This is an optimization exercise on Yosys and OpenROAD, whose aim is small area, not a production implementation.
Only simulation tests tie the RTL to the original design; equivalence was not proved.
The series may have gaps, and a smaller design here may also do less where the tests do not look.

--- run.sh ---
#!/bin/bash
# synth_recipe.tcl (not shown) runs the flow's synth.tcl, then flattens the netlist and writes it again
# the make line also repeats each setting of config.mk as NAME=value (left out here)
make -C /OpenROAD-flow-scripts/flow DESIGN_CONFIG=/design/flow/config.mk WORK_HOME=/design/flow/orfs CLKGATE_MAP_FILE= SYNTH_SCRIPT=/design/flow/synth_recipe.tcl finish
--- config.mk ---
export PLATFORM = sky130hd
export DESIGN_NAME = mst_fifo_top
export DESIGN_NICKNAME = mst_fifo_top
export VERILOG_FILES = /design/flow/design.v
export SDC_FILE = /design/flow/constraint.sdc
export NUM_CORES = 4
export LEC_CHECK = 0
export CAP_MARGIN = 20
export CORE_MARGIN = 2
export CORE_UTILIZATION = 40
export SLEW_MARGIN = 20
--- constraint.sdc ---
create_clock -name core_clock -period 10.0 [get_ports {CLK}]
set_input_delay 2.0000 -clock core_clock [delete_from_list [all_inputs] [get_ports {CLK}]]
set_output_delay 2.0000 -clock core_clock [all_outputs]
set_load 0.01 [all_outputs]
--- design.v ---
module sp_sram #(
  parameter AW = 5,
  parameter DW = 36
) (
  input  wire          clk,
  input  wire          we,
  input  wire [AW-1:0] a,
  input  wire [DW-1:0] d,
  output reg  [DW-1:0] q
);
  reg [DW-1:0] mem [0:(1<<AW)-1];
  always @(posedge clk)
  begin
    if (we)
    begin
      mem[a] <= d;
      q      <= d;
    end
    else
      q      <= mem[a];
  end
endmodule
module mst_fifo_ctl #(
  parameter AW = 5               
) (
  input  clk,
  input  rst_n,
  input  mltcn, 
  input  fiford,    
  input  [1:0] fifordid,  
  input  fifowr,
  input  [1:0] fifowrid,     
  output reg [3:0] fifoafull,  
  output wire [3:0] fifonempt,  
  input  [35:0] fifo_din,
  output wire [35:0] fifo_dout, 
  output  wire mem_we,           
  output  wire [AW-1:0] mem_a,     
  output  wire [35:0] mem_d,	 
  input   wire [35:0] mem_q	 
  );
localparam [AW:0] AFULL_CH  = (1 << (AW-2)) - 5;  
localparam [AW:0] AFULL_ALL = (1 << AW) - 5;      
wire mem_re;
reg [AW-1:0] wrcnt0;
reg [AW-3:0] wrcnt1;
reg [AW-3:0] wrcnt2;
reg [AW-3:0] wrcnt3;
reg [AW-3:0] wrcnt;
reg [AW-1:0] rdcnt0;
reg [AW-3:0] rdcnt1;
reg [AW-3:0] rdcnt2;
reg [AW-3:0] rdcnt3;
reg [AW-3:0] rdcnt;
wire [AW-1:0] mem_wa;
assign      mem_wa = mltcn ? {fifowrid,wrcnt} : wrcnt0;
wire [AW-1:0] mem_ra;
assign      mem_ra = mltcn ? {fifordid,rdcnt} : rdcnt0;
always @ (*)  
  begin 
  case (fifowrid)
    2'b00: wrcnt = wrcnt0[AW-3:0];
    2'b01: wrcnt = wrcnt1;
    2'b10: wrcnt = wrcnt2;
    2'b11: wrcnt = wrcnt3;
  endcase
  end  
always @ (*)  
  begin 
  case (fifordid)
    2'b00: rdcnt = rdcnt0[AW-3:0];
    2'b01: rdcnt = rdcnt1;
    2'b10: rdcnt = rdcnt2;
    2'b11: rdcnt = rdcnt3;
  endcase
  end 
assign mem_a = mem_we ? mem_wa : mem_ra;
assign mem_d = fifo_din;
assign fifo_dout = mem_q; 
always @(posedge clk or negedge rst_n)
  begin
  if(!rst_n)
    wrcnt0 <= {AW{1'b0}};   
  else if (mem_we & (fifowrid == 2'b00)) 
    wrcnt0 <= wrcnt0 + 1'b1;
  end
always @(posedge clk or negedge rst_n)
  begin
  if(!rst_n)
    wrcnt1 <= {(AW-2){1'b0}};   
  else if (mem_we & (fifowrid == 2'b01)) 
    wrcnt1 <= wrcnt1 + 1'b1;
  end
always @(posedge clk or negedge rst_n)
  begin
  if(!rst_n)
    wrcnt2 <= {(AW-2){1'b0}};   
  else if (mem_we & (fifowrid == 2'b10)) 
    wrcnt2 <= wrcnt2 + 1'b1;
  end
always @(posedge clk or negedge rst_n)
  begin
  if(!rst_n)
    wrcnt3 <= {(AW-2){1'b0}};   
  else if (mem_we & (fifowrid == 2'b11)) 
    wrcnt3 <= wrcnt3 + 1'b1;
  end
always @(posedge clk or negedge rst_n)
  begin
  if(!rst_n)
    rdcnt0 <= {AW{1'b0}};   
  else if (mem_re & (fifordid == 2'b00)) 
    rdcnt0 <= rdcnt0 + 1'b1;
  end
always @(posedge clk or negedge rst_n)
  begin
  if(!rst_n)
    rdcnt1 <= {(AW-2){1'b0}};   
  else if (mem_re & (fifordid == 2'b01)) 
    rdcnt1 <= rdcnt1 + 1'b1;
  end
always @(posedge clk or negedge rst_n)
  begin
  if(!rst_n)
    rdcnt2 <= {(AW-2){1'b0}};   
  else if (mem_re & (fifordid == 2'b10)) 
    rdcnt2 <= rdcnt2 + 1'b1;
  end
always @(posedge clk or negedge rst_n)
  begin
  if(!rst_n)
    rdcnt3 <= {(AW-2){1'b0}};   
  else if (mem_re & (fifordid == 2'b11)) 
    rdcnt3 <= rdcnt3 + 1'b1;
  end
wire [3:0] fifofull;
wire full;
assign full  =   fifofull[fifowrid];
wire notempty;
assign notempty    =   fifonempt[fifordid];
assign mem_we      =   fifowr & (!full);
assign mem_re      =   fiford & (notempty);
reg [AW:0] fifolen0;
reg [AW-2:0] fifolen1;
reg [AW-2:0] fifolen2;
reg [AW-2:0] fifolen3;
assign fifonempt[0] = |fifolen0;
assign fifonempt[1] = |fifolen1;
assign fifonempt[2] = |fifolen2;
assign fifonempt[3] = |fifolen3; 
assign fifofull[0] = mltcn ? fifolen0[AW-2] : fifolen0[AW];
assign fifofull[1] = mltcn ? fifolen1[AW-2] : 1'b0;
assign fifofull[2] = mltcn ? fifolen2[AW-2] : 1'b0; 
assign fifofull[3] = mltcn ? fifolen3[AW-2] : 1'b0; 
always @ (posedge clk or negedge rst_n)
  begin 
    if (!rst_n) 
      fifolen0 <= {(AW+1){1'b0}};
    else if (mem_we & (fifowrid == 2'b00))
      fifolen0 <= fifolen0 + 1'b1;
    else if (mem_re & (fifordid == 2'b00))
      fifolen0 <= fifolen0 - 1'b1;
  end 
always @ (posedge clk or negedge rst_n)
  begin 
    if (!rst_n) 
      fifolen1 <= {(AW-1){1'b0}};
    else if (mem_we & (fifowrid == 2'b01))
      fifolen1 <= fifolen1 + 1'b1;
    else if (mem_re & (fifordid == 2'b01))
      fifolen1 <= fifolen1 - 1'b1;
  end 
always @ (posedge clk or negedge rst_n)
  begin 
    if (!rst_n) 
      fifolen2 <= {(AW-1){1'b0}};
    else if (mem_we & (fifowrid == 2'b10))
      fifolen2 <= fifolen2 + 1'b1;
    else if (mem_re & (fifordid == 2'b10))
      fifolen2 <= fifolen2 - 1'b1;
  end 
always @ (posedge clk or negedge rst_n)
  begin 
    if (!rst_n) 
      fifolen3 <= {(AW-1){1'b0}};
    else if (mem_we & (fifowrid == 2'b11))
      fifolen3 <= fifolen3 + 1'b1;
    else if (mem_re & (fifordid == 2'b11))
      fifolen3 <= fifolen3 - 1'b1;
  end 
always @ (posedge clk or negedge rst_n)
  begin 
    if (!rst_n)
      fifoafull <= 4'h0;
    else if (mltcn) 
      begin
      fifoafull[0] <= (fifolen0 >= AFULL_CH);
      fifoafull[1] <= (fifolen1 >= AFULL_CH);
      fifoafull[2] <= (fifolen2 >= AFULL_CH);
      fifoafull[3] <= (fifolen3 >= AFULL_CH);
      end
    else  
      begin
      fifoafull[0] <= (fifolen0 >= AFULL_ALL);
      fifoafull[1] <= 1'b0;
      fifoafull[2] <= 1'b0; 
      fifoafull[3] <= 1'b0;
      end
  end 
endmodule
module mst_data_gen (
  input rst_n, 
  input clk,
  input clr,      
  input bus16,
  input ch0_req,
  input ch1_req,
  input ch2_req,
  input ch3_req,
  output reg [31:0] ch0_dat,
  output reg [31:0] ch1_dat,
  output reg [31:0] ch2_dat,
  output reg [31:0] ch3_dat 
);
  always @ (posedge clk or negedge rst_n)
  begin
    if (!rst_n)
        ch0_dat <= 32'hFFFF_FFFF;
    else if (clr)
        ch0_dat <= 32'hFFFF_FFFF;
    else if (ch0_req)  
      if (bus16) 
            ch0_dat <= (&ch0_dat[15:0]) ? 32'h0000_0000 : {16'h0000,ch0_dat[15:0] + 1'b1};
      else  
            ch0_dat <= (&ch0_dat) ? 32'h0000_0000 : ch0_dat + 1'b1;
  end 
  always @ (posedge clk or negedge rst_n)
  begin
    if (!rst_n)
        ch1_dat <= 32'hFFFF_FFFF;
    else if (clr)
        ch1_dat <= 32'hFFFF_FFFF;
    else if (ch1_req)  
      if (bus16) 
            ch1_dat <= (&ch1_dat[15:0]) ? 32'h0000_0000 : {16'h0000,ch1_dat[15:0] + 1'b1};
      else  
            ch1_dat <= (&ch1_dat) ? 32'h0000_0000 : ch1_dat + 1'b1;
  end 
  always @ (posedge clk or negedge rst_n)
  begin
    if (!rst_n)
        ch2_dat <= 32'hFFFF_FFFF;
    else if (clr)
        ch2_dat <= 32'hFFFF_FFFF;
    else if (ch2_req)  
      if (bus16) 
            ch2_dat <= (&ch2_dat[15:0]) ? 32'h0000_0000 : {16'h0000,ch2_dat[15:0] + 1'b1};
      else  
            ch2_dat <= (&ch2_dat) ? 32'h0000_0000 : ch2_dat + 1'b1;
  end 
  always @ (posedge clk or negedge rst_n)
  begin
    if (!rst_n)
        ch3_dat <= 32'hFFFF_FFFF;
    else if (clr)
        ch3_dat <= 32'hFFFF_FFFF;
    else if (ch3_req)  
      if (bus16) 
            ch3_dat <= (&ch3_dat[15:0]) ? 32'h0000_0000 : {16'h0000,ch3_dat[15:0] + 1'b1};
      else  
            ch3_dat <= (&ch3_dat) ? 32'h0000_0000 : ch3_dat + 1'b1;
  end
endmodule 
module mst_data_chk (
  input  rst_n, 
  input  clk,
  input  clr,     
  input  bus16,
  input  erdis, 
  input  ch0_vld,
  input  ch1_vld,
  input  ch2_vld,
  input  ch3_vld,
  input  [31:0] rdata,
  output wire [3:0] seq_err 
);
  reg [31:0] cmp0_dat;
  reg [31:0] cmp1_dat;
  reg [31:0] cmp2_dat;
  reg [31:0] cmp3_dat;
  reg cmp0_err;
  reg cmp1_err;
  reg cmp2_err;
  reg cmp3_err;
  assign seq_err = {cmp3_err,cmp2_err,cmp1_err,cmp0_err} & {4{!erdis}};
  always @ (posedge clk or negedge rst_n)
  begin
    if (!rst_n)
      begin 
        cmp0_dat <= 32'h0000_0000;
        cmp0_err <= 1'b0;
      end 
    else if (clr)
      begin 
        cmp0_dat <= 32'h0000_0000;
        cmp0_err <= 1'b0;
      end 
    else if (ch0_vld & (!cmp0_err) & (!erdis))
      if (bus16) 
        if (rdata[15:0] == cmp0_dat[15:0])
          begin  
            cmp0_dat <= (&cmp0_dat[15:0]) ? 32'h0000_0000 : {16'h0000,cmp0_dat[15:0] + 1'b1};
            cmp0_err <= 1'b0;
          end 
        else
          begin 
            cmp0_dat <= cmp0_dat;
            cmp0_err <= 1'b1;
          end 
      else  
        if (rdata == cmp0_dat)
          begin  
            cmp0_dat <= (&cmp0_dat) ? 32'h0000_0000 : cmp0_dat + 1'b1;
            cmp0_err <= 1'b0;
          end 
        else
          begin 
            cmp0_dat <= cmp0_dat;
            cmp0_err <= 1'b1;
          end
  end 
  always @ (posedge clk or negedge rst_n)
  begin
    if (!rst_n)
      begin 
        cmp1_dat <= 32'h0000_0000;
        cmp1_err <= 1'b0;
      end 
    else if (clr)
      begin 
        cmp1_dat <= 32'h0000_0000;
        cmp1_err <= 1'b0;
      end 
    else if (ch1_vld & (!cmp1_err) & (!erdis)) 
      if (bus16) 
        if (rdata[15:0] == cmp1_dat[15:0])
          begin  
            cmp1_dat <= (&cmp1_dat[15:0]) ? 32'h0000_0000 : {16'h0000,cmp1_dat[15:0] + 1'b1};
            cmp1_err <= 1'b0;
          end 
        else
          begin 
            cmp1_dat <= cmp1_dat;
            cmp1_err <= 1'b1;
          end 
      else  
        if (rdata == cmp1_dat)
          begin  
            cmp1_dat <= (&cmp1_dat) ? 32'h0000_0000 : cmp1_dat + 1'b1;
            cmp1_err <= 1'b0;
          end 
        else
          begin 
            cmp1_dat <= cmp1_dat;
            cmp1_err <= 1'b1;
          end
  end 
  always @ (posedge clk or negedge rst_n)
  begin
    if (!rst_n)
      begin 
        cmp2_dat <= 32'h0000_0000;
        cmp2_err <= 1'b0;
      end 
    else if (clr)
      begin 
        cmp2_dat <= 32'h0000_0000;
        cmp2_err <= 1'b0;
      end 
    else if (ch2_vld & (!cmp2_err) & (!erdis)) 
      if (bus16) 
        if (rdata[15:0] == cmp2_dat[15:0])
          begin  
            cmp2_dat <= (&cmp2_dat[15:0]) ? 32'h0000_0000 : {16'h0000,cmp2_dat[15:0] + 1'b1};
            cmp2_err <= 1'b0;
          end 
        else
          begin 
            cmp2_dat <= cmp2_dat;
            cmp2_err <= 1'b1;
          end 
      else  
        if (rdata == cmp2_dat)
          begin  
            cmp2_dat <= (&cmp2_dat) ? 32'h0000_0000 : cmp2_dat + 1'b1;
            cmp2_err <= 1'b0;
          end 
        else
          begin 
            cmp2_dat <= cmp2_dat;
            cmp2_err <= 1'b1;
          end
  end 
  always @ (posedge clk or negedge rst_n)
  begin
    if (!rst_n)
      begin 
        cmp3_dat <= 32'h0000_0000;
        cmp3_err <= 1'b0;
      end 
    else if (clr)
      begin 
        cmp3_dat <= 32'h0000_0000;
        cmp3_err <= 1'b0;
      end 
    else if (ch3_vld & (!cmp3_err) & (!erdis)) 
      if (bus16) 
        if (rdata[15:0] == cmp3_dat[15:0])
          begin  
            cmp3_dat <= (&cmp3_dat[15:0]) ? 32'h0000_0000 : {16'h0000,cmp3_dat[15:0] + 1'b1};
            cmp3_err <= 1'b0;
          end 
        else
          begin 
            cmp3_dat <= cmp3_dat;
            cmp3_err <= 1'b1;
          end 
      else  
        if (rdata == cmp3_dat)
          begin  
            cmp3_dat <= (&cmp3_dat) ? 32'h0000_0000 : cmp3_dat + 1'b1;
            cmp3_err <= 1'b0;
          end 
        else
          begin 
            cmp3_dat <= cmp3_dat;
            cmp3_err <= 1'b1;
          end
  end 
endmodule 
module mst_pre_fet 
    (
     clk,
     rst_n,
     prefena,        
     prefreq,        
     prefmod,	     
     prefchn,	     
     prefnempt,      
     prefdout,       
     ififord,        
     ifnempt,        
     ififodat,       
     gen0req,         
     gen1req,         
     gen2req,         
     gen3req,         
     gen0dat,         
     gen1dat,         
     gen2dat,         
     gen3dat          
     );
parameter ADDRBIT = 2;
parameter LENGTH  = 4;
parameter WIDTH   = 36;
input clk;
input rst_n;
input prefena;      
input prefreq;      
input prefmod;	    
input [1:0]  prefchn;
output[3:0]  prefnempt;      
output[WIDTH -1:0]  prefdout;      
output ififord;
input [3:0] ifnempt;
input [WIDTH -1:0] ififodat; 
output gen0req;
output gen1req;
output gen2req;
output gen3req;
input[WIDTH-5:0]  gen0dat; 
input[WIDTH-5:0]  gen1dat; 
input[WIDTH-5:0]  gen2dat; 
input[WIDTH-5:0]  gen3dat; 
reg     [WIDTH-1:0]     pref_dat0 [LENGTH-1:0];
reg     [WIDTH-1:0]     pref_dat1 [LENGTH-1:0];
reg     [WIDTH-1:0]     pref_dat2 [LENGTH-1:0];
reg     [WIDTH-1:0]     pref_dat3 [LENGTH-1:0];
reg     [ADDRBIT:0]     pref_len0;
reg     [ADDRBIT:0]     pref_len1;
reg     [ADDRBIT:0]     pref_len2;
reg     [ADDRBIT:0]     pref_len3;
reg     [ADDRBIT-1:0]   wrcnt0;
reg     [ADDRBIT-1:0]   wrcnt1;
reg     [ADDRBIT-1:0]   wrcnt2;
reg     [ADDRBIT-1:0]   wrcnt3;
wire    [3:0] prefnempt; 
assign  prefnempt[0]    =   (pref_len0!={1'b0,{ADDRBIT{1'b0}}});
assign  prefnempt[1]    =   (pref_len1!={1'b0,{ADDRBIT{1'b0}}});
assign  prefnempt[2]    =   (pref_len2!={1'b0,{ADDRBIT{1'b0}}});
assign  prefnempt[3]    =   (pref_len3!={1'b0,{ADDRBIT{1'b0}}});
wire    [3:0] preffull;
assign  preffull[0]    =   (pref_len0[ADDRBIT]);
assign  preffull[1]    =   (pref_len1[ADDRBIT]);
assign  preffull[2]    =   (pref_len2[ADDRBIT]);
assign  preffull[3]    =   (pref_len3[ADDRBIT]);
wire    prefwr; 
wire    write;
assign  write       =   (prefwr & !preffull[prefchn]);
wire    read;
assign  read        =   (prefreq & prefnempt[prefchn]);
wire    [ADDRBIT-1:0]   rdcnt0;
wire    [ADDRBIT-1:0]   rdcnt1;
wire    [ADDRBIT-1:0]   rdcnt2;
wire    [ADDRBIT-1:0]   rdcnt3;
assign  rdcnt0       =   wrcnt0 - pref_len0[ADDRBIT-1:0];
assign  rdcnt1       =   wrcnt1 - pref_len1[ADDRBIT-1:0];
assign  rdcnt2       =   wrcnt2 - pref_len2[ADDRBIT-1:0];
assign  rdcnt3       =   wrcnt3 - pref_len3[ADDRBIT-1:0];
integer     i;
reg [WIDTH-1:0] prefdat0 [LENGTH-1:0];
reg [WIDTH-1:0] prefdat1 [LENGTH-1:0];
reg [WIDTH-1:0] prefdat2 [LENGTH-1:0];
reg [WIDTH-1:0] prefdat3 [LENGTH-1:0];
reg [WIDTH-1:0] prefdin; 
always @(posedge clk or negedge rst_n)
begin
  if(!rst_n) 
    for(i=0; i<LENGTH; i=i+1)
    begin 
      prefdat0[i]      <= {WIDTH{1'b0}};
      prefdat1[i]      <= {WIDTH{1'b0}};
      prefdat2[i]      <= {WIDTH{1'b0}};
      prefdat3[i]      <= {WIDTH{1'b0}};
    end 
  else if(write)
    case (prefchn) 
      2'b00 :  prefdat0[wrcnt0] <= prefdin;
      2'b01 :  prefdat1[wrcnt1] <= prefdin;
      2'b10 :  prefdat2[wrcnt2] <= prefdin;
      2'b11 :  prefdat3[wrcnt3] <= prefdin;
    endcase 
end
always @(posedge clk or negedge rst_n)
begin
  if(!rst_n) 
  begin
    wrcnt0 <= {ADDRBIT{1'b0}};
    wrcnt1 <= {ADDRBIT{1'b0}};
    wrcnt2 <= {ADDRBIT{1'b0}};
    wrcnt3 <= {ADDRBIT{1'b0}};
  end 
  else if(write)
    case (prefchn)
      2'b00:  wrcnt0 <= wrcnt0 + 1'b1;
      2'b01:  wrcnt1 <= wrcnt1 + 1'b1;
      2'b10:  wrcnt2 <= wrcnt2 + 1'b1;
      2'b11:  wrcnt3 <= wrcnt3 + 1'b1;
    endcase
end  
always @(posedge clk or negedge rst_n)
begin
  if(!rst_n) pref_len0  <= {1'b0,{ADDRBIT{1'b0}}};
  else if (prefchn == 2'b00)
    case({read,write})
      2'b01:   pref_len0 <= pref_len0 + 1'b1;
      2'b10:   pref_len0 <= pref_len0 - 1'b1;
      default: pref_len0 <= pref_len0;
    endcase
end
always @(posedge clk or negedge rst_n)
begin
  if(!rst_n) pref_len1  <= {1'b0,{ADDRBIT{1'b0}}};
  else if (prefchn == 2'b01)
    case({read,write})
      2'b01:   pref_len1 <= pref_len1 + 1'b1;
      2'b10:   pref_len1 <= pref_len1 - 1'b1;
      default: pref_len1 <= pref_len1;
    endcase
end
always @(posedge clk or negedge rst_n)
begin
  if(!rst_n) pref_len2  <= {1'b0,{ADDRBIT{1'b0}}};
  else if (prefchn == 2'b10)
    case({read,write})
      2'b01:   pref_len2 <= pref_len2 + 1'b1;
      2'b10:   pref_len2 <= pref_len2 - 1'b1;
      default: pref_len2 <= pref_len2;
    endcase
end
always @(posedge clk or negedge rst_n)
begin
  if(!rst_n) pref_len3  <= {1'b0,{ADDRBIT{1'b0}}};
  else if (prefchn == 2'b11)
    case({read,write})
      2'b01:   pref_len3 <= pref_len3 + 1'b1;
      2'b10:   pref_len3 <= pref_len3 - 1'b1;
      default: pref_len3 <= pref_len3;
    endcase
end
wire [WIDTH-1:0] pref_dout[3:0];
assign pref_dout[0] = prefdat0[rdcnt0]; 
assign pref_dout[1] = prefdat1[rdcnt1]; 
assign pref_dout[2] = prefdat2[rdcnt2]; 
assign pref_dout[3] = prefdat3[rdcnt3];
wire [WIDTH-1:0] prefdout;  
assign prefdout = pref_dout[prefchn];
wire[3:0] prenotful; 
assign prenotful[0] = (pref_len0 < 3);
assign prenotful[1] = (pref_len1 < 3);
assign prenotful[2] = (pref_len2 < 3);
assign prenotful[3] = (pref_len3 < 3);
wire datareq;
wire ififord;  
assign datareq = prefena && prenotful[prefchn] && (ifnempt[prefchn] | prefmod) ;
assign ififord = datareq && (!prefmod);  
reg datareq_p1;
always @(posedge clk or negedge rst_n)
begin
  if(!rst_n) 
    datareq_p1 <= 1'b0;
  else
    datareq_p1 <= datareq; 
end
assign prefwr = datareq_p1;
always @(*)  
begin 
  if (!prefmod)
    prefdin = ififodat; 
  else 
    case (prefchn)
      2'b00: prefdin = {4'hf,gen0dat};
      2'b01: prefdin = {4'hf,gen1dat}; 
      2'b10: prefdin = {4'hf,gen2dat}; 
      2'b11: prefdin = {4'hf,gen3dat}; 
    endcase 
end 
wire gen0req;
wire gen1req;
wire gen2req;
wire gen3req;
assign gen0req = datareq & (prefchn == 2'b00) & prefmod; 
assign gen1req = datareq & (prefchn == 2'b01) & prefmod; 
assign gen2req = datareq & (prefchn == 2'b10) & prefmod; 
assign gen3req = datareq & (prefchn == 2'b11) & prefmod;
endmodule 
module mst_fifo_fsm (
  input  rst_n,
  input  clk,
  input  txe_n,
  input  rxf_n,
  input  [31:0] idata,
  input  [3:0]  ibe,
  input  mltcn,
  input  stren,
  input  r_oob,
  input  w_oob,  
  input  [3:0] mst_rd_n,
  input  [3:0] mst_wr_n,
  output  reg [31:0] odata,
  output  reg [3:0]  obe,
  output  reg dt_oe_n,
  output  reg be_oe_n,
  output  wire siwu_n,
  output  reg wr_n,    
  output  reg rd_n,
  output  reg oe_n,
  output  [3:0] tp_debug_sig,  
  output  ch0_vld,
  output  ch1_vld,
  output  ch2_vld,
  output  ch3_vld,
  output  [31:0] chk_data,
  input	  [3:0] chk_err,  
  input  [3:0] ififoafull,  
  input  [3:0] ififonempt, 
  output  ififowr,
  output  [ 1:0] ififowrid,
  output  [35:0] ififo_wdat,
  output wire prefena,
  output wire prefreq,
  output wire prefmod,
  output wire [1:0] prefchn,
  input [ 3:0]  prefnempt, 
  input [35:0]  prefdout
);
  localparam IDLE	= 4'b0001;
  localparam MTRD	= 4'b0010;
  localparam MDLE	= 4'b0100;
  localparam MTWR	= 4'b1000;
  reg [3:0] nxt_state, cur_stap1, cur_stap2, cur_stap3, cur_stap4;
  wire [3:0] cur_state;  
  assign tp_debug_sig[3:0] 	= 4'b1010; 
  assign siwu_n		= 1'b1;
  wire [3:0] imst_rd_n;
  wire [3:0] imst_wr_n;
  reg  [3:0] mst_rd_n_p1;
  reg  [3:0] mst_wr_n_p1;
  reg  [3:0] mst_rd_n_p2;
  reg  [3:0] mst_wr_n_p2;
  reg        mst_wr_n_p3;
  reg        mst_wr_n_p4;
  wire [3:0] ibuf_ful;
  wire [3:0] ibuf_nep;
  reg  [1:0] ichannel;
  reg  [36:0] remain[3:0]; 
  reg  rxf_n_p1;
  reg  txe_n_p1; 
  reg  w_oob_p1;
  reg  w_oob_p2;
  reg  r_oob_p1;
  reg  r_oob_p2;
  reg  r_oob_p3;
  reg  w_1byte;
  reg  w_1flag; 
  assign imst_rd_n = mst_rd_n_p2;
  assign imst_wr_n = mst_wr_n_p2;
  assign ibuf_ful  = ififoafull; 
  assign ibuf_nep  = ififonempt | prefnempt | {remain[3][36],remain[2][36],remain[1][36],remain[0][36]};
  reg [3:0] irxf_n;
  reg [3:0] itxe_n;
  always @ (posedge clk or negedge rst_n)
  begin
    if (~rst_n)
    begin 
      irxf_n	<=	4'hf;
      itxe_n 	<=	4'hf;
    end 
    else if (((cur_stap2 == IDLE) || (cur_stap2 == MDLE)) && (!txe_n) && wr_n)
      begin
        irxf_n    <= mltcn ? idata[15:12] : {3'b111,rxf_n}; 
        itxe_n    <= mltcn ? idata[11:8]  : {3'b111,txe_n}; 
      end
  end
  always @ (posedge clk or negedge rst_n)
  begin
    if (~rst_n)
      w_1byte <= 1'b0;
    else if (r_oob_p2 & (!r_oob_p3))
      w_1byte <= 1'b1;
    else if (w_1byte && (cur_stap1 == IDLE) && (cur_stap2 == MTWR))
      w_1byte <= 1'b0;
    else if (!r_oob_p2)
      w_1byte <= 1'b0; 
  end 
  always @ (posedge clk or negedge rst_n)
  begin
    if (~rst_n)
      w_1flag <= 1'b0;
    else if (!r_oob_p2) 
      w_1flag <= 1'b0;
    else if (w_1byte & (cur_stap2 == MTWR))
      w_1flag <= 1'b1;
  end 
  reg [3:0] ifsm_cond;
  wire r_oobe;
  assign r_oobe = r_oob_p2 | ((!mltcn) & (!wr_n) & (obe != 4'hF)); 
  always @ (posedge clk or negedge rst_n)
  begin
    if (~rst_n)
      ifsm_cond <= 4'h0;
    else if (!mltcn)
    begin
      ifsm_cond[0] <= (cur_stap1 == IDLE) & (!imst_rd_n[0]) & (!rxf_n)& (!ibuf_ful[0]); 
      ifsm_cond[1] <= (cur_state == MTRD) & ( imst_rd_n[0]  | (rxf_n  & (!rxf_n_p1))  | ibuf_ful[0]) ; 
      ifsm_cond[2] <= (cur_state == MDLE) & (!imst_wr_n[0]) & (!txe_n)& (ibuf_nep[0]  | stren | w_1byte) & (!w_1flag);
      ifsm_cond[3] <= (cur_stap3 == MTWR) & ( imst_wr_n[0]  | (txe_n  & (!txe_n_p1))  | r_oobe |
		                            ((!ififonempt[0]) & (!stren) & (!prefnempt[0]))) ; 
    end 
    else 
    begin 
      ifsm_cond[0] <= (!imst_rd_n[ichannel]) & (!irxf_n[ichannel])  & (!ibuf_ful[ichannel]) & (cur_stap3 == IDLE); 
      ifsm_cond[1] <= ( imst_rd_n[ichannel]  | (rxf_n & (!rxf_n_p1))|   ibuf_ful[ichannel]) & (cur_state == MTRD); 
      ifsm_cond[2] <= (!imst_wr_n[ichannel]) & (!itxe_n[ichannel])  & (ibuf_nep[ichannel] | stren) & (cur_stap3 == MDLE);
      ifsm_cond[3] <= ( imst_wr_n[ichannel]  | (rxf_n & (!rxf_n_p1))| 
			((!ififonempt[ichannel]) & (!stren) & (!prefnempt[ichannel]))) & (cur_stap3 == MTWR); 
    end 
  end 
  always @ (posedge clk, negedge rst_n)
  begin
    if (~rst_n) begin
      cur_stap1 <= IDLE;
      cur_stap2 <= IDLE;
      cur_stap3 <= IDLE;
      cur_stap4 <= IDLE;
    end
    else begin
      cur_stap1 <= cur_state;
      cur_stap2 <= cur_stap1; 
      cur_stap3 <= cur_stap2; 
      cur_stap4 <= cur_stap3; 
    end
  end
  assign cur_state = nxt_state;
  always @ (posedge clk, negedge rst_n) 
  begin
    if (~rst_n)
      nxt_state <= IDLE;
    else if (chk_err != 4'b0000)
      nxt_state <= MDLE;
    else 
      case (cur_state)
        IDLE : nxt_state <= ifsm_cond[0] ? MTRD : (((cur_stap4 == IDLE) & (cur_stap3 == IDLE)  & 
                                                 (cur_stap2 == IDLE) & (cur_stap1 == IDLE)) ? MDLE : IDLE); 
        MTRD : nxt_state <= ifsm_cond[1] ? MDLE : MTRD;
        MDLE : nxt_state <= ifsm_cond[2] ? MTWR : (((cur_stap4 == MDLE) & (cur_stap3 == MDLE)  & 
                                                 (cur_stap2 == MDLE) & (cur_stap1 == MDLE)) ? IDLE : MDLE); 
        MTWR : nxt_state <= (ifsm_cond[3] | (r_oobe & (!wr_n))) ? IDLE : MTWR; 
      endcase
  end
  always @ (posedge clk or negedge rst_n)
  begin 
    if (~rst_n) 
      ichannel <= 2'b00;
    else if (!mltcn)
      ichannel <= 2'b00;
    else if ((cur_stap1 == IDLE) & (cur_stap2 != IDLE))
      ichannel <= ichannel + 1'b1; 
  end 
reg  [31:0] rdata;
reg  [3:0] rbe; 
reg  rvalid;
wire [31:0] wdata;
wire [3:0] wbe; 
  always @ (posedge clk or negedge rst_n)
  begin
    if (~rst_n)
    begin 
      odata	<= 32'hFFFF_FFFF;
      obe	<=  4'hF;
    end
    else if ((cur_state == MTWR) || (cur_stap1 == MTWR)) 
      if (!mltcn) 
      begin
        odata <= r_oobe ? 32'h0000_0036 : (remain[0][36] ? remain[0][31:0]  : wdata[31:0]);
        obe   <= r_oobe ? 4'h1          : (remain[0][36] ? remain[0][35:32] : wbe);
      end 
      else 
      begin 
        if ((cur_stap1 != MTWR) | (cur_stap2 != MTWR))
        begin 
          odata[31:16] <= 16'hffff; 
          odata[15:8]  <= odata[15:8];
          odata[7:0]   <= {6'b000000,ichannel} + 1'b1; 
          obe          <= 4'h1;
        end 
        else 
        begin
          odata <= remain[ichannel][36] ? remain[ichannel][31:0]  : wdata[31:0];
          obe   <= remain[ichannel][36] ? remain[ichannel][35:32] : wbe;
        end 
      end 
    else if ((cur_state == MTRD) & mltcn)
      begin 
        odata[31:16] <= 16'hffff; 
        odata[15:8]  <= odata[15:8];
        odata[7:0]   <= {6'b000000,ichannel} + 1'b1; 
        obe	     <= 4'h0;
      end  
    else if ((cur_stap2 == IDLE) | (cur_stap2 == MDLE)) 
    begin 
      odata	<= 32'hFFFF_FFFF;
      obe	<=  4'hF;
    end
  end
  always @ (posedge clk or negedge rst_n)
  begin
    if (~rst_n)
    begin 
      rdata     <= 'b0;
      rbe	<= 'b0; 
      rvalid    <= 'b0; 
    end
    else if (cur_stap1 == MTRD)
    begin
      rdata 	<= idata;
      rbe	<= ibe;
      if (mltcn)
        rvalid	<= (rxf_n | wr_n) ? 1'b0 : 1'b1;
      else    
        rvalid 	<= (rxf_n | rd_n) ? 1'b0 : (!w_oob_p2);   
    end  
    else 
    begin 
      rdata     <= 'b0;
      rbe	<= 'b0; 
      rvalid    <= 'b0; 
    end
  end 
  always @ (posedge clk or negedge rst_n)
  begin
    if (~rst_n)
    begin 
      dt_oe_n	<= 'b1;
      be_oe_n 	<= 'b1;
      wr_n	<= 'b1;     
      rd_n	<= 'b1; 
      oe_n	<= 'b1;
    end
    else
    begin  
      if ((cur_state == IDLE) || (cur_state == MDLE)) 
      begin 
        dt_oe_n	<= mltcn;  
        be_oe_n	<= 'b0;
        wr_n	<= 'b1;     
        rd_n	<= 'b1; 
        oe_n	<= 'b1;
      end
      else if (cur_state == MTRD)
        if (!mltcn) 
        begin
          dt_oe_n 	<= 'b1;
          be_oe_n 	<= 'b1;
          wr_n		<= 'b1;     
          rd_n		<= (rxf_n | oe_n) ? 1'b1 : 1'b0; 
          oe_n		<=  rxf_n         ? 1'b1 : 1'b0; 
        end
        else
        begin
          be_oe_n 	<= !(cur_stap1 == IDLE);  
          wr_n		<= (rxf_n & (!rxf_n_p1)) ? 1'b1 : ((cur_stap1 == IDLE)?  1'b0 : wr_n); 
          rd_n		<= 1'b1; 
          oe_n		<= 1'b1;  
        end
      else if (cur_state == MTWR) 
        if (!mltcn) 
        begin
      	  dt_oe_n	<= 1'b0; 
      	  be_oe_n 	<= 1'b0;
          if ((cur_stap3 == MTWR) && (cur_stap4 == MDLE)) 
            wr_n        <= 1'b0; 
          else if (((!prefnempt[0]) & (!stren)) | r_oobe | txe_n)
	    wr_n 	<= 1'b1;
      	  rd_n		<= 'b1; 
      	  oe_n		<= 'b1;
        end 
        else 
        begin 
          dt_oe_n	<= wr_n;  
          be_oe_n 	<= 1'b0;
          if (rxf_n & (!rxf_n_p1))
            wr_n	<= 1'b1;
          else if (cur_stap1 == MDLE)
            wr_n	<= 1'b0;
          else if ((!rxf_n) & (((!stren) & (!prefnempt[ichannel])) | ifsm_cond[3])) 
            wr_n	<= 1'b1;
          rd_n		<= 1'b1; 
          oe_n		<= 1'b1; 
        end 
    end 
  end
  wire readburst;
  reg  readburst_p1; 
  wire rd245;
  wire rd600; 
  wire rema600;
  assign rd245 = (!mltcn) && (!txe_n) && (prefnempt[0] | stren) && (!r_oobe) && (cur_stap3 == MTWR) 
                          && (!remain[0][36]) && (!mst_wr_n_p4) && prefena;  
  assign rd600 =   mltcn  && (!rxf_n) && (!wr_n) && (prefnempt[ichannel] | stren) && (cur_stap3 == MTWR); 
  assign rema600 = (!remain[ichannel][36]) & (cur_stap2 == MTWR) & (cur_stap3 != MTWR) & mltcn;
  assign readburst  = rd245 | rd600;
  always @ (posedge clk or negedge rst_n)
  begin
    if (~rst_n)
      begin
        remain[0] <= 37'd0;
        remain[1] <= 37'd0;
        remain[2] <= 37'd0;
        remain[3] <= 37'd0;
      end
    else if ((cur_stap3 == MTWR) && (cur_stap4 == MDLE) && (!mltcn))
      remain[ichannel] <= 37'd0;
    else if ((cur_stap2 == MTWR) && (cur_stap3 == MDLE) && mltcn)
      remain[ichannel] <= 37'd0;
    else if (((!wr_n) & txe_n & readburst_p1  & (!mltcn)) |
             ((!wr_n) & rxf_n & readburst_p1  & mltcn)    | 
             ((wr_n) & (!rxf_n) & readburst_p1  & mltcn)  | 
             ((wr_n) & (rxf_n) & readburst_p1  & mltcn))
      remain[ichannel] <= {1'b1,obe,odata};
  end
  always @ (posedge clk or negedge rst_n)
  begin 
    if (~rst_n) 
    begin 
      readburst_p1<= 1'b0;
      rxf_n_p1	  <= 1'b1;
      txe_n_p1	  <= 1'b1;
      w_oob_p1    <= 1'b0;
      w_oob_p2    <= 1'b0;
      r_oob_p1    <= 1'b0;
      r_oob_p2    <= 1'b0;
      r_oob_p3    <= 1'b0;
      mst_rd_n_p1 <= 4'hF;
      mst_wr_n_p1 <= 4'hF;;
      mst_rd_n_p2 <= 4'hF;
      mst_wr_n_p2 <= 4'hF;;
      mst_wr_n_p3 <= 1'b1;;
      mst_wr_n_p4 <= 1'b1;;
    end 
    else
    begin 
      readburst_p1<= readburst;
      rxf_n_p1    <= rxf_n; 
      txe_n_p1    <= txe_n; 
      w_oob_p1    <= w_oob;		
      w_oob_p2    <= w_oob_p1;
      r_oob_p1    <= r_oob;		
      r_oob_p2    <= r_oob_p1;
      r_oob_p3    <= r_oob_p2;
      mst_rd_n_p1 <= mst_rd_n;
      mst_wr_n_p1 <= mst_wr_n;
      mst_rd_n_p2 <= mst_rd_n_p1;
      mst_wr_n_p2 <= mst_wr_n_p1;
      mst_wr_n_p3 <= mst_wr_n_p2[0];
      mst_wr_n_p4 <= mst_wr_n_p3;
    end 
  end
assign ch0_vld = rvalid & stren & (ichannel == 2'b00);
assign ch1_vld = rvalid & stren & (ichannel == 2'b01) & mltcn;
assign ch2_vld = rvalid & stren & (ichannel == 2'b10) & mltcn;
assign ch3_vld = rvalid & stren & (ichannel == 2'b11) & mltcn;
assign chk_data= rdata;
assign prefena = (cur_state == MTWR);
assign prefreq = readburst | rema600;
assign prefmod = stren;
assign prefchn = ichannel;
assign wdata   = prefdout[31:0];
assign wbe     = prefdout[35:32];
assign ififowr  	= rvalid & (!stren);
assign ififowrid 	= ichannel;
assign ififo_wdat 	= {rbe,rdata}; 
endmodule 
module mst_fifo_top (
  input  wire RST_N,
  input  wire MLTCN,  
  input  wire STREN,  
  input  wire ERDIS,  
  input  wire R_OOB,
  input  wire W_OOB,  
  input  wire CLK,
  input  wire [31:0] DATA_I,    
  input  wire [3:0]  BE_I,      
  output wire [31:0] DATA_O,    
  output wire [3:0]  BE_O,      
  output wire DT_OE_N,          
  output wire BE_OE_N,          
  input  wire RXF_N,     
  input  wire TXE_N,
  output wire WR_N,     
  output wire RD_N,
  output wire OE_N,
  output wire [3:0] STRER
);
  localparam AW = 5;
  wire [3:0] tp_seq_err;
  wire [3:0] tp_debug_sig;
  wire tp_siwu_n;
  assign STRER = tp_seq_err;
  wire ch0_vld;
  wire ch1_vld;
  wire ch2_vld;
  wire ch3_vld;
  wire [31:0] chk_data;
  wire ch0_req;
  wire ch1_req;
  wire ch2_req;
  wire ch3_req;
  wire [31:0] ch0_dat;
  wire [31:0] ch1_dat;
  wire [31:0] ch2_dat;
  wire [31:0] ch3_dat;
  wire ififord;
  wire ififowr;
  wire [1:0] ififowrid;
  wire [3:0] ififoafull;
  wire [3:0] ififonempt;
  wire [35:0] ififo_wdat;
  wire [35:0] ififo_rdat;
  wire prefena;
  wire prefreq;
  wire prefmod;
  wire[ 1:0]  prefchn;
  wire[ 3:0]  prefnempt;
  wire[35:0]  prefdout; 
  mst_fifo_fsm i1_fsm (
    .rst_n	(RST_N),
    .clk		(CLK),
    .txe_n	(TXE_N),
    .rxf_n	(RXF_N),
    .idata	(DATA_I),
    .ibe		(BE_I),
    .mltcn	(MLTCN),
    .stren	(STREN),
    .r_oob	(R_OOB),
    .w_oob	(W_OOB),
    .mst_rd_n	(4'h0),
    .mst_wr_n	(4'h0), 
    .odata	(DATA_O),
    .obe		(BE_O),
    .dt_oe_n(DT_OE_N),
    .be_oe_n(BE_OE_N),
    .siwu_n	(tp_siwu_n),
    .wr_n	(WR_N),
    .rd_n	(RD_N),
    .oe_n	(OE_N),
    .tp_debug_sig(tp_debug_sig),
    .ch0_vld	(ch0_vld),
    .ch1_vld	(ch1_vld),
    .ch2_vld	(ch2_vld),
    .ch3_vld	(ch3_vld),
    .chk_data	(chk_data),
    .chk_err	(tp_seq_err),
    .ififoafull	(ififoafull),
    .ififonempt	(ififonempt),
    .ififowr	(ififowr),
    .ififowrid	(ififowrid),
    .ififo_wdat	(ififo_wdat),
    .prefena   (prefena),
    .prefreq   (prefreq),
    .prefmod   (prefmod),
    .prefchn   (prefchn),
    .prefnempt (prefnempt),
    .prefdout  (prefdout)
  );
   mst_pre_fet i2_pref (
    .clk      (CLK),
    .rst_n    (RST_N),
    .prefena  (prefena),    
    .prefreq  (prefreq),    
    .prefmod  (prefmod),
    .prefchn  (prefchn),       
    .prefnempt(prefnempt),     
    .prefdout (prefdout),     
    .ififord  (ififord),
    .ifnempt  (ififonempt),    
    .ififodat (ififo_rdat),  
    .gen0req  (ch0_req),  
    .gen1req  (ch1_req), 
    .gen2req  (ch2_req),
    .gen3req  (ch3_req),
    .gen0dat  (ch0_dat),
    .gen1dat  (ch1_dat),
    .gen2dat  (ch2_dat),
    .gen3dat  (ch3_dat) 
     );
  mst_data_chk i3_chk(
    .rst_n	(RST_N),
    .clk	(CLK),
    .clr	(W_OOB),
    .bus16	(1'b0),
    .erdis 	(ERDIS), 
    .ch0_vld	(ch0_vld),
    .ch1_vld	(ch1_vld),
    .ch2_vld	(ch2_vld),
    .ch3_vld	(ch3_vld),
    .rdata	(chk_data),
    .seq_err	(tp_seq_err) 
  );
  mst_data_gen i4_gen(
    .rst_n	(RST_N),
    .clk	(CLK),
    .clr	(R_OOB),
    .bus16	(1'b0),
    .ch0_req	(ch0_req),
    .ch1_req	(ch1_req),
    .ch2_req	(ch2_req),
    .ch3_req	(ch3_req),
    .ch0_dat	(ch0_dat),
    .ch1_dat	(ch1_dat),
    .ch2_dat	(ch2_dat),
    .ch3_dat	(ch3_dat)
  ); 
  wire mem_w;       
  wire [AW-1:0] mem_a;
  wire [35:0] mem_d;   
  wire [35:0] mem_q; 
  mst_fifo_ctl #(.AW(AW)) i5_ctl(
    .clk	(CLK),
    .rst_n	(RST_N),
    .mltcn	(MLTCN),
    .fiford	(ififord),
    .fifordid	(prefchn),
    .fifowr	(ififowr),
    .fifowrid	(ififowrid),
    .fifoafull	(ififoafull),
    .fifonempt	(ififonempt),
    .fifo_din	(ififo_wdat),
    .fifo_dout	(ififo_rdat), 
    .mem_we	(mem_w),
    .mem_a	(mem_a),
    .mem_d	(mem_d),
    .mem_q	(mem_q) 
    );
  sp_sram #(.AW(AW), .DW(36)) i6_ram (
    .clk	(CLK),
    .we		(mem_w),
    .a		(mem_a),
    .d		(mem_d),
    .q		(mem_q) 
  );
endmodule
==> impl_metrics.tcl, run 1 <==
set metrics [dict create \
    place_ws_ps 3510 \
    yosys-top-cells-area "edfxtp_1 34%, dfrtp_1 24%, mux4_2 8.8%" \
    setup_viol 0 \
    max-cap-violations 0 \
    drt-met1-wl_mm 128 \
    die-area_um2 262000 \
    synthFlopType "edfxtp_1" \
    gp_congestion 0.897 \
    cp-end-kind "flop" \
    clock_skew_ps 83.1 \
    status "timing/DRC/antenna clean" \
    synth_top_area_cell "edfxtp_1" \
    min_from "i1_fsm.mst_wr_n_p3" \
    chipWidth_um 512 \
    hold_class "flop to flop" \
    grt_max_degree 178 \
    synth-simple-area-share_pct 9.90 \
    core_area_um2 256000 \
    post_drt_via_cell_ratio 6.03 \
    dr.first_iter.drc_count 8481 \
    met2_usage_pct 35.7 \
    cts_buffer_depth 3 \
    io-pin-count 90 \
    root_buffer "clkbuf_16" \
    crit_fanout 68 \
    synth_area_per_cell_um2 13.1 \
    fin_crit_sh_pct 57.9 \
    fmax_mhz 173 \
    ys_ff_latch 2338 \
    drt_pass1_iterations 8 \
    final_area_um2 116000 \
    maxSlewHeadroom_pct 20.0 \
]
## run 1: layout make-up
cell class	count	area [µm²]	area share (%)
sequential	2338	64500	55.8
multi-input combinational	4871	36400	31.5
clock buffer	337	6640	5.74
tap	3384	4230	3.66
timing repair buffer	273	2350	2.04
clock inverter	105	1140	0.987
inverter	71	268	0.232
antenna	5	12.5	0.0108
## run 1: Yosys cell counts, types with 36 or more instances
master	count
a211oi_1	41
a21oi_1	248
a222oi_1	107
a22o_1	146
a31oi_1	36
and2_1	65
and3_1	82
and4_1	37
buf_1	46
buf_2	88
clkbuf_1	408
dfrtp_1	993
dfstp_2	188
edfxtp_1	1152
ha_1	51
inv_1	68
mux2i_1	128
mux4_2	402
nand2_1	1053
nand2b_1	53
nand3_1	168
nand4_1	100
nor2_1	209
nor3_1	114
nor4_1	73
o21ai_0	842
o21ai_1	45
o22ai_1	37
o31ai_1	63
xnor2_1	145
xor2_1	104
## run 1: per-stage QoR
step	std cells
finish	11400
global route	11400
detailed placement	10900
global placement	10900
CTS	11400
floorplan	7857
## run 1: state kept, by name (all words and copies together), names as in the netlist, 6 cells and up, named ones only
| name | cells |
|---|---|
| i2_pref.prefdat1 | 144 |
| i6_ram.mem | 1152 |
| i4_gen.ch3_dat | 32 |
| i1_fsm.rdata | 32 |
| i1_fsm.remain | 148 |
| i4_gen.ch1_dat | 32 |
| i2_pref.prefdat2 | 144 |
| i5_ctl.fifolen0 | 6 |
| i4_gen.ch0_dat | 32 |
| i2_pref.prefdat3 | 144 |
| i3_chk.cmp1_dat | 32 |
| i3_chk.cmp2_dat | 32 |
| i2_pref.prefdat0 | 144 |
| i4_gen.ch2_dat | 32 |
| i1_fsm.odata | 32 |
| i3_chk.cmp3_dat | 32 |
| i3_chk.cmp0_dat | 32 |
## run 1: worst max-delay path by stage
stage / from / to / slack (ps)
final: i1_fsm.ichannel[0] / i3_chk.cmp0_dat[26] / 4210
after floorplan: MLTCN / i6_ram.mem[7][0] / 4210
after CTS: i1_fsm.ichannel[0] / i3_chk.cmp0_dat[26] / 4300
after global routing: i1_fsm.ichannel[0] / i3_chk.cmp0_dat[26] / 3940
after detailed placement: MLTCN / i6_ram.mem[11][2] / 3510
after global placement: MLTCN / i6_ram.mem[3][27] / 3530
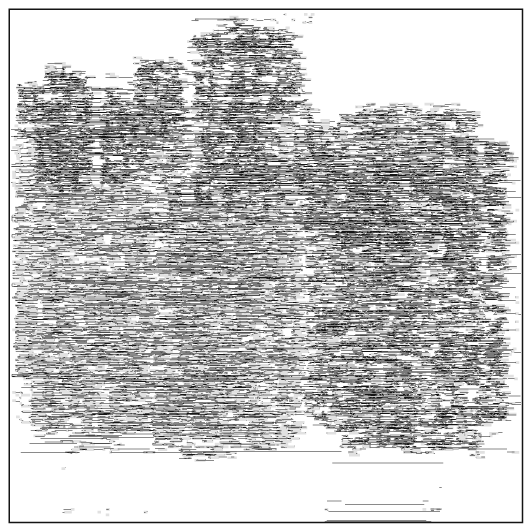
(run_1/met1.png)
Drawn at 1 px/µm. Cells faint in the background.
share of all routed wire: 42%
main direction: horizontal
longest straight run: 128 µm
nets with wire on the layer: 7512
Routed WL: 303 mm
total number of vias: 68700
GR Layer Usage met1: 32.5%

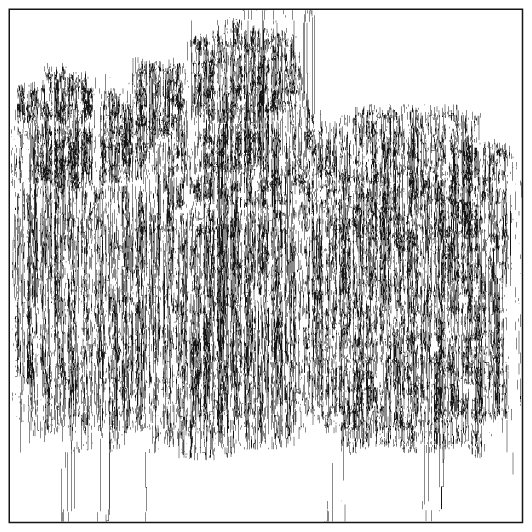
(run_1/met2.png)
Drawn at 1 px/µm.
share of all routed wire: 46%
main direction: vertical
nets with wire on the layer: 6516
longest straight run: 168 µm
wire length on this layer: 141 mm

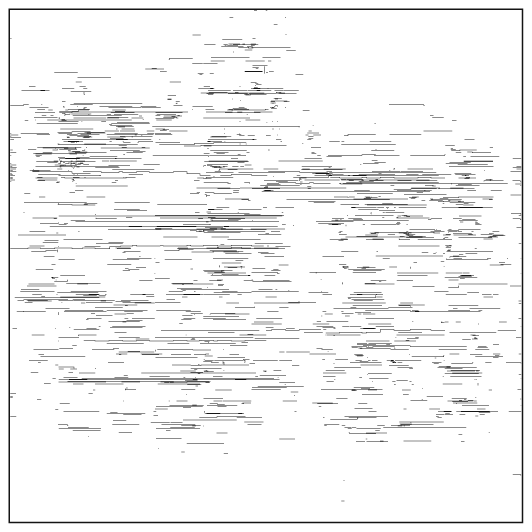
(run_1/met3.png)
Drawn at 1 px/µm.
main direction: horizontal
longest straight run: 228 µm
wire length on this layer: 25.2 mm
met3 Resource Use GR: 4.22%

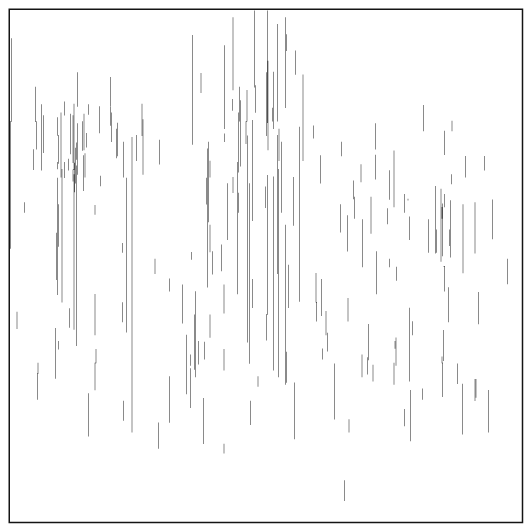
(run_1/met4.png)
Drawn at 1 px/µm.
main direction: vertical
wire length on this layer: 9170 µm
share of all routed wire: 3.0%

==> run_1/final_congestion.png <==
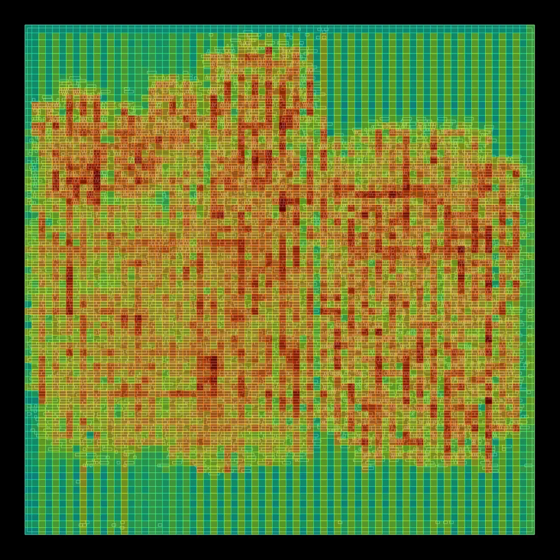

## Run 2: files that changed since run 1, shown whole
==> design.v <==
module sp_sram #(
  parameter AW = 5,
  parameter DW = 36
) (
  input  wire          clk,
  input  wire          we,
  input  wire [AW-1:0] a,
  input  wire [DW-1:0] d,
  output reg  [DW-1:0] q
);
  reg [DW-1:0] mem [0:(1<<AW)-1];
  always @(posedge clk)
  begin
    if (we)
    begin
      mem[a] <= d;
      q      <= d;
    end
    else
      q      <= mem[a];
  end
endmodule
module mst_fifo_ctl #(
  parameter AW = 5               
) (
  input  clk,
  input  rst_n,
  input  mltcn, 
  input  fiford,    
  input  [1:0] fifordid,  
  input  fifowr,
  input  [1:0] fifowrid,     
  output reg [3:0] fifoafull,  
  output wire [3:0] fifonempt,  
  input  [35:0] fifo_din,
  output wire [35:0] fifo_dout, 
  output  wire mem_we,           
  output  wire [AW-1:0] mem_a,     
  output  wire [35:0] mem_d,	 
  input   wire [35:0] mem_q	 
  );
localparam [AW:0] AFULL_CH  = (1 << (AW-2)) - 5;  
localparam [AW:0] AFULL_ALL = (1 << AW) - 5;      
wire mem_re;
reg [AW-1:0] wrcnt0;
reg [AW-3:0] wrcnt1;
reg [AW-3:0] wrcnt2;
reg [AW-3:0] wrcnt3;
reg [AW-3:0] wrcnt;
reg [AW-1:0] rdcnt0;
reg [AW-3:0] rdcnt1;
reg [AW-3:0] rdcnt2;
reg [AW-3:0] rdcnt3;
reg [AW-3:0] rdcnt;
wire [AW-1:0] mem_wa;
assign      mem_wa = mltcn ? {fifowrid,wrcnt} : wrcnt0;
wire [AW-1:0] mem_ra;
assign      mem_ra = mltcn ? {fifordid,rdcnt} : rdcnt0;
always @ (*)  
  begin 
  case (fifowrid)
    2'b00: wrcnt = wrcnt0[AW-3:0];
    2'b01: wrcnt = wrcnt1;
    2'b10: wrcnt = wrcnt2;
    2'b11: wrcnt = wrcnt3;
  endcase
  end  
always @ (*)  
  begin 
  case (fifordid)
    2'b00: rdcnt = rdcnt0[AW-3:0];
    2'b01: rdcnt = rdcnt1;
    2'b10: rdcnt = rdcnt2;
    2'b11: rdcnt = rdcnt3;
  endcase
  end 
assign mem_a = mem_we ? mem_wa : mem_ra;
assign mem_d = fifo_din;
assign fifo_dout = mem_q; 
always @(posedge clk or negedge rst_n)
  begin
  if(!rst_n)
    wrcnt0 <= {AW{1'b0}};   
  else if (mem_we & (fifowrid == 2'b00)) 
    wrcnt0 <= wrcnt0 + 1'b1;
  end
always @(posedge clk or negedge rst_n)
  begin
  if(!rst_n)
    wrcnt1 <= {(AW-2){1'b0}};   
  else if (mem_we & (fifowrid == 2'b01)) 
    wrcnt1 <= wrcnt1 + 1'b1;
  end
always @(posedge clk or negedge rst_n)
  begin
  if(!rst_n)
    wrcnt2 <= {(AW-2){1'b0}};   
  else if (mem_we & (fifowrid == 2'b10)) 
    wrcnt2 <= wrcnt2 + 1'b1;
  end
always @(posedge clk or negedge rst_n)
  begin
  if(!rst_n)
    wrcnt3 <= {(AW-2){1'b0}};   
  else if (mem_we & (fifowrid == 2'b11)) 
    wrcnt3 <= wrcnt3 + 1'b1;
  end
always @(posedge clk or negedge rst_n)
  begin
  if(!rst_n)
    rdcnt0 <= {AW{1'b0}};   
  else if (mem_re & (fifordid == 2'b00)) 
    rdcnt0 <= rdcnt0 + 1'b1;
  end
always @(posedge clk or negedge rst_n)
  begin
  if(!rst_n)
    rdcnt1 <= {(AW-2){1'b0}};   
  else if (mem_re & (fifordid == 2'b01)) 
    rdcnt1 <= rdcnt1 + 1'b1;
  end
always @(posedge clk or negedge rst_n)
  begin
  if(!rst_n)
    rdcnt2 <= {(AW-2){1'b0}};   
  else if (mem_re & (fifordid == 2'b10)) 
    rdcnt2 <= rdcnt2 + 1'b1;
  end
always @(posedge clk or negedge rst_n)
  begin
  if(!rst_n)
    rdcnt3 <= {(AW-2){1'b0}};   
  else if (mem_re & (fifordid == 2'b11)) 
    rdcnt3 <= rdcnt3 + 1'b1;
  end
wire [3:0] fifofull;
wire full;
assign full  =   fifofull[fifowrid];
wire notempty;
assign notempty    =   fifonempt[fifordid];
assign mem_we      =   fifowr & (!full);
assign mem_re      =   fiford & (notempty);
reg [AW:0] fifolen0;
reg [AW-2:0] fifolen1;
reg [AW-2:0] fifolen2;
reg [AW-2:0] fifolen3;
assign fifonempt[0] = |fifolen0;
assign fifonempt[1] = |fifolen1;
assign fifonempt[2] = |fifolen2;
assign fifonempt[3] = |fifolen3; 
assign fifofull[0] = mltcn ? fifolen0[AW-2] : fifolen0[AW];
assign fifofull[1] = mltcn ? fifolen1[AW-2] : 1'b0;
assign fifofull[2] = mltcn ? fifolen2[AW-2] : 1'b0; 
assign fifofull[3] = mltcn ? fifolen3[AW-2] : 1'b0; 
always @ (posedge clk or negedge rst_n)
  begin 
    if (!rst_n) 
      fifolen0 <= {(AW+1){1'b0}};
    else if (mem_we & (fifowrid == 2'b00))
      fifolen0 <= fifolen0 + 1'b1;
    else if (mem_re & (fifordid == 2'b00))
      fifolen0 <= fifolen0 - 1'b1;
  end 
always @ (posedge clk or negedge rst_n)
  begin 
    if (!rst_n) 
      fifolen1 <= {(AW-1){1'b0}};
    else if (mem_we & (fifowrid == 2'b01))
      fifolen1 <= fifolen1 + 1'b1;
    else if (mem_re & (fifordid == 2'b01))
      fifolen1 <= fifolen1 - 1'b1;
  end 
always @ (posedge clk or negedge rst_n)
  begin 
    if (!rst_n) 
      fifolen2 <= {(AW-1){1'b0}};
    else if (mem_we & (fifowrid == 2'b10))
      fifolen2 <= fifolen2 + 1'b1;
    else if (mem_re & (fifordid == 2'b10))
      fifolen2 <= fifolen2 - 1'b1;
  end 
always @ (posedge clk or negedge rst_n)
  begin 
    if (!rst_n) 
      fifolen3 <= {(AW-1){1'b0}};
    else if (mem_we & (fifowrid == 2'b11))
      fifolen3 <= fifolen3 + 1'b1;
    else if (mem_re & (fifordid == 2'b11))
      fifolen3 <= fifolen3 - 1'b1;
  end 
always @ (posedge clk or negedge rst_n)
  begin 
    if (!rst_n)
      fifoafull <= 4'h0;
    else if (mltcn) 
      begin
      fifoafull[0] <= (fifolen0 >= AFULL_CH);
      fifoafull[1] <= (fifolen1 >= AFULL_CH);
      fifoafull[2] <= (fifolen2 >= AFULL_CH);
      fifoafull[3] <= (fifolen3 >= AFULL_CH);
      end
    else  
      begin
      fifoafull[0] <= (fifolen0 >= AFULL_ALL);
      fifoafull[1] <= 1'b0;
      fifoafull[2] <= 1'b0; 
      fifoafull[3] <= 1'b0;
      end
  end 
endmodule
module mst_data_gen (
  input  wire        rst_n,
  input  wire        clk,
  input  wire        clr,      
  input  wire [1:0]  ch,       
  input  wire        req,      
  output wire [31:0] dat       
);
  reg [31:0] cnt [0:3];
  reg [3:0]  rst_v;            
  assign dat = cnt[ch] | {32{rst_v[ch]}};
  always @ (posedge clk)
    if (req)
      cnt[ch] <= dat + 1'b1;
  always @ (posedge clk or negedge rst_n)
    if (!rst_n)
      rst_v <= 4'hf;
    else if (clr)
      rst_v <= 4'hf;
    else if (req)
      rst_v[ch] <= 1'b0;
endmodule
module mst_data_chk (
  input  wire        rst_n,
  input  wire        clk,
  input  wire        clr,     
  input  wire        erdis,
  input  wire [1:0]  ch,      
  input  wire        vld,     
  input  wire [31:0] rdata,
  output wire [3:0]  seq_err
);
  reg [31:0] cmp [0:3];
  reg [3:0]  rst_v;           
  reg [3:0]  err;
  assign seq_err = err & {4{!erdis}};
  wire [31:0] exp = cmp[ch] & {32{!rst_v[ch]}};
  wire        upd = vld & !err[ch] & !erdis;
  wire        eq  = (rdata == exp);
  always @ (posedge clk)
    if (upd & eq)
      cmp[ch] <= exp + 1'b1;
  always @ (posedge clk or negedge rst_n)
    if (!rst_n)
    begin
      rst_v <= 4'hf;
      err   <= 4'h0;
    end
    else if (clr)
    begin
      rst_v <= 4'hf;
      err   <= 4'h0;
    end
    else if (upd)
    begin
      if (eq)
        rst_v[ch] <= 1'b0;
      else
        err[ch]   <= 1'b1;
    end
endmodule
module mst_pre_fet
    (
     input  wire        clk,
     input  wire        rst_n,
     input  wire        prefena,    
     input  wire        prefreq,    
     input  wire        prefmod,    
     input  wire [1:0]  prefchn,    
     output wire [3:0]  prefnempt,  
     output wire [35:0] prefdout,   
     output wire        ififord,    
     input  wire [3:0]  ifnempt,    
     input  wire [35:0] ififodat,   
     output wire        genreq,     
     input  wire [31:0] gendat      
     );
reg  [35:0] pdat [0:15];
reg  [15:0] pwf;
reg  [11:0] plen;         
reg  [7:0]  pwc;          
reg         prefwr;
wire [2:0] len  = plen[prefchn*3 +: 3];
wire [1:0] wc   = pwc[prefchn*2 +: 2];
wire       full = len[2];
assign prefnempt[0] = |plen[2:0];
assign prefnempt[1] = |plen[5:3];
assign prefnempt[2] = |plen[8:6];
assign prefnempt[3] = |plen[11:9];
wire write = prefwr & !full;
wire read  = prefreq & prefnempt[prefchn];
wire [3:0]  wa = {prefchn, wc};
wire [3:0]  ra = {prefchn, wc - len[1:0]};
wire [35:0] prefdin = prefmod ? {4'hf, gendat} : ififodat;
always @(posedge clk)
  if (write)
    pdat[wa] <= prefdin;
always @(posedge clk or negedge rst_n)
  if (!rst_n)
    pwf <= 16'h0;
  else if (write)
    pwf[wa] <= 1'b1;
assign prefdout = pdat[ra] & {36{pwf[ra]}};
genvar g;
generate
  for (g = 0; g < 4; g = g + 1)
  begin : g_len
    wire sel = (prefchn == g);
    always @(posedge clk or negedge rst_n)
      if (!rst_n)
      begin
        plen[g*3 +: 3] <= 3'd0;
        pwc[g*2 +: 2]  <= 2'd0;
      end
      else if (sel)
      begin
        if (write)
          pwc[g*2 +: 2] <= wc + 1'b1;
        if (write & !read)
          plen[g*3 +: 3] <= len + 1'b1;
        else if (read & !write)
          plen[g*3 +: 3] <= len - 1'b1;
      end
  end
endgenerate
wire datareq = prefena && !(len[2] | (len[1] & len[0])) && (ifnempt[prefchn] | prefmod);
assign ififord = datareq && (!prefmod);
assign genreq  = datareq && prefmod;
always @(posedge clk or negedge rst_n)
  if (!rst_n)
    prefwr <= 1'b0;
  else
    prefwr <= datareq;
endmodule
module mst_fifo_fsm (
  input  rst_n,
  input  clk,
  input  txe_n,
  input  rxf_n,
  input  [31:0] idata,
  input  [3:0]  ibe,
  input  mltcn,
  input  stren,
  input  r_oob,
  input  w_oob,  
  input  [3:0] mst_rd_n,
  input  [3:0] mst_wr_n,
  output  reg [31:0] odata,
  output  reg [3:0]  obe,
  output  reg dt_oe_n,
  output  reg be_oe_n,
  output  wire siwu_n,
  output  reg wr_n,    
  output  reg rd_n,
  output  reg oe_n,
  output  [3:0] tp_debug_sig,  
  output  chk_vld,
  output  [31:0] chk_data,
  input	  [3:0] chk_err,  
  input  [3:0] ififoafull,  
  input  [3:0] ififonempt, 
  output  ififowr,
  output  [ 1:0] ififowrid,
  output  [35:0] ififo_wdat,
  output wire prefena,
  output wire prefreq,
  output wire prefmod,
  output wire [1:0] prefchn,
  input [ 3:0]  prefnempt, 
  input [35:0]  prefdout
);
  localparam IDLE	= 4'b0001;
  localparam MTRD	= 4'b0010;
  localparam MDLE	= 4'b0100;
  localparam MTWR	= 4'b1000;
  reg [3:0] nxt_state, cur_stap1, cur_stap2, cur_stap3, cur_stap4;
  wire [3:0] cur_state;  
  assign tp_debug_sig[3:0] 	= 4'b1010; 
  assign siwu_n		= 1'b1;
  wire [3:0] imst_rd_n;
  wire [3:0] imst_wr_n;
  reg  [3:0] mst_rd_n_p1;
  reg  [3:0] mst_wr_n_p1;
  reg  [3:0] mst_rd_n_p2;
  reg  [3:0] mst_wr_n_p2;
  reg        mst_wr_n_p3;
  reg        mst_wr_n_p4;
  wire [3:0] ibuf_ful;
  wire [3:0] ibuf_nep;
  reg  [1:0] ichannel;
  wire [36:0] remain[3:0];
  reg  rxf_n_p1;
  reg  txe_n_p1; 
  reg  w_oob_p1;
  reg  w_oob_p2;
  reg  r_oob_p1;
  reg  r_oob_p2;
  reg  r_oob_p3;
  reg  w_1byte;
  reg  w_1flag; 
  assign imst_rd_n = mst_rd_n_p2;
  assign imst_wr_n = mst_wr_n_p2;
  assign ibuf_ful  = ififoafull; 
  assign ibuf_nep  = ififonempt | prefnempt | {remain[3][36],remain[2][36],remain[1][36],remain[0][36]};
  reg [3:0] irxf_n;
  reg [3:0] itxe_n;
  always @ (posedge clk or negedge rst_n)
  begin
    if (~rst_n)
    begin 
      irxf_n	<=	4'hf;
      itxe_n 	<=	4'hf;
    end 
    else if (((cur_stap2 == IDLE) || (cur_stap2 == MDLE)) && (!txe_n) && wr_n)
      begin
        irxf_n    <= mltcn ? idata[15:12] : {3'b111,rxf_n}; 
        itxe_n    <= mltcn ? idata[11:8]  : {3'b111,txe_n}; 
      end
  end
  always @ (posedge clk or negedge rst_n)
  begin
    if (~rst_n)
      w_1byte <= 1'b0;
    else if (r_oob_p2 & (!r_oob_p3))
      w_1byte <= 1'b1;
    else if (w_1byte && (cur_stap1 == IDLE) && (cur_stap2 == MTWR))
      w_1byte <= 1'b0;
    else if (!r_oob_p2)
      w_1byte <= 1'b0; 
  end 
  always @ (posedge clk or negedge rst_n)
  begin
    if (~rst_n)
      w_1flag <= 1'b0;
    else if (!r_oob_p2) 
      w_1flag <= 1'b0;
    else if (w_1byte & (cur_stap2 == MTWR))
      w_1flag <= 1'b1;
  end 
  reg [3:0] ifsm_cond;
  wire r_oobe;
  assign r_oobe = r_oob_p2 | ((!mltcn) & (!wr_n) & (obe != 4'hF)); 
  always @ (posedge clk or negedge rst_n)
  begin
    if (~rst_n)
      ifsm_cond <= 4'h0;
    else if (!mltcn)
    begin
      ifsm_cond[0] <= (cur_stap1 == IDLE) & (!imst_rd_n[0]) & (!rxf_n)& (!ibuf_ful[0]); 
      ifsm_cond[1] <= (cur_state == MTRD) & ( imst_rd_n[0]  | (rxf_n  & (!rxf_n_p1))  | ibuf_ful[0]) ; 
      ifsm_cond[2] <= (cur_state == MDLE) & (!imst_wr_n[0]) & (!txe_n)& (ibuf_nep[0]  | stren | w_1byte) & (!w_1flag);
      ifsm_cond[3] <= (cur_stap3 == MTWR) & ( imst_wr_n[0]  | (txe_n  & (!txe_n_p1))  | r_oobe |
		                            ((!ififonempt[0]) & (!stren) & (!prefnempt[0]))) ; 
    end 
    else 
    begin 
      ifsm_cond[0] <= (!imst_rd_n[ichannel]) & (!irxf_n[ichannel])  & (!ibuf_ful[ichannel]) & (cur_stap3 == IDLE); 
      ifsm_cond[1] <= ( imst_rd_n[ichannel]  | (rxf_n & (!rxf_n_p1))|   ibuf_ful[ichannel]) & (cur_state == MTRD); 
      ifsm_cond[2] <= (!imst_wr_n[ichannel]) & (!itxe_n[ichannel])  & (ibuf_nep[ichannel] | stren) & (cur_stap3 == MDLE);
      ifsm_cond[3] <= ( imst_wr_n[ichannel]  | (rxf_n & (!rxf_n_p1))| 
			((!ififonempt[ichannel]) & (!stren) & (!prefnempt[ichannel]))) & (cur_stap3 == MTWR); 
    end 
  end 
  always @ (posedge clk, negedge rst_n)
  begin
    if (~rst_n) begin
      cur_stap1 <= IDLE;
      cur_stap2 <= IDLE;
      cur_stap3 <= IDLE;
      cur_stap4 <= IDLE;
    end
    else begin
      cur_stap1 <= cur_state;
      cur_stap2 <= cur_stap1; 
      cur_stap3 <= cur_stap2; 
      cur_stap4 <= cur_stap3; 
    end
  end
  assign cur_state = nxt_state;
  always @ (posedge clk, negedge rst_n) 
  begin
    if (~rst_n)
      nxt_state <= IDLE;
    else if (chk_err != 4'b0000)
      nxt_state <= MDLE;
    else 
      case (cur_state)
        IDLE : nxt_state <= ifsm_cond[0] ? MTRD : (((cur_stap4 == IDLE) & (cur_stap3 == IDLE)  & 
                                                 (cur_stap2 == IDLE) & (cur_stap1 == IDLE)) ? MDLE : IDLE); 
        MTRD : nxt_state <= ifsm_cond[1] ? MDLE : MTRD;
        MDLE : nxt_state <= ifsm_cond[2] ? MTWR : (((cur_stap4 == MDLE) & (cur_stap3 == MDLE)  & 
                                                 (cur_stap2 == MDLE) & (cur_stap1 == MDLE)) ? IDLE : MDLE); 
        MTWR : nxt_state <= (ifsm_cond[3] | (r_oobe & (!wr_n))) ? IDLE : MTWR; 
      endcase
  end
  always @ (posedge clk or negedge rst_n)
  begin 
    if (~rst_n) 
      ichannel <= 2'b00;
    else if (!mltcn)
      ichannel <= 2'b00;
    else if ((cur_stap1 == IDLE) & (cur_stap2 != IDLE))
      ichannel <= ichannel + 1'b1; 
  end 
reg  [31:0] rdata;
reg  [3:0] rbe; 
reg  rvalid;
wire [31:0] wdata;
wire [3:0] wbe; 
  always @ (posedge clk or negedge rst_n)
  begin
    if (~rst_n)
    begin 
      odata	<= 32'hFFFF_FFFF;
      obe	<=  4'hF;
    end
    else if ((cur_state == MTWR) || (cur_stap1 == MTWR)) 
      if (!mltcn) 
      begin
        odata <= r_oobe ? 32'h0000_0036 : (remain[0][36] ? remain[0][31:0]  : wdata[31:0]);
        obe   <= r_oobe ? 4'h1          : (remain[0][36] ? remain[0][35:32] : wbe);
      end 
      else 
      begin 
        if ((cur_stap1 != MTWR) | (cur_stap2 != MTWR))
        begin 
          odata[31:16] <= 16'hffff; 
          odata[15:8]  <= odata[15:8];
          odata[7:0]   <= {6'b000000,ichannel} + 1'b1; 
          obe          <= 4'h1;
        end 
        else 
        begin
          odata <= remain[ichannel][36] ? remain[ichannel][31:0]  : wdata[31:0];
          obe   <= remain[ichannel][36] ? remain[ichannel][35:32] : wbe;
        end 
      end 
    else if ((cur_state == MTRD) & mltcn)
      begin 
        odata[31:16] <= 16'hffff; 
        odata[15:8]  <= odata[15:8];
        odata[7:0]   <= {6'b000000,ichannel} + 1'b1; 
        obe	     <= 4'h0;
      end  
    else if ((cur_stap2 == IDLE) | (cur_stap2 == MDLE)) 
    begin 
      odata	<= 32'hFFFF_FFFF;
      obe	<=  4'hF;
    end
  end
  always @ (posedge clk)
  begin
    rdata <= idata;
    rbe   <= ibe;
  end
  always @ (posedge clk or negedge rst_n)
  begin
    if (~rst_n)
      rvalid    <= 'b0;
    else if (cur_stap1 == MTRD)
    begin
      if (mltcn)
        rvalid	<= (rxf_n | wr_n) ? 1'b0 : 1'b1;
      else
        rvalid 	<= (rxf_n | rd_n) ? 1'b0 : (!w_oob_p2);
    end
    else
      rvalid    <= 'b0;
  end
  always @ (posedge clk or negedge rst_n)
  begin
    if (~rst_n)
    begin 
      dt_oe_n	<= 'b1;
      be_oe_n 	<= 'b1;
      wr_n	<= 'b1;     
      rd_n	<= 'b1; 
      oe_n	<= 'b1;
    end
    else
    begin  
      if ((cur_state == IDLE) || (cur_state == MDLE)) 
      begin 
        dt_oe_n	<= mltcn;  
        be_oe_n	<= 'b0;
        wr_n	<= 'b1;     
        rd_n	<= 'b1; 
        oe_n	<= 'b1;
      end
      else if (cur_state == MTRD)
        if (!mltcn) 
        begin
          dt_oe_n 	<= 'b1;
          be_oe_n 	<= 'b1;
          wr_n		<= 'b1;     
          rd_n		<= (rxf_n | oe_n) ? 1'b1 : 1'b0; 
          oe_n		<=  rxf_n         ? 1'b1 : 1'b0; 
        end
        else
        begin
          be_oe_n 	<= !(cur_stap1 == IDLE);  
          wr_n		<= (rxf_n & (!rxf_n_p1)) ? 1'b1 : ((cur_stap1 == IDLE)?  1'b0 : wr_n); 
          rd_n		<= 1'b1; 
          oe_n		<= 1'b1;  
        end
      else if (cur_state == MTWR) 
        if (!mltcn) 
        begin
      	  dt_oe_n	<= 1'b0; 
      	  be_oe_n 	<= 1'b0;
          if ((cur_stap3 == MTWR) && (cur_stap4 == MDLE)) 
            wr_n        <= 1'b0; 
          else if (((!prefnempt[0]) & (!stren)) | r_oobe | txe_n)
	    wr_n 	<= 1'b1;
      	  rd_n		<= 'b1; 
      	  oe_n		<= 'b1;
        end 
        else 
        begin 
          dt_oe_n	<= wr_n;  
          be_oe_n 	<= 1'b0;
          if (rxf_n & (!rxf_n_p1))
            wr_n	<= 1'b1;
          else if (cur_stap1 == MDLE)
            wr_n	<= 1'b0;
          else if ((!rxf_n) & (((!stren) & (!prefnempt[ichannel])) | ifsm_cond[3])) 
            wr_n	<= 1'b1;
          rd_n		<= 1'b1; 
          oe_n		<= 1'b1; 
        end 
    end 
  end
  wire readburst;
  reg  readburst_p1; 
  wire rd245;
  wire rd600; 
  wire rema600;
  assign rd245 = (!mltcn) && (!txe_n) && (prefnempt[0] | stren) && (!r_oobe) && (cur_stap3 == MTWR) 
                          && (!remain[0][36]) && (!mst_wr_n_p4) && prefena;  
  assign rd600 =   mltcn  && (!rxf_n) && (!wr_n) && (prefnempt[ichannel] | stren) && (cur_stap3 == MTWR); 
  assign rema600 = (!remain[ichannel][36]) & (cur_stap2 == MTWR) & (cur_stap3 != MTWR) & mltcn;
  assign readburst  = rd245 | rd600;
  reg  [3:0] remv;
  reg  [35:0] remd [3:0];
  wire rem_clr = ((cur_stap3 == MTWR) && (cur_stap4 == MDLE) && (!mltcn)) ||
                 ((cur_stap2 == MTWR) && (cur_stap3 == MDLE) && mltcn);
  wire rem_set = readburst_p1 & (mltcn ? (wr_n | rxf_n) : ((!wr_n) & txe_n));
  always @ (posedge clk or negedge rst_n)
  begin
    if (~rst_n)
      remv <= 4'h0;
    else if (rem_clr)
      remv[ichannel] <= 1'b0;
    else if (rem_set)
      remv[ichannel] <= 1'b1;
  end
  always @ (posedge clk)
    if (rem_set)
      remd[ichannel] <= {obe,odata};
  assign remain[0] = {remv[0], remd[0]};
  assign remain[1] = {remv[1], remd[1]};
  assign remain[2] = {remv[2], remd[2]};
  assign remain[3] = {remv[3], remd[3]};
  always @ (posedge clk or negedge rst_n)
  begin 
    if (~rst_n) 
    begin 
      readburst_p1<= 1'b0;
      rxf_n_p1	  <= 1'b1;
      txe_n_p1	  <= 1'b1;
      w_oob_p1    <= 1'b0;
      w_oob_p2    <= 1'b0;
      r_oob_p1    <= 1'b0;
      r_oob_p2    <= 1'b0;
      r_oob_p3    <= 1'b0;
      mst_rd_n_p1 <= 4'hF;
      mst_wr_n_p1 <= 4'hF;;
      mst_rd_n_p2 <= 4'hF;
      mst_wr_n_p2 <= 4'hF;;
      mst_wr_n_p3 <= 1'b1;;
      mst_wr_n_p4 <= 1'b1;;
    end 
    else
    begin 
      readburst_p1<= readburst;
      rxf_n_p1    <= rxf_n; 
      txe_n_p1    <= txe_n; 
      w_oob_p1    <= w_oob;		
      w_oob_p2    <= w_oob_p1;
      r_oob_p1    <= r_oob;		
      r_oob_p2    <= r_oob_p1;
      r_oob_p3    <= r_oob_p2;
      mst_rd_n_p1 <= mst_rd_n;
      mst_wr_n_p1 <= mst_wr_n;
      mst_rd_n_p2 <= mst_rd_n_p1;
      mst_wr_n_p2 <= mst_wr_n_p1;
      mst_wr_n_p3 <= mst_wr_n_p2[0];
      mst_wr_n_p4 <= mst_wr_n_p3;
    end 
  end
assign chk_vld = rvalid & stren;
assign chk_data= rdata;
assign prefena = (cur_state == MTWR);
assign prefreq = readburst | rema600;
assign prefmod = stren;
assign prefchn = ichannel;
assign wdata   = prefdout[31:0];
assign wbe     = prefdout[35:32];
assign ififowr  	= rvalid & (!stren);
assign ififowrid 	= ichannel;
assign ififo_wdat 	= {rbe,rdata}; 
endmodule 
module mst_fifo_top (
  input  wire RST_N,
  input  wire MLTCN,  
  input  wire STREN,  
  input  wire ERDIS,  
  input  wire R_OOB,
  input  wire W_OOB,  
  input  wire CLK,
  input  wire [31:0] DATA_I,    
  input  wire [3:0]  BE_I,      
  output wire [31:0] DATA_O,    
  output wire [3:0]  BE_O,      
  output wire DT_OE_N,          
  output wire BE_OE_N,          
  input  wire RXF_N,     
  input  wire TXE_N,
  output wire WR_N,     
  output wire RD_N,
  output wire OE_N,
  output wire [3:0] STRER
);
  localparam AW = 5;
  wire [3:0] tp_seq_err;
  wire [3:0] tp_debug_sig;
  wire tp_siwu_n;
  assign STRER = tp_seq_err;
  wire chk_vld;
  wire [31:0] chk_data;
  wire gen_req;
  wire [31:0] gen_dat;
  wire ififord;
  wire ififowr;
  wire [1:0] ififowrid;
  wire [3:0] ififoafull;
  wire [3:0] ififonempt;
  wire [35:0] ififo_wdat;
  wire [35:0] ififo_rdat;
  wire prefena;
  wire prefreq;
  wire prefmod;
  wire[ 1:0]  prefchn;
  wire[ 3:0]  prefnempt;
  wire[35:0]  prefdout; 
  mst_fifo_fsm i1_fsm (
    .rst_n	(RST_N),
    .clk		(CLK),
    .txe_n	(TXE_N),
    .rxf_n	(RXF_N),
    .idata	(DATA_I),
    .ibe		(BE_I),
    .mltcn	(MLTCN),
    .stren	(STREN),
    .r_oob	(R_OOB),
    .w_oob	(W_OOB),
    .mst_rd_n	(4'h0),
    .mst_wr_n	(4'h0), 
    .odata	(DATA_O),
    .obe		(BE_O),
    .dt_oe_n(DT_OE_N),
    .be_oe_n(BE_OE_N),
    .siwu_n	(tp_siwu_n),
    .wr_n	(WR_N),
    .rd_n	(RD_N),
    .oe_n	(OE_N),
    .tp_debug_sig(tp_debug_sig),
    .chk_vld	(chk_vld),
    .chk_data	(chk_data),
    .chk_err	(tp_seq_err),
    .ififoafull	(ififoafull),
    .ififonempt	(ififonempt),
    .ififowr	(ififowr),
    .ififowrid	(ififowrid),
    .ififo_wdat	(ififo_wdat),
    .prefena   (prefena),
    .prefreq   (prefreq),
    .prefmod   (prefmod),
    .prefchn   (prefchn),
    .prefnempt (prefnempt),
    .prefdout  (prefdout)
  );
   mst_pre_fet i2_pref (
    .clk      (CLK),
    .rst_n    (RST_N),
    .prefena  (prefena),    
    .prefreq  (prefreq),    
    .prefmod  (prefmod),
    .prefchn  (prefchn),       
    .prefnempt(prefnempt),     
    .prefdout (prefdout),     
    .ififord  (ififord),
    .ifnempt  (ififonempt),    
    .ififodat (ififo_rdat),  
    .genreq   (gen_req),
    .gendat   (gen_dat)
     );
  mst_data_chk i3_chk(
    .rst_n	(RST_N),
    .clk	(CLK),
    .clr	(W_OOB),
    .erdis 	(ERDIS),
    .ch	(prefchn),
    .vld	(chk_vld),
    .rdata	(chk_data),
    .seq_err	(tp_seq_err)
  );
  mst_data_gen i4_gen(
    .rst_n	(RST_N),
    .clk	(CLK),
    .clr	(R_OOB),
    .ch	(prefchn),
    .req	(gen_req),
    .dat	(gen_dat)
  );
  wire mem_w;
  wire [AW-1:0] mem_a;
  wire [35:0] mem_d;
  wire [35:0] mem_q;
  mst_fifo_ctl #(.AW(AW)) i5_ctl(
    .clk	(CLK),
    .rst_n	(RST_N),
    .mltcn	(MLTCN),
    .fiford	(ififord),
    .fifordid	(prefchn),
    .fifowr	(ififowr),
    .fifowrid	(ififowrid),
    .fifoafull	(ififoafull),
    .fifonempt	(ififonempt),
    .fifo_din	(ififo_wdat),
    .fifo_dout	(ififo_rdat), 
    .mem_we	(mem_w),
    .mem_a	(mem_a),
    .mem_d	(mem_d),
    .mem_q	(mem_q) 
    );
  sp_sram #(.AW(AW), .DW(36)) i6_ram (
    .clk	(CLK),
    .we		(mem_w),
    .a		(mem_a),
    .d		(mem_d),
    .q		(mem_q) 
  );
endmodule
==> config.mk <==
export PLATFORM = sky130hd
export DESIGN_NAME = mst_fifo_top
export DESIGN_NICKNAME = mst_fifo_top
export VERILOG_FILES = /design/flow/design.v
export SDC_FILE = /design/flow/constraint.sdc
export NUM_CORES = 4
export LEC_CHECK = 0
export CAP_MARGIN = 20
export CORE_MARGIN = 2
export CORE_UTILIZATION = 65
export CTS_BUF_LIST = sky130_fd_sc_hd__clkbuf_8
export PLACE_DENSITY = 0.75
export SLEW_MARGIN = 20
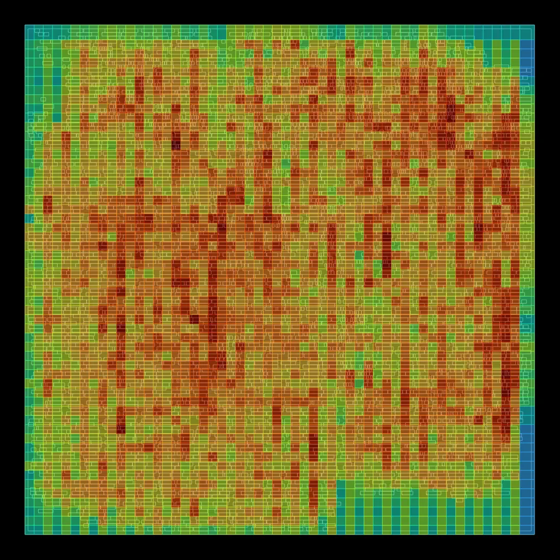
(run_2/final_congestion.png)
gr busiest metal: met2
met3 Resource Use GR: 7.82%

==> impl_metrics.tcl, run 2 <==
set metrics [dict create \
    status "timing/DRC/antenna clean" \
    post_drt_via_cell_ratio 6.79 \
    crit_fanout 44 \
    grt_max_degree 142 \
    io-pin-count 90 \
    drt_pass1_iterations 6 \
    grt_pass1_wl_mm 334 \
    gp_congestion 0.883 \
    regMostFlops "i6_ram.mem" \
    reg_top3 "i6_ram.mem x1152, i2_pref.pdat x576, i1_fsm.remd x144" \
    synthTopCellsByCount "2128 x edfxtp_1, 559 x mux4_2, 224 x nor2_1, 151 x clkbuf_1, 143 x o21ai_0" \
    hold_class "flop to flop" \
    setup_viol 0 \
    met2_usage_pct 50.0 \
    routed_wl_mm 230 \
    cp-start-kind "flop" \
    chipWidth_um 384 \
    multi_input_area_um2 23200 \
    syn-instance-count 4721 \
    max-cap-violations 0 \
    placed_cells 6612 \
    yosys-top-cells-area "edfxtp_1 68%, mux4_2 13%, dfrtp_1 3.3%" \
    final_area_um2 104000 \
    cts_buffer_depth 4 \
    grt_use_met1_pct 43.9 \
    cp-end-kind "flop" \
    fin_crit_sh_pct 54.8 \
    cts_buffers 375 \
    synth_most_common_cell "edfxtp_1" \
    synth_nets 4804 \
    vias 49300 \
    hpwl_mm 138 \
    avgRoutedWirePerCell_um 31.6 \
    cts_setup_buffers 0 \
    synthFlopType "edfxtp_1" \
    root_buffer "clkbuf_8" \
    insertion_delay_ps 1050 \
    dr.first_iter.drc_count 6513 \
    layout_common_cells "2128 x edfxtp_1, 559 x mux4_2, 405 x clkbuf_8, 187 x nor2_1, 176 x inv_1" \
    ys_ff_latch 2362 \
    path_clk_slew_ps 60 \
    place_ws_ps 3680 \
    fmax_mhz 182 \
    largest_reg_flops 1152 \
    instances_no_fill 7268 \
    clock_skew_ps 70.2 \
    area_delta_synth_final_pct 11.3 \
    synth_area_per_cell_um2 19.9 \
    register_area_um2 69700 \
    htree_levels 5 \
    r2r_setup_slack_ps 4520 \
    die-area_um2 147000 \
    synth_top_area_cell "edfxtp_1" \
    detail-route-antenna-nets 0 \
    start_util_pct 65.4 \
    core_area_um2 143000 \
    maxSlewHeadroom_pct 18.2 \
]
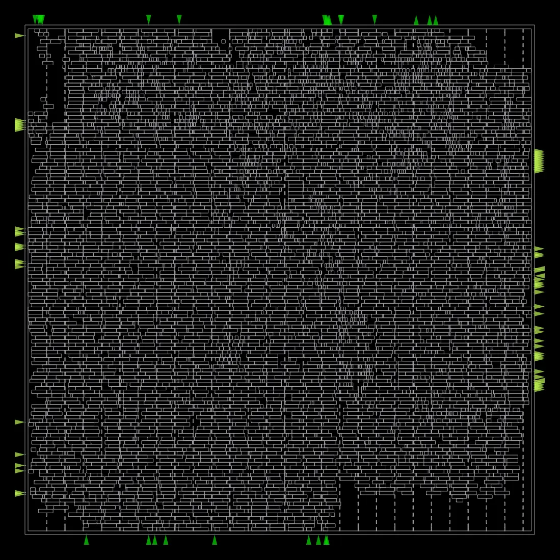
(run_2/final_placement.png)
Seq/total area: 66.8%
Site Rows: 139
FFs & Latches: 2362
Final Util: 72.8%

==> run 2: changes by cell type after synthesis, moves of 157 or more <==
cell,previous run,this run
mux4_2,402,559
edfxtp_1,1152,2128
dfrtp_1,993,125
o21ai_0,842,143
a21oi_1,248,85
clkbuf_1,408,151
nand2_1,1053,122
==> run 2: worst paths after layout <==
kind	start	endpoint	cells after the start
setup / recovery	i1_fsm.ichannel[0]	i6_ram.mem[12][20]	9
hold / removal	i1_fsm.mst_rd_n_p1[2]	i1_fsm.mst_rd_n_p2[2]	0
setup reg to reg	i1_fsm.ichannel[0]	i6_ram.mem[12][20]	9
hold reg to reg	i1_fsm.mst_rd_n_p1[2]	i1_fsm.mst_rd_n_p2[2]	0
max in group asynchronous	RST_N	i5_ctl.fifoafull[0]	2
min in group asynchronous	RST_N	i1_fsm.cur_stap3[1]	1
==> run 2: layer usage <==
metal | up-vias | wire length [µm]
li1 | 20300 | -
met1 | 25600 | 84400
met2 | 2996 | 112000
met3 | 446 | 25400
met4 | 6 | 7750
met5 | - | 47
==> run 2: cells by family (layout without fill, tap and decap cells) <==
group	after synthesis	in the layout	share of synthesized area [%]
buffers and inverters	302	944	1.36
xor gates and xnor gates	116	116	1.14
adders and majority gates	38	38	0.547
DFF	2362	2362	74.3
other	1	3	0.00400
muxes	697	697	15.0
and+or+nand+nor	620	620	3.30
AOI/OAI and AO/OA	585	585	4.37
==> run 2: area by class of cell <==
| cell class | instances | share of cell area (%) |
|---|---|---|
| Sequential cell | 2362 | 66.8 |
| Multi-Input combinational cell | 2057 | 22.2 |
| Clock buffer | 404 | 5.33 |
| Tap cell | 1903 | 2.28 |
| Timing Repair Buffer | 240 | 2.10 |
| Clock inverter | 244 | 1.03 |
| Inverter | 56 | 0.202 |
| Antenna cell | 2 | 0.00480 |
==> run 2: worst register-to-register path, cell delays in order (launching register included) <==
cell and delay, ps:
dfrtp_4 710, buf_4 760, inv_2 400, a21oi_1 320, o221a_2 470, mux2i_1 130
o21ai_1 710, nand3b_1 500, nor2_4 710, buf_4 440
==> run_2/met1.png <==
Drawn at 1.5 px/µm. Cells faint in the background.
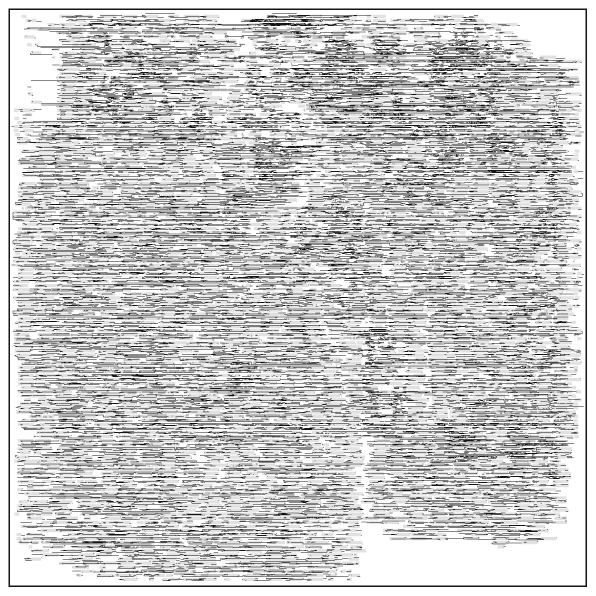

--- run 3 (diff from run 2) ---
--- a/design.v
+++ b/design.v
@@ -5,19 +5,23 @@
   input  wire          clk,
   input  wire          we,
-  input  wire [AW-1:0] a,
+  input  wire [AW-1:0] wa,
   input  wire [DW-1:0] d,
-  output reg  [DW-1:0] q
+  input  wire [AW-1:0] ra,
+  output wire [DW-1:0] q
 );
   reg [DW-1:0] mem [0:(1<<AW)-1];
   always @(posedge clk)
-  begin
     if (we)
-    begin
-      mem[a] <= d;
-      q      <= d;
-    end
-    else
-      q      <= mem[a];
+      mem[wa] <= d;
+  wire [(1<<AW)-1:0] rsel = {{((1<<AW)-1){1'b0}}, 1'b1} << ra;
+  reg  [DW-1:0] qq;
+  integer i;
+  always @(*)
+  begin
+    qq = {DW{1'b0}};
+    for (i = 0; i < (1<<AW); i = i + 1)
+      qq = qq | (mem[i] & {DW{rsel[i]}});
   end
+  assign q = qq;
 endmodule
 module mst_fifo_ctl #(
@@ -26,13 +30,13 @@
   input  clk,
   input  rst_n,
-  input  mltcn, 
-  input  fiford,    
-  input  [1:0] fifordid,  
+  input  mltcn,
+  input  fiford,
+  input  [1:0] fifordid,         
   input  fifowr,
-  input  [1:0] fifowrid,     
+  input  [1:0] fifowrid,
   output reg [3:0] fifoafull,  
   output wire [3:0] fifonempt,  
   input  [35:0] fifo_din,
-  output wire [35:0] fifo_dout, 
+  output wire [35:0] fifo_dout,
   output  wire mem_we,           
   output  wire [AW-1:0] mem_a,     
@@ -42,156 +46,71 @@
 localparam [AW:0] AFULL_CH  = (1 << (AW-2)) - 5;  
 localparam [AW:0] AFULL_ALL = (1 << AW) - 5;      
-wire mem_re;
-reg [AW-1:0] wrcnt0;
-reg [AW-3:0] wrcnt1;
-reg [AW-3:0] wrcnt2;
-reg [AW-3:0] wrcnt3;
-reg [AW-3:0] wrcnt;
-reg [AW-1:0] rdcnt0;
-reg [AW-3:0] rdcnt1;
-reg [AW-3:0] rdcnt2;
-reg [AW-3:0] rdcnt3;
-reg [AW-3:0] rdcnt;
-wire [AW-1:0] mem_wa;
-assign      mem_wa = mltcn ? {fifowrid,wrcnt} : wrcnt0;
-wire [AW-1:0] mem_ra;
-assign      mem_ra = mltcn ? {fifordid,rdcnt} : rdcnt0;
-always @ (*)  
-  begin 
-  case (fifowrid)
-    2'b00: wrcnt = wrcnt0[AW-3:0];
-    2'b01: wrcnt = wrcnt1;
-    2'b10: wrcnt = wrcnt2;
-    2'b11: wrcnt = wrcnt3;
-  endcase
-  end  
-always @ (*)  
-  begin 
-  case (fifordid)
-    2'b00: rdcnt = rdcnt0[AW-3:0];
-    2'b01: rdcnt = rdcnt1;
-    2'b10: rdcnt = rdcnt2;
-    2'b11: rdcnt = rdcnt3;
+wire [1:0] ch = fifowrid;
+reg [AW-1:0] wrcnt0, rdcnt0;
+reg [AW:0]   fifolen0;
+reg [AW-3:0] wrcnt1, wrcnt2, wrcnt3;
+reg [AW-3:0] rdcnt1, rdcnt2, rdcnt3;
+reg [AW-2:0] fifolen1, fifolen2, fifolen3;
+reg [AW-1:0] wrcnt, rdcnt;
+reg [AW:0]   fifolen;
+always @(*)
+  case (ch)
+    2'b00: begin wrcnt = wrcnt0; rdcnt = rdcnt0; fifolen = fifolen0; end
+    2'b01: begin wrcnt = {2'b00, wrcnt1}; rdcnt = {2'b00, rdcnt1}; fifolen = {2'b00, fifolen1}; end
+    2'b10: begin wrcnt = {2'b00, wrcnt2}; rdcnt = {2'b00, rdcnt2}; fifolen = {2'b00, fifolen2}; end
+    default: begin wrcnt = {2'b00, wrcnt3}; rdcnt = {2'b00, rdcnt3}; fifolen = {2'b00, fifolen3}; end
   endcase
-  end 
-assign mem_a = mem_we ? mem_wa : mem_ra;
+assign fifonempt[0] = |fifolen0;
+assign fifonempt[1] = |fifolen1;
+assign fifonempt[2] = |fifolen2;
+assign fifonempt[3] = |fifolen3;
+wire full     = mltcn ? fifolen[AW-2] : fifolen[AW];
+wire notempty = |fifolen;
+assign mem_we = fifowr & (!full);
+wire   mem_re = fiford & notempty;
+wire [AW-1:0] wrinc = wrcnt + 1'b1;
+wire [AW-1:0] rdinc = rdcnt + 1'b1;
+wire [AW:0]   lennx = mem_we ? fifolen + 1'b1 : fifolen - 1'b1;
+wire          lenup = mem_we | mem_re;
+assign mem_a = mltcn ? {ch, mem_we ? wrcnt[AW-3:0] : rdcnt[AW-3:0]}
+                     : (mem_we ? wrcnt0 : rdcnt0);
 assign mem_d = fifo_din;
-assign fifo_dout = mem_q; 
-always @(posedge clk or negedge rst_n)
-  begin
-  if(!rst_n)
-    wrcnt0 <= {AW{1'b0}};   
-  else if (mem_we & (fifowrid == 2'b00)) 
-    wrcnt0 <= wrcnt0 + 1'b1;
-  end
-always @(posedge clk or negedge rst_n)
-  begin
-  if(!rst_n)
-    wrcnt1 <= {(AW-2){1'b0}};   
-  else if (mem_we & (fifowrid == 2'b01)) 
-    wrcnt1 <= wrcnt1 + 1'b1;
-  end
-always @(posedge clk or negedge rst_n)
-  begin
-  if(!rst_n)
-    wrcnt2 <= {(AW-2){1'b0}};   
-  else if (mem_we & (fifowrid == 2'b10)) 
-    wrcnt2 <= wrcnt2 + 1'b1;
-  end
-always @(posedge clk or negedge rst_n)
-  begin
-  if(!rst_n)
-    wrcnt3 <= {(AW-2){1'b0}};   
-  else if (mem_we & (fifowrid == 2'b11)) 
-    wrcnt3 <= wrcnt3 + 1'b1;
-  end
-always @(posedge clk or negedge rst_n)
-  begin
-  if(!rst_n)
-    rdcnt0 <= {AW{1'b0}};   
-  else if (mem_re & (fifordid == 2'b00)) 
-    rdcnt0 <= rdcnt0 + 1'b1;
-  end
-always @(posedge clk or negedge rst_n)
-  begin
-  if(!rst_n)
-    rdcnt1 <= {(AW-2){1'b0}};   
-  else if (mem_re & (fifordid == 2'b01)) 
-    rdcnt1 <= rdcnt1 + 1'b1;
-  end
+assign fifo_dout = mem_q;
 always @(posedge clk or negedge rst_n)
+  if (!rst_n)
   begin
-  if(!rst_n)
-    rdcnt2 <= {(AW-2){1'b0}};   
-  else if (mem_re & (fifordid == 2'b10)) 
-    rdcnt2 <= rdcnt2 + 1'b1;
+    wrcnt0 <= {AW{1'b0}};   rdcnt0 <= {AW{1'b0}};   fifolen0 <= {(AW+1){1'b0}};
+    wrcnt1 <= {(AW-2){1'b0}}; rdcnt1 <= {(AW-2){1'b0}}; fifolen1 <= {(AW-1){1'b0}};
+    wrcnt2 <= {(AW-2){1'b0}}; rdcnt2 <= {(AW-2){1'b0}}; fifolen2 <= {(AW-1){1'b0}};
+    wrcnt3 <= {(AW-2){1'b0}}; rdcnt3 <= {(AW-2){1'b0}}; fifolen3 <= {(AW-1){1'b0}};
   end
-always @(posedge clk or negedge rst_n)
-  begin
-  if(!rst_n)
-    rdcnt3 <= {(AW-2){1'b0}};   
-  else if (mem_re & (fifordid == 2'b11)) 
-    rdcnt3 <= rdcnt3 + 1'b1;
-  end
-wire [3:0] fifofull;
-wire full;
-assign full  =   fifofull[fifowrid];
-wire notempty;
-assign notempty    =   fifonempt[fifordid];
-assign mem_we      =   fifowr & (!full);
-assign mem_re      =   fiford & (notempty);
-reg [AW:0] fifolen0;
-reg [AW-2:0] fifolen1;
-reg [AW-2:0] fifolen2;
-reg [AW-2:0] fifolen3;
-assign fifonempt[0] = |fifolen0;
-assign fifonempt[1] = |fifolen1;
-assign fifonempt[2] = |fifolen2;
-assign fifonempt[3] = |fifolen3; 
-assign fifofull[0] = mltcn ? fifolen0[AW-2] : fifolen0[AW];
-assign fifofull[1] = mltcn ? fifolen1[AW-2] : 1'b0;
-assign fifofull[2] = mltcn ? fifolen2[AW-2] : 1'b0; 
-assign fifofull[3] = mltcn ? fifolen3[AW-2] : 1'b0; 
-always @ (posedge clk or negedge rst_n)
-  begin 
-    if (!rst_n) 
-      fifolen0 <= {(AW+1){1'b0}};
-    else if (mem_we & (fifowrid == 2'b00))
-      fifolen0 <= fifolen0 + 1'b1;
-    else if (mem_re & (fifordid == 2'b00))
-      fifolen0 <= fifolen0 - 1'b1;
-  end 
-always @ (posedge clk or negedge rst_n)
-  begin 
-    if (!rst_n) 
-      fifolen1 <= {(AW-1){1'b0}};
-    else if (mem_we & (fifowrid == 2'b01))
-      fifolen1 <= fifolen1 + 1'b1;
-    else if (mem_re & (fifordid == 2'b01))
-      fifolen1 <= fifolen1 - 1'b1;
-  end 
-always @ (posedge clk or negedge rst_n)
-  begin 
-    if (!rst_n) 
-      fifolen2 <= {(AW-1){1'b0}};
-    else if (mem_we & (fifowrid == 2'b10))
-      fifolen2 <= fifolen2 + 1'b1;
-    else if (mem_re & (fifordid == 2'b10))
-      fifolen2 <= fifolen2 - 1'b1;
-  end 
-always @ (posedge clk or negedge rst_n)
-  begin 
-    if (!rst_n) 
-      fifolen3 <= {(AW-1){1'b0}};
-    else if (mem_we & (fifowrid == 2'b11))
-      fifolen3 <= fifolen3 + 1'b1;
-    else if (mem_re & (fifordid == 2'b11))
-      fifolen3 <= fifolen3 - 1'b1;
-  end 
+  else
+    case (ch)
+      2'b00: begin
+        if (mem_we) wrcnt0 <= wrinc;
+        if (mem_re) rdcnt0 <= rdinc;
+        if (lenup)  fifolen0 <= lennx;
+      end
+      2'b01: begin
+        if (mem_we) wrcnt1 <= wrinc[AW-3:0];
+        if (mem_re) rdcnt1 <= rdinc[AW-3:0];
+        if (lenup)  fifolen1 <= lennx[AW-2:0];
+      end
+      2'b10: begin
+        if (mem_we) wrcnt2 <= wrinc[AW-3:0];
+        if (mem_re) rdcnt2 <= rdinc[AW-3:0];
+        if (lenup)  fifolen2 <= lennx[AW-2:0];
+      end
+      default: begin
+        if (mem_we) wrcnt3 <= wrinc[AW-3:0];
+        if (mem_re) rdcnt3 <= rdinc[AW-3:0];
+        if (lenup)  fifolen3 <= lennx[AW-2:0];
+      end
+    endcase
 always @ (posedge clk or negedge rst_n)
-  begin 
+  begin
     if (!rst_n)
       fifoafull <= 4'h0;
-    else if (mltcn) 
+    else if (mltcn)
       begin
       fifoafull[0] <= (fifolen0 >= AFULL_CH);
@@ -200,12 +119,12 @@
       fifoafull[3] <= (fifolen3 >= AFULL_CH);
       end
-    else  
+    else
       begin
       fifoafull[0] <= (fifolen0 >= AFULL_ALL);
       fifoafull[1] <= 1'b0;
-      fifoafull[2] <= 1'b0; 
+      fifoafull[2] <= 1'b0;
       fifoafull[3] <= 1'b0;
       end
-  end 
+  end
 endmodule
 module mst_data_gen (
@@ -215,12 +134,9 @@
   input  wire [1:0]  ch,       
   input  wire        req,      
+  input  wire [31:0] q,        
   output wire [31:0] dat       
 );
-  reg [31:0] cnt [0:3];
   reg [3:0]  rst_v;            
-  assign dat = cnt[ch] | {32{rst_v[ch]}};
-  always @ (posedge clk)
-    if (req)
-      cnt[ch] <= dat + 1'b1;
+  assign dat = q | {32{rst_v[ch]}};
   always @ (posedge clk or negedge rst_n)
     if (!rst_n)
@@ -239,16 +155,16 @@
   input  wire        vld,     
   input  wire [31:0] rdata,
+  input  wire [31:0] q,       
+  output wire [31:0] exp,     
+  output wire        adv,     
   output wire [3:0]  seq_err
 );
-  reg [31:0] cmp [0:3];
   reg [3:0]  rst_v;           
   reg [3:0]  err;
   assign seq_err = err & {4{!erdis}};
-  wire [31:0] exp = cmp[ch] & {32{!rst_v[ch]}};
+  assign exp = q & {32{!rst_v[ch]}};
   wire        upd = vld & !err[ch] & !erdis;
   wire        eq  = (rdata == exp);
-  always @ (posedge clk)
-    if (upd & eq)
-      cmp[ch] <= exp + 1'b1;
+  assign adv = upd & eq;
   always @ (posedge clk or negedge rst_n)
     if (!rst_n)
@@ -311,5 +227,14 @@
   else if (write)
     pwf[wa] <= 1'b1;
-assign prefdout = pdat[ra] & {36{pwf[ra]}};
+wire [15:0] rsel = (16'h1 << ra) & pwf;
+reg  [35:0] pout;
+integer i;
+always @(*)
+begin
+  pout = 36'h0;
+  for (i = 0; i < 16; i = i + 1)
+    pout = pout | (pdat[i] & {36{rsel[i]}});
+end
+assign prefdout = pout;
 genvar g;
 generate
@@ -380,10 +305,10 @@
   input [35:0]  prefdout
 );
-  localparam IDLE	= 4'b0001;
-  localparam MTRD	= 4'b0010;
-  localparam MDLE	= 4'b0100;
-  localparam MTWR	= 4'b1000;
-  reg [3:0] nxt_state, cur_stap1, cur_stap2, cur_stap3, cur_stap4;
-  wire [3:0] cur_state;  
+  localparam IDLE	= 2'b00;
+  localparam MDLE	= 2'b01;
+  localparam MTRD	= 2'b10;
+  localparam MTWR	= 2'b11;
+  reg [1:0] nxt_state, cur_stap1, cur_stap2, cur_stap3, cur_stap4;
+  wire [1:0] cur_state;  
   assign tp_debug_sig[3:0] 	= 4'b1010; 
   assign siwu_n		= 1'b1;
@@ -518,12 +443,7 @@
 wire [31:0] wdata;
 wire [3:0] wbe; 
-  always @ (posedge clk or negedge rst_n)
+  always @ (posedge clk)
   begin
-    if (~rst_n)
-    begin 
-      odata	<= 32'hFFFF_FFFF;
-      obe	<=  4'hF;
-    end
-    else if ((cur_state == MTWR) || (cur_stap1 == MTWR)) 
+    if ((cur_state == MTWR) || (cur_stap1 == MTWR)) 
       if (!mltcn) 
       begin
@@ -816,4 +736,8 @@
     .gendat   (gen_dat)
      );
+  wire [31:0] mem_q32;
+  wire [31:0] chk_exp;
+  wire        chk_adv;
+  wire [AW-1:0] seq_a = {{(AW-3){1'b0}}, chk_vld, prefchn};
   mst_data_chk i3_chk(
     .rst_n	(RST_N),
@@ -824,4 +748,7 @@
     .vld	(chk_vld),
     .rdata	(chk_data),
+    .q	(mem_q32),
+    .exp	(chk_exp),
+    .adv	(chk_adv),
     .seq_err	(tp_seq_err)
   );
@@ -832,10 +759,16 @@
     .ch	(prefchn),
     .req	(gen_req),
+    .q	(mem_q32),
     .dat	(gen_dat)
   );
+  wire [31:0] seq_nxt = (chk_vld ? chk_exp : gen_dat) + 1'b1;
+  wire        seq_we  = chk_adv | gen_req;
   wire mem_w;
   wire [AW-1:0] mem_a;
   wire [35:0] mem_d;
   wire [35:0] mem_q;
+  reg  [AW-1:0] mem_ar;    
+  always @(posedge CLK)
+    mem_ar <= mem_a;
   mst_fifo_ctl #(.AW(AW)) i5_ctl(
     .clk	(CLK),
@@ -849,16 +782,18 @@
     .fifonempt	(ififonempt),
     .fifo_din	(ififo_wdat),
-    .fifo_dout	(ififo_rdat), 
+    .fifo_dout	(ififo_rdat),
     .mem_we	(mem_w),
     .mem_a	(mem_a),
     .mem_d	(mem_d),
-    .mem_q	(mem_q) 
+    .mem_q	(mem_q)
     );
   sp_sram #(.AW(AW), .DW(36)) i6_ram (
     .clk	(CLK),
-    .we		(mem_w),
-    .a		(mem_a),
-    .d		(mem_d),
-    .q		(mem_q) 
+    .we		(mem_w | seq_we),
+    .wa		(STREN ? seq_a : mem_a),
+    .d		({mem_d[35:32], STREN ? seq_nxt : mem_d[31:0]}),
+    .ra		(STREN ? seq_a : mem_ar),
+    .q		(mem_q)
   );
+  assign mem_q32 = mem_q[31:0];
 endmodule
--- a/config.mk
+++ b/config.mk
@@ -10,4 +10,6 @@
 export CORE_UTILIZATION = 65
 export CTS_BUF_LIST = sky130_fd_sc_hd__clkbuf_8
+export CTS_CLUSTER_DIAMETER = 45
+export CTS_CLUSTER_SIZE = 16
 export PLACE_DENSITY = 0.75
 export SLEW_MARGIN = 20
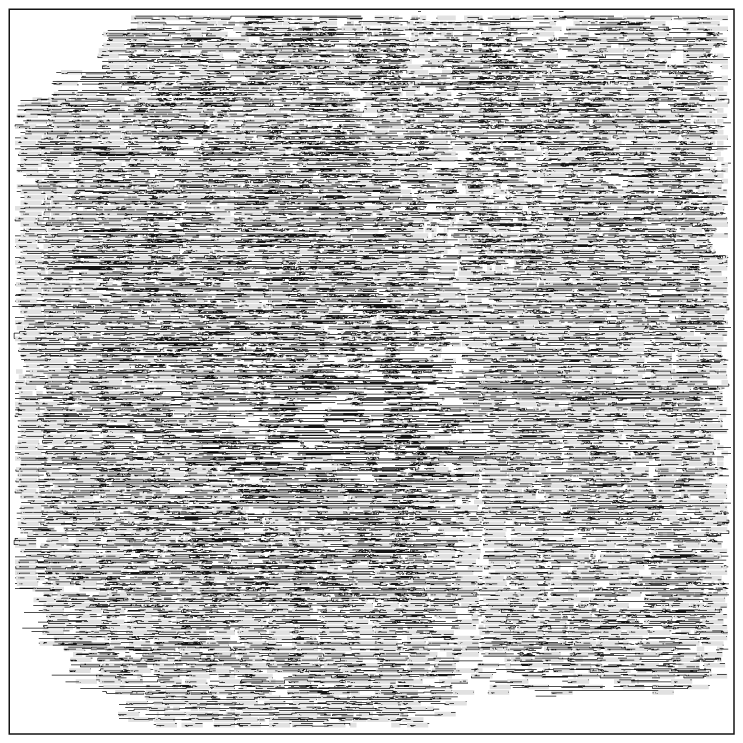
(run_3/met1.png)
Drawn at 2 px/µm. Cells faint in the background.
wire length on this layer: 89.9 mm
main direction: horizontal
nets with wire on the layer: 5179
longest straight run: 97.5 µm
total number of vias: 53100
GR Layer Usage met1: 54.2%
Routed WL: 265 mm

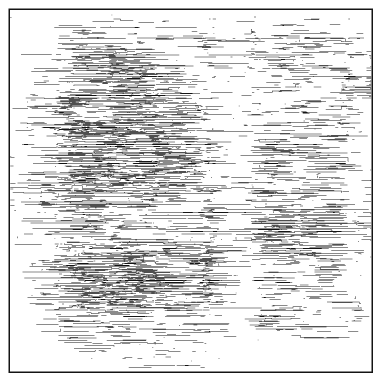
(run_3/met3.png)
Drawn at 1 px/µm.
longest straight run: 156 µm
wire length on this layer: 37.5 mm
main direction: horizontal
share of all routed wire: 14%

==> impl_metrics.tcl, run 3 <==
set metrics [dict create \
    status "timing/DRC/antenna clean" \
    hpwl_mm 157 \
    grt_max_degree 90 \
    r2r_cells 14 \
    cp-end-kind "flop" \
    clock_skew_ps 59.7 \
    synth-simple-area-share_pct 5.96 \
    root_buffer "clkbuf_8" \
    chipWidth_um 362 \
    synthFlopType "edfxtp_1" \
    io-pin-count 90 \
    regMostFlops "i6_ram.mem" \
    layout_common_cells "1908 x edfxtp_1, 311 x nand2_1, 263 x a22oi_1, 224 x mux2i_1, 185 x nor2_1" \
    post_drt_via_cell_ratio 7.41 \
    synthTopCellsByCount "1908 x edfxtp_1, 311 x nand2_1, 264 x a22oi_1, 225 x mux2i_1, 212 x nor2_1" \
    core_area_um2 127000 \
    utilization_pct 71.1 \
    synth_xor_area_share_pct 0.667 \
    register_area_um2 61800 \
    maxSlewHeadroom_pct 18.5 \
    drt_pass1_iterations 12 \
    cts_setup_buffers 0 \
    holdPathStages 0 \
    cts_buffer_depth 3 \
    syn-instance-count 5227 \
    cts_buffers 180 \
    synth_nets 5291 \
    rows 131 \
    area_delta_synth_final_pct 8.77 \
    start_util_pct 65.4 \
    ys_ff_latch 2096 \
    die-area_um2 131000 \
    insertion_delay_ps 1000 \
]
==> run 3: logic make-up after synthesis <==
logic type | count (synthesis)
DFF | 2096
AOI/OAI and AO/OA | 1365
and+or+nand+nor | 986
buffers and inverters | 375
muxes | 325
xor gates and xnor gates | 60
adders and majority gates | 19
other | 1
==> run 3: worst paths after layout <==
kind                                  endpoint             from  slack [ps]
max                           i6_ram.mem[5][3]            STREN        2160
min                            i1_fsm.w_oob_p2  i1_fsm.w_oob_p1         360
max reg2reg                   i6_ram.mem[5][3]        mem_ar[3]        2800
min reg2reg                    i1_fsm.w_oob_p2  i1_fsm.w_oob_p1         360
max in group asynchronous     i5_ctl.rdcnt1[1]            RST_N        7820
min in group asynchronous  i1_fsm.cur_stap1[0]            RST_N         980
==> run 3: metrics by stage <==
stage               setup WS [ps]  hold slack [ps]  instance area, µm²  instances
finish                       2160              358               90400       7158
global route                 2240              359               90400       7153
CTS                          2570              361               90400       7152
detailed placement           1530              336               86400       6822
global placement             1710              331               86400       6822
floorplan                    2370              331               83100       5227
==> run 3: critical path: stages <==
cell     delay, ps
buf_4          320
nor4b_2       1060
or2_4          700
buf_4          500
a22oi_1        170
a31o_2         270
nand4_1        520
nand2_1        120
o22ai_1        170
a22oi_1        160
nor4_1         540
nand4_1        760
a21oi_4        340
buf_4          610
==> run 3: cell type report <==
type / instances / share of cell area, %
Tap cell: 1662 / 2.30
Clock buffer: 183 / 2.79
Clock inverter: 147 / 1.59
Inverter: 46 / 0.191
Sequential cell: 2096 / 68.4
Antenna cell: 6 / 0.0166
Timing Repair Buffer: 262 / 2.49
Multi-Input combinational cell: 2756 / 22.2
==> run 3: layer usage <==
layer  up-vias  share of wire [%]
li1      21300                  -
met1     26200                 34
met2      4601                 45
met3       941                 14
met4         2                7.3
met5         -             0.0049
==> run_3/met4.png <==
Drawn at 1 px/µm.
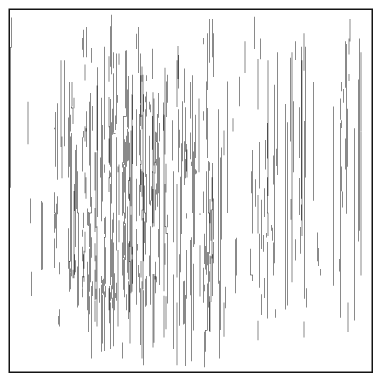

--- run 4 (diff from run 3) ---
--- a/design.v
+++ b/design.v
@@ -7,5 +7,5 @@
   input  wire [AW-1:0] wa,
   input  wire [DW-1:0] d,
-  input  wire [AW-1:0] ra,
+  input  wire [AW-1:0] ra_nx,    
   output wire [DW-1:0] q
 );
@@ -14,5 +14,7 @@
     if (we)
       mem[wa] <= d;
-  wire [(1<<AW)-1:0] rsel = {{((1<<AW)-1){1'b0}}, 1'b1} << ra;
+  reg  [(1<<AW)-1:0] rsel;
+  always @(posedge clk)
+    rsel <= {{((1<<AW)-1){1'b0}}, 1'b1} << ra_nx;
   reg  [DW-1:0] qq;
   integer i;
@@ -291,4 +293,5 @@
   output  [3:0] tp_debug_sig,  
   output  chk_vld,
+  output  [2:0] seq_a_nx,    
   output  [31:0] chk_data,
   input	  [3:0] chk_err,  
@@ -429,13 +432,14 @@
       endcase
   end
+  wire [1:0] ichannel_nx = (!mltcn) ? 2'b00 :
+                           ((cur_stap1 == IDLE) & (cur_stap2 != IDLE)) ? ichannel + 1'b1 :
+                           ichannel;
   always @ (posedge clk or negedge rst_n)
-  begin 
-    if (~rst_n) 
-      ichannel <= 2'b00;
-    else if (!mltcn)
+  begin
+    if (~rst_n)
       ichannel <= 2'b00;
-    else if ((cur_stap1 == IDLE) & (cur_stap2 != IDLE))
-      ichannel <= ichannel + 1'b1; 
-  end 
+    else
+      ichannel <= ichannel_nx;
+  end
 reg  [31:0] rdata;
 reg  [3:0] rbe; 
@@ -484,17 +488,12 @@
     rbe   <= ibe;
   end
+  wire rvalid_nx = (cur_stap1 == MTRD) &
+                   (mltcn ? !(rxf_n | wr_n) : (!(rxf_n | rd_n) & !w_oob_p2));
   always @ (posedge clk or negedge rst_n)
   begin
     if (~rst_n)
       rvalid    <= 'b0;
-    else if (cur_stap1 == MTRD)
-    begin
-      if (mltcn)
-        rvalid	<= (rxf_n | wr_n) ? 1'b0 : 1'b1;
-      else
-        rvalid 	<= (rxf_n | rd_n) ? 1'b0 : (!w_oob_p2);
-    end
     else
-      rvalid    <= 'b0;
+      rvalid    <= rvalid_nx;
   end
   always @ (posedge clk or negedge rst_n)
@@ -630,4 +629,5 @@
   end
 assign chk_vld = rvalid & stren;
+assign seq_a_nx = {rvalid_nx, ichannel_nx};
 assign chk_data= rdata;
 assign prefena = (cur_state == MTWR);
@@ -707,4 +707,5 @@
     .tp_debug_sig(tp_debug_sig),
     .chk_vld	(chk_vld),
+    .seq_a_nx	(seq_a_nx),
     .chk_data	(chk_data),
     .chk_err	(tp_seq_err),
@@ -740,4 +741,5 @@
   wire        chk_adv;
   wire [AW-1:0] seq_a = {{(AW-3){1'b0}}, chk_vld, prefchn};
+  wire [2:0]    seq_a_nx;
   mst_data_chk i3_chk(
     .rst_n	(RST_N),
@@ -768,7 +770,4 @@
   wire [35:0] mem_d;
   wire [35:0] mem_q;
-  reg  [AW-1:0] mem_ar;    
-  always @(posedge CLK)
-    mem_ar <= mem_a;
   mst_fifo_ctl #(.AW(AW)) i5_ctl(
     .clk	(CLK),
@@ -793,5 +792,5 @@
     .wa		(STREN ? seq_a : mem_a),
     .d		({mem_d[35:32], STREN ? seq_nxt : mem_d[31:0]}),
-    .ra		(STREN ? seq_a : mem_ar),
+    .ra_nx	(STREN ? {{(AW-3){1'b0}}, seq_a_nx} : mem_a),
     .q		(mem_q)
   );
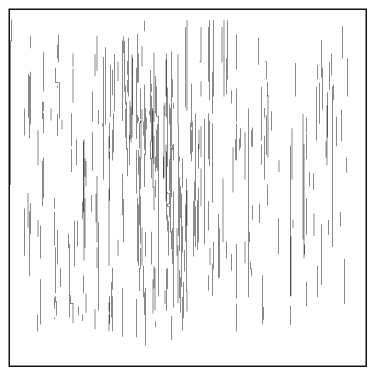
(run_4/met4.png)
Drawn at 1 px/µm.
wire length on this layer: 12200 µm
main direction: vertical
share of all routed wire: 5.3%
Routed WL: 232 mm
total number of vias: 49000

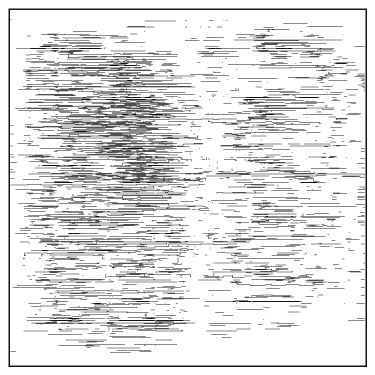
(run_4/met3.png)
Drawn at 1 px/µm.
nets with wire on the layer: 649
share of all routed wire: 14%
wire length on this layer: 32.1 mm
met3 Resource Use GR: 8.71%

==> impl_metrics.tcl, run 4 <==
set metrics [dict create \
    grt_pass1_wl_mm 330 \
    cts_setup_buffers 0 \
    min_to "i1_fsm.mst_rd_n_p2[2]" \
    worstReg2RegEnd "i6_ram.mem[7][32]" \
    die-area_um2 126000 \
    post_drt_via_cell_ratio 7.39 \
    syn-instance-count 4759 \
    io-pin-count 90 \
    fin_crit_sh_pct 60.1 \
    slowest_stage "a211oi_4" \
    detail-route-antenna-nets 0 \
    path_cells "buf_4 > a22o_1 > a221oi_1 > nand4_1 > or3_1 > a2111oi_0 > a31oi_1 > nor4_2 > nand4_4 > a211oi_4 > buf_4" \
    hold_class "flop to flop" \
    hold-worst-slack_ps 364 \
    regMostFlops "i6_ram.mem" \
    cp-start-kind "flop" \
    layout_common_cells "1908 x edfxtp_1, 569 x a22oi_1, 188 x clkbuf_8, 160 x nor2_1, 151 x nand2_1" \
    largest_reg_flops 1152 \
    htree_levels 4 \
    status "timing/DRC/antenna clean" \
    synth_area_per_cell_um2 16.9 \
    synthFlopType "edfxtp_1" \
    rows 128 \
    gp_congestion 0.897 \
    grt_use_met1_pct 49.6 \
    cts_buffer_depth 3 \
    grt_busiest_layer "met2" \
    crit_fanout 29 \
    rr_startpoint "i6_ram.rsel[3]" \
    start_util_pct 65.7 \
    maxSlewHeadroom_pct 26.5 \
    cts_buffers 178 \
    synthTopCellsByCount "1908 x edfxtp_1, 569 x a22oi_1, 166 x nor2_1, 151 x nand2_1, 146 x o21ai_0" \
    setup_viol 0 \
    avgRoutedWirePerCell_um 34.9 \
    hpwl_mm 129 \
    chipWidth_um 355 \
]
==> run 4: critical path: cells and delay by family, from the launching register on <==
family / cells / cell delay (ps)
AOI/OAI and AO/OA: 5 / 2320
and+or+nand+nor: 4 / 1460
buffers and inverters: 2 / 1120
DFF: 1 / 620
==> run 4: worst max path at each step <==
stage | from | to | slack (ps) | cells past startpoint
after global placement | MLTCN | i6_ram.mem[20][34] | 2590 | 12
after global routing | i1_fsm.ichannel[1] | i6_ram.mem[7][35] | 3860 | 11
final | i6_ram.rsel[3] | i6_ram.mem[7][32] | 3990 | 11
after CTS | i1_fsm.ichannel[1] | i6_ram.mem[7][30] | 3830 | 11
after floorplan | STREN | i6_ram.mem[22][0] | 2780 | 10
after detailed placement | MLTCN | i6_ram.mem[7][30] | 2820 | 11
==> run 4: area by class of cell <==
type	instances	area, µm²	area share, %
Antenna cell	2	5.00	0.00574
Clock buffer	188	2590	2.97
Clock inverter	119	1150	1.32
Inverter	43	161	0.185
Multi-Input combinational cell	2302	16800	19.3
Sequential cell	2123	62400	71.6
Tap cell	1625	2030	2.33
Timing Repair Buffer	238	2010	2.30
==> run 4: per-stage QoR <==
step | utilization (%) | cell area (µm²) | instances | setup slack (ps)
global route | 71.3 | 87100 | 6640 | 3860
detailed placement | 68.2 | 83400 | 6331 | 2820
finish | 71.3 | 87100 | 6640 | 3990
CTS | 71.3 | 87100 | 6638 | 3830
floorplan | - | 80300 | 4759 | 2780
global placement | 68.2 | 83400 | 6330 | 2590
==> run 4: logic make-up after synthesis <==
| logic type | after synthesis | share of synthesized area [%] |
|---|---|---|
| compound gates | 1369 | 12.7 |
| xor+xnor | 55 | 0.600 |
| fa+ha+maj | 20 | 0.330 |
| buf+inv | 334 | 2.02 |
| flops | 2123 | 77.7 |
| mux | 92 | 1.41 |
| other cells | 1 | 0.00467 |
| simple gates | 765 | 5.24 |
==> run 4: routing by layer <==
layer,wire length (µm),up-vias
met5,29,-
met4,12200,4
met3,32100,753
met2,108000,4098
met1,79300,24400
li1,-,19800
==> run_4/final_congestion.png <==
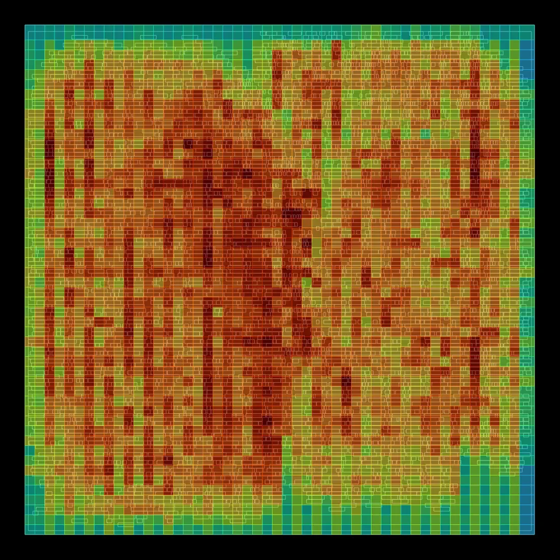

--- run 5 (diff from run 4) ---
--- a/design.v
+++ b/design.v
@@ -327,5 +327,6 @@
   wire [3:0] ibuf_nep;
   reg  [1:0] ichannel;
-  wire [36:0] remain[3:0];
+  wire [3:0] remv;           
+  reg  [35:0] remd [3:0];    
   reg  rxf_n_p1;
   reg  txe_n_p1; 
@@ -340,5 +341,5 @@
   assign imst_wr_n = mst_wr_n_p2;
   assign ibuf_ful  = ififoafull; 
-  assign ibuf_nep  = ififonempt | prefnempt | {remain[3][36],remain[2][36],remain[1][36],remain[0][36]};
+  assign ibuf_nep  = ififonempt | prefnempt | remv;
   reg [3:0] irxf_n;
   reg [3:0] itxe_n;
@@ -452,6 +453,6 @@
       if (!mltcn) 
       begin
-        odata <= r_oobe ? 32'h0000_0036 : (remain[0][36] ? remain[0][31:0]  : wdata[31:0]);
-        obe   <= r_oobe ? 4'h1          : (remain[0][36] ? remain[0][35:32] : wbe);
+        odata <= r_oobe ? 32'h0000_0036 : (remv[0] ? remd[0][31:0]  : wdata[31:0]);
+        obe   <= r_oobe ? 4'h1          : (remv[0] ? remd[0][35:32] : wbe);
       end 
       else 
@@ -466,6 +467,6 @@
         else 
         begin
-          odata <= remain[ichannel][36] ? remain[ichannel][31:0]  : wdata[31:0];
-          obe   <= remain[ichannel][36] ? remain[ichannel][35:32] : wbe;
+          odata <= remv[ichannel] ? remd[ichannel][31:0]  : wdata[31:0];
+          obe   <= remv[ichannel] ? remd[ichannel][35:32] : wbe;
         end 
       end 
@@ -566,29 +567,34 @@
   wire rema600;
   assign rd245 = (!mltcn) && (!txe_n) && (prefnempt[0] | stren) && (!r_oobe) && (cur_stap3 == MTWR) 
-                          && (!remain[0][36]) && (!mst_wr_n_p4) && prefena;  
+                          && (!remv[0]) && (!mst_wr_n_p4) && prefena;  
   assign rd600 =   mltcn  && (!rxf_n) && (!wr_n) && (prefnempt[ichannel] | stren) && (cur_stap3 == MTWR); 
-  assign rema600 = (!remain[ichannel][36]) & (cur_stap2 == MTWR) & (cur_stap3 != MTWR) & mltcn;
+  assign rema600 = (!remv[ichannel]) & (cur_stap2 == MTWR) & (cur_stap3 != MTWR) & mltcn;
   assign readburst  = rd245 | rd600;
-  reg  [3:0] remv;
-  reg  [35:0] remd [3:0];
   wire rem_clr = ((cur_stap3 == MTWR) && (cur_stap4 == MDLE) && (!mltcn)) ||
                  ((cur_stap2 == MTWR) && (cur_stap3 == MDLE) && mltcn);
   wire rem_set = readburst_p1 & (mltcn ? (wr_n | rxf_n) : ((!wr_n) & txe_n));
-  always @ (posedge clk or negedge rst_n)
-  begin
-    if (~rst_n)
-      remv <= 4'h0;
-    else if (rem_clr)
-      remv[ichannel] <= 1'b0;
-    else if (rem_set)
-      remv[ichannel] <= 1'b1;
-  end
+  genvar gr;
+  generate
+    for (gr = 0; gr < 4; gr = gr + 1)
+    begin : g_remv
+      reg v;
+      always @ (posedge clk or negedge rst_n)
+      begin
+        if (~rst_n)
+          v <= 1'b0;
+        else if (ichannel == gr)
+        begin
+          if (rem_clr)
+            v <= 1'b0;
+          else if (rem_set)
+            v <= 1'b1;
+        end
+      end
+      assign remv[gr] = v;
+    end
+  endgenerate
   always @ (posedge clk)
     if (rem_set)
       remd[ichannel] <= {obe,odata};
-  assign remain[0] = {remv[0], remd[0]};
-  assign remain[1] = {remv[1], remd[1]};
-  assign remain[2] = {remv[2], remd[2]};
-  assign remain[3] = {remv[3], remd[3]};
   always @ (posedge clk or negedge rst_n)
   begin 
==> flow/run.sh (new file) <==
#!/bin/bash
# Own layout flow: the standard layout (standard.sh) with two changes.
#  1. Synthesis is the standard synthesis script except that the final
#     ABC technology mapping uses flow/area.abc (Yosys's default ABC mapping
#     with more area recovery, under the clock-period delay target) instead
#     of ORFS's speed script.
#     Registers are mapped by the same dfflibmap step before ABC, so their
#     names and cell types are the standard synthesis's.
#  2. Clock tree synthesis does not insert dummy loads.
#  3. Port buffers (every input and output still gets one) are the
#     smallest buffer, buf_1, instead of the resizer's pick.
# Each step's full output is in orfs/logs/ (ORFS writes one log per step);
# make's own output is in flow_make.log.
set -euo pipefail
W=$(pwd)
mkdir -p "$W/myflow"
# synthesis script: synth_recipe.tcl sourcing a copy of ORFS's synth.tcl
sed "s#^  log_cmd abc {\\*}\$abc_args#  log_cmd abc -script $W/flow/area.abc {*}[lrange \$abc_args 2 end]#" \
  "$FLOW_HOME/scripts/synth.tcl" > "$W/myflow/synth.tcl"
grep -q "log_cmd abc -script $W/flow/area.abc" "$W/myflow/synth.tcl"
sed "s#source \$::env(SCRIPTS_DIR)/synth.tcl#source $W/myflow/synth.tcl#" \
  "$W/synth_recipe.tcl" > "$W/myflow/synth_recipe.tcl"
grep -q "source $W/myflow/synth.tcl" "$W/myflow/synth_recipe.tcl"
#
CTS="-sink_clustering_enable -repair_clock_nets -dont_use_dummy_load"
CTS="$CTS -sink_clustering_size 16 -sink_clustering_max_diameter 45"
CTS="$CTS -buf_list sky130_fd_sc_hd__clkbuf_8"
bash "$W/standard.sh" "SYNTH_SCRIPT=$W/myflow/synth_recipe.tcl" "CTS_ARGS=$CTS" \
  "BUFFER_PORTS_ARGS=-buffer_cell sky130_fd_sc_hd__buf_1" finish \
  > "$W/flow_make.log" 2>&1
test -s "$W/out/final.def"
==> flow/area.abc (new file) <==
strash
&get -n
&fraig -x
&put
scorr
dc2
dretime
strash
&get -n
&dch -f
&nf -R 1000
&put
==> standard.sh (new file) <==
#!/bin/bash
# synth_recipe.tcl (not shown) runs the flow's synth.tcl, then flattens the netlist and writes it again
# the make line also repeats each setting of config.mk as NAME=value (left out here)
make -C /OpenROAD-flow-scripts/flow DESIGN_CONFIG=/design/flow/config.mk WORK_HOME=/design/flow/orfs CLKGATE_MAP_FILE= SYNTH_SCRIPT=/design/flow/synth_recipe.tcl "${@:-finish}"
removed: run.sh
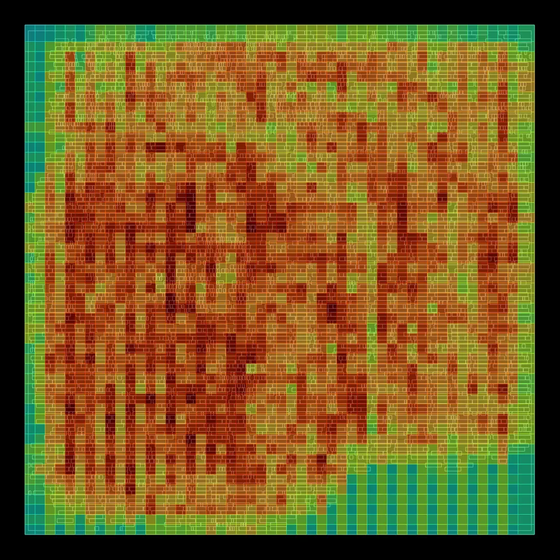
(run_5/final_congestion.png)
met2 usage: 57.3%
met3 Resource Use GR: 11.9%

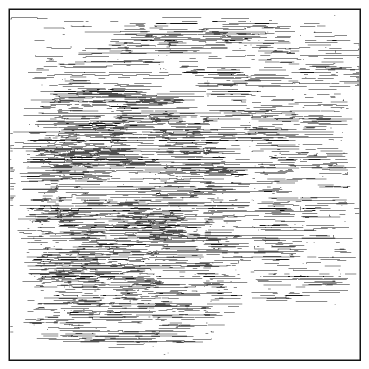
(run_5/met3.png)
Drawn at 1 px/µm.
longest straight run: 180 µm
wire length on this layer: 39.9 mm

==> impl_metrics.tcl, run 5 <==
set metrics [dict create \
    synthFlopType "edfxtp_1" \
    dr.first_iter.drc_count 9735 \
    final_area_um2 84400 \
    min_from "i1_fsm.w_oob_p1" \
    synth_nets 4396 \
    cp-end-kind "flop" \
    yosys-top-cells-area "edfxtp_1 74%, a222oi_1 5.2%, dfrtp_1 3.9%" \
    crit_family "simple AND/OR/NAND/NOR gates" \
    synth_most_common_cell "edfxtp_1" \
    synthTopCellsByCount "1908 x edfxtp_1, 406 x a222oi_1, 284 x nand2_1, 208 x nor2_1, 189 x o21ai_0" \
    routed_wl_mm 238 \
    largest_reg_flops 1152 \
    regMostFlops "i6_ram.mem" \
    ys_ff_latch 2123 \
    hold-worst-slack_ps 355 \
    io-pin-count 90 \
    reg_top3 "i6_ram.mem x1152, i2_pref.pdat x576, i1_fsm.remd x144" \
    rows 126 \
    post_drt_via_cell_ratio 7.66 \
    drt_pass1_iterations 10 \
    maxSlewHeadroom_pct 16.0 \
    status "timing/DRC/antenna clean" \
    crit_fanout 32 \
    slowest_stage "a21oi_4" \
    htree_levels 4 \
    met3_length_mm 39.9 \
    chipWidth_um 349 \
    insertion_delay_ps 930 \
    path_cells "clkbuf_4 > nand2_1 > buf_4 > o22ai_1 > nand2b_1 > nor2_1 > or4b_1 > or3_1 > or3_1 > or3_1 > or3_1 > or4_1 > or3_1 > or3_1 > or3_1 > or4b_1 > xnor2_1 > a21oi_4" \
    wl_met2_mm 104 \
    fin_crit_sh_pct 82.8 \
    placed_cell_area_um2 81800 \
    cp-startpoint "STREN" \
    gp_congestion 0.963 \
    cp-start-kind "input pin" \
    avgRoutedWirePerCell_um 37.6 \
    vias 48500 \
    synth_area_per_cell_um2 17.9 \
    clock_skew_ps 92.8 \
    cts_buffer_depth 3 \
    hold_class "flop to flop" \
    top_layer_used "met5" \
    synth_top_area_cell "edfxtp_1" \
    fmax_mhz 121 \
    setup_viol 0 \
    cts_buffers 180 \
    die-area_um2 122000 \
    grt_max_degree 72 \
]
run 5: cell types whose count changed in the layout (fill, tap and decap cells not counted), sizes merged, moves of 99 or more:
cell,previous run,this run
a22o,143,25
inv,99,0
a221oi,143,37
a22oi,571,167
buf,152,275
nand2,151,284
a222oi,51,406
run 5: worst paths after layout:
| path | end | slack, ps | cells past startpoint |
|---|---|---|---|
| max in group asynchronous | i5_ctl.fifolen0[1] | 7050 | 3 |
| min in group asynchronous | i1_fsm.w_oob_p2 | 1010 | 1 |
| min | i1_fsm.w_oob_p2 | 360 | 0 |
| max | i6_ram.mem[30][30] | 1720 | 18 |
| max reg2reg | i6_ram.mem[30][30] | 1770 | 21 |
| min reg2reg | i1_fsm.w_oob_p2 | 360 | 0 |
run 5: kinds of logic (layout without fill, tap and decap cells):
| kind of cell | count (synthesis) | count (layout) | share of synthesized area (%) |
|---|---|---|---|
| AOI/OAI and AO/OA | 1073 | 1073 | 10.8 |
| xor gates and xnor gates | 70 | 70 | 0.790 |
| adders and majority gates | 19 | 19 | 0.326 |
| buffers and inverters | 39 | 497 | 0.189 |
| DFF | 2123 | 2123 | 80.4 |
| muxes | 73 | 73 | 1.66 |
| other | 1 | 6 | 0.00483 |
| and+or+nand+nor | 934 | 934 | 5.79 |
run 5: stage by stage:
| stage | worst slack (ps) | std cells | util, % |
|---|---|---|---|
| global placement | 785 | 6142 | 69.1 |
| floorplan | 288 | 4332 | - |
| detailed placement | 697 | 6144 | 69.2 |
| global route | 1590 | 6327 | 71.4 |
| CTS | 1630 | 6324 | 71.3 |
| finish | 1720 | 6331 | 71.4 |
run 5: layout make-up:
class                      instances  area [µm²]  area share (%)
clock buffer                     180        2480            2.94
timing repair buffer             278        1830            2.17
tap                             1536        1920            2.28
sequential                      2123       62400            74.0
multi-input combinational       2170       15600            18.5
antenna                            5        12.5          0.0148
inverter                          39         146           0.173
run 5: worst reg2reg max path: cells and delay by family (launching register included):
family                    cells  cell delay [ps]
AOI/OAI and AO/OA             4             1100
xor gates and xnor gates      1              190
DFF                           1              880
and+or+nand+nor              16             5760
==> run_5/met1.png <==
Drawn at 2 px/µm. Cells faint in the background.
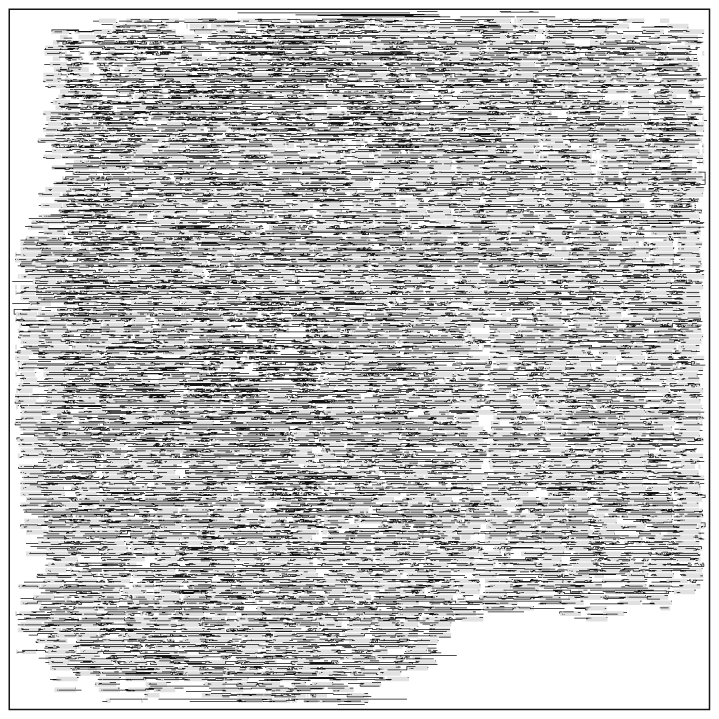

--- run 6 (diff from run 5) ---
--- a/design.v
+++ b/design.v
@@ -49,17 +49,16 @@
 localparam [AW:0] AFULL_ALL = (1 << AW) - 5;      
 wire [1:0] ch = fifowrid;
-reg [AW-1:0] wrcnt0, rdcnt0;
+reg [AW-1:0] wrcnt0;
 reg [AW:0]   fifolen0;
 reg [AW-3:0] wrcnt1, wrcnt2, wrcnt3;
-reg [AW-3:0] rdcnt1, rdcnt2, rdcnt3;
 reg [AW-2:0] fifolen1, fifolen2, fifolen3;
-reg [AW-1:0] wrcnt, rdcnt;
+reg [AW-1:0] wrcnt;
 reg [AW:0]   fifolen;
 always @(*)
   case (ch)
-    2'b00: begin wrcnt = wrcnt0; rdcnt = rdcnt0; fifolen = fifolen0; end
-    2'b01: begin wrcnt = {2'b00, wrcnt1}; rdcnt = {2'b00, rdcnt1}; fifolen = {2'b00, fifolen1}; end
-    2'b10: begin wrcnt = {2'b00, wrcnt2}; rdcnt = {2'b00, rdcnt2}; fifolen = {2'b00, fifolen2}; end
-    default: begin wrcnt = {2'b00, wrcnt3}; rdcnt = {2'b00, rdcnt3}; fifolen = {2'b00, fifolen3}; end
+    2'b00: begin wrcnt = wrcnt0; fifolen = fifolen0; end
+    2'b01: begin wrcnt = {2'b00, wrcnt1}; fifolen = {2'b00, fifolen1}; end
+    2'b10: begin wrcnt = {2'b00, wrcnt2}; fifolen = {2'b00, fifolen2}; end
+    default: begin wrcnt = {2'b00, wrcnt3}; fifolen = {2'b00, fifolen3}; end
   endcase
 assign fifonempt[0] = |fifolen0;
@@ -72,9 +71,9 @@
 wire   mem_re = fiford & notempty;
 wire [AW-1:0] wrinc = wrcnt + 1'b1;
-wire [AW-1:0] rdinc = rdcnt + 1'b1;
+wire [AW-1:0] rdcnt = wrcnt - fifolen[AW-1:0];
 wire [AW:0]   lennx = mem_we ? fifolen + 1'b1 : fifolen - 1'b1;
 wire          lenup = mem_we | mem_re;
 assign mem_a = mltcn ? {ch, mem_we ? wrcnt[AW-3:0] : rdcnt[AW-3:0]}
-                     : (mem_we ? wrcnt0 : rdcnt0);
+                     : (mem_we ? wrcnt0 : rdcnt);
 assign mem_d = fifo_din;
 assign fifo_dout = mem_q;
@@ -82,8 +81,8 @@
   if (!rst_n)
   begin
-    wrcnt0 <= {AW{1'b0}};   rdcnt0 <= {AW{1'b0}};   fifolen0 <= {(AW+1){1'b0}};
-    wrcnt1 <= {(AW-2){1'b0}}; rdcnt1 <= {(AW-2){1'b0}}; fifolen1 <= {(AW-1){1'b0}};
-    wrcnt2 <= {(AW-2){1'b0}}; rdcnt2 <= {(AW-2){1'b0}}; fifolen2 <= {(AW-1){1'b0}};
-    wrcnt3 <= {(AW-2){1'b0}}; rdcnt3 <= {(AW-2){1'b0}}; fifolen3 <= {(AW-1){1'b0}};
+    wrcnt0 <= {AW{1'b0}};     fifolen0 <= {(AW+1){1'b0}};
+    wrcnt1 <= {(AW-2){1'b0}}; fifolen1 <= {(AW-1){1'b0}};
+    wrcnt2 <= {(AW-2){1'b0}}; fifolen2 <= {(AW-1){1'b0}};
+    wrcnt3 <= {(AW-2){1'b0}}; fifolen3 <= {(AW-1){1'b0}};
   end
   else
@@ -91,20 +90,16 @@
       2'b00: begin
         if (mem_we) wrcnt0 <= wrinc;
-        if (mem_re) rdcnt0 <= rdinc;
         if (lenup)  fifolen0 <= lennx;
       end
       2'b01: begin
         if (mem_we) wrcnt1 <= wrinc[AW-3:0];
-        if (mem_re) rdcnt1 <= rdinc[AW-3:0];
         if (lenup)  fifolen1 <= lennx[AW-2:0];
       end
       2'b10: begin
         if (mem_we) wrcnt2 <= wrinc[AW-3:0];
-        if (mem_re) rdcnt2 <= rdinc[AW-3:0];
         if (lenup)  fifolen2 <= lennx[AW-2:0];
       end
       default: begin
         if (mem_we) wrcnt3 <= wrinc[AW-3:0];
-        if (mem_re) rdcnt3 <= rdinc[AW-3:0];
         if (lenup)  fifolen3 <= lennx[AW-2:0];
       end
@@ -386,9 +381,9 @@
     else if (!mltcn)
     begin
-      ifsm_cond[0] <= (cur_stap1 == IDLE) & (!imst_rd_n[0]) & (!rxf_n)& (!ibuf_ful[0]); 
-      ifsm_cond[1] <= (cur_state == MTRD) & ( imst_rd_n[0]  | (rxf_n  & (!rxf_n_p1))  | ibuf_ful[0]) ; 
-      ifsm_cond[2] <= (cur_state == MDLE) & (!imst_wr_n[0]) & (!txe_n)& (ibuf_nep[0]  | stren | w_1byte) & (!w_1flag);
+      ifsm_cond[0] <= (cur_stap1 == IDLE) & (!imst_rd_n[0]) & (!rxf_n)& (!ibuf_ful[ichannel]); 
+      ifsm_cond[1] <= (cur_state == MTRD) & ( imst_rd_n[0]  | (rxf_n  & (!rxf_n_p1))  | ibuf_ful[ichannel]) ; 
+      ifsm_cond[2] <= (cur_state == MDLE) & (!imst_wr_n[0]) & (!txe_n)& (ibuf_nep[ichannel]  | stren | w_1byte) & (!w_1flag);
       ifsm_cond[3] <= (cur_stap3 == MTWR) & ( imst_wr_n[0]  | (txe_n  & (!txe_n_p1))  | r_oobe |
-		                            ((!ififonempt[0]) & (!stren) & (!prefnempt[0]))) ; 
+		                            ((!ififonempt[ichannel]) & (!stren) & (!prefnempt[ichannel]))) ; 
     end 
     else 
@@ -453,6 +448,6 @@
       if (!mltcn) 
       begin
-        odata <= r_oobe ? 32'h0000_0036 : (remv[0] ? remd[0][31:0]  : wdata[31:0]);
-        obe   <= r_oobe ? 4'h1          : (remv[0] ? remd[0][35:32] : wbe);
+        odata <= r_oobe ? 32'h0000_0036 : (remv[ichannel] ? remd[ichannel][31:0]  : wdata[31:0]);
+        obe   <= r_oobe ? 4'h1          : (remv[ichannel] ? remd[ichannel][35:32] : wbe);
       end 
       else 
@@ -541,5 +536,5 @@
           if ((cur_stap3 == MTWR) && (cur_stap4 == MDLE)) 
             wr_n        <= 1'b0; 
-          else if (((!prefnempt[0]) & (!stren)) | r_oobe | txe_n)
+          else if (((!prefnempt[ichannel]) & (!stren)) | r_oobe | txe_n)
 	    wr_n 	<= 1'b1;
       	  rd_n		<= 'b1; 
@@ -566,6 +561,6 @@
   wire rd600; 
   wire rema600;
-  assign rd245 = (!mltcn) && (!txe_n) && (prefnempt[0] | stren) && (!r_oobe) && (cur_stap3 == MTWR) 
-                          && (!remv[0]) && (!mst_wr_n_p4) && prefena;  
+  assign rd245 = (!mltcn) && (!txe_n) && (prefnempt[ichannel] | stren) && (!r_oobe) && (cur_stap3 == MTWR) 
+                          && (!remv[ichannel]) && (!mst_wr_n_p4) && prefena;  
   assign rd600 =   mltcn  && (!rxf_n) && (!wr_n) && (prefnempt[ichannel] | stren) && (cur_stap3 == MTWR); 
   assign rema600 = (!remv[ichannel]) & (cur_stap2 == MTWR) & (cur_stap3 != MTWR) & mltcn;
--- a/config.mk
+++ b/config.mk
@@ -6,5 +6,5 @@
 export NUM_CORES = 4
 export LEC_CHECK = 0
-export CAP_MARGIN = 20
+export CAP_MARGIN = 10
 export CORE_MARGIN = 2
 export CORE_UTILIZATION = 65
@@ -13,3 +13,3 @@
 export CTS_CLUSTER_SIZE = 16
 export PLACE_DENSITY = 0.75
-export SLEW_MARGIN = 20
+export SLEW_MARGIN = 10
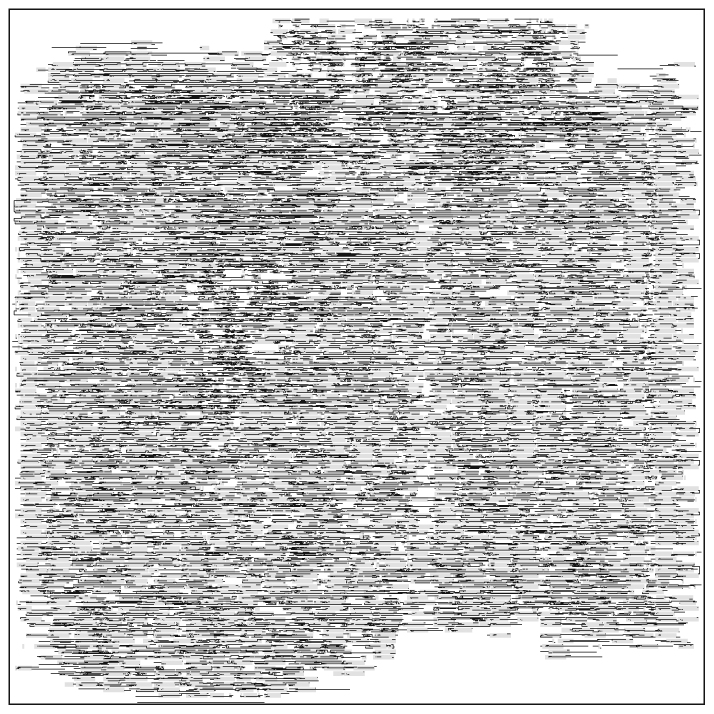
(run_6/met1.png)
Drawn at 2 px/µm. Cells faint in the background.
longest straight run: 82.3 µm
main direction: horizontal
nets with wire on the layer: 4458
share of all routed wire: 32%
wire length on this layer: 73.7 mm

==> impl_metrics.tcl, run 6 <==
set metrics [dict create \
    status "timing/DRC/antenna clean" \
    ys_ff_latch 2109 \
    path_cells "a22o_1 > a221oi_1 > nand4_1 > or3_1 > nor2b_1 > o22ai_1 > clkinv_1 > ha_1 > nand2b_1 > nor2_1 > nand3b_1 > or3_1 > or3_1 > or2_0 > or3_1 > or2_0 > or3_1 > or3_1 > or3_1 > or3_1 > or4_1 > xnor2_1 > a21oi_2" \
    gp_congestion 0.966 \
    regMostFlops "i6_ram.mem" \
    reg_top3 "i6_ram.mem x1152, i2_pref.pdat x576, i1_fsm.remd x144" \
    rows 125 \
    fin_crit_sh_pct 83.1 \
    synth_area_per_cell_um2 18.5 \
    max-cap-violations 0 \
    core_area_um2 116000 \
    hold_class "flop to flop" \
    hpwl_mm 129 \
    crit_cells 23 \
    critPathMostFrequentCell "or3_1" \
    crit_fanout 32 \
    cts_buffer_depth 3 \
    grt_max_degree 68 \
    insertion_delay_ps 960 \
    area_delta_synth_final_pct 8.33 \
    holdPathStages 0 \
    dr.first_iter.drc_count 9839 \
    rr_startpoint "i6_ram.rsel[9]" \
    worstReg2RegEnd "i6_ram.mem[20][30]" \
    clock_skew_ps 97.9 \
    start_util_pct 65.6 \
    post_drt_via_cell_ratio 7.66 \
]
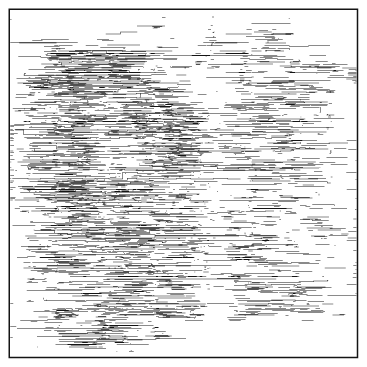
(run_6/met3.png)
Drawn at 1 px/µm.
wire length on this layer: 35.6 mm
nets with wire on the layer: 701

run 6: cell count changes after synthesis, sizes merged, moves of 11 or more:
cell / delta
nand2: -68
o21ai: -56
nor3: -32
a221oi: +24
a21oi: -20
nand3: -15
nor2: +15
dfrtp: -14
o22ai: +14
o211ai: -13
nor4: -11
run 6: kinds of logic after synthesis:
kind of cell | after synthesis | share of synthesized area (%)
AO/OA/AOI/OAI | 990 | 10.4
XOR/XNOR | 66 | 0.757
adder cells (fa/ha/maj) | 23 | 0.406
buffers and inverters | 30 | 0.147
flip-flops | 2109 | 81.2
multiplexers | 76 | 1.76
other | 1 | 0.00491
AND/OR/NAND/NOR | 838 | 5.31
run 6: layout make-up:
| type | instances | area, µm² |
|---|---|---|
| Multi-Input combinational cell | 1994 | 14700 |
| Clock buffer | 176 | 2420 |
| Timing Repair Buffer | 245 | 1510 |
| Tap cell | 1524 | 1910 |
| Sequential cell | 2109 | 62100 |
| Inverter | 30 | 113 |
| Antenna cell | 6 | 15.0 |
| Fill cell | 7065 | 33600 |
run 6: stage by stage:
step / area [µm²] / cells / utilization (%)
6_report: 82700 / 6084 / 71.1
4_1_cts: 82700 / 6078 / 71.0
3_3_place_gp: 80200 / 5902 / 69.0
5_1_grt: 82700 / 6079 / 71.1
2_1_floorplan: 76400 / 4133 / -
3_5_place_dp: 80200 / 5902 / 69.0
run 6: how the worst max path moves through the flow:
stage | end | slack, ps | start
3_3_place_gp | i6_ram.mem[13][30] | 1120 | STREN
2_1_floorplan | i6_ram.mem[0][30] | 600 | i1_fsm.ichannel[0]
5_1_grt | i6_ram.mem[20][30] | 1240 | i1_fsm.ichannel[0]
3_5_place_dp | i6_ram.mem[8][30] | 1110 | STREN
6_report | i6_ram.mem[20][30] | 1690 | i6_ram.rsel[9]
4_1_cts | i6_ram.mem[20][30] | 1840 | i1_fsm.ichannel[0]
run 6: per-layer routing:
metal | GRT usage [%] | vias to the layer above | wire [µm]
met4 | 19.4 | 8 | 14200
li1 | - | 18400 | -
met2 | 58.4 | 4356 | 104000
met5 | 0 | - | 45
met1 | 49.4 | 22900 | 73700
met3 | 10.6 | 905 | 35600
==> run_6/final_congestion.png <==
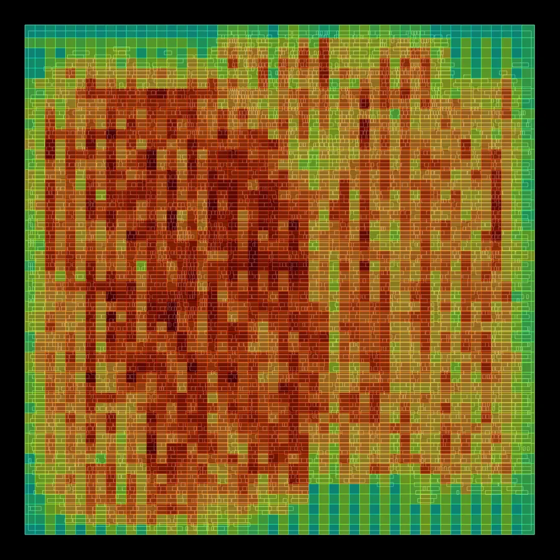

--- run 7 (diff from run 6) ---
--- a/design.v
+++ b/design.v
@@ -191,4 +191,5 @@
      input  wire        prefmod,    
      input  wire [1:0]  prefchn,    
+     input  wire        prefmask,   
      output wire [3:0]  prefnempt,  
      output wire [35:0] prefdout,   
@@ -200,5 +201,5 @@
      );
 reg  [35:0] pdat [0:15];
-reg  [15:0] pwf;
+wire [3:0]  pwrap;        
 reg  [11:0] plen;         
 reg  [7:0]  pwc;          
@@ -219,10 +220,23 @@
   if (write)
     pdat[wa] <= prefdin;
-always @(posedge clk or negedge rst_n)
-  if (!rst_n)
-    pwf <= 16'h0;
-  else if (write)
-    pwf[wa] <= 1'b1;
-wire [15:0] rsel = (16'h1 << ra) & pwf;
+wire [15:0] pwf;
+genvar gw, gk;
+generate
+  for (gw = 0; gw < 4; gw = gw + 1)
+  begin : g_pwf
+    reg wrapped;
+    always @(posedge clk or negedge rst_n)
+      if (!rst_n)
+        wrapped <= 1'b0;
+      else if (write & (wc == 2'd3) & (prefchn == gw))
+        wrapped <= 1'b1;
+    assign pwrap[gw] = wrapped;
+    for (gk = 0; gk < 4; gk = gk + 1)
+    begin : g_k
+      assign pwf[gw*4 + gk] = pwrap[gw] | (pwc[gw*2 +: 2] > gk);
+    end
+  end
+endgenerate
+wire [15:0] rsel = (16'h1 << ra) & pwf & {16{!prefmask}};
 reg  [35:0] pout;
 integer i;
@@ -301,5 +315,6 @@
   output wire [1:0] prefchn,
   input [ 3:0]  prefnempt, 
-  input [35:0]  prefdout
+  input [35:0]  prefdout,     
+  output        prefmask      
 );
   localparam IDLE	= 2'b00;
@@ -443,4 +458,13 @@
 wire [31:0] wdata;
 wire [3:0] wbe; 
+  assign prefmask = remv[ichannel];
+  reg [35:0] wsel;
+  integer k;
+  always @(*)
+  begin
+    wsel = {wbe, wdata};
+    for (k = 0; k < 4; k = k + 1)
+      wsel = wsel | (remd[k] & {36{remv[k] & (ichannel == k)}});
+  end
   always @ (posedge clk)
   begin
@@ -448,6 +472,6 @@
       if (!mltcn) 
       begin
-        odata <= r_oobe ? 32'h0000_0036 : (remv[ichannel] ? remd[ichannel][31:0]  : wdata[31:0]);
-        obe   <= r_oobe ? 4'h1          : (remv[ichannel] ? remd[ichannel][35:32] : wbe);
+        odata <= r_oobe ? 32'h0000_0036 : wsel[31:0];
+        obe   <= r_oobe ? 4'h1          : wsel[35:32];
       end 
       else 
@@ -462,6 +486,6 @@
         else 
         begin
-          odata <= remv[ichannel] ? remd[ichannel][31:0]  : wdata[31:0];
-          obe   <= remv[ichannel] ? remd[ichannel][35:32] : wbe;
+          odata <= wsel[31:0];
+          obe   <= wsel[35:32];
         end 
       end 
@@ -684,5 +708,6 @@
   wire[ 1:0]  prefchn;
   wire[ 3:0]  prefnempt;
-  wire[35:0]  prefdout; 
+  wire[35:0]  prefdout;
+  wire        prefmask;
   mst_fifo_fsm i1_fsm (
     .rst_n	(RST_N),
@@ -721,5 +746,6 @@
     .prefchn   (prefchn),
     .prefnempt (prefnempt),
-    .prefdout  (prefdout)
+    .prefdout  (prefdout),
+    .prefmask  (prefmask)
   );
    mst_pre_fet i2_pref (
@@ -729,5 +755,6 @@
     .prefreq  (prefreq),    
     .prefmod  (prefmod),
-    .prefchn  (prefchn),       
+    .prefchn  (prefchn),
+    .prefmask (prefmask),
     .prefnempt(prefnempt),     
     .prefdout (prefdout),     
--- a/config.mk
+++ b/config.mk
@@ -6,5 +6,5 @@
 export NUM_CORES = 4
 export LEC_CHECK = 0
-export CAP_MARGIN = 10
+export CAP_MARGIN = 20
 export CORE_MARGIN = 2
 export CORE_UTILIZATION = 65
@@ -13,3 +13,3 @@
 export CTS_CLUSTER_SIZE = 16
 export PLACE_DENSITY = 0.75
-export SLEW_MARGIN = 10
+export SLEW_MARGIN = 20
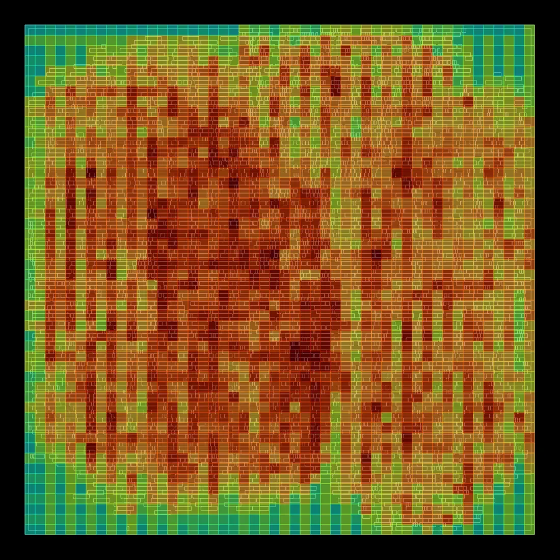
(run_7/final_congestion.png)
GRT Util Overall: 38.3%
met2 usage: 59.0%
wire length per cell: 37.7 µm
GR Layer Usage met1: 50.3%
met3 Resource Use GR: 11.1%

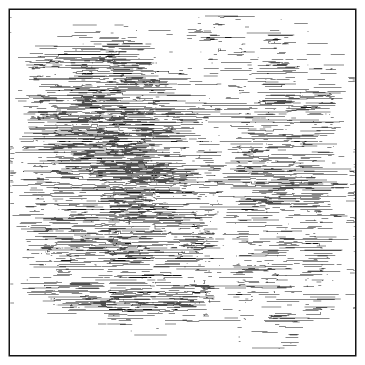
(run_7/met3.png)
Drawn at 1 px/µm.
main direction: horizontal
longest straight run: 156 µm
nets with wire on the layer: 711
share of all routed wire: 16%

==> impl_metrics.tcl, run 7 <==
set metrics [dict create \
    status "timing/DRC/antenna clean" \
    synthTopCellsByCount "1908 x edfxtp_1, 433 x a222oi_1, 276 x nand2_1, 176 x nor2_1, 156 x a22oi_1" \
    root_buffer "clkbuf_8" \
    clock_skew_ps 99.2 \
    hold-worst-slack_ps 351 \
    cp-end-kind "flop" \
    detail-route-antenna-nets 0 \
    grt_max_degree 86 \
    crit_family "simple AND/OR/NAND/NOR gates" \
    min_from "i1_fsm.r_oob_p1" \
    rows 125 \
    synth_most_common_cell "edfxtp_1" \
    chipWidth_um 345 \
    place_ws_ps 1740 \
    rr_startpoint "i6_ram.rsel[2]" \
    setup_viol 0 \
    fin_ws_ps 2270 \
    drt_pass1_iterations 11 \
    core_area_um2 116000 \
    cts_buffers 174 \
    largest_reg_flops 1152 \
    vias 46800 \
    synthFlopType "edfxtp_1" \
    area_delta_synth_final_pct 8.61 \
    reg_top3 "i6_ram.mem x1152, i2_pref.pdat x576, i1_fsm.remd x144" \
]
==> run 7: cell count changes in the layout (fill, tap and decap cells not counted), sizes merged, moves of 10 or more <==
cell / change
a21o: -14
a222oi: +27
and3: -22
buf: +12
dfrtp: -12
mux4: -36
nand2: +60
nand2b: +10
nor2: -47
nor3: +32
o21ai: -20
==> run 7: cells by family (layout without fill, tap and decap cells) <==
kind of cell               Yosys count  in the layout  share of synthesized area, %
AOI/OAI and AO/OA                  977            977                          10.6
xor gates and xnor gates            63             63                         0.730
adders and majority gates           23             23                         0.410
buffers and inverters               38            469                         0.189
DFF                               2097           2097                          81.6
muxes                               42             42                         0.733
other                                1              7                       0.00496
and+or+nand+nor                    892            892                          5.72
==> run 7: cell type report <==
| class | count | area, µm² | area share, % |
|---|---|---|---|
| Tap cell | 1524 | 1910 | 2.32 |
| Timing Repair Buffer | 257 | 1630 | 1.98 |
| Clock buffer | 174 | 2390 | 2.92 |
| Antenna cell | 6 | 15.0 | 0.0183 |
| Sequential cell | 2097 | 61800 | 75.2 |
| Inverter | 38 | 143 | 0.174 |
| Multi-Input combinational cell | 1998 | 14300 | 17.4 |
==> run 7: final timing paths <==
check	depth (start not counted)	slack [ps]	endpoint
hold / removal	0	350	i1_fsm.r_oob_p2
hold reg to reg	0	350	i1_fsm.r_oob_p2
min in group asynchronous	1	1130	i1_fsm.r_oob_p2
setup / recovery	23	2270	i6_ram.mem[20][28]
max in group asynchronous	2	7730	i3_chk.err[1]
setup reg to reg	23	2270	i6_ram.mem[20][28]
==> run 7: layer usage <==
metal  up-vias  GRT usage [%]  wire length, µm
met1     23000           50.3            73900
li1      18500              -                -
met5         -              0              112
met4        14           20.1            14700
met3       918           11.1            36500
met2      4433           59.0           104000
==> run 7: through the flow <==
stage,cell area (µm²)
after floorplan,75600
after global placement,79600
after detailed placement,79600
after CTS,82000
after global routing,82100
final,82100
==> run_7/met2.png <==
Drawn at 1.5 px/µm.
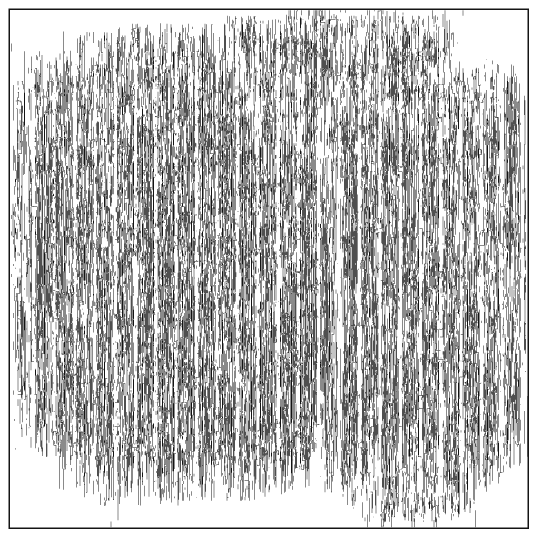

--- run 8 (diff from run 7) ---
--- a/design.v
+++ b/design.v
@@ -129,4 +129,5 @@
   input  wire        clk,
   input  wire        clr,      
+  input  wire        en,       
   input  wire [1:0]  ch,       
   input  wire        req,      
@@ -135,5 +136,5 @@
 );
   reg [3:0]  rst_v;            
-  assign dat = q | {32{rst_v[ch]}};
+  assign dat = q | {32{en & rst_v[ch]}};    
   always @ (posedge clk or negedge rst_n)
     if (!rst_n)
@@ -216,5 +217,5 @@
 wire [3:0]  wa = {prefchn, wc};
 wire [3:0]  ra = {prefchn, wc - len[1:0]};
-wire [35:0] prefdin = prefmod ? {4'hf, gendat} : ififodat;
+wire [35:0] prefdin = {ififodat[35:32] | {4{prefmod}}, gendat};
 always @(posedge clk)
   if (write)
@@ -787,4 +788,5 @@
     .clk	(CLK),
     .clr	(R_OOB),
+    .en	(STREN),
     .ch	(prefchn),
     .req	(gen_req),
--- a/config.mk
+++ b/config.mk
@@ -6,5 +6,5 @@
 export NUM_CORES = 4
 export LEC_CHECK = 0
-export CAP_MARGIN = 20
+export CAP_MARGIN = 10
 export CORE_MARGIN = 2
 export CORE_UTILIZATION = 65
@@ -13,3 +13,3 @@
 export CTS_CLUSTER_SIZE = 16
 export PLACE_DENSITY = 0.75
-export SLEW_MARGIN = 20
+export SLEW_MARGIN = 10
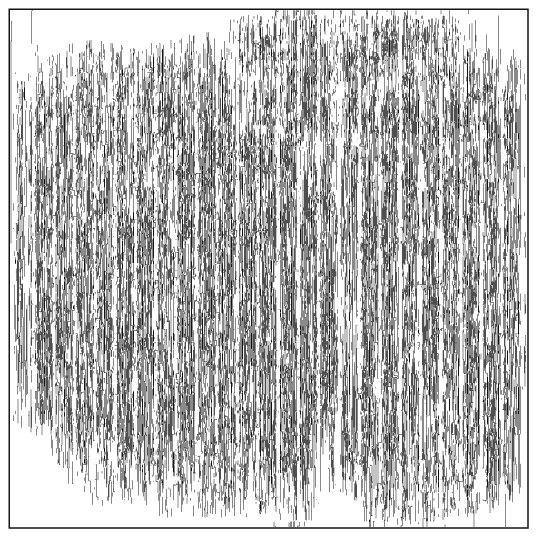
(run_8/met2.png)
Drawn at 1.5 px/µm.
main direction: vertical
longest straight run: 135 µm
total number of vias: 46300
met2 usage: 59.6%
Routed WL: 228 mm

==> impl_metrics.tcl, run 8 <==
set metrics [dict create \
    synth_area_per_cell_um2 18.4 \
    synthFlopType "edfxtp_1" \
    dr.first_iter.drc_count 9003 \
    clock_skew_ps 86.4 \
    holdPathStages 0 \
    regMostFlops "i6_ram.mem" \
    hpwl_mm 126 \
    yosys-top-cells-area "edfxtp_1 76%, a222oi_1 5.8%, dfrtp_1 3.1%" \
    io-pin-count 90 \
    drt_pass1_iterations 10 \
    min_from "i1_fsm.mst_rd_n_p2[2]" \
    rows 125 \
    root_buffer "clkbuf_8" \
    synth_top_family_by_area "compound AO/OA/AOI/OAI gates" \
    die-area_um2 119000 \
    cts_buffers 177 \
    cts_setup_buffers 0 \
    syn-instance-count 4110 \
    setup_viol 0 \
    fmax_mhz 122 \
    largest_reg_flops 1152 \
    fin_crit_sh_pct 82.2 \
    muxShareOfSynthArea_pct 0.810 \
    post_drt_via_cell_ratio 7.64 \
    multi_input_area_um2 14200 \
    synth_compound_area_share_pct 10.5 \
    maxSlewHeadroom_pct 12.9 \
    r2r_cells 20 \
    fin_ws_ps 1780 \
    start_util_pct 65.3 \
    grt_max_degree 77 \
    reg_top3 "i6_ram.mem x1152, i2_pref.pdat x576, i1_fsm.remd x144" \
    path_clk_slew_ps 100 \
    r2r_setup_slack_ps 1780 \
    synthTopCellsByCount "1908 x edfxtp_1, 435 x a222oi_1, 255 x nand2_1, 179 x nor2_1, 154 x a22oi_1" \
    layout_common_cells "1908 x edfxtp_1, 435 x a222oi_1, 255 x nand2_1, 177 x clkbuf_8, 162 x buf_4" \
    insertion_delay_ps 960 \
    htree_levels 4 \
    grt_pass1_wl_mm 318 \
    rr_startpoint "i6_ram.rsel[13]" \
    core_area_um2 116000 \
    status "timing/DRC/antenna clean" \
    register_area_um2 61800 \
    avgRoutedWirePerCell_um 37.6 \
    cp-end-kind "flop" \
    cp-start-kind "flop" \
    cts_buffer_depth 3 \
    synth_top_area_cell "edfxtp_1" \
]
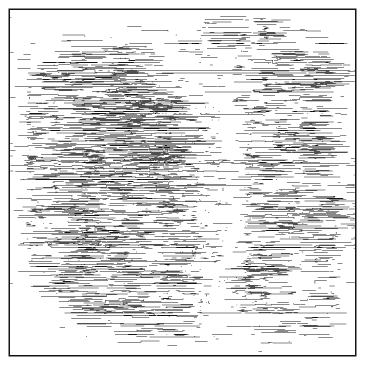
(run_8/met3.png)
Drawn at 1 px/µm.
share of all routed wire: 16%
longest straight run: 191 µm
met3 Resource Use GR: 10.4%

-- run 8: metal layers --
layer	routed length, µm	vias to the layer above	share of wire [%]	global-route usage (%)
met3	36800	848	16	10.4
li1	-	18300	-	-
met2	104000	4442	46	59.6
met1	73100	22700	32	51.2
met5	44	-	0.019	0
met4	13400	8	5.9	18.6
-- run 8: final timing paths --
kind,to
max reg2reg,i6_ram.mem[26][28]
max in group asynchronous,i5_ctl.wrcnt0[3]
min reg2reg,i1_fsm.mst_wr_n_p3
min in group asynchronous,i1_fsm.r_oob_p3
min,i1_fsm.mst_wr_n_p3
max,i6_ram.mem[26][28]
-- run 8: area by class of cell --
type / instances / share of cell area, %
Antenna cell: 1 / 0.00305
Clock buffer: 177 / 2.97
Inverter: 35 / 0.160
Multi-Input combinational cell: 1978 / 17.3
Sequential cell: 2097 / 75.3
Tap cell: 1524 / 2.32
Timing Repair Buffer: 253 / 1.96
-- run 8: worst max-delay path, cell delays in order (launching register included) --
cell,delay [ps]
dfxtp_2,850
buf_4,470
a222oi_1,120
and4_1,240
nand4_1,340
or2_0,650
a21oi_1,210
clkinv_1,110
nand3_1,120
nor3_1,290
nand3_1,200
or3_1,460
or3_1,430
or3_1,420
or3_1,410
or3_1,410
or4_1,450
or2_0,310
nor3_1,240
xor2_1,120
a21oi_2,890
-- run 8: logic make-up after synthesis --
group | after synthesis
flops | 2097
compound gates | 964
simple gates | 881
xor+xnor | 63
mux | 46
buf+inv | 35
fa+ha+maj | 23
other cells | 1
-- run 8: stage by stage --
stage	instance area, µm²	utilization [%]	std cells	hold slack, ps
after global placement	79500	68.7	5886	332
after floorplan	75500	-	4110	331
after global routing	82100	70.9	6065	361
final	82100	70.9	6065	361
after CTS	82000	70.8	6063	363
after detailed placement	79500	68.7	5886	337
==> run_8/met1.png <==
Drawn at 2 px/µm. Cells faint in the background.
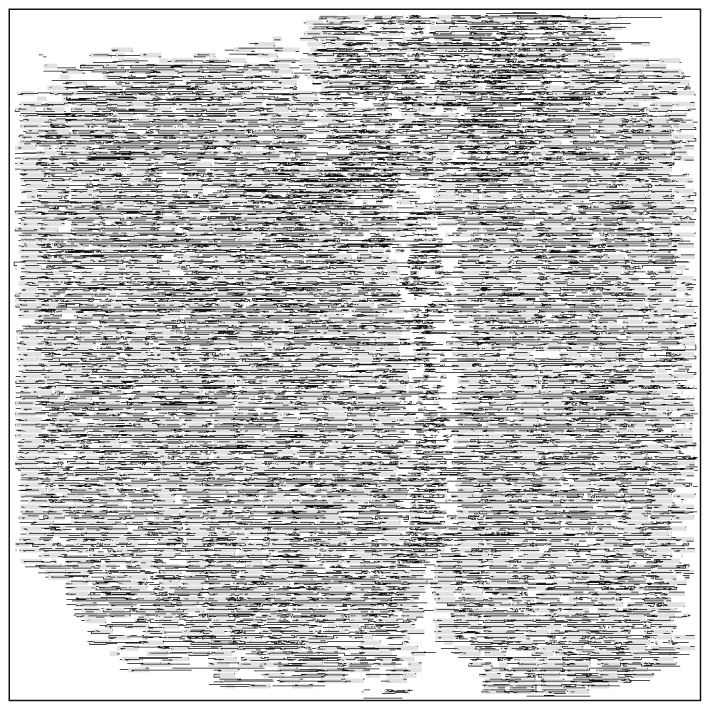

--- run 9 (diff from run 8) ---
--- a/flow/run.sh
+++ b/flow/run.sh
@@ -24,5 +24,5 @@
 #
 CTS="-sink_clustering_enable -repair_clock_nets -dont_use_dummy_load"
-CTS="$CTS -sink_clustering_size 16 -sink_clustering_max_diameter 45"
+CTS="$CTS -sink_clustering_size 18 -sink_clustering_max_diameter 45"
 CTS="$CTS -buf_list sky130_fd_sc_hd__clkbuf_8"
 bash "$W/standard.sh" "SYNTH_SCRIPT=$W/myflow/synth_recipe.tcl" "CTS_ARGS=$CTS" \
--- a/config.mk
+++ b/config.mk
@@ -11,5 +11,5 @@
 export CTS_BUF_LIST = sky130_fd_sc_hd__clkbuf_8
 export CTS_CLUSTER_DIAMETER = 45
-export CTS_CLUSTER_SIZE = 16
+export CTS_CLUSTER_SIZE = 18
 export PLACE_DENSITY = 0.75
 export SLEW_MARGIN = 10
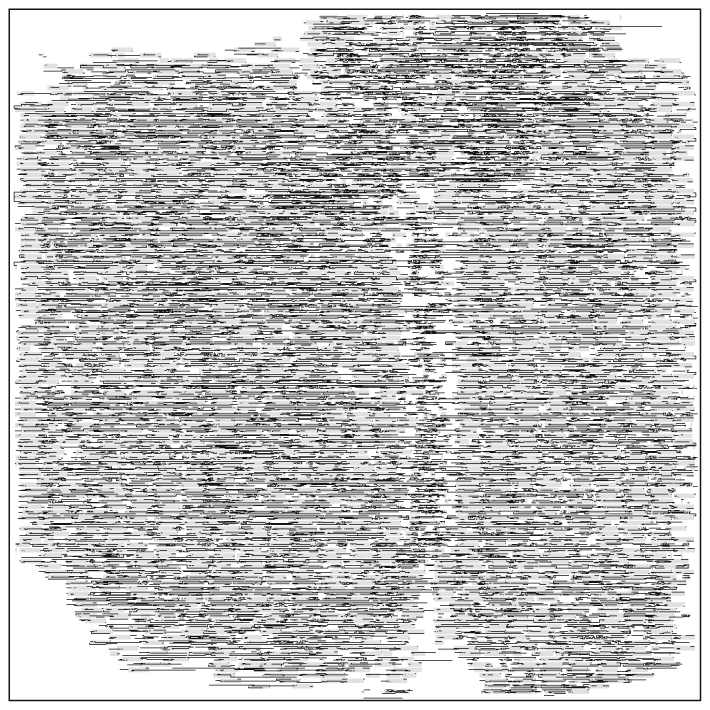
(run_9/met1.png)
Drawn at 2 px/µm. Cells faint in the background.
longest straight run: 149 µm
main direction: horizontal
total number of vias: 46200
Routed WL: 227 mm
GR Layer Usage met1: 51.5%

==> impl_metrics.tcl, run 9 <==
set metrics [dict create \
    fill_cells 7187 \
    start_util_pct 65.3 \
    grt_max_degree 77 \
    insertion_delay_ps 920 \
    layout_common_cells "1908 x edfxtp_1, 435 x a222oi_1, 255 x nand2_1, 168 x clkbuf_8, 162 x buf_4" \
    path_cells "clkbuf_4 > and2_0 > buf_4 > or2_0 > o21ai_0 > nor2_1 > nand3_1 > nor3_1 > nand3_1 > or3_1 > or3_1 > or3_1 > or3_1 > or3_1 > or4_1 > or2_0 > nor3_1 > xor2_1 > a21oi_2" \
    slowest_stage "a21oi_2" \
    synth_top_area_cell "edfxtp_1" \
    place_ws_ps 979 \
    root_buffer "clkbuf_8" \
    worst-path-buf-inv 2 \
    reg_top3 "i6_ram.mem x1152, i2_pref.pdat x576, i1_fsm.remd x144" \
    placed_cells 5886 \
    status "timing/DRC/antenna clean" \
    instances_no_fill 6060 \
    rows 125 \
    post_drt_via_cell_ratio 7.62 \
    avgRoutedWirePerCell_um 37.5 \
    hold-worst-slack_ps 360 \
    r2r_cells 21 \
    path_clk_slew_ps 90 \
    placed_cell_area_um2 79500 \
]
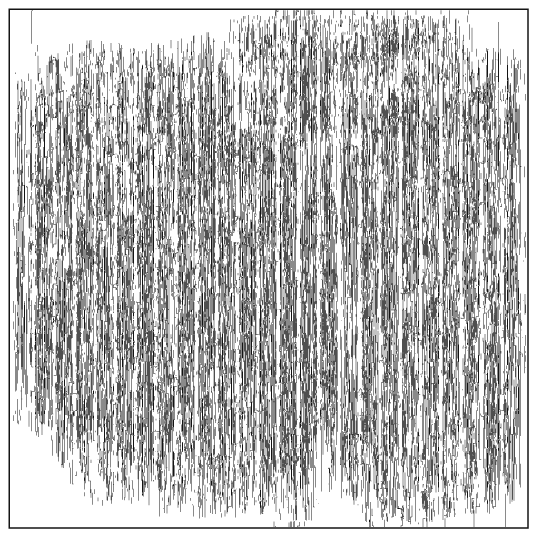
(run_9/met2.png)
Drawn at 1.5 px/µm.
main direction: vertical
nets with wire on the layer: 3971

-- run 9: layer usage --
metal | global-route usage, % | wire length [µm] | part of all wire (%)
met5 | 0 | 26 | 0.011
met4 | 17.6 | 12900 | 5.7
met3 | 9.53 | 36100 | 16
met2 | 60.1 | 105000 | 46
met1 | 51.5 | 73500 | 32
-- run 9: worst min-delay path by stage --
stage | from | endpoint | slack, ps | depth (start not counted)
2_1_floorplan | i1_fsm.r_oob_p1 | i1_fsm.r_oob_p2 | 330 | 0
5_1_grt | i1_fsm.mst_rd_n_p1[2] | i1_fsm.mst_rd_n_p2[2] | 370 | 0
6_report | i1_fsm.mst_rd_n_p1[2] | i1_fsm.mst_rd_n_p2[2] | 360 | 0
4_1_cts | i1_fsm.mst_rd_n_p1[2] | i1_fsm.mst_rd_n_p2[2] | 360 | 0
3_3_place_gp | i1_fsm.r_oob_p1 | i1_fsm.r_oob_p2 | 330 | 0
3_5_place_dp | i1_fsm.w_oob_p1 | i1_fsm.w_oob_p2 | 340 | 0
-- run 9: logic make-up (layout without fill, tap and decap cells) --
group | after synthesis | count (layout) | share of synthesized area, %
other | 1 | 6 | 0.00496
xor gates and xnor gates | 63 | 63 | 0.730
and+or+nand+nor | 881 | 881 | 5.67
muxes | 46 | 46 | 0.810
buffers and inverters | 35 | 456 | 0.174
DFF | 2097 | 2097 | 81.7
AOI/OAI and AO/OA | 964 | 964 | 10.5
adders and majority gates | 23 | 23 | 0.411
-- run 9: cell type report --
cell class	instances	area [µm²]	share of cell area [%]
multi-input cells	1978	14200	17.4
repair buffers	253	1610	1.96
well taps	1524	1910	2.33
diodes	5	12.5	0.0153
clock buffers	168	2310	2.82
flip-flops and latches	2097	61800	75.4
inverters	35	131	0.160
==> run_9/met3.png <==
Drawn at 1 px/µm.
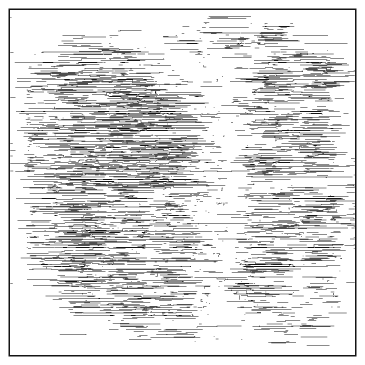

--- run 10 (diff from run 9) ---
--- a/config.mk
+++ b/config.mk
@@ -6,5 +6,5 @@
 export NUM_CORES = 4
 export LEC_CHECK = 0
-export CAP_MARGIN = 10
+export CAP_MARGIN = 5
 export CORE_MARGIN = 2
 export CORE_UTILIZATION = 65
@@ -13,3 +13,3 @@
 export CTS_CLUSTER_SIZE = 18
 export PLACE_DENSITY = 0.75
-export SLEW_MARGIN = 10
+export SLEW_MARGIN = 5
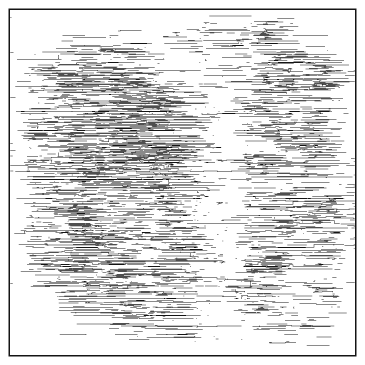
(run_10/met3.png)
Drawn at 1 px/µm.
nets with wire on the layer: 668
share of all routed wire: 16%

==> impl_metrics.tcl, run 10 <==
set metrics [dict create \
    status "timing/DRC/antenna clean" \
    layout_common_cells "1908 x edfxtp_1, 435 x a222oi_1, 255 x nand2_1, 168 x clkbuf_8, 162 x buf_4" \
    ys_ff_latch 2097 \
    gp_congestion 0.938 \
    regMostFlops "i6_ram.mem" \
    placed_cell_area_um2 79500 \
    root_buffer "clkbuf_8" \
    final_area_um2 81900 \
    insertion_delay_ps 930 \
    synth_area_per_cell_um2 18.4 \
    holdPathStages 0 \
    clock_skew_ps 118 \
    detail-route-antenna-nets 0 \
    chipWidth_um 345 \
    largest_reg_flops 1152 \
    r2r_cells 21 \
    post_drt_via_cell_ratio 7.63 \
    path_clk_slew_ps 90 \
    dr.first_iter.drc_count 9254 \
    hold_class "flop to flop" \
    min_to "i1_fsm.mst_rd_n_p2[2]" \
    syn-instance-count 4110 \
    grt_pass1_wl_mm 317 \
    crit_fanout 32 \
]
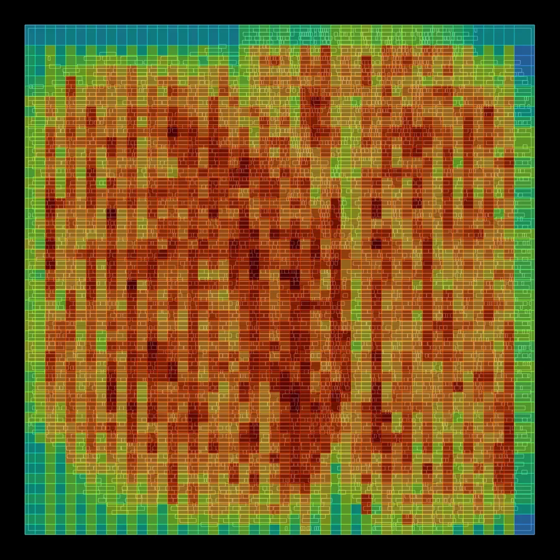
(run_10/final_congestion.png)
met2 usage: 60.1%
wire length per cell: 37.5 µm

## run 10: cell counts after synthesis
No cell type changed its count.
## run 10: stage by stage
step	setup slack (ps)	utilization, %	std cells
global placement	1120	68.7	5886
finish	1790	70.8	6062
floorplan	1920	-	4110
detailed placement	979	68.7	5886
global route	1300	70.8	6059
CTS	1920	70.7	6054
## run 10: worst max-delay path: stages
cell	delay, ps
clkbuf_4	310
and2_0	210
buf_4	240
or2_0	620
o21ai_0	320
nor2_1	190
nand3_1	130
nor3_1	310
nand3_1	190
or3_1	460
or3_1	440
or3_1	430
or3_1	410
or3_1	410
or4_1	450
or2_0	300
nor3_1	240
xor2_1	120
a21oi_2	870
## run 10: cell type report
cell class / instances / area [µm²]
fill: 7195 / 33800
inverter: 35 / 131
sequential: 2097 / 61800
antenna: 8 / 20.0
tap: 1524 / 1910
timing repair buffer: 252 / 1580
clock buffer: 168 / 2310
multi-input combinational: 1978 / 14200
## run 10: how the worst max path moves through the flow
stage          startpoint                 end  slack [ps]
4_1_cts             STREN  i6_ram.mem[27][30]        1920
3_5_place_dp        STREN  i6_ram.mem[31][30]         980
2_1_floorplan       STREN   i6_ram.mem[0][28]        1920
3_3_place_gp        STREN   i6_ram.mem[0][30]        1120
6_report            STREN  i6_ram.mem[25][28]        1790
5_1_grt             STREN   i6_ram.mem[0][28]        1300
## run 10: per-layer routing
layer | vias to the layer above | GRT usage [%] | routed length (µm) | share of wire [%]
met5 | - | 0 | 128 | 0.056
met4 | 6 | 17.6 | 12700 | 5.6
met3 | 827 | 9.53 | 36800 | 16
met2 | 4464 | 60.1 | 105000 | 46
met1 | 22700 | 51.5 | 72700 | 32
li1 | 18300 | - | - | -
## run 10: logic make-up after synthesis
family / synth area share, %
AOI/OAI and AO/OA: 10.5
and+or+nand+nor: 5.67
adders and majority gates: 0.411
xor gates and xnor gates: 0.730
other: 0.00496
muxes: 0.810
buffers and inverters: 0.174
DFF: 81.7
==> run_10/met4.png <==
Drawn at 1 px/µm.
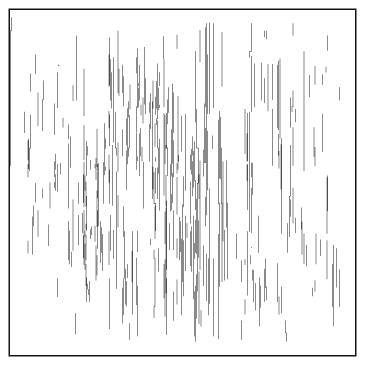

--- run 11 (diff from run 10) ---
--- a/flow/run.sh
+++ b/flow/run.sh
@@ -24,5 +24,5 @@
 #
 CTS="-sink_clustering_enable -repair_clock_nets -dont_use_dummy_load"
-CTS="$CTS -sink_clustering_size 18 -sink_clustering_max_diameter 45"
+CTS="$CTS -sink_clustering_size 20 -sink_clustering_max_diameter 45"
 CTS="$CTS -buf_list sky130_fd_sc_hd__clkbuf_8"
 bash "$W/standard.sh" "SYNTH_SCRIPT=$W/myflow/synth_recipe.tcl" "CTS_ARGS=$CTS" \
--- a/config.mk
+++ b/config.mk
@@ -6,10 +6,10 @@
 export NUM_CORES = 4
 export LEC_CHECK = 0
-export CAP_MARGIN = 5
+export CAP_MARGIN = 10
 export CORE_MARGIN = 2
 export CORE_UTILIZATION = 65
 export CTS_BUF_LIST = sky130_fd_sc_hd__clkbuf_8
 export CTS_CLUSTER_DIAMETER = 45
-export CTS_CLUSTER_SIZE = 18
+export CTS_CLUSTER_SIZE = 20
 export PLACE_DENSITY = 0.75
-export SLEW_MARGIN = 5
+export SLEW_MARGIN = 10
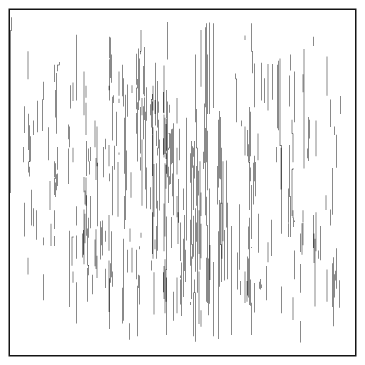
(run_11/met4.png)
Drawn at 1 px/µm.
share of all routed wire: 5.9%
nets with wire on the layer: 187
total number of vias: 46300
Routed WL: 227 mm

==> impl_metrics.tcl, run 11 <==
set metrics [dict create \
    placed_cell_area_um2 79500 \
    rows 125 \
    final_area_um2 81900 \
    fill_cells 7212 \
    min_from "i1_fsm.mst_rd_n_p1[2]" \
    syn-instance-count 4110 \
    cts_buffers 163 \
    maxSlewHeadroom_pct 14.8 \
    gp_congestion 0.938 \
    hold_class "flop to flop" \
    synth_nets 4178 \
    regMostFlops "i6_ram.mem" \
    insertion_delay_ps 940 \
    worstReg2RegEnd "i6_ram.mem[0][28]" \
    max-cap-violations 0 \
    status "timing/DRC/antenna clean" \
    ys_ff_latch 2097 \
    layout_common_cells "1908 x edfxtp_1, 435 x a222oi_1, 255 x nand2_1, 163 x clkbuf_8, 162 x buf_4" \
    muxShareOfSynthArea_pct 0.810 \
    area_delta_synth_final_pct 8.39 \
    crit_fanout 32 \
    dr.first_iter.drc_count 9392 \
    nNonClkInverters 35 \
    post_drt_via_cell_ratio 7.65 \
    start_util_pct 65.3 \
    r2r_setup_slack_ps 1800 \
    chipWidth_um 345 \
    buffer_area_share_pct 1.96 \
    grt_util_all_layers_pct 38.3 \
    cp-start-kind "input pin" \
    die-area_um2 119000 \
    htree_levels 4 \
    synth_most_common_cell "edfxtp_1" \
    largest_reg_flops 1152 \
    cts_setup_buffers 0 \
    synthTopCellsByCount "1908 x edfxtp_1, 435 x a222oi_1, 255 x nand2_1, 179 x nor2_1, 154 x a22oi_1" \
    setup_viol 0 \
    yosys-top-cells-area "edfxtp_1 76%, a222oi_1 5.8%, dfrtp_1 3.1%" \
    fmax_mhz 122 \
    reg_top3 "i6_ram.mem x1152, i2_pref.pdat x576, i1_fsm.remd x144" \
    root_buffer "clkbuf_8" \
    register_area_um2 61800 \
    synth-simple-area-share_pct 5.67 \
    comb.multi_input.count 1978 \
]
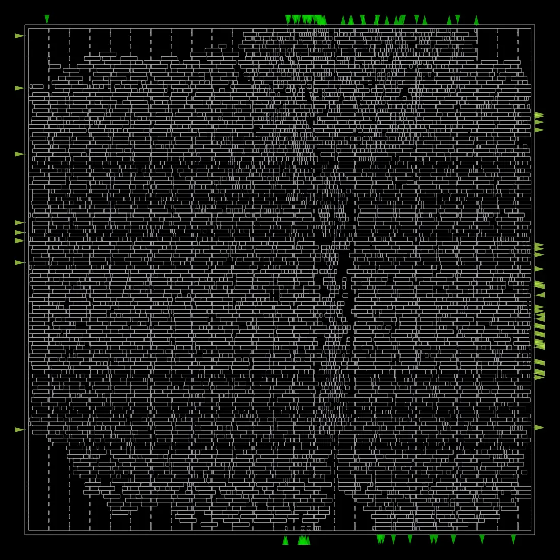
(run_11/final_placement.png)
Final Util: 70.8%
FFs & Latches: 2097
Seq/total area: 75.4%
final non-filler cell total: 6052
Tap Cells: 1524

## run 11: cell types whose count changed in the layout (fill, tap and decap cells not counted)
cell	delta
buf_16	+1
a21oi_4	+1
o21ai_4	+1
diode_2	-6
clkbuf_8	-5
o21ai_2	-1
a21oi_2	-1
## run 11: logic make-up (layout without fill, tap and decap cells)
| group | Yosys count | in the layout |
|---|---|---|
| adder cells (fa/ha/maj) | 23 | 23 |
| flip-flops | 2097 | 2097 |
| XOR/XNOR | 63 | 63 |
| buffers and inverters | 35 | 451 |
| other | 1 | 3 |
| AND/OR/NAND/NOR | 881 | 881 |
| AO/OA/AOI/OAI | 964 | 964 |
| multiplexers | 46 | 46 |
## run 11: critical path: stages
cell and delay, ps:
clkbuf_4 320, and2_0 210, buf_4 250, or2_0 600
o21ai_0 320, nor2_1 190, nand3_1 130, nor3_1 310
nand3_1 190, or3_1 470, or3_1 440, or3_1 440
or3_1 420, or3_1 420, or4_1 450, or2_0 300
nor3_1 240, xor2_1 120, a21oi_2 880
## run 11: worst max-delay path by stage
stage | end | start | slack [ps] | depth (start not counted)
2_1_floorplan | i6_ram.mem[0][28] | STREN | 1920 | 17
6_report | i6_ram.mem[0][28] | STREN | 1780 | 19
4_1_cts | i6_ram.mem[27][30] | STREN | 1920 | 19
3_5_place_dp | i6_ram.mem[31][30] | STREN | 980 | 19
5_1_grt | i6_ram.mem[0][28] | STREN | 1300 | 19
3_3_place_gp | i6_ram.mem[0][30] | STREN | 1120 | 19
## run 11: metrics by stage
| stage | utilization (%) | setup WS, ps | std cells |
|---|---|---|---|
| 4_1_cts | 70.7 | 1920 | 6049 |
| 2_1_floorplan | - | 1920 | 4110 |
| 5_1_grt | 70.7 | 1300 | 6051 |
| 3_3_place_gp | 68.7 | 1120 | 5886 |
| 6_report | 70.8 | 1780 | 6052 |
| 3_5_place_dp | 68.7 | 979 | 5886 |
## run 11: routing by layer
layer | up-vias | share of wire (%) | wire, µm | GRT usage, %
li1 | 18300 | - | - | -
met1 | 22800 | 32 | 73200 | 51.1
met2 | 4406 | 46 | 104000 | 59.8
met3 | 850 | 16 | 36200 | 9.95
met4 | 10 | 5.9 | 13400 | 18.1
met5 | - | 0.044 | 100 | 0
==> run_11/final_congestion.png <==
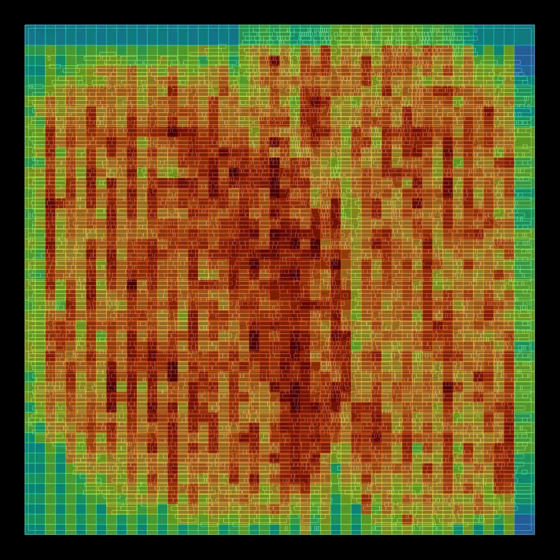

--- run 12 (diff from run 11) ---
--- a/design.v
+++ b/design.v
@@ -129,5 +129,4 @@
   input  wire        clk,
   input  wire        clr,      
-  input  wire        en,       
   input  wire [1:0]  ch,       
   input  wire        req,      
@@ -136,5 +135,5 @@
 );
   reg [3:0]  rst_v;            
-  assign dat = q | {32{en & rst_v[ch]}};    
+  assign dat = q | {32{rst_v[ch]}};
   always @ (posedge clk or negedge rst_n)
     if (!rst_n)
@@ -202,5 +201,5 @@
      );
 reg  [35:0] pdat [0:15];
-wire [3:0]  pwrap;        
+reg  [15:0] pwf;
 reg  [11:0] plen;         
 reg  [7:0]  pwc;          
@@ -217,26 +216,13 @@
 wire [3:0]  wa = {prefchn, wc};
 wire [3:0]  ra = {prefchn, wc - len[1:0]};
-wire [35:0] prefdin = {ififodat[35:32] | {4{prefmod}}, gendat};
+wire [35:0] prefdin = prefmod ? {4'hf, gendat} : ififodat;
 always @(posedge clk)
   if (write)
     pdat[wa] <= prefdin;
-wire [15:0] pwf;
-genvar gw, gk;
-generate
-  for (gw = 0; gw < 4; gw = gw + 1)
-  begin : g_pwf
-    reg wrapped;
-    always @(posedge clk or negedge rst_n)
-      if (!rst_n)
-        wrapped <= 1'b0;
-      else if (write & (wc == 2'd3) & (prefchn == gw))
-        wrapped <= 1'b1;
-    assign pwrap[gw] = wrapped;
-    for (gk = 0; gk < 4; gk = gk + 1)
-    begin : g_k
-      assign pwf[gw*4 + gk] = pwrap[gw] | (pwc[gw*2 +: 2] > gk);
-    end
-  end
-endgenerate
+always @(posedge clk or negedge rst_n)
+  if (!rst_n)
+    pwf <= 16'h0;
+  else if (write)
+    pwf[wa] <= 1'b1;
 wire [15:0] rsel = (16'h1 << ra) & pwf & {16{!prefmask}};
 reg  [35:0] pout;
@@ -788,5 +774,4 @@
     .clk	(CLK),
     .clr	(R_OOB),
-    .en	(STREN),
     .ch	(prefchn),
     .req	(gen_req),
==> run.sh (new file) <==
#!/bin/bash
# synth_recipe.tcl (not shown) runs the flow's synth.tcl, then flattens the netlist and writes it again
# the make line also repeats each setting of config.mk as NAME=value (left out here)
make -C /OpenROAD-flow-scripts/flow DESIGN_CONFIG=/design/flow/config.mk WORK_HOME=/design/flow/orfs CLKGATE_MAP_FILE= SYNTH_SCRIPT=/design/flow/synth_recipe.tcl finish
--- a/config.mk
+++ b/config.mk
@@ -6,10 +6,10 @@
 export NUM_CORES = 4
 export LEC_CHECK = 0
-export CAP_MARGIN = 10
+export CAP_MARGIN = 20
 export CORE_MARGIN = 2
 export CORE_UTILIZATION = 65
 export CTS_BUF_LIST = sky130_fd_sc_hd__clkbuf_8
 export CTS_CLUSTER_DIAMETER = 45
-export CTS_CLUSTER_SIZE = 20
+export CTS_CLUSTER_SIZE = 16
 export PLACE_DENSITY = 0.75
-export SLEW_MARGIN = 10
+export SLEW_MARGIN = 20
removed: flow/run.sh
removed: flow/area.abc
removed: standard.sh
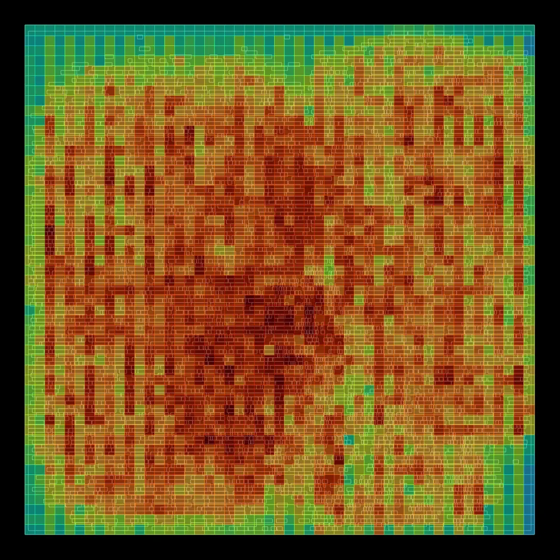
(run_12/final_congestion.png)
met2 usage: 60.0%
GRT Util Overall: 38.4%
wire length per cell: 36.3 µm
GR Layer Usage met1: 50.4%
met3 Resource Use GR: 9.55%

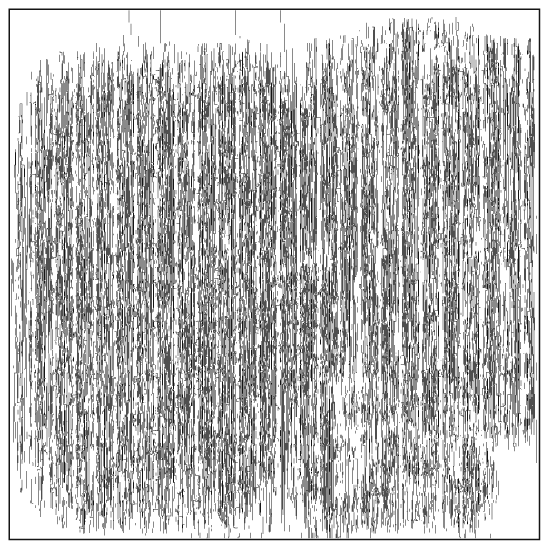
(run_12/met2.png)
Drawn at 1.5 px/µm.
nets with wire on the layer: 4127
wire length on this layer: 110 mm
main direction: vertical
share of all routed wire: 46%

==> impl_metrics.tcl, run 12 <==
set metrics [dict create \
    synth_most_common_cell "edfxtp_1" \
    hold_class "flop to flop" \
    reg_top3 "i6_ram.mem x1152, i2_pref.pdat x576, i1_fsm.remd x144" \
    crit_fanout 33 \
    insertion_delay_ps 960 \
    crit_family "compound AO/OA/AOI/OAI gates" \
    vias 49000 \
    final_area_um2 86200 \
    htree_levels 4 \
    grt_pass1_wl_mm 338 \
    area_delta_synth_final_pct 9.23 \
    fill_cells 7444 \
    grt_max_degree 79 \
    status "timing/DRC/antenna clean" \
    cp-end-kind "flop" \
    layout_common_cells "1908 x edfxtp_1, 778 x a22oi_1, 197 x nand2_1, 192 x clkbuf_8, 179 x nand4_1" \
    fin_crit_sh_pct 74.9 \
    synth_nets 4758 \
    dr.first_iter.drc_count 8383 \
    cts_buffer_depth 3 \
    root_buffer "clkbuf_8" \
    synthFlopType "edfxtp_1" \
    largest_reg_flops 1152 \
    clock_skew_ps 76.2 \
    start_util_pct 65.7 \
    post_drt_via_cell_ratio 7.41 \
    regMostFlops "i6_ram.mem" \
]
run 12: cell families (layout without fill, tap and decap cells):
group | count (synthesis) | count (layout) | share of synthesized area, %
AO/OA/AOI/OAI | 1229 | 1229 | 11.4
multiplexers | 75 | 75 | 1.16
adder cells (fa/ha/maj) | 23 | 23 | 0.393
other | 1 | 5 | 0.00475
AND/OR/NAND/NOR | 885 | 885 | 6.02
XOR/XNOR | 53 | 53 | 0.625
flip-flops | 2109 | 2109 | 78.6
buffers and inverters | 315 | 611 | 1.81
run 12: path summary, 6_finish.rpt:
path | end | startpoint | cells after the start | slack, ps
worst max-delay path | i6_ram.mem[18][13] | i1_fsm.ichannel[0] | 16 | 2510
worst min-delay path | i1_fsm.w_oob_p2 | i1_fsm.w_oob_p1 | 0 | 350
worst max register to register | i6_ram.mem[18][13] | i1_fsm.ichannel[0] | 16 | 2510
worst min register to register | i1_fsm.w_oob_p2 | i1_fsm.w_oob_p1 | 0 | 350
max in group asynchronous | i1_fsm.ichannel[0] | RST_N | 2 | 7550
min in group asynchronous | i5_ctl.wrcnt3[0] | RST_N | 1 | 1050
run 12: metal layers:
| layer | wire length (µm) | vias to the layer above | global-route usage [%] |
|---|---|---|---|
| met2 | 110000 | 4378 | 60.0 |
| met5 | 34 | - | 0 |
| li1 | - | 19400 | - |
| met4 | 15200 | 4 | 20.7 |
| met1 | 79400 | 24300 | 50.4 |
| met3 | 34500 | 885 | 9.55 |
run 12: per-stage QoR:
step | utilization (%) | instances
after CTS | 71.7 | 6597
final | 71.8 | 6602
after detailed placement | 68.5 | 6276
after floorplan | - | 4690
after global routing | 71.7 | 6599
after global placement | 68.4 | 6275
run 12: area by class of cell:
class,instances,area [µm²],area share (%)
antenna,4,10.0,0.0116
clock buffer,192,2640,3.07
clock inverter,129,1240,1.44
inverter,36,135,0.157
multi-input combinational,2266,15900,18.5
sequential,2109,62100,72.0
tap,1612,2020,2.34
timing repair buffer,254,2170,2.52

==> layout pictures side by side <==
Routing congestion map.
panel A
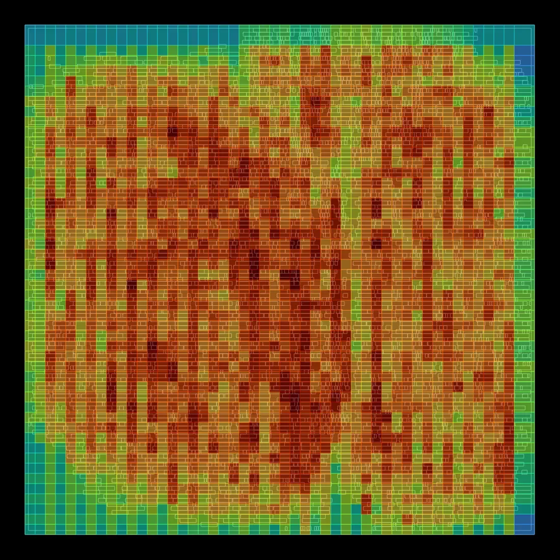
panel B
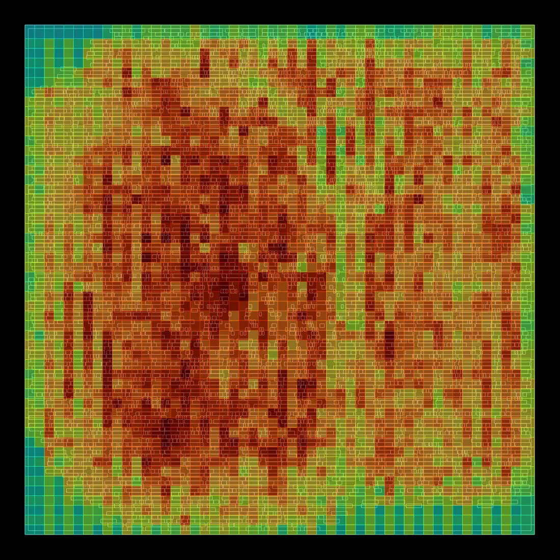
| picture | from |
|---|---|
| panel B | run 3 |
| panel A | run 9 |


## Gallery

Signal wires on met4.
Drawn at 1 px/µm.
image #1
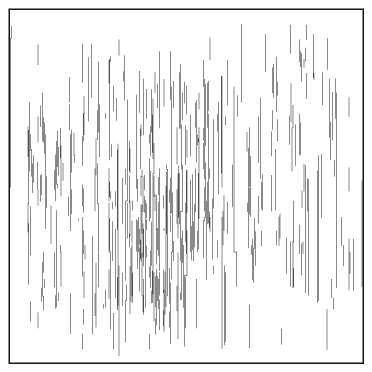
image #2
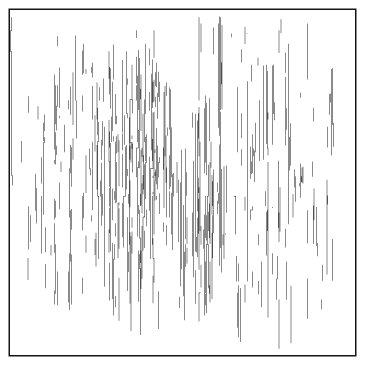
image #3
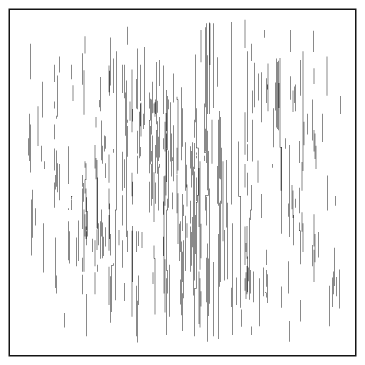
image #4
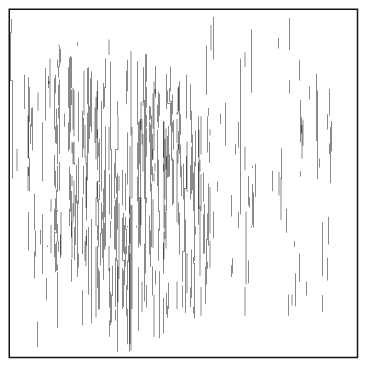
image #5
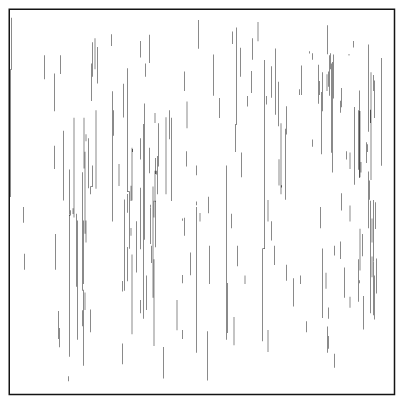
image #6
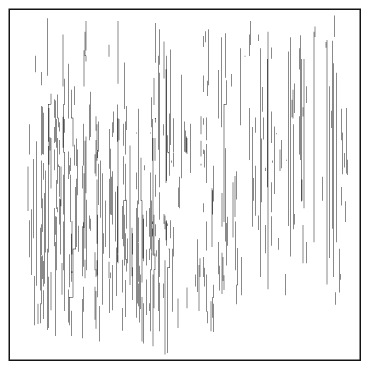
The one with the largest die is image #5.
For run 2, see image #5.
For run 5, see image #6.
For run 8, see image #3.
For run 12, see image #1.
For run 7, see image #2.
For run 6, see image #4.

Key to image #3:
wire length on this layer: 13400 µm
main direction: vertical
share of all routed wire: 5.9%
longest straight run: 182 µm
nets with wire on the layer: 191

## afterwards: timing with drivers on the ports
In the flow no input, the clock included, has a driving cell. The finished layouts below were timed again as built, in two steps. Step 1, drivers: a clkbuf_16 drives CLK and a buf_2 each remaining input, both assumed. Step 2 adds t to the input delays and takes it off the output delays; t is the mean of the earliest and latest rising clock arrival at the registers after step 1. Input paths then give back, and output paths get back, about the clock's delay inside the block. Slacks: ideal ports / drivers / drivers and shift; pairs: ideal ports / drivers.
| run | shift t [ns] | slack for setup (ns) | worst hold slack (ns) | latest minus earliest clock arrival (ns) |
|---|---|---|---|---|
| run 1 | 0.946 | 4.215 / 4.215 / 3.419 | 0.336 / 0.336 / 0.336 | 0.085 / 0.085 |
| run 2 | 1.091 | 4.520 / 4.520 / 3.616 | 0.356 / 0.356 / 0.356 | 0.075 / 0.075 |
| run 3 | 1.046 | 2.156 / 2.141 / 1.095 | 0.358 / 0.358 / 0.358 | 0.060 / 0.060 |
| run 4 | 1.017 | 3.991 / 3.991 / 3.103 | 0.364 / 0.364 / 0.364 | 0.048 / 0.048 |
| run 5 | 0.960 | 1.722 / 1.769 / 0.822 | 0.355 / 0.355 / 0.355 | 0.093 / 0.092 |
| run 6 | 0.976 | 1.692 / 1.692 / 0.862 | 0.355 / 0.355 / 0.355 | 0.121 / 0.121 |
| run 7 | 0.955 | 2.268 / 2.268 / 1.761 | 0.351 / 0.351 / 0.351 | 0.103 / 0.103 |
| run 8 | 0.986 | 1.783 / 1.783 / 0.843 | 0.361 / 0.361 / 0.361 | 0.086 / 0.087 |
| run 9 | 0.942 | 1.769 / 1.804 / 0.863 | 0.360 / 0.360 / 0.360 | 0.113 / 0.113 |
| run 10 | 0.946 | 1.794 / 1.811 / 0.881 | 0.360 / 0.360 / 0.360 | 0.118 / 0.117 |
| run 11 | 0.954 | 1.781 / 1.804 / 0.859 | 0.360 / 0.360 / 0.360 | 0.119 / 0.119 |
| run 12 | 0.991 | 2.514 / 2.514 / 2.514 | 0.354 / 0.354 / 0.354 | 0.076 / 0.076 |
After both steps setup and hold are still met in every run listed. The setup slack of run 3, which loses most, moves by -0.015 ns with the drivers and by -1.061 ns with both steps.
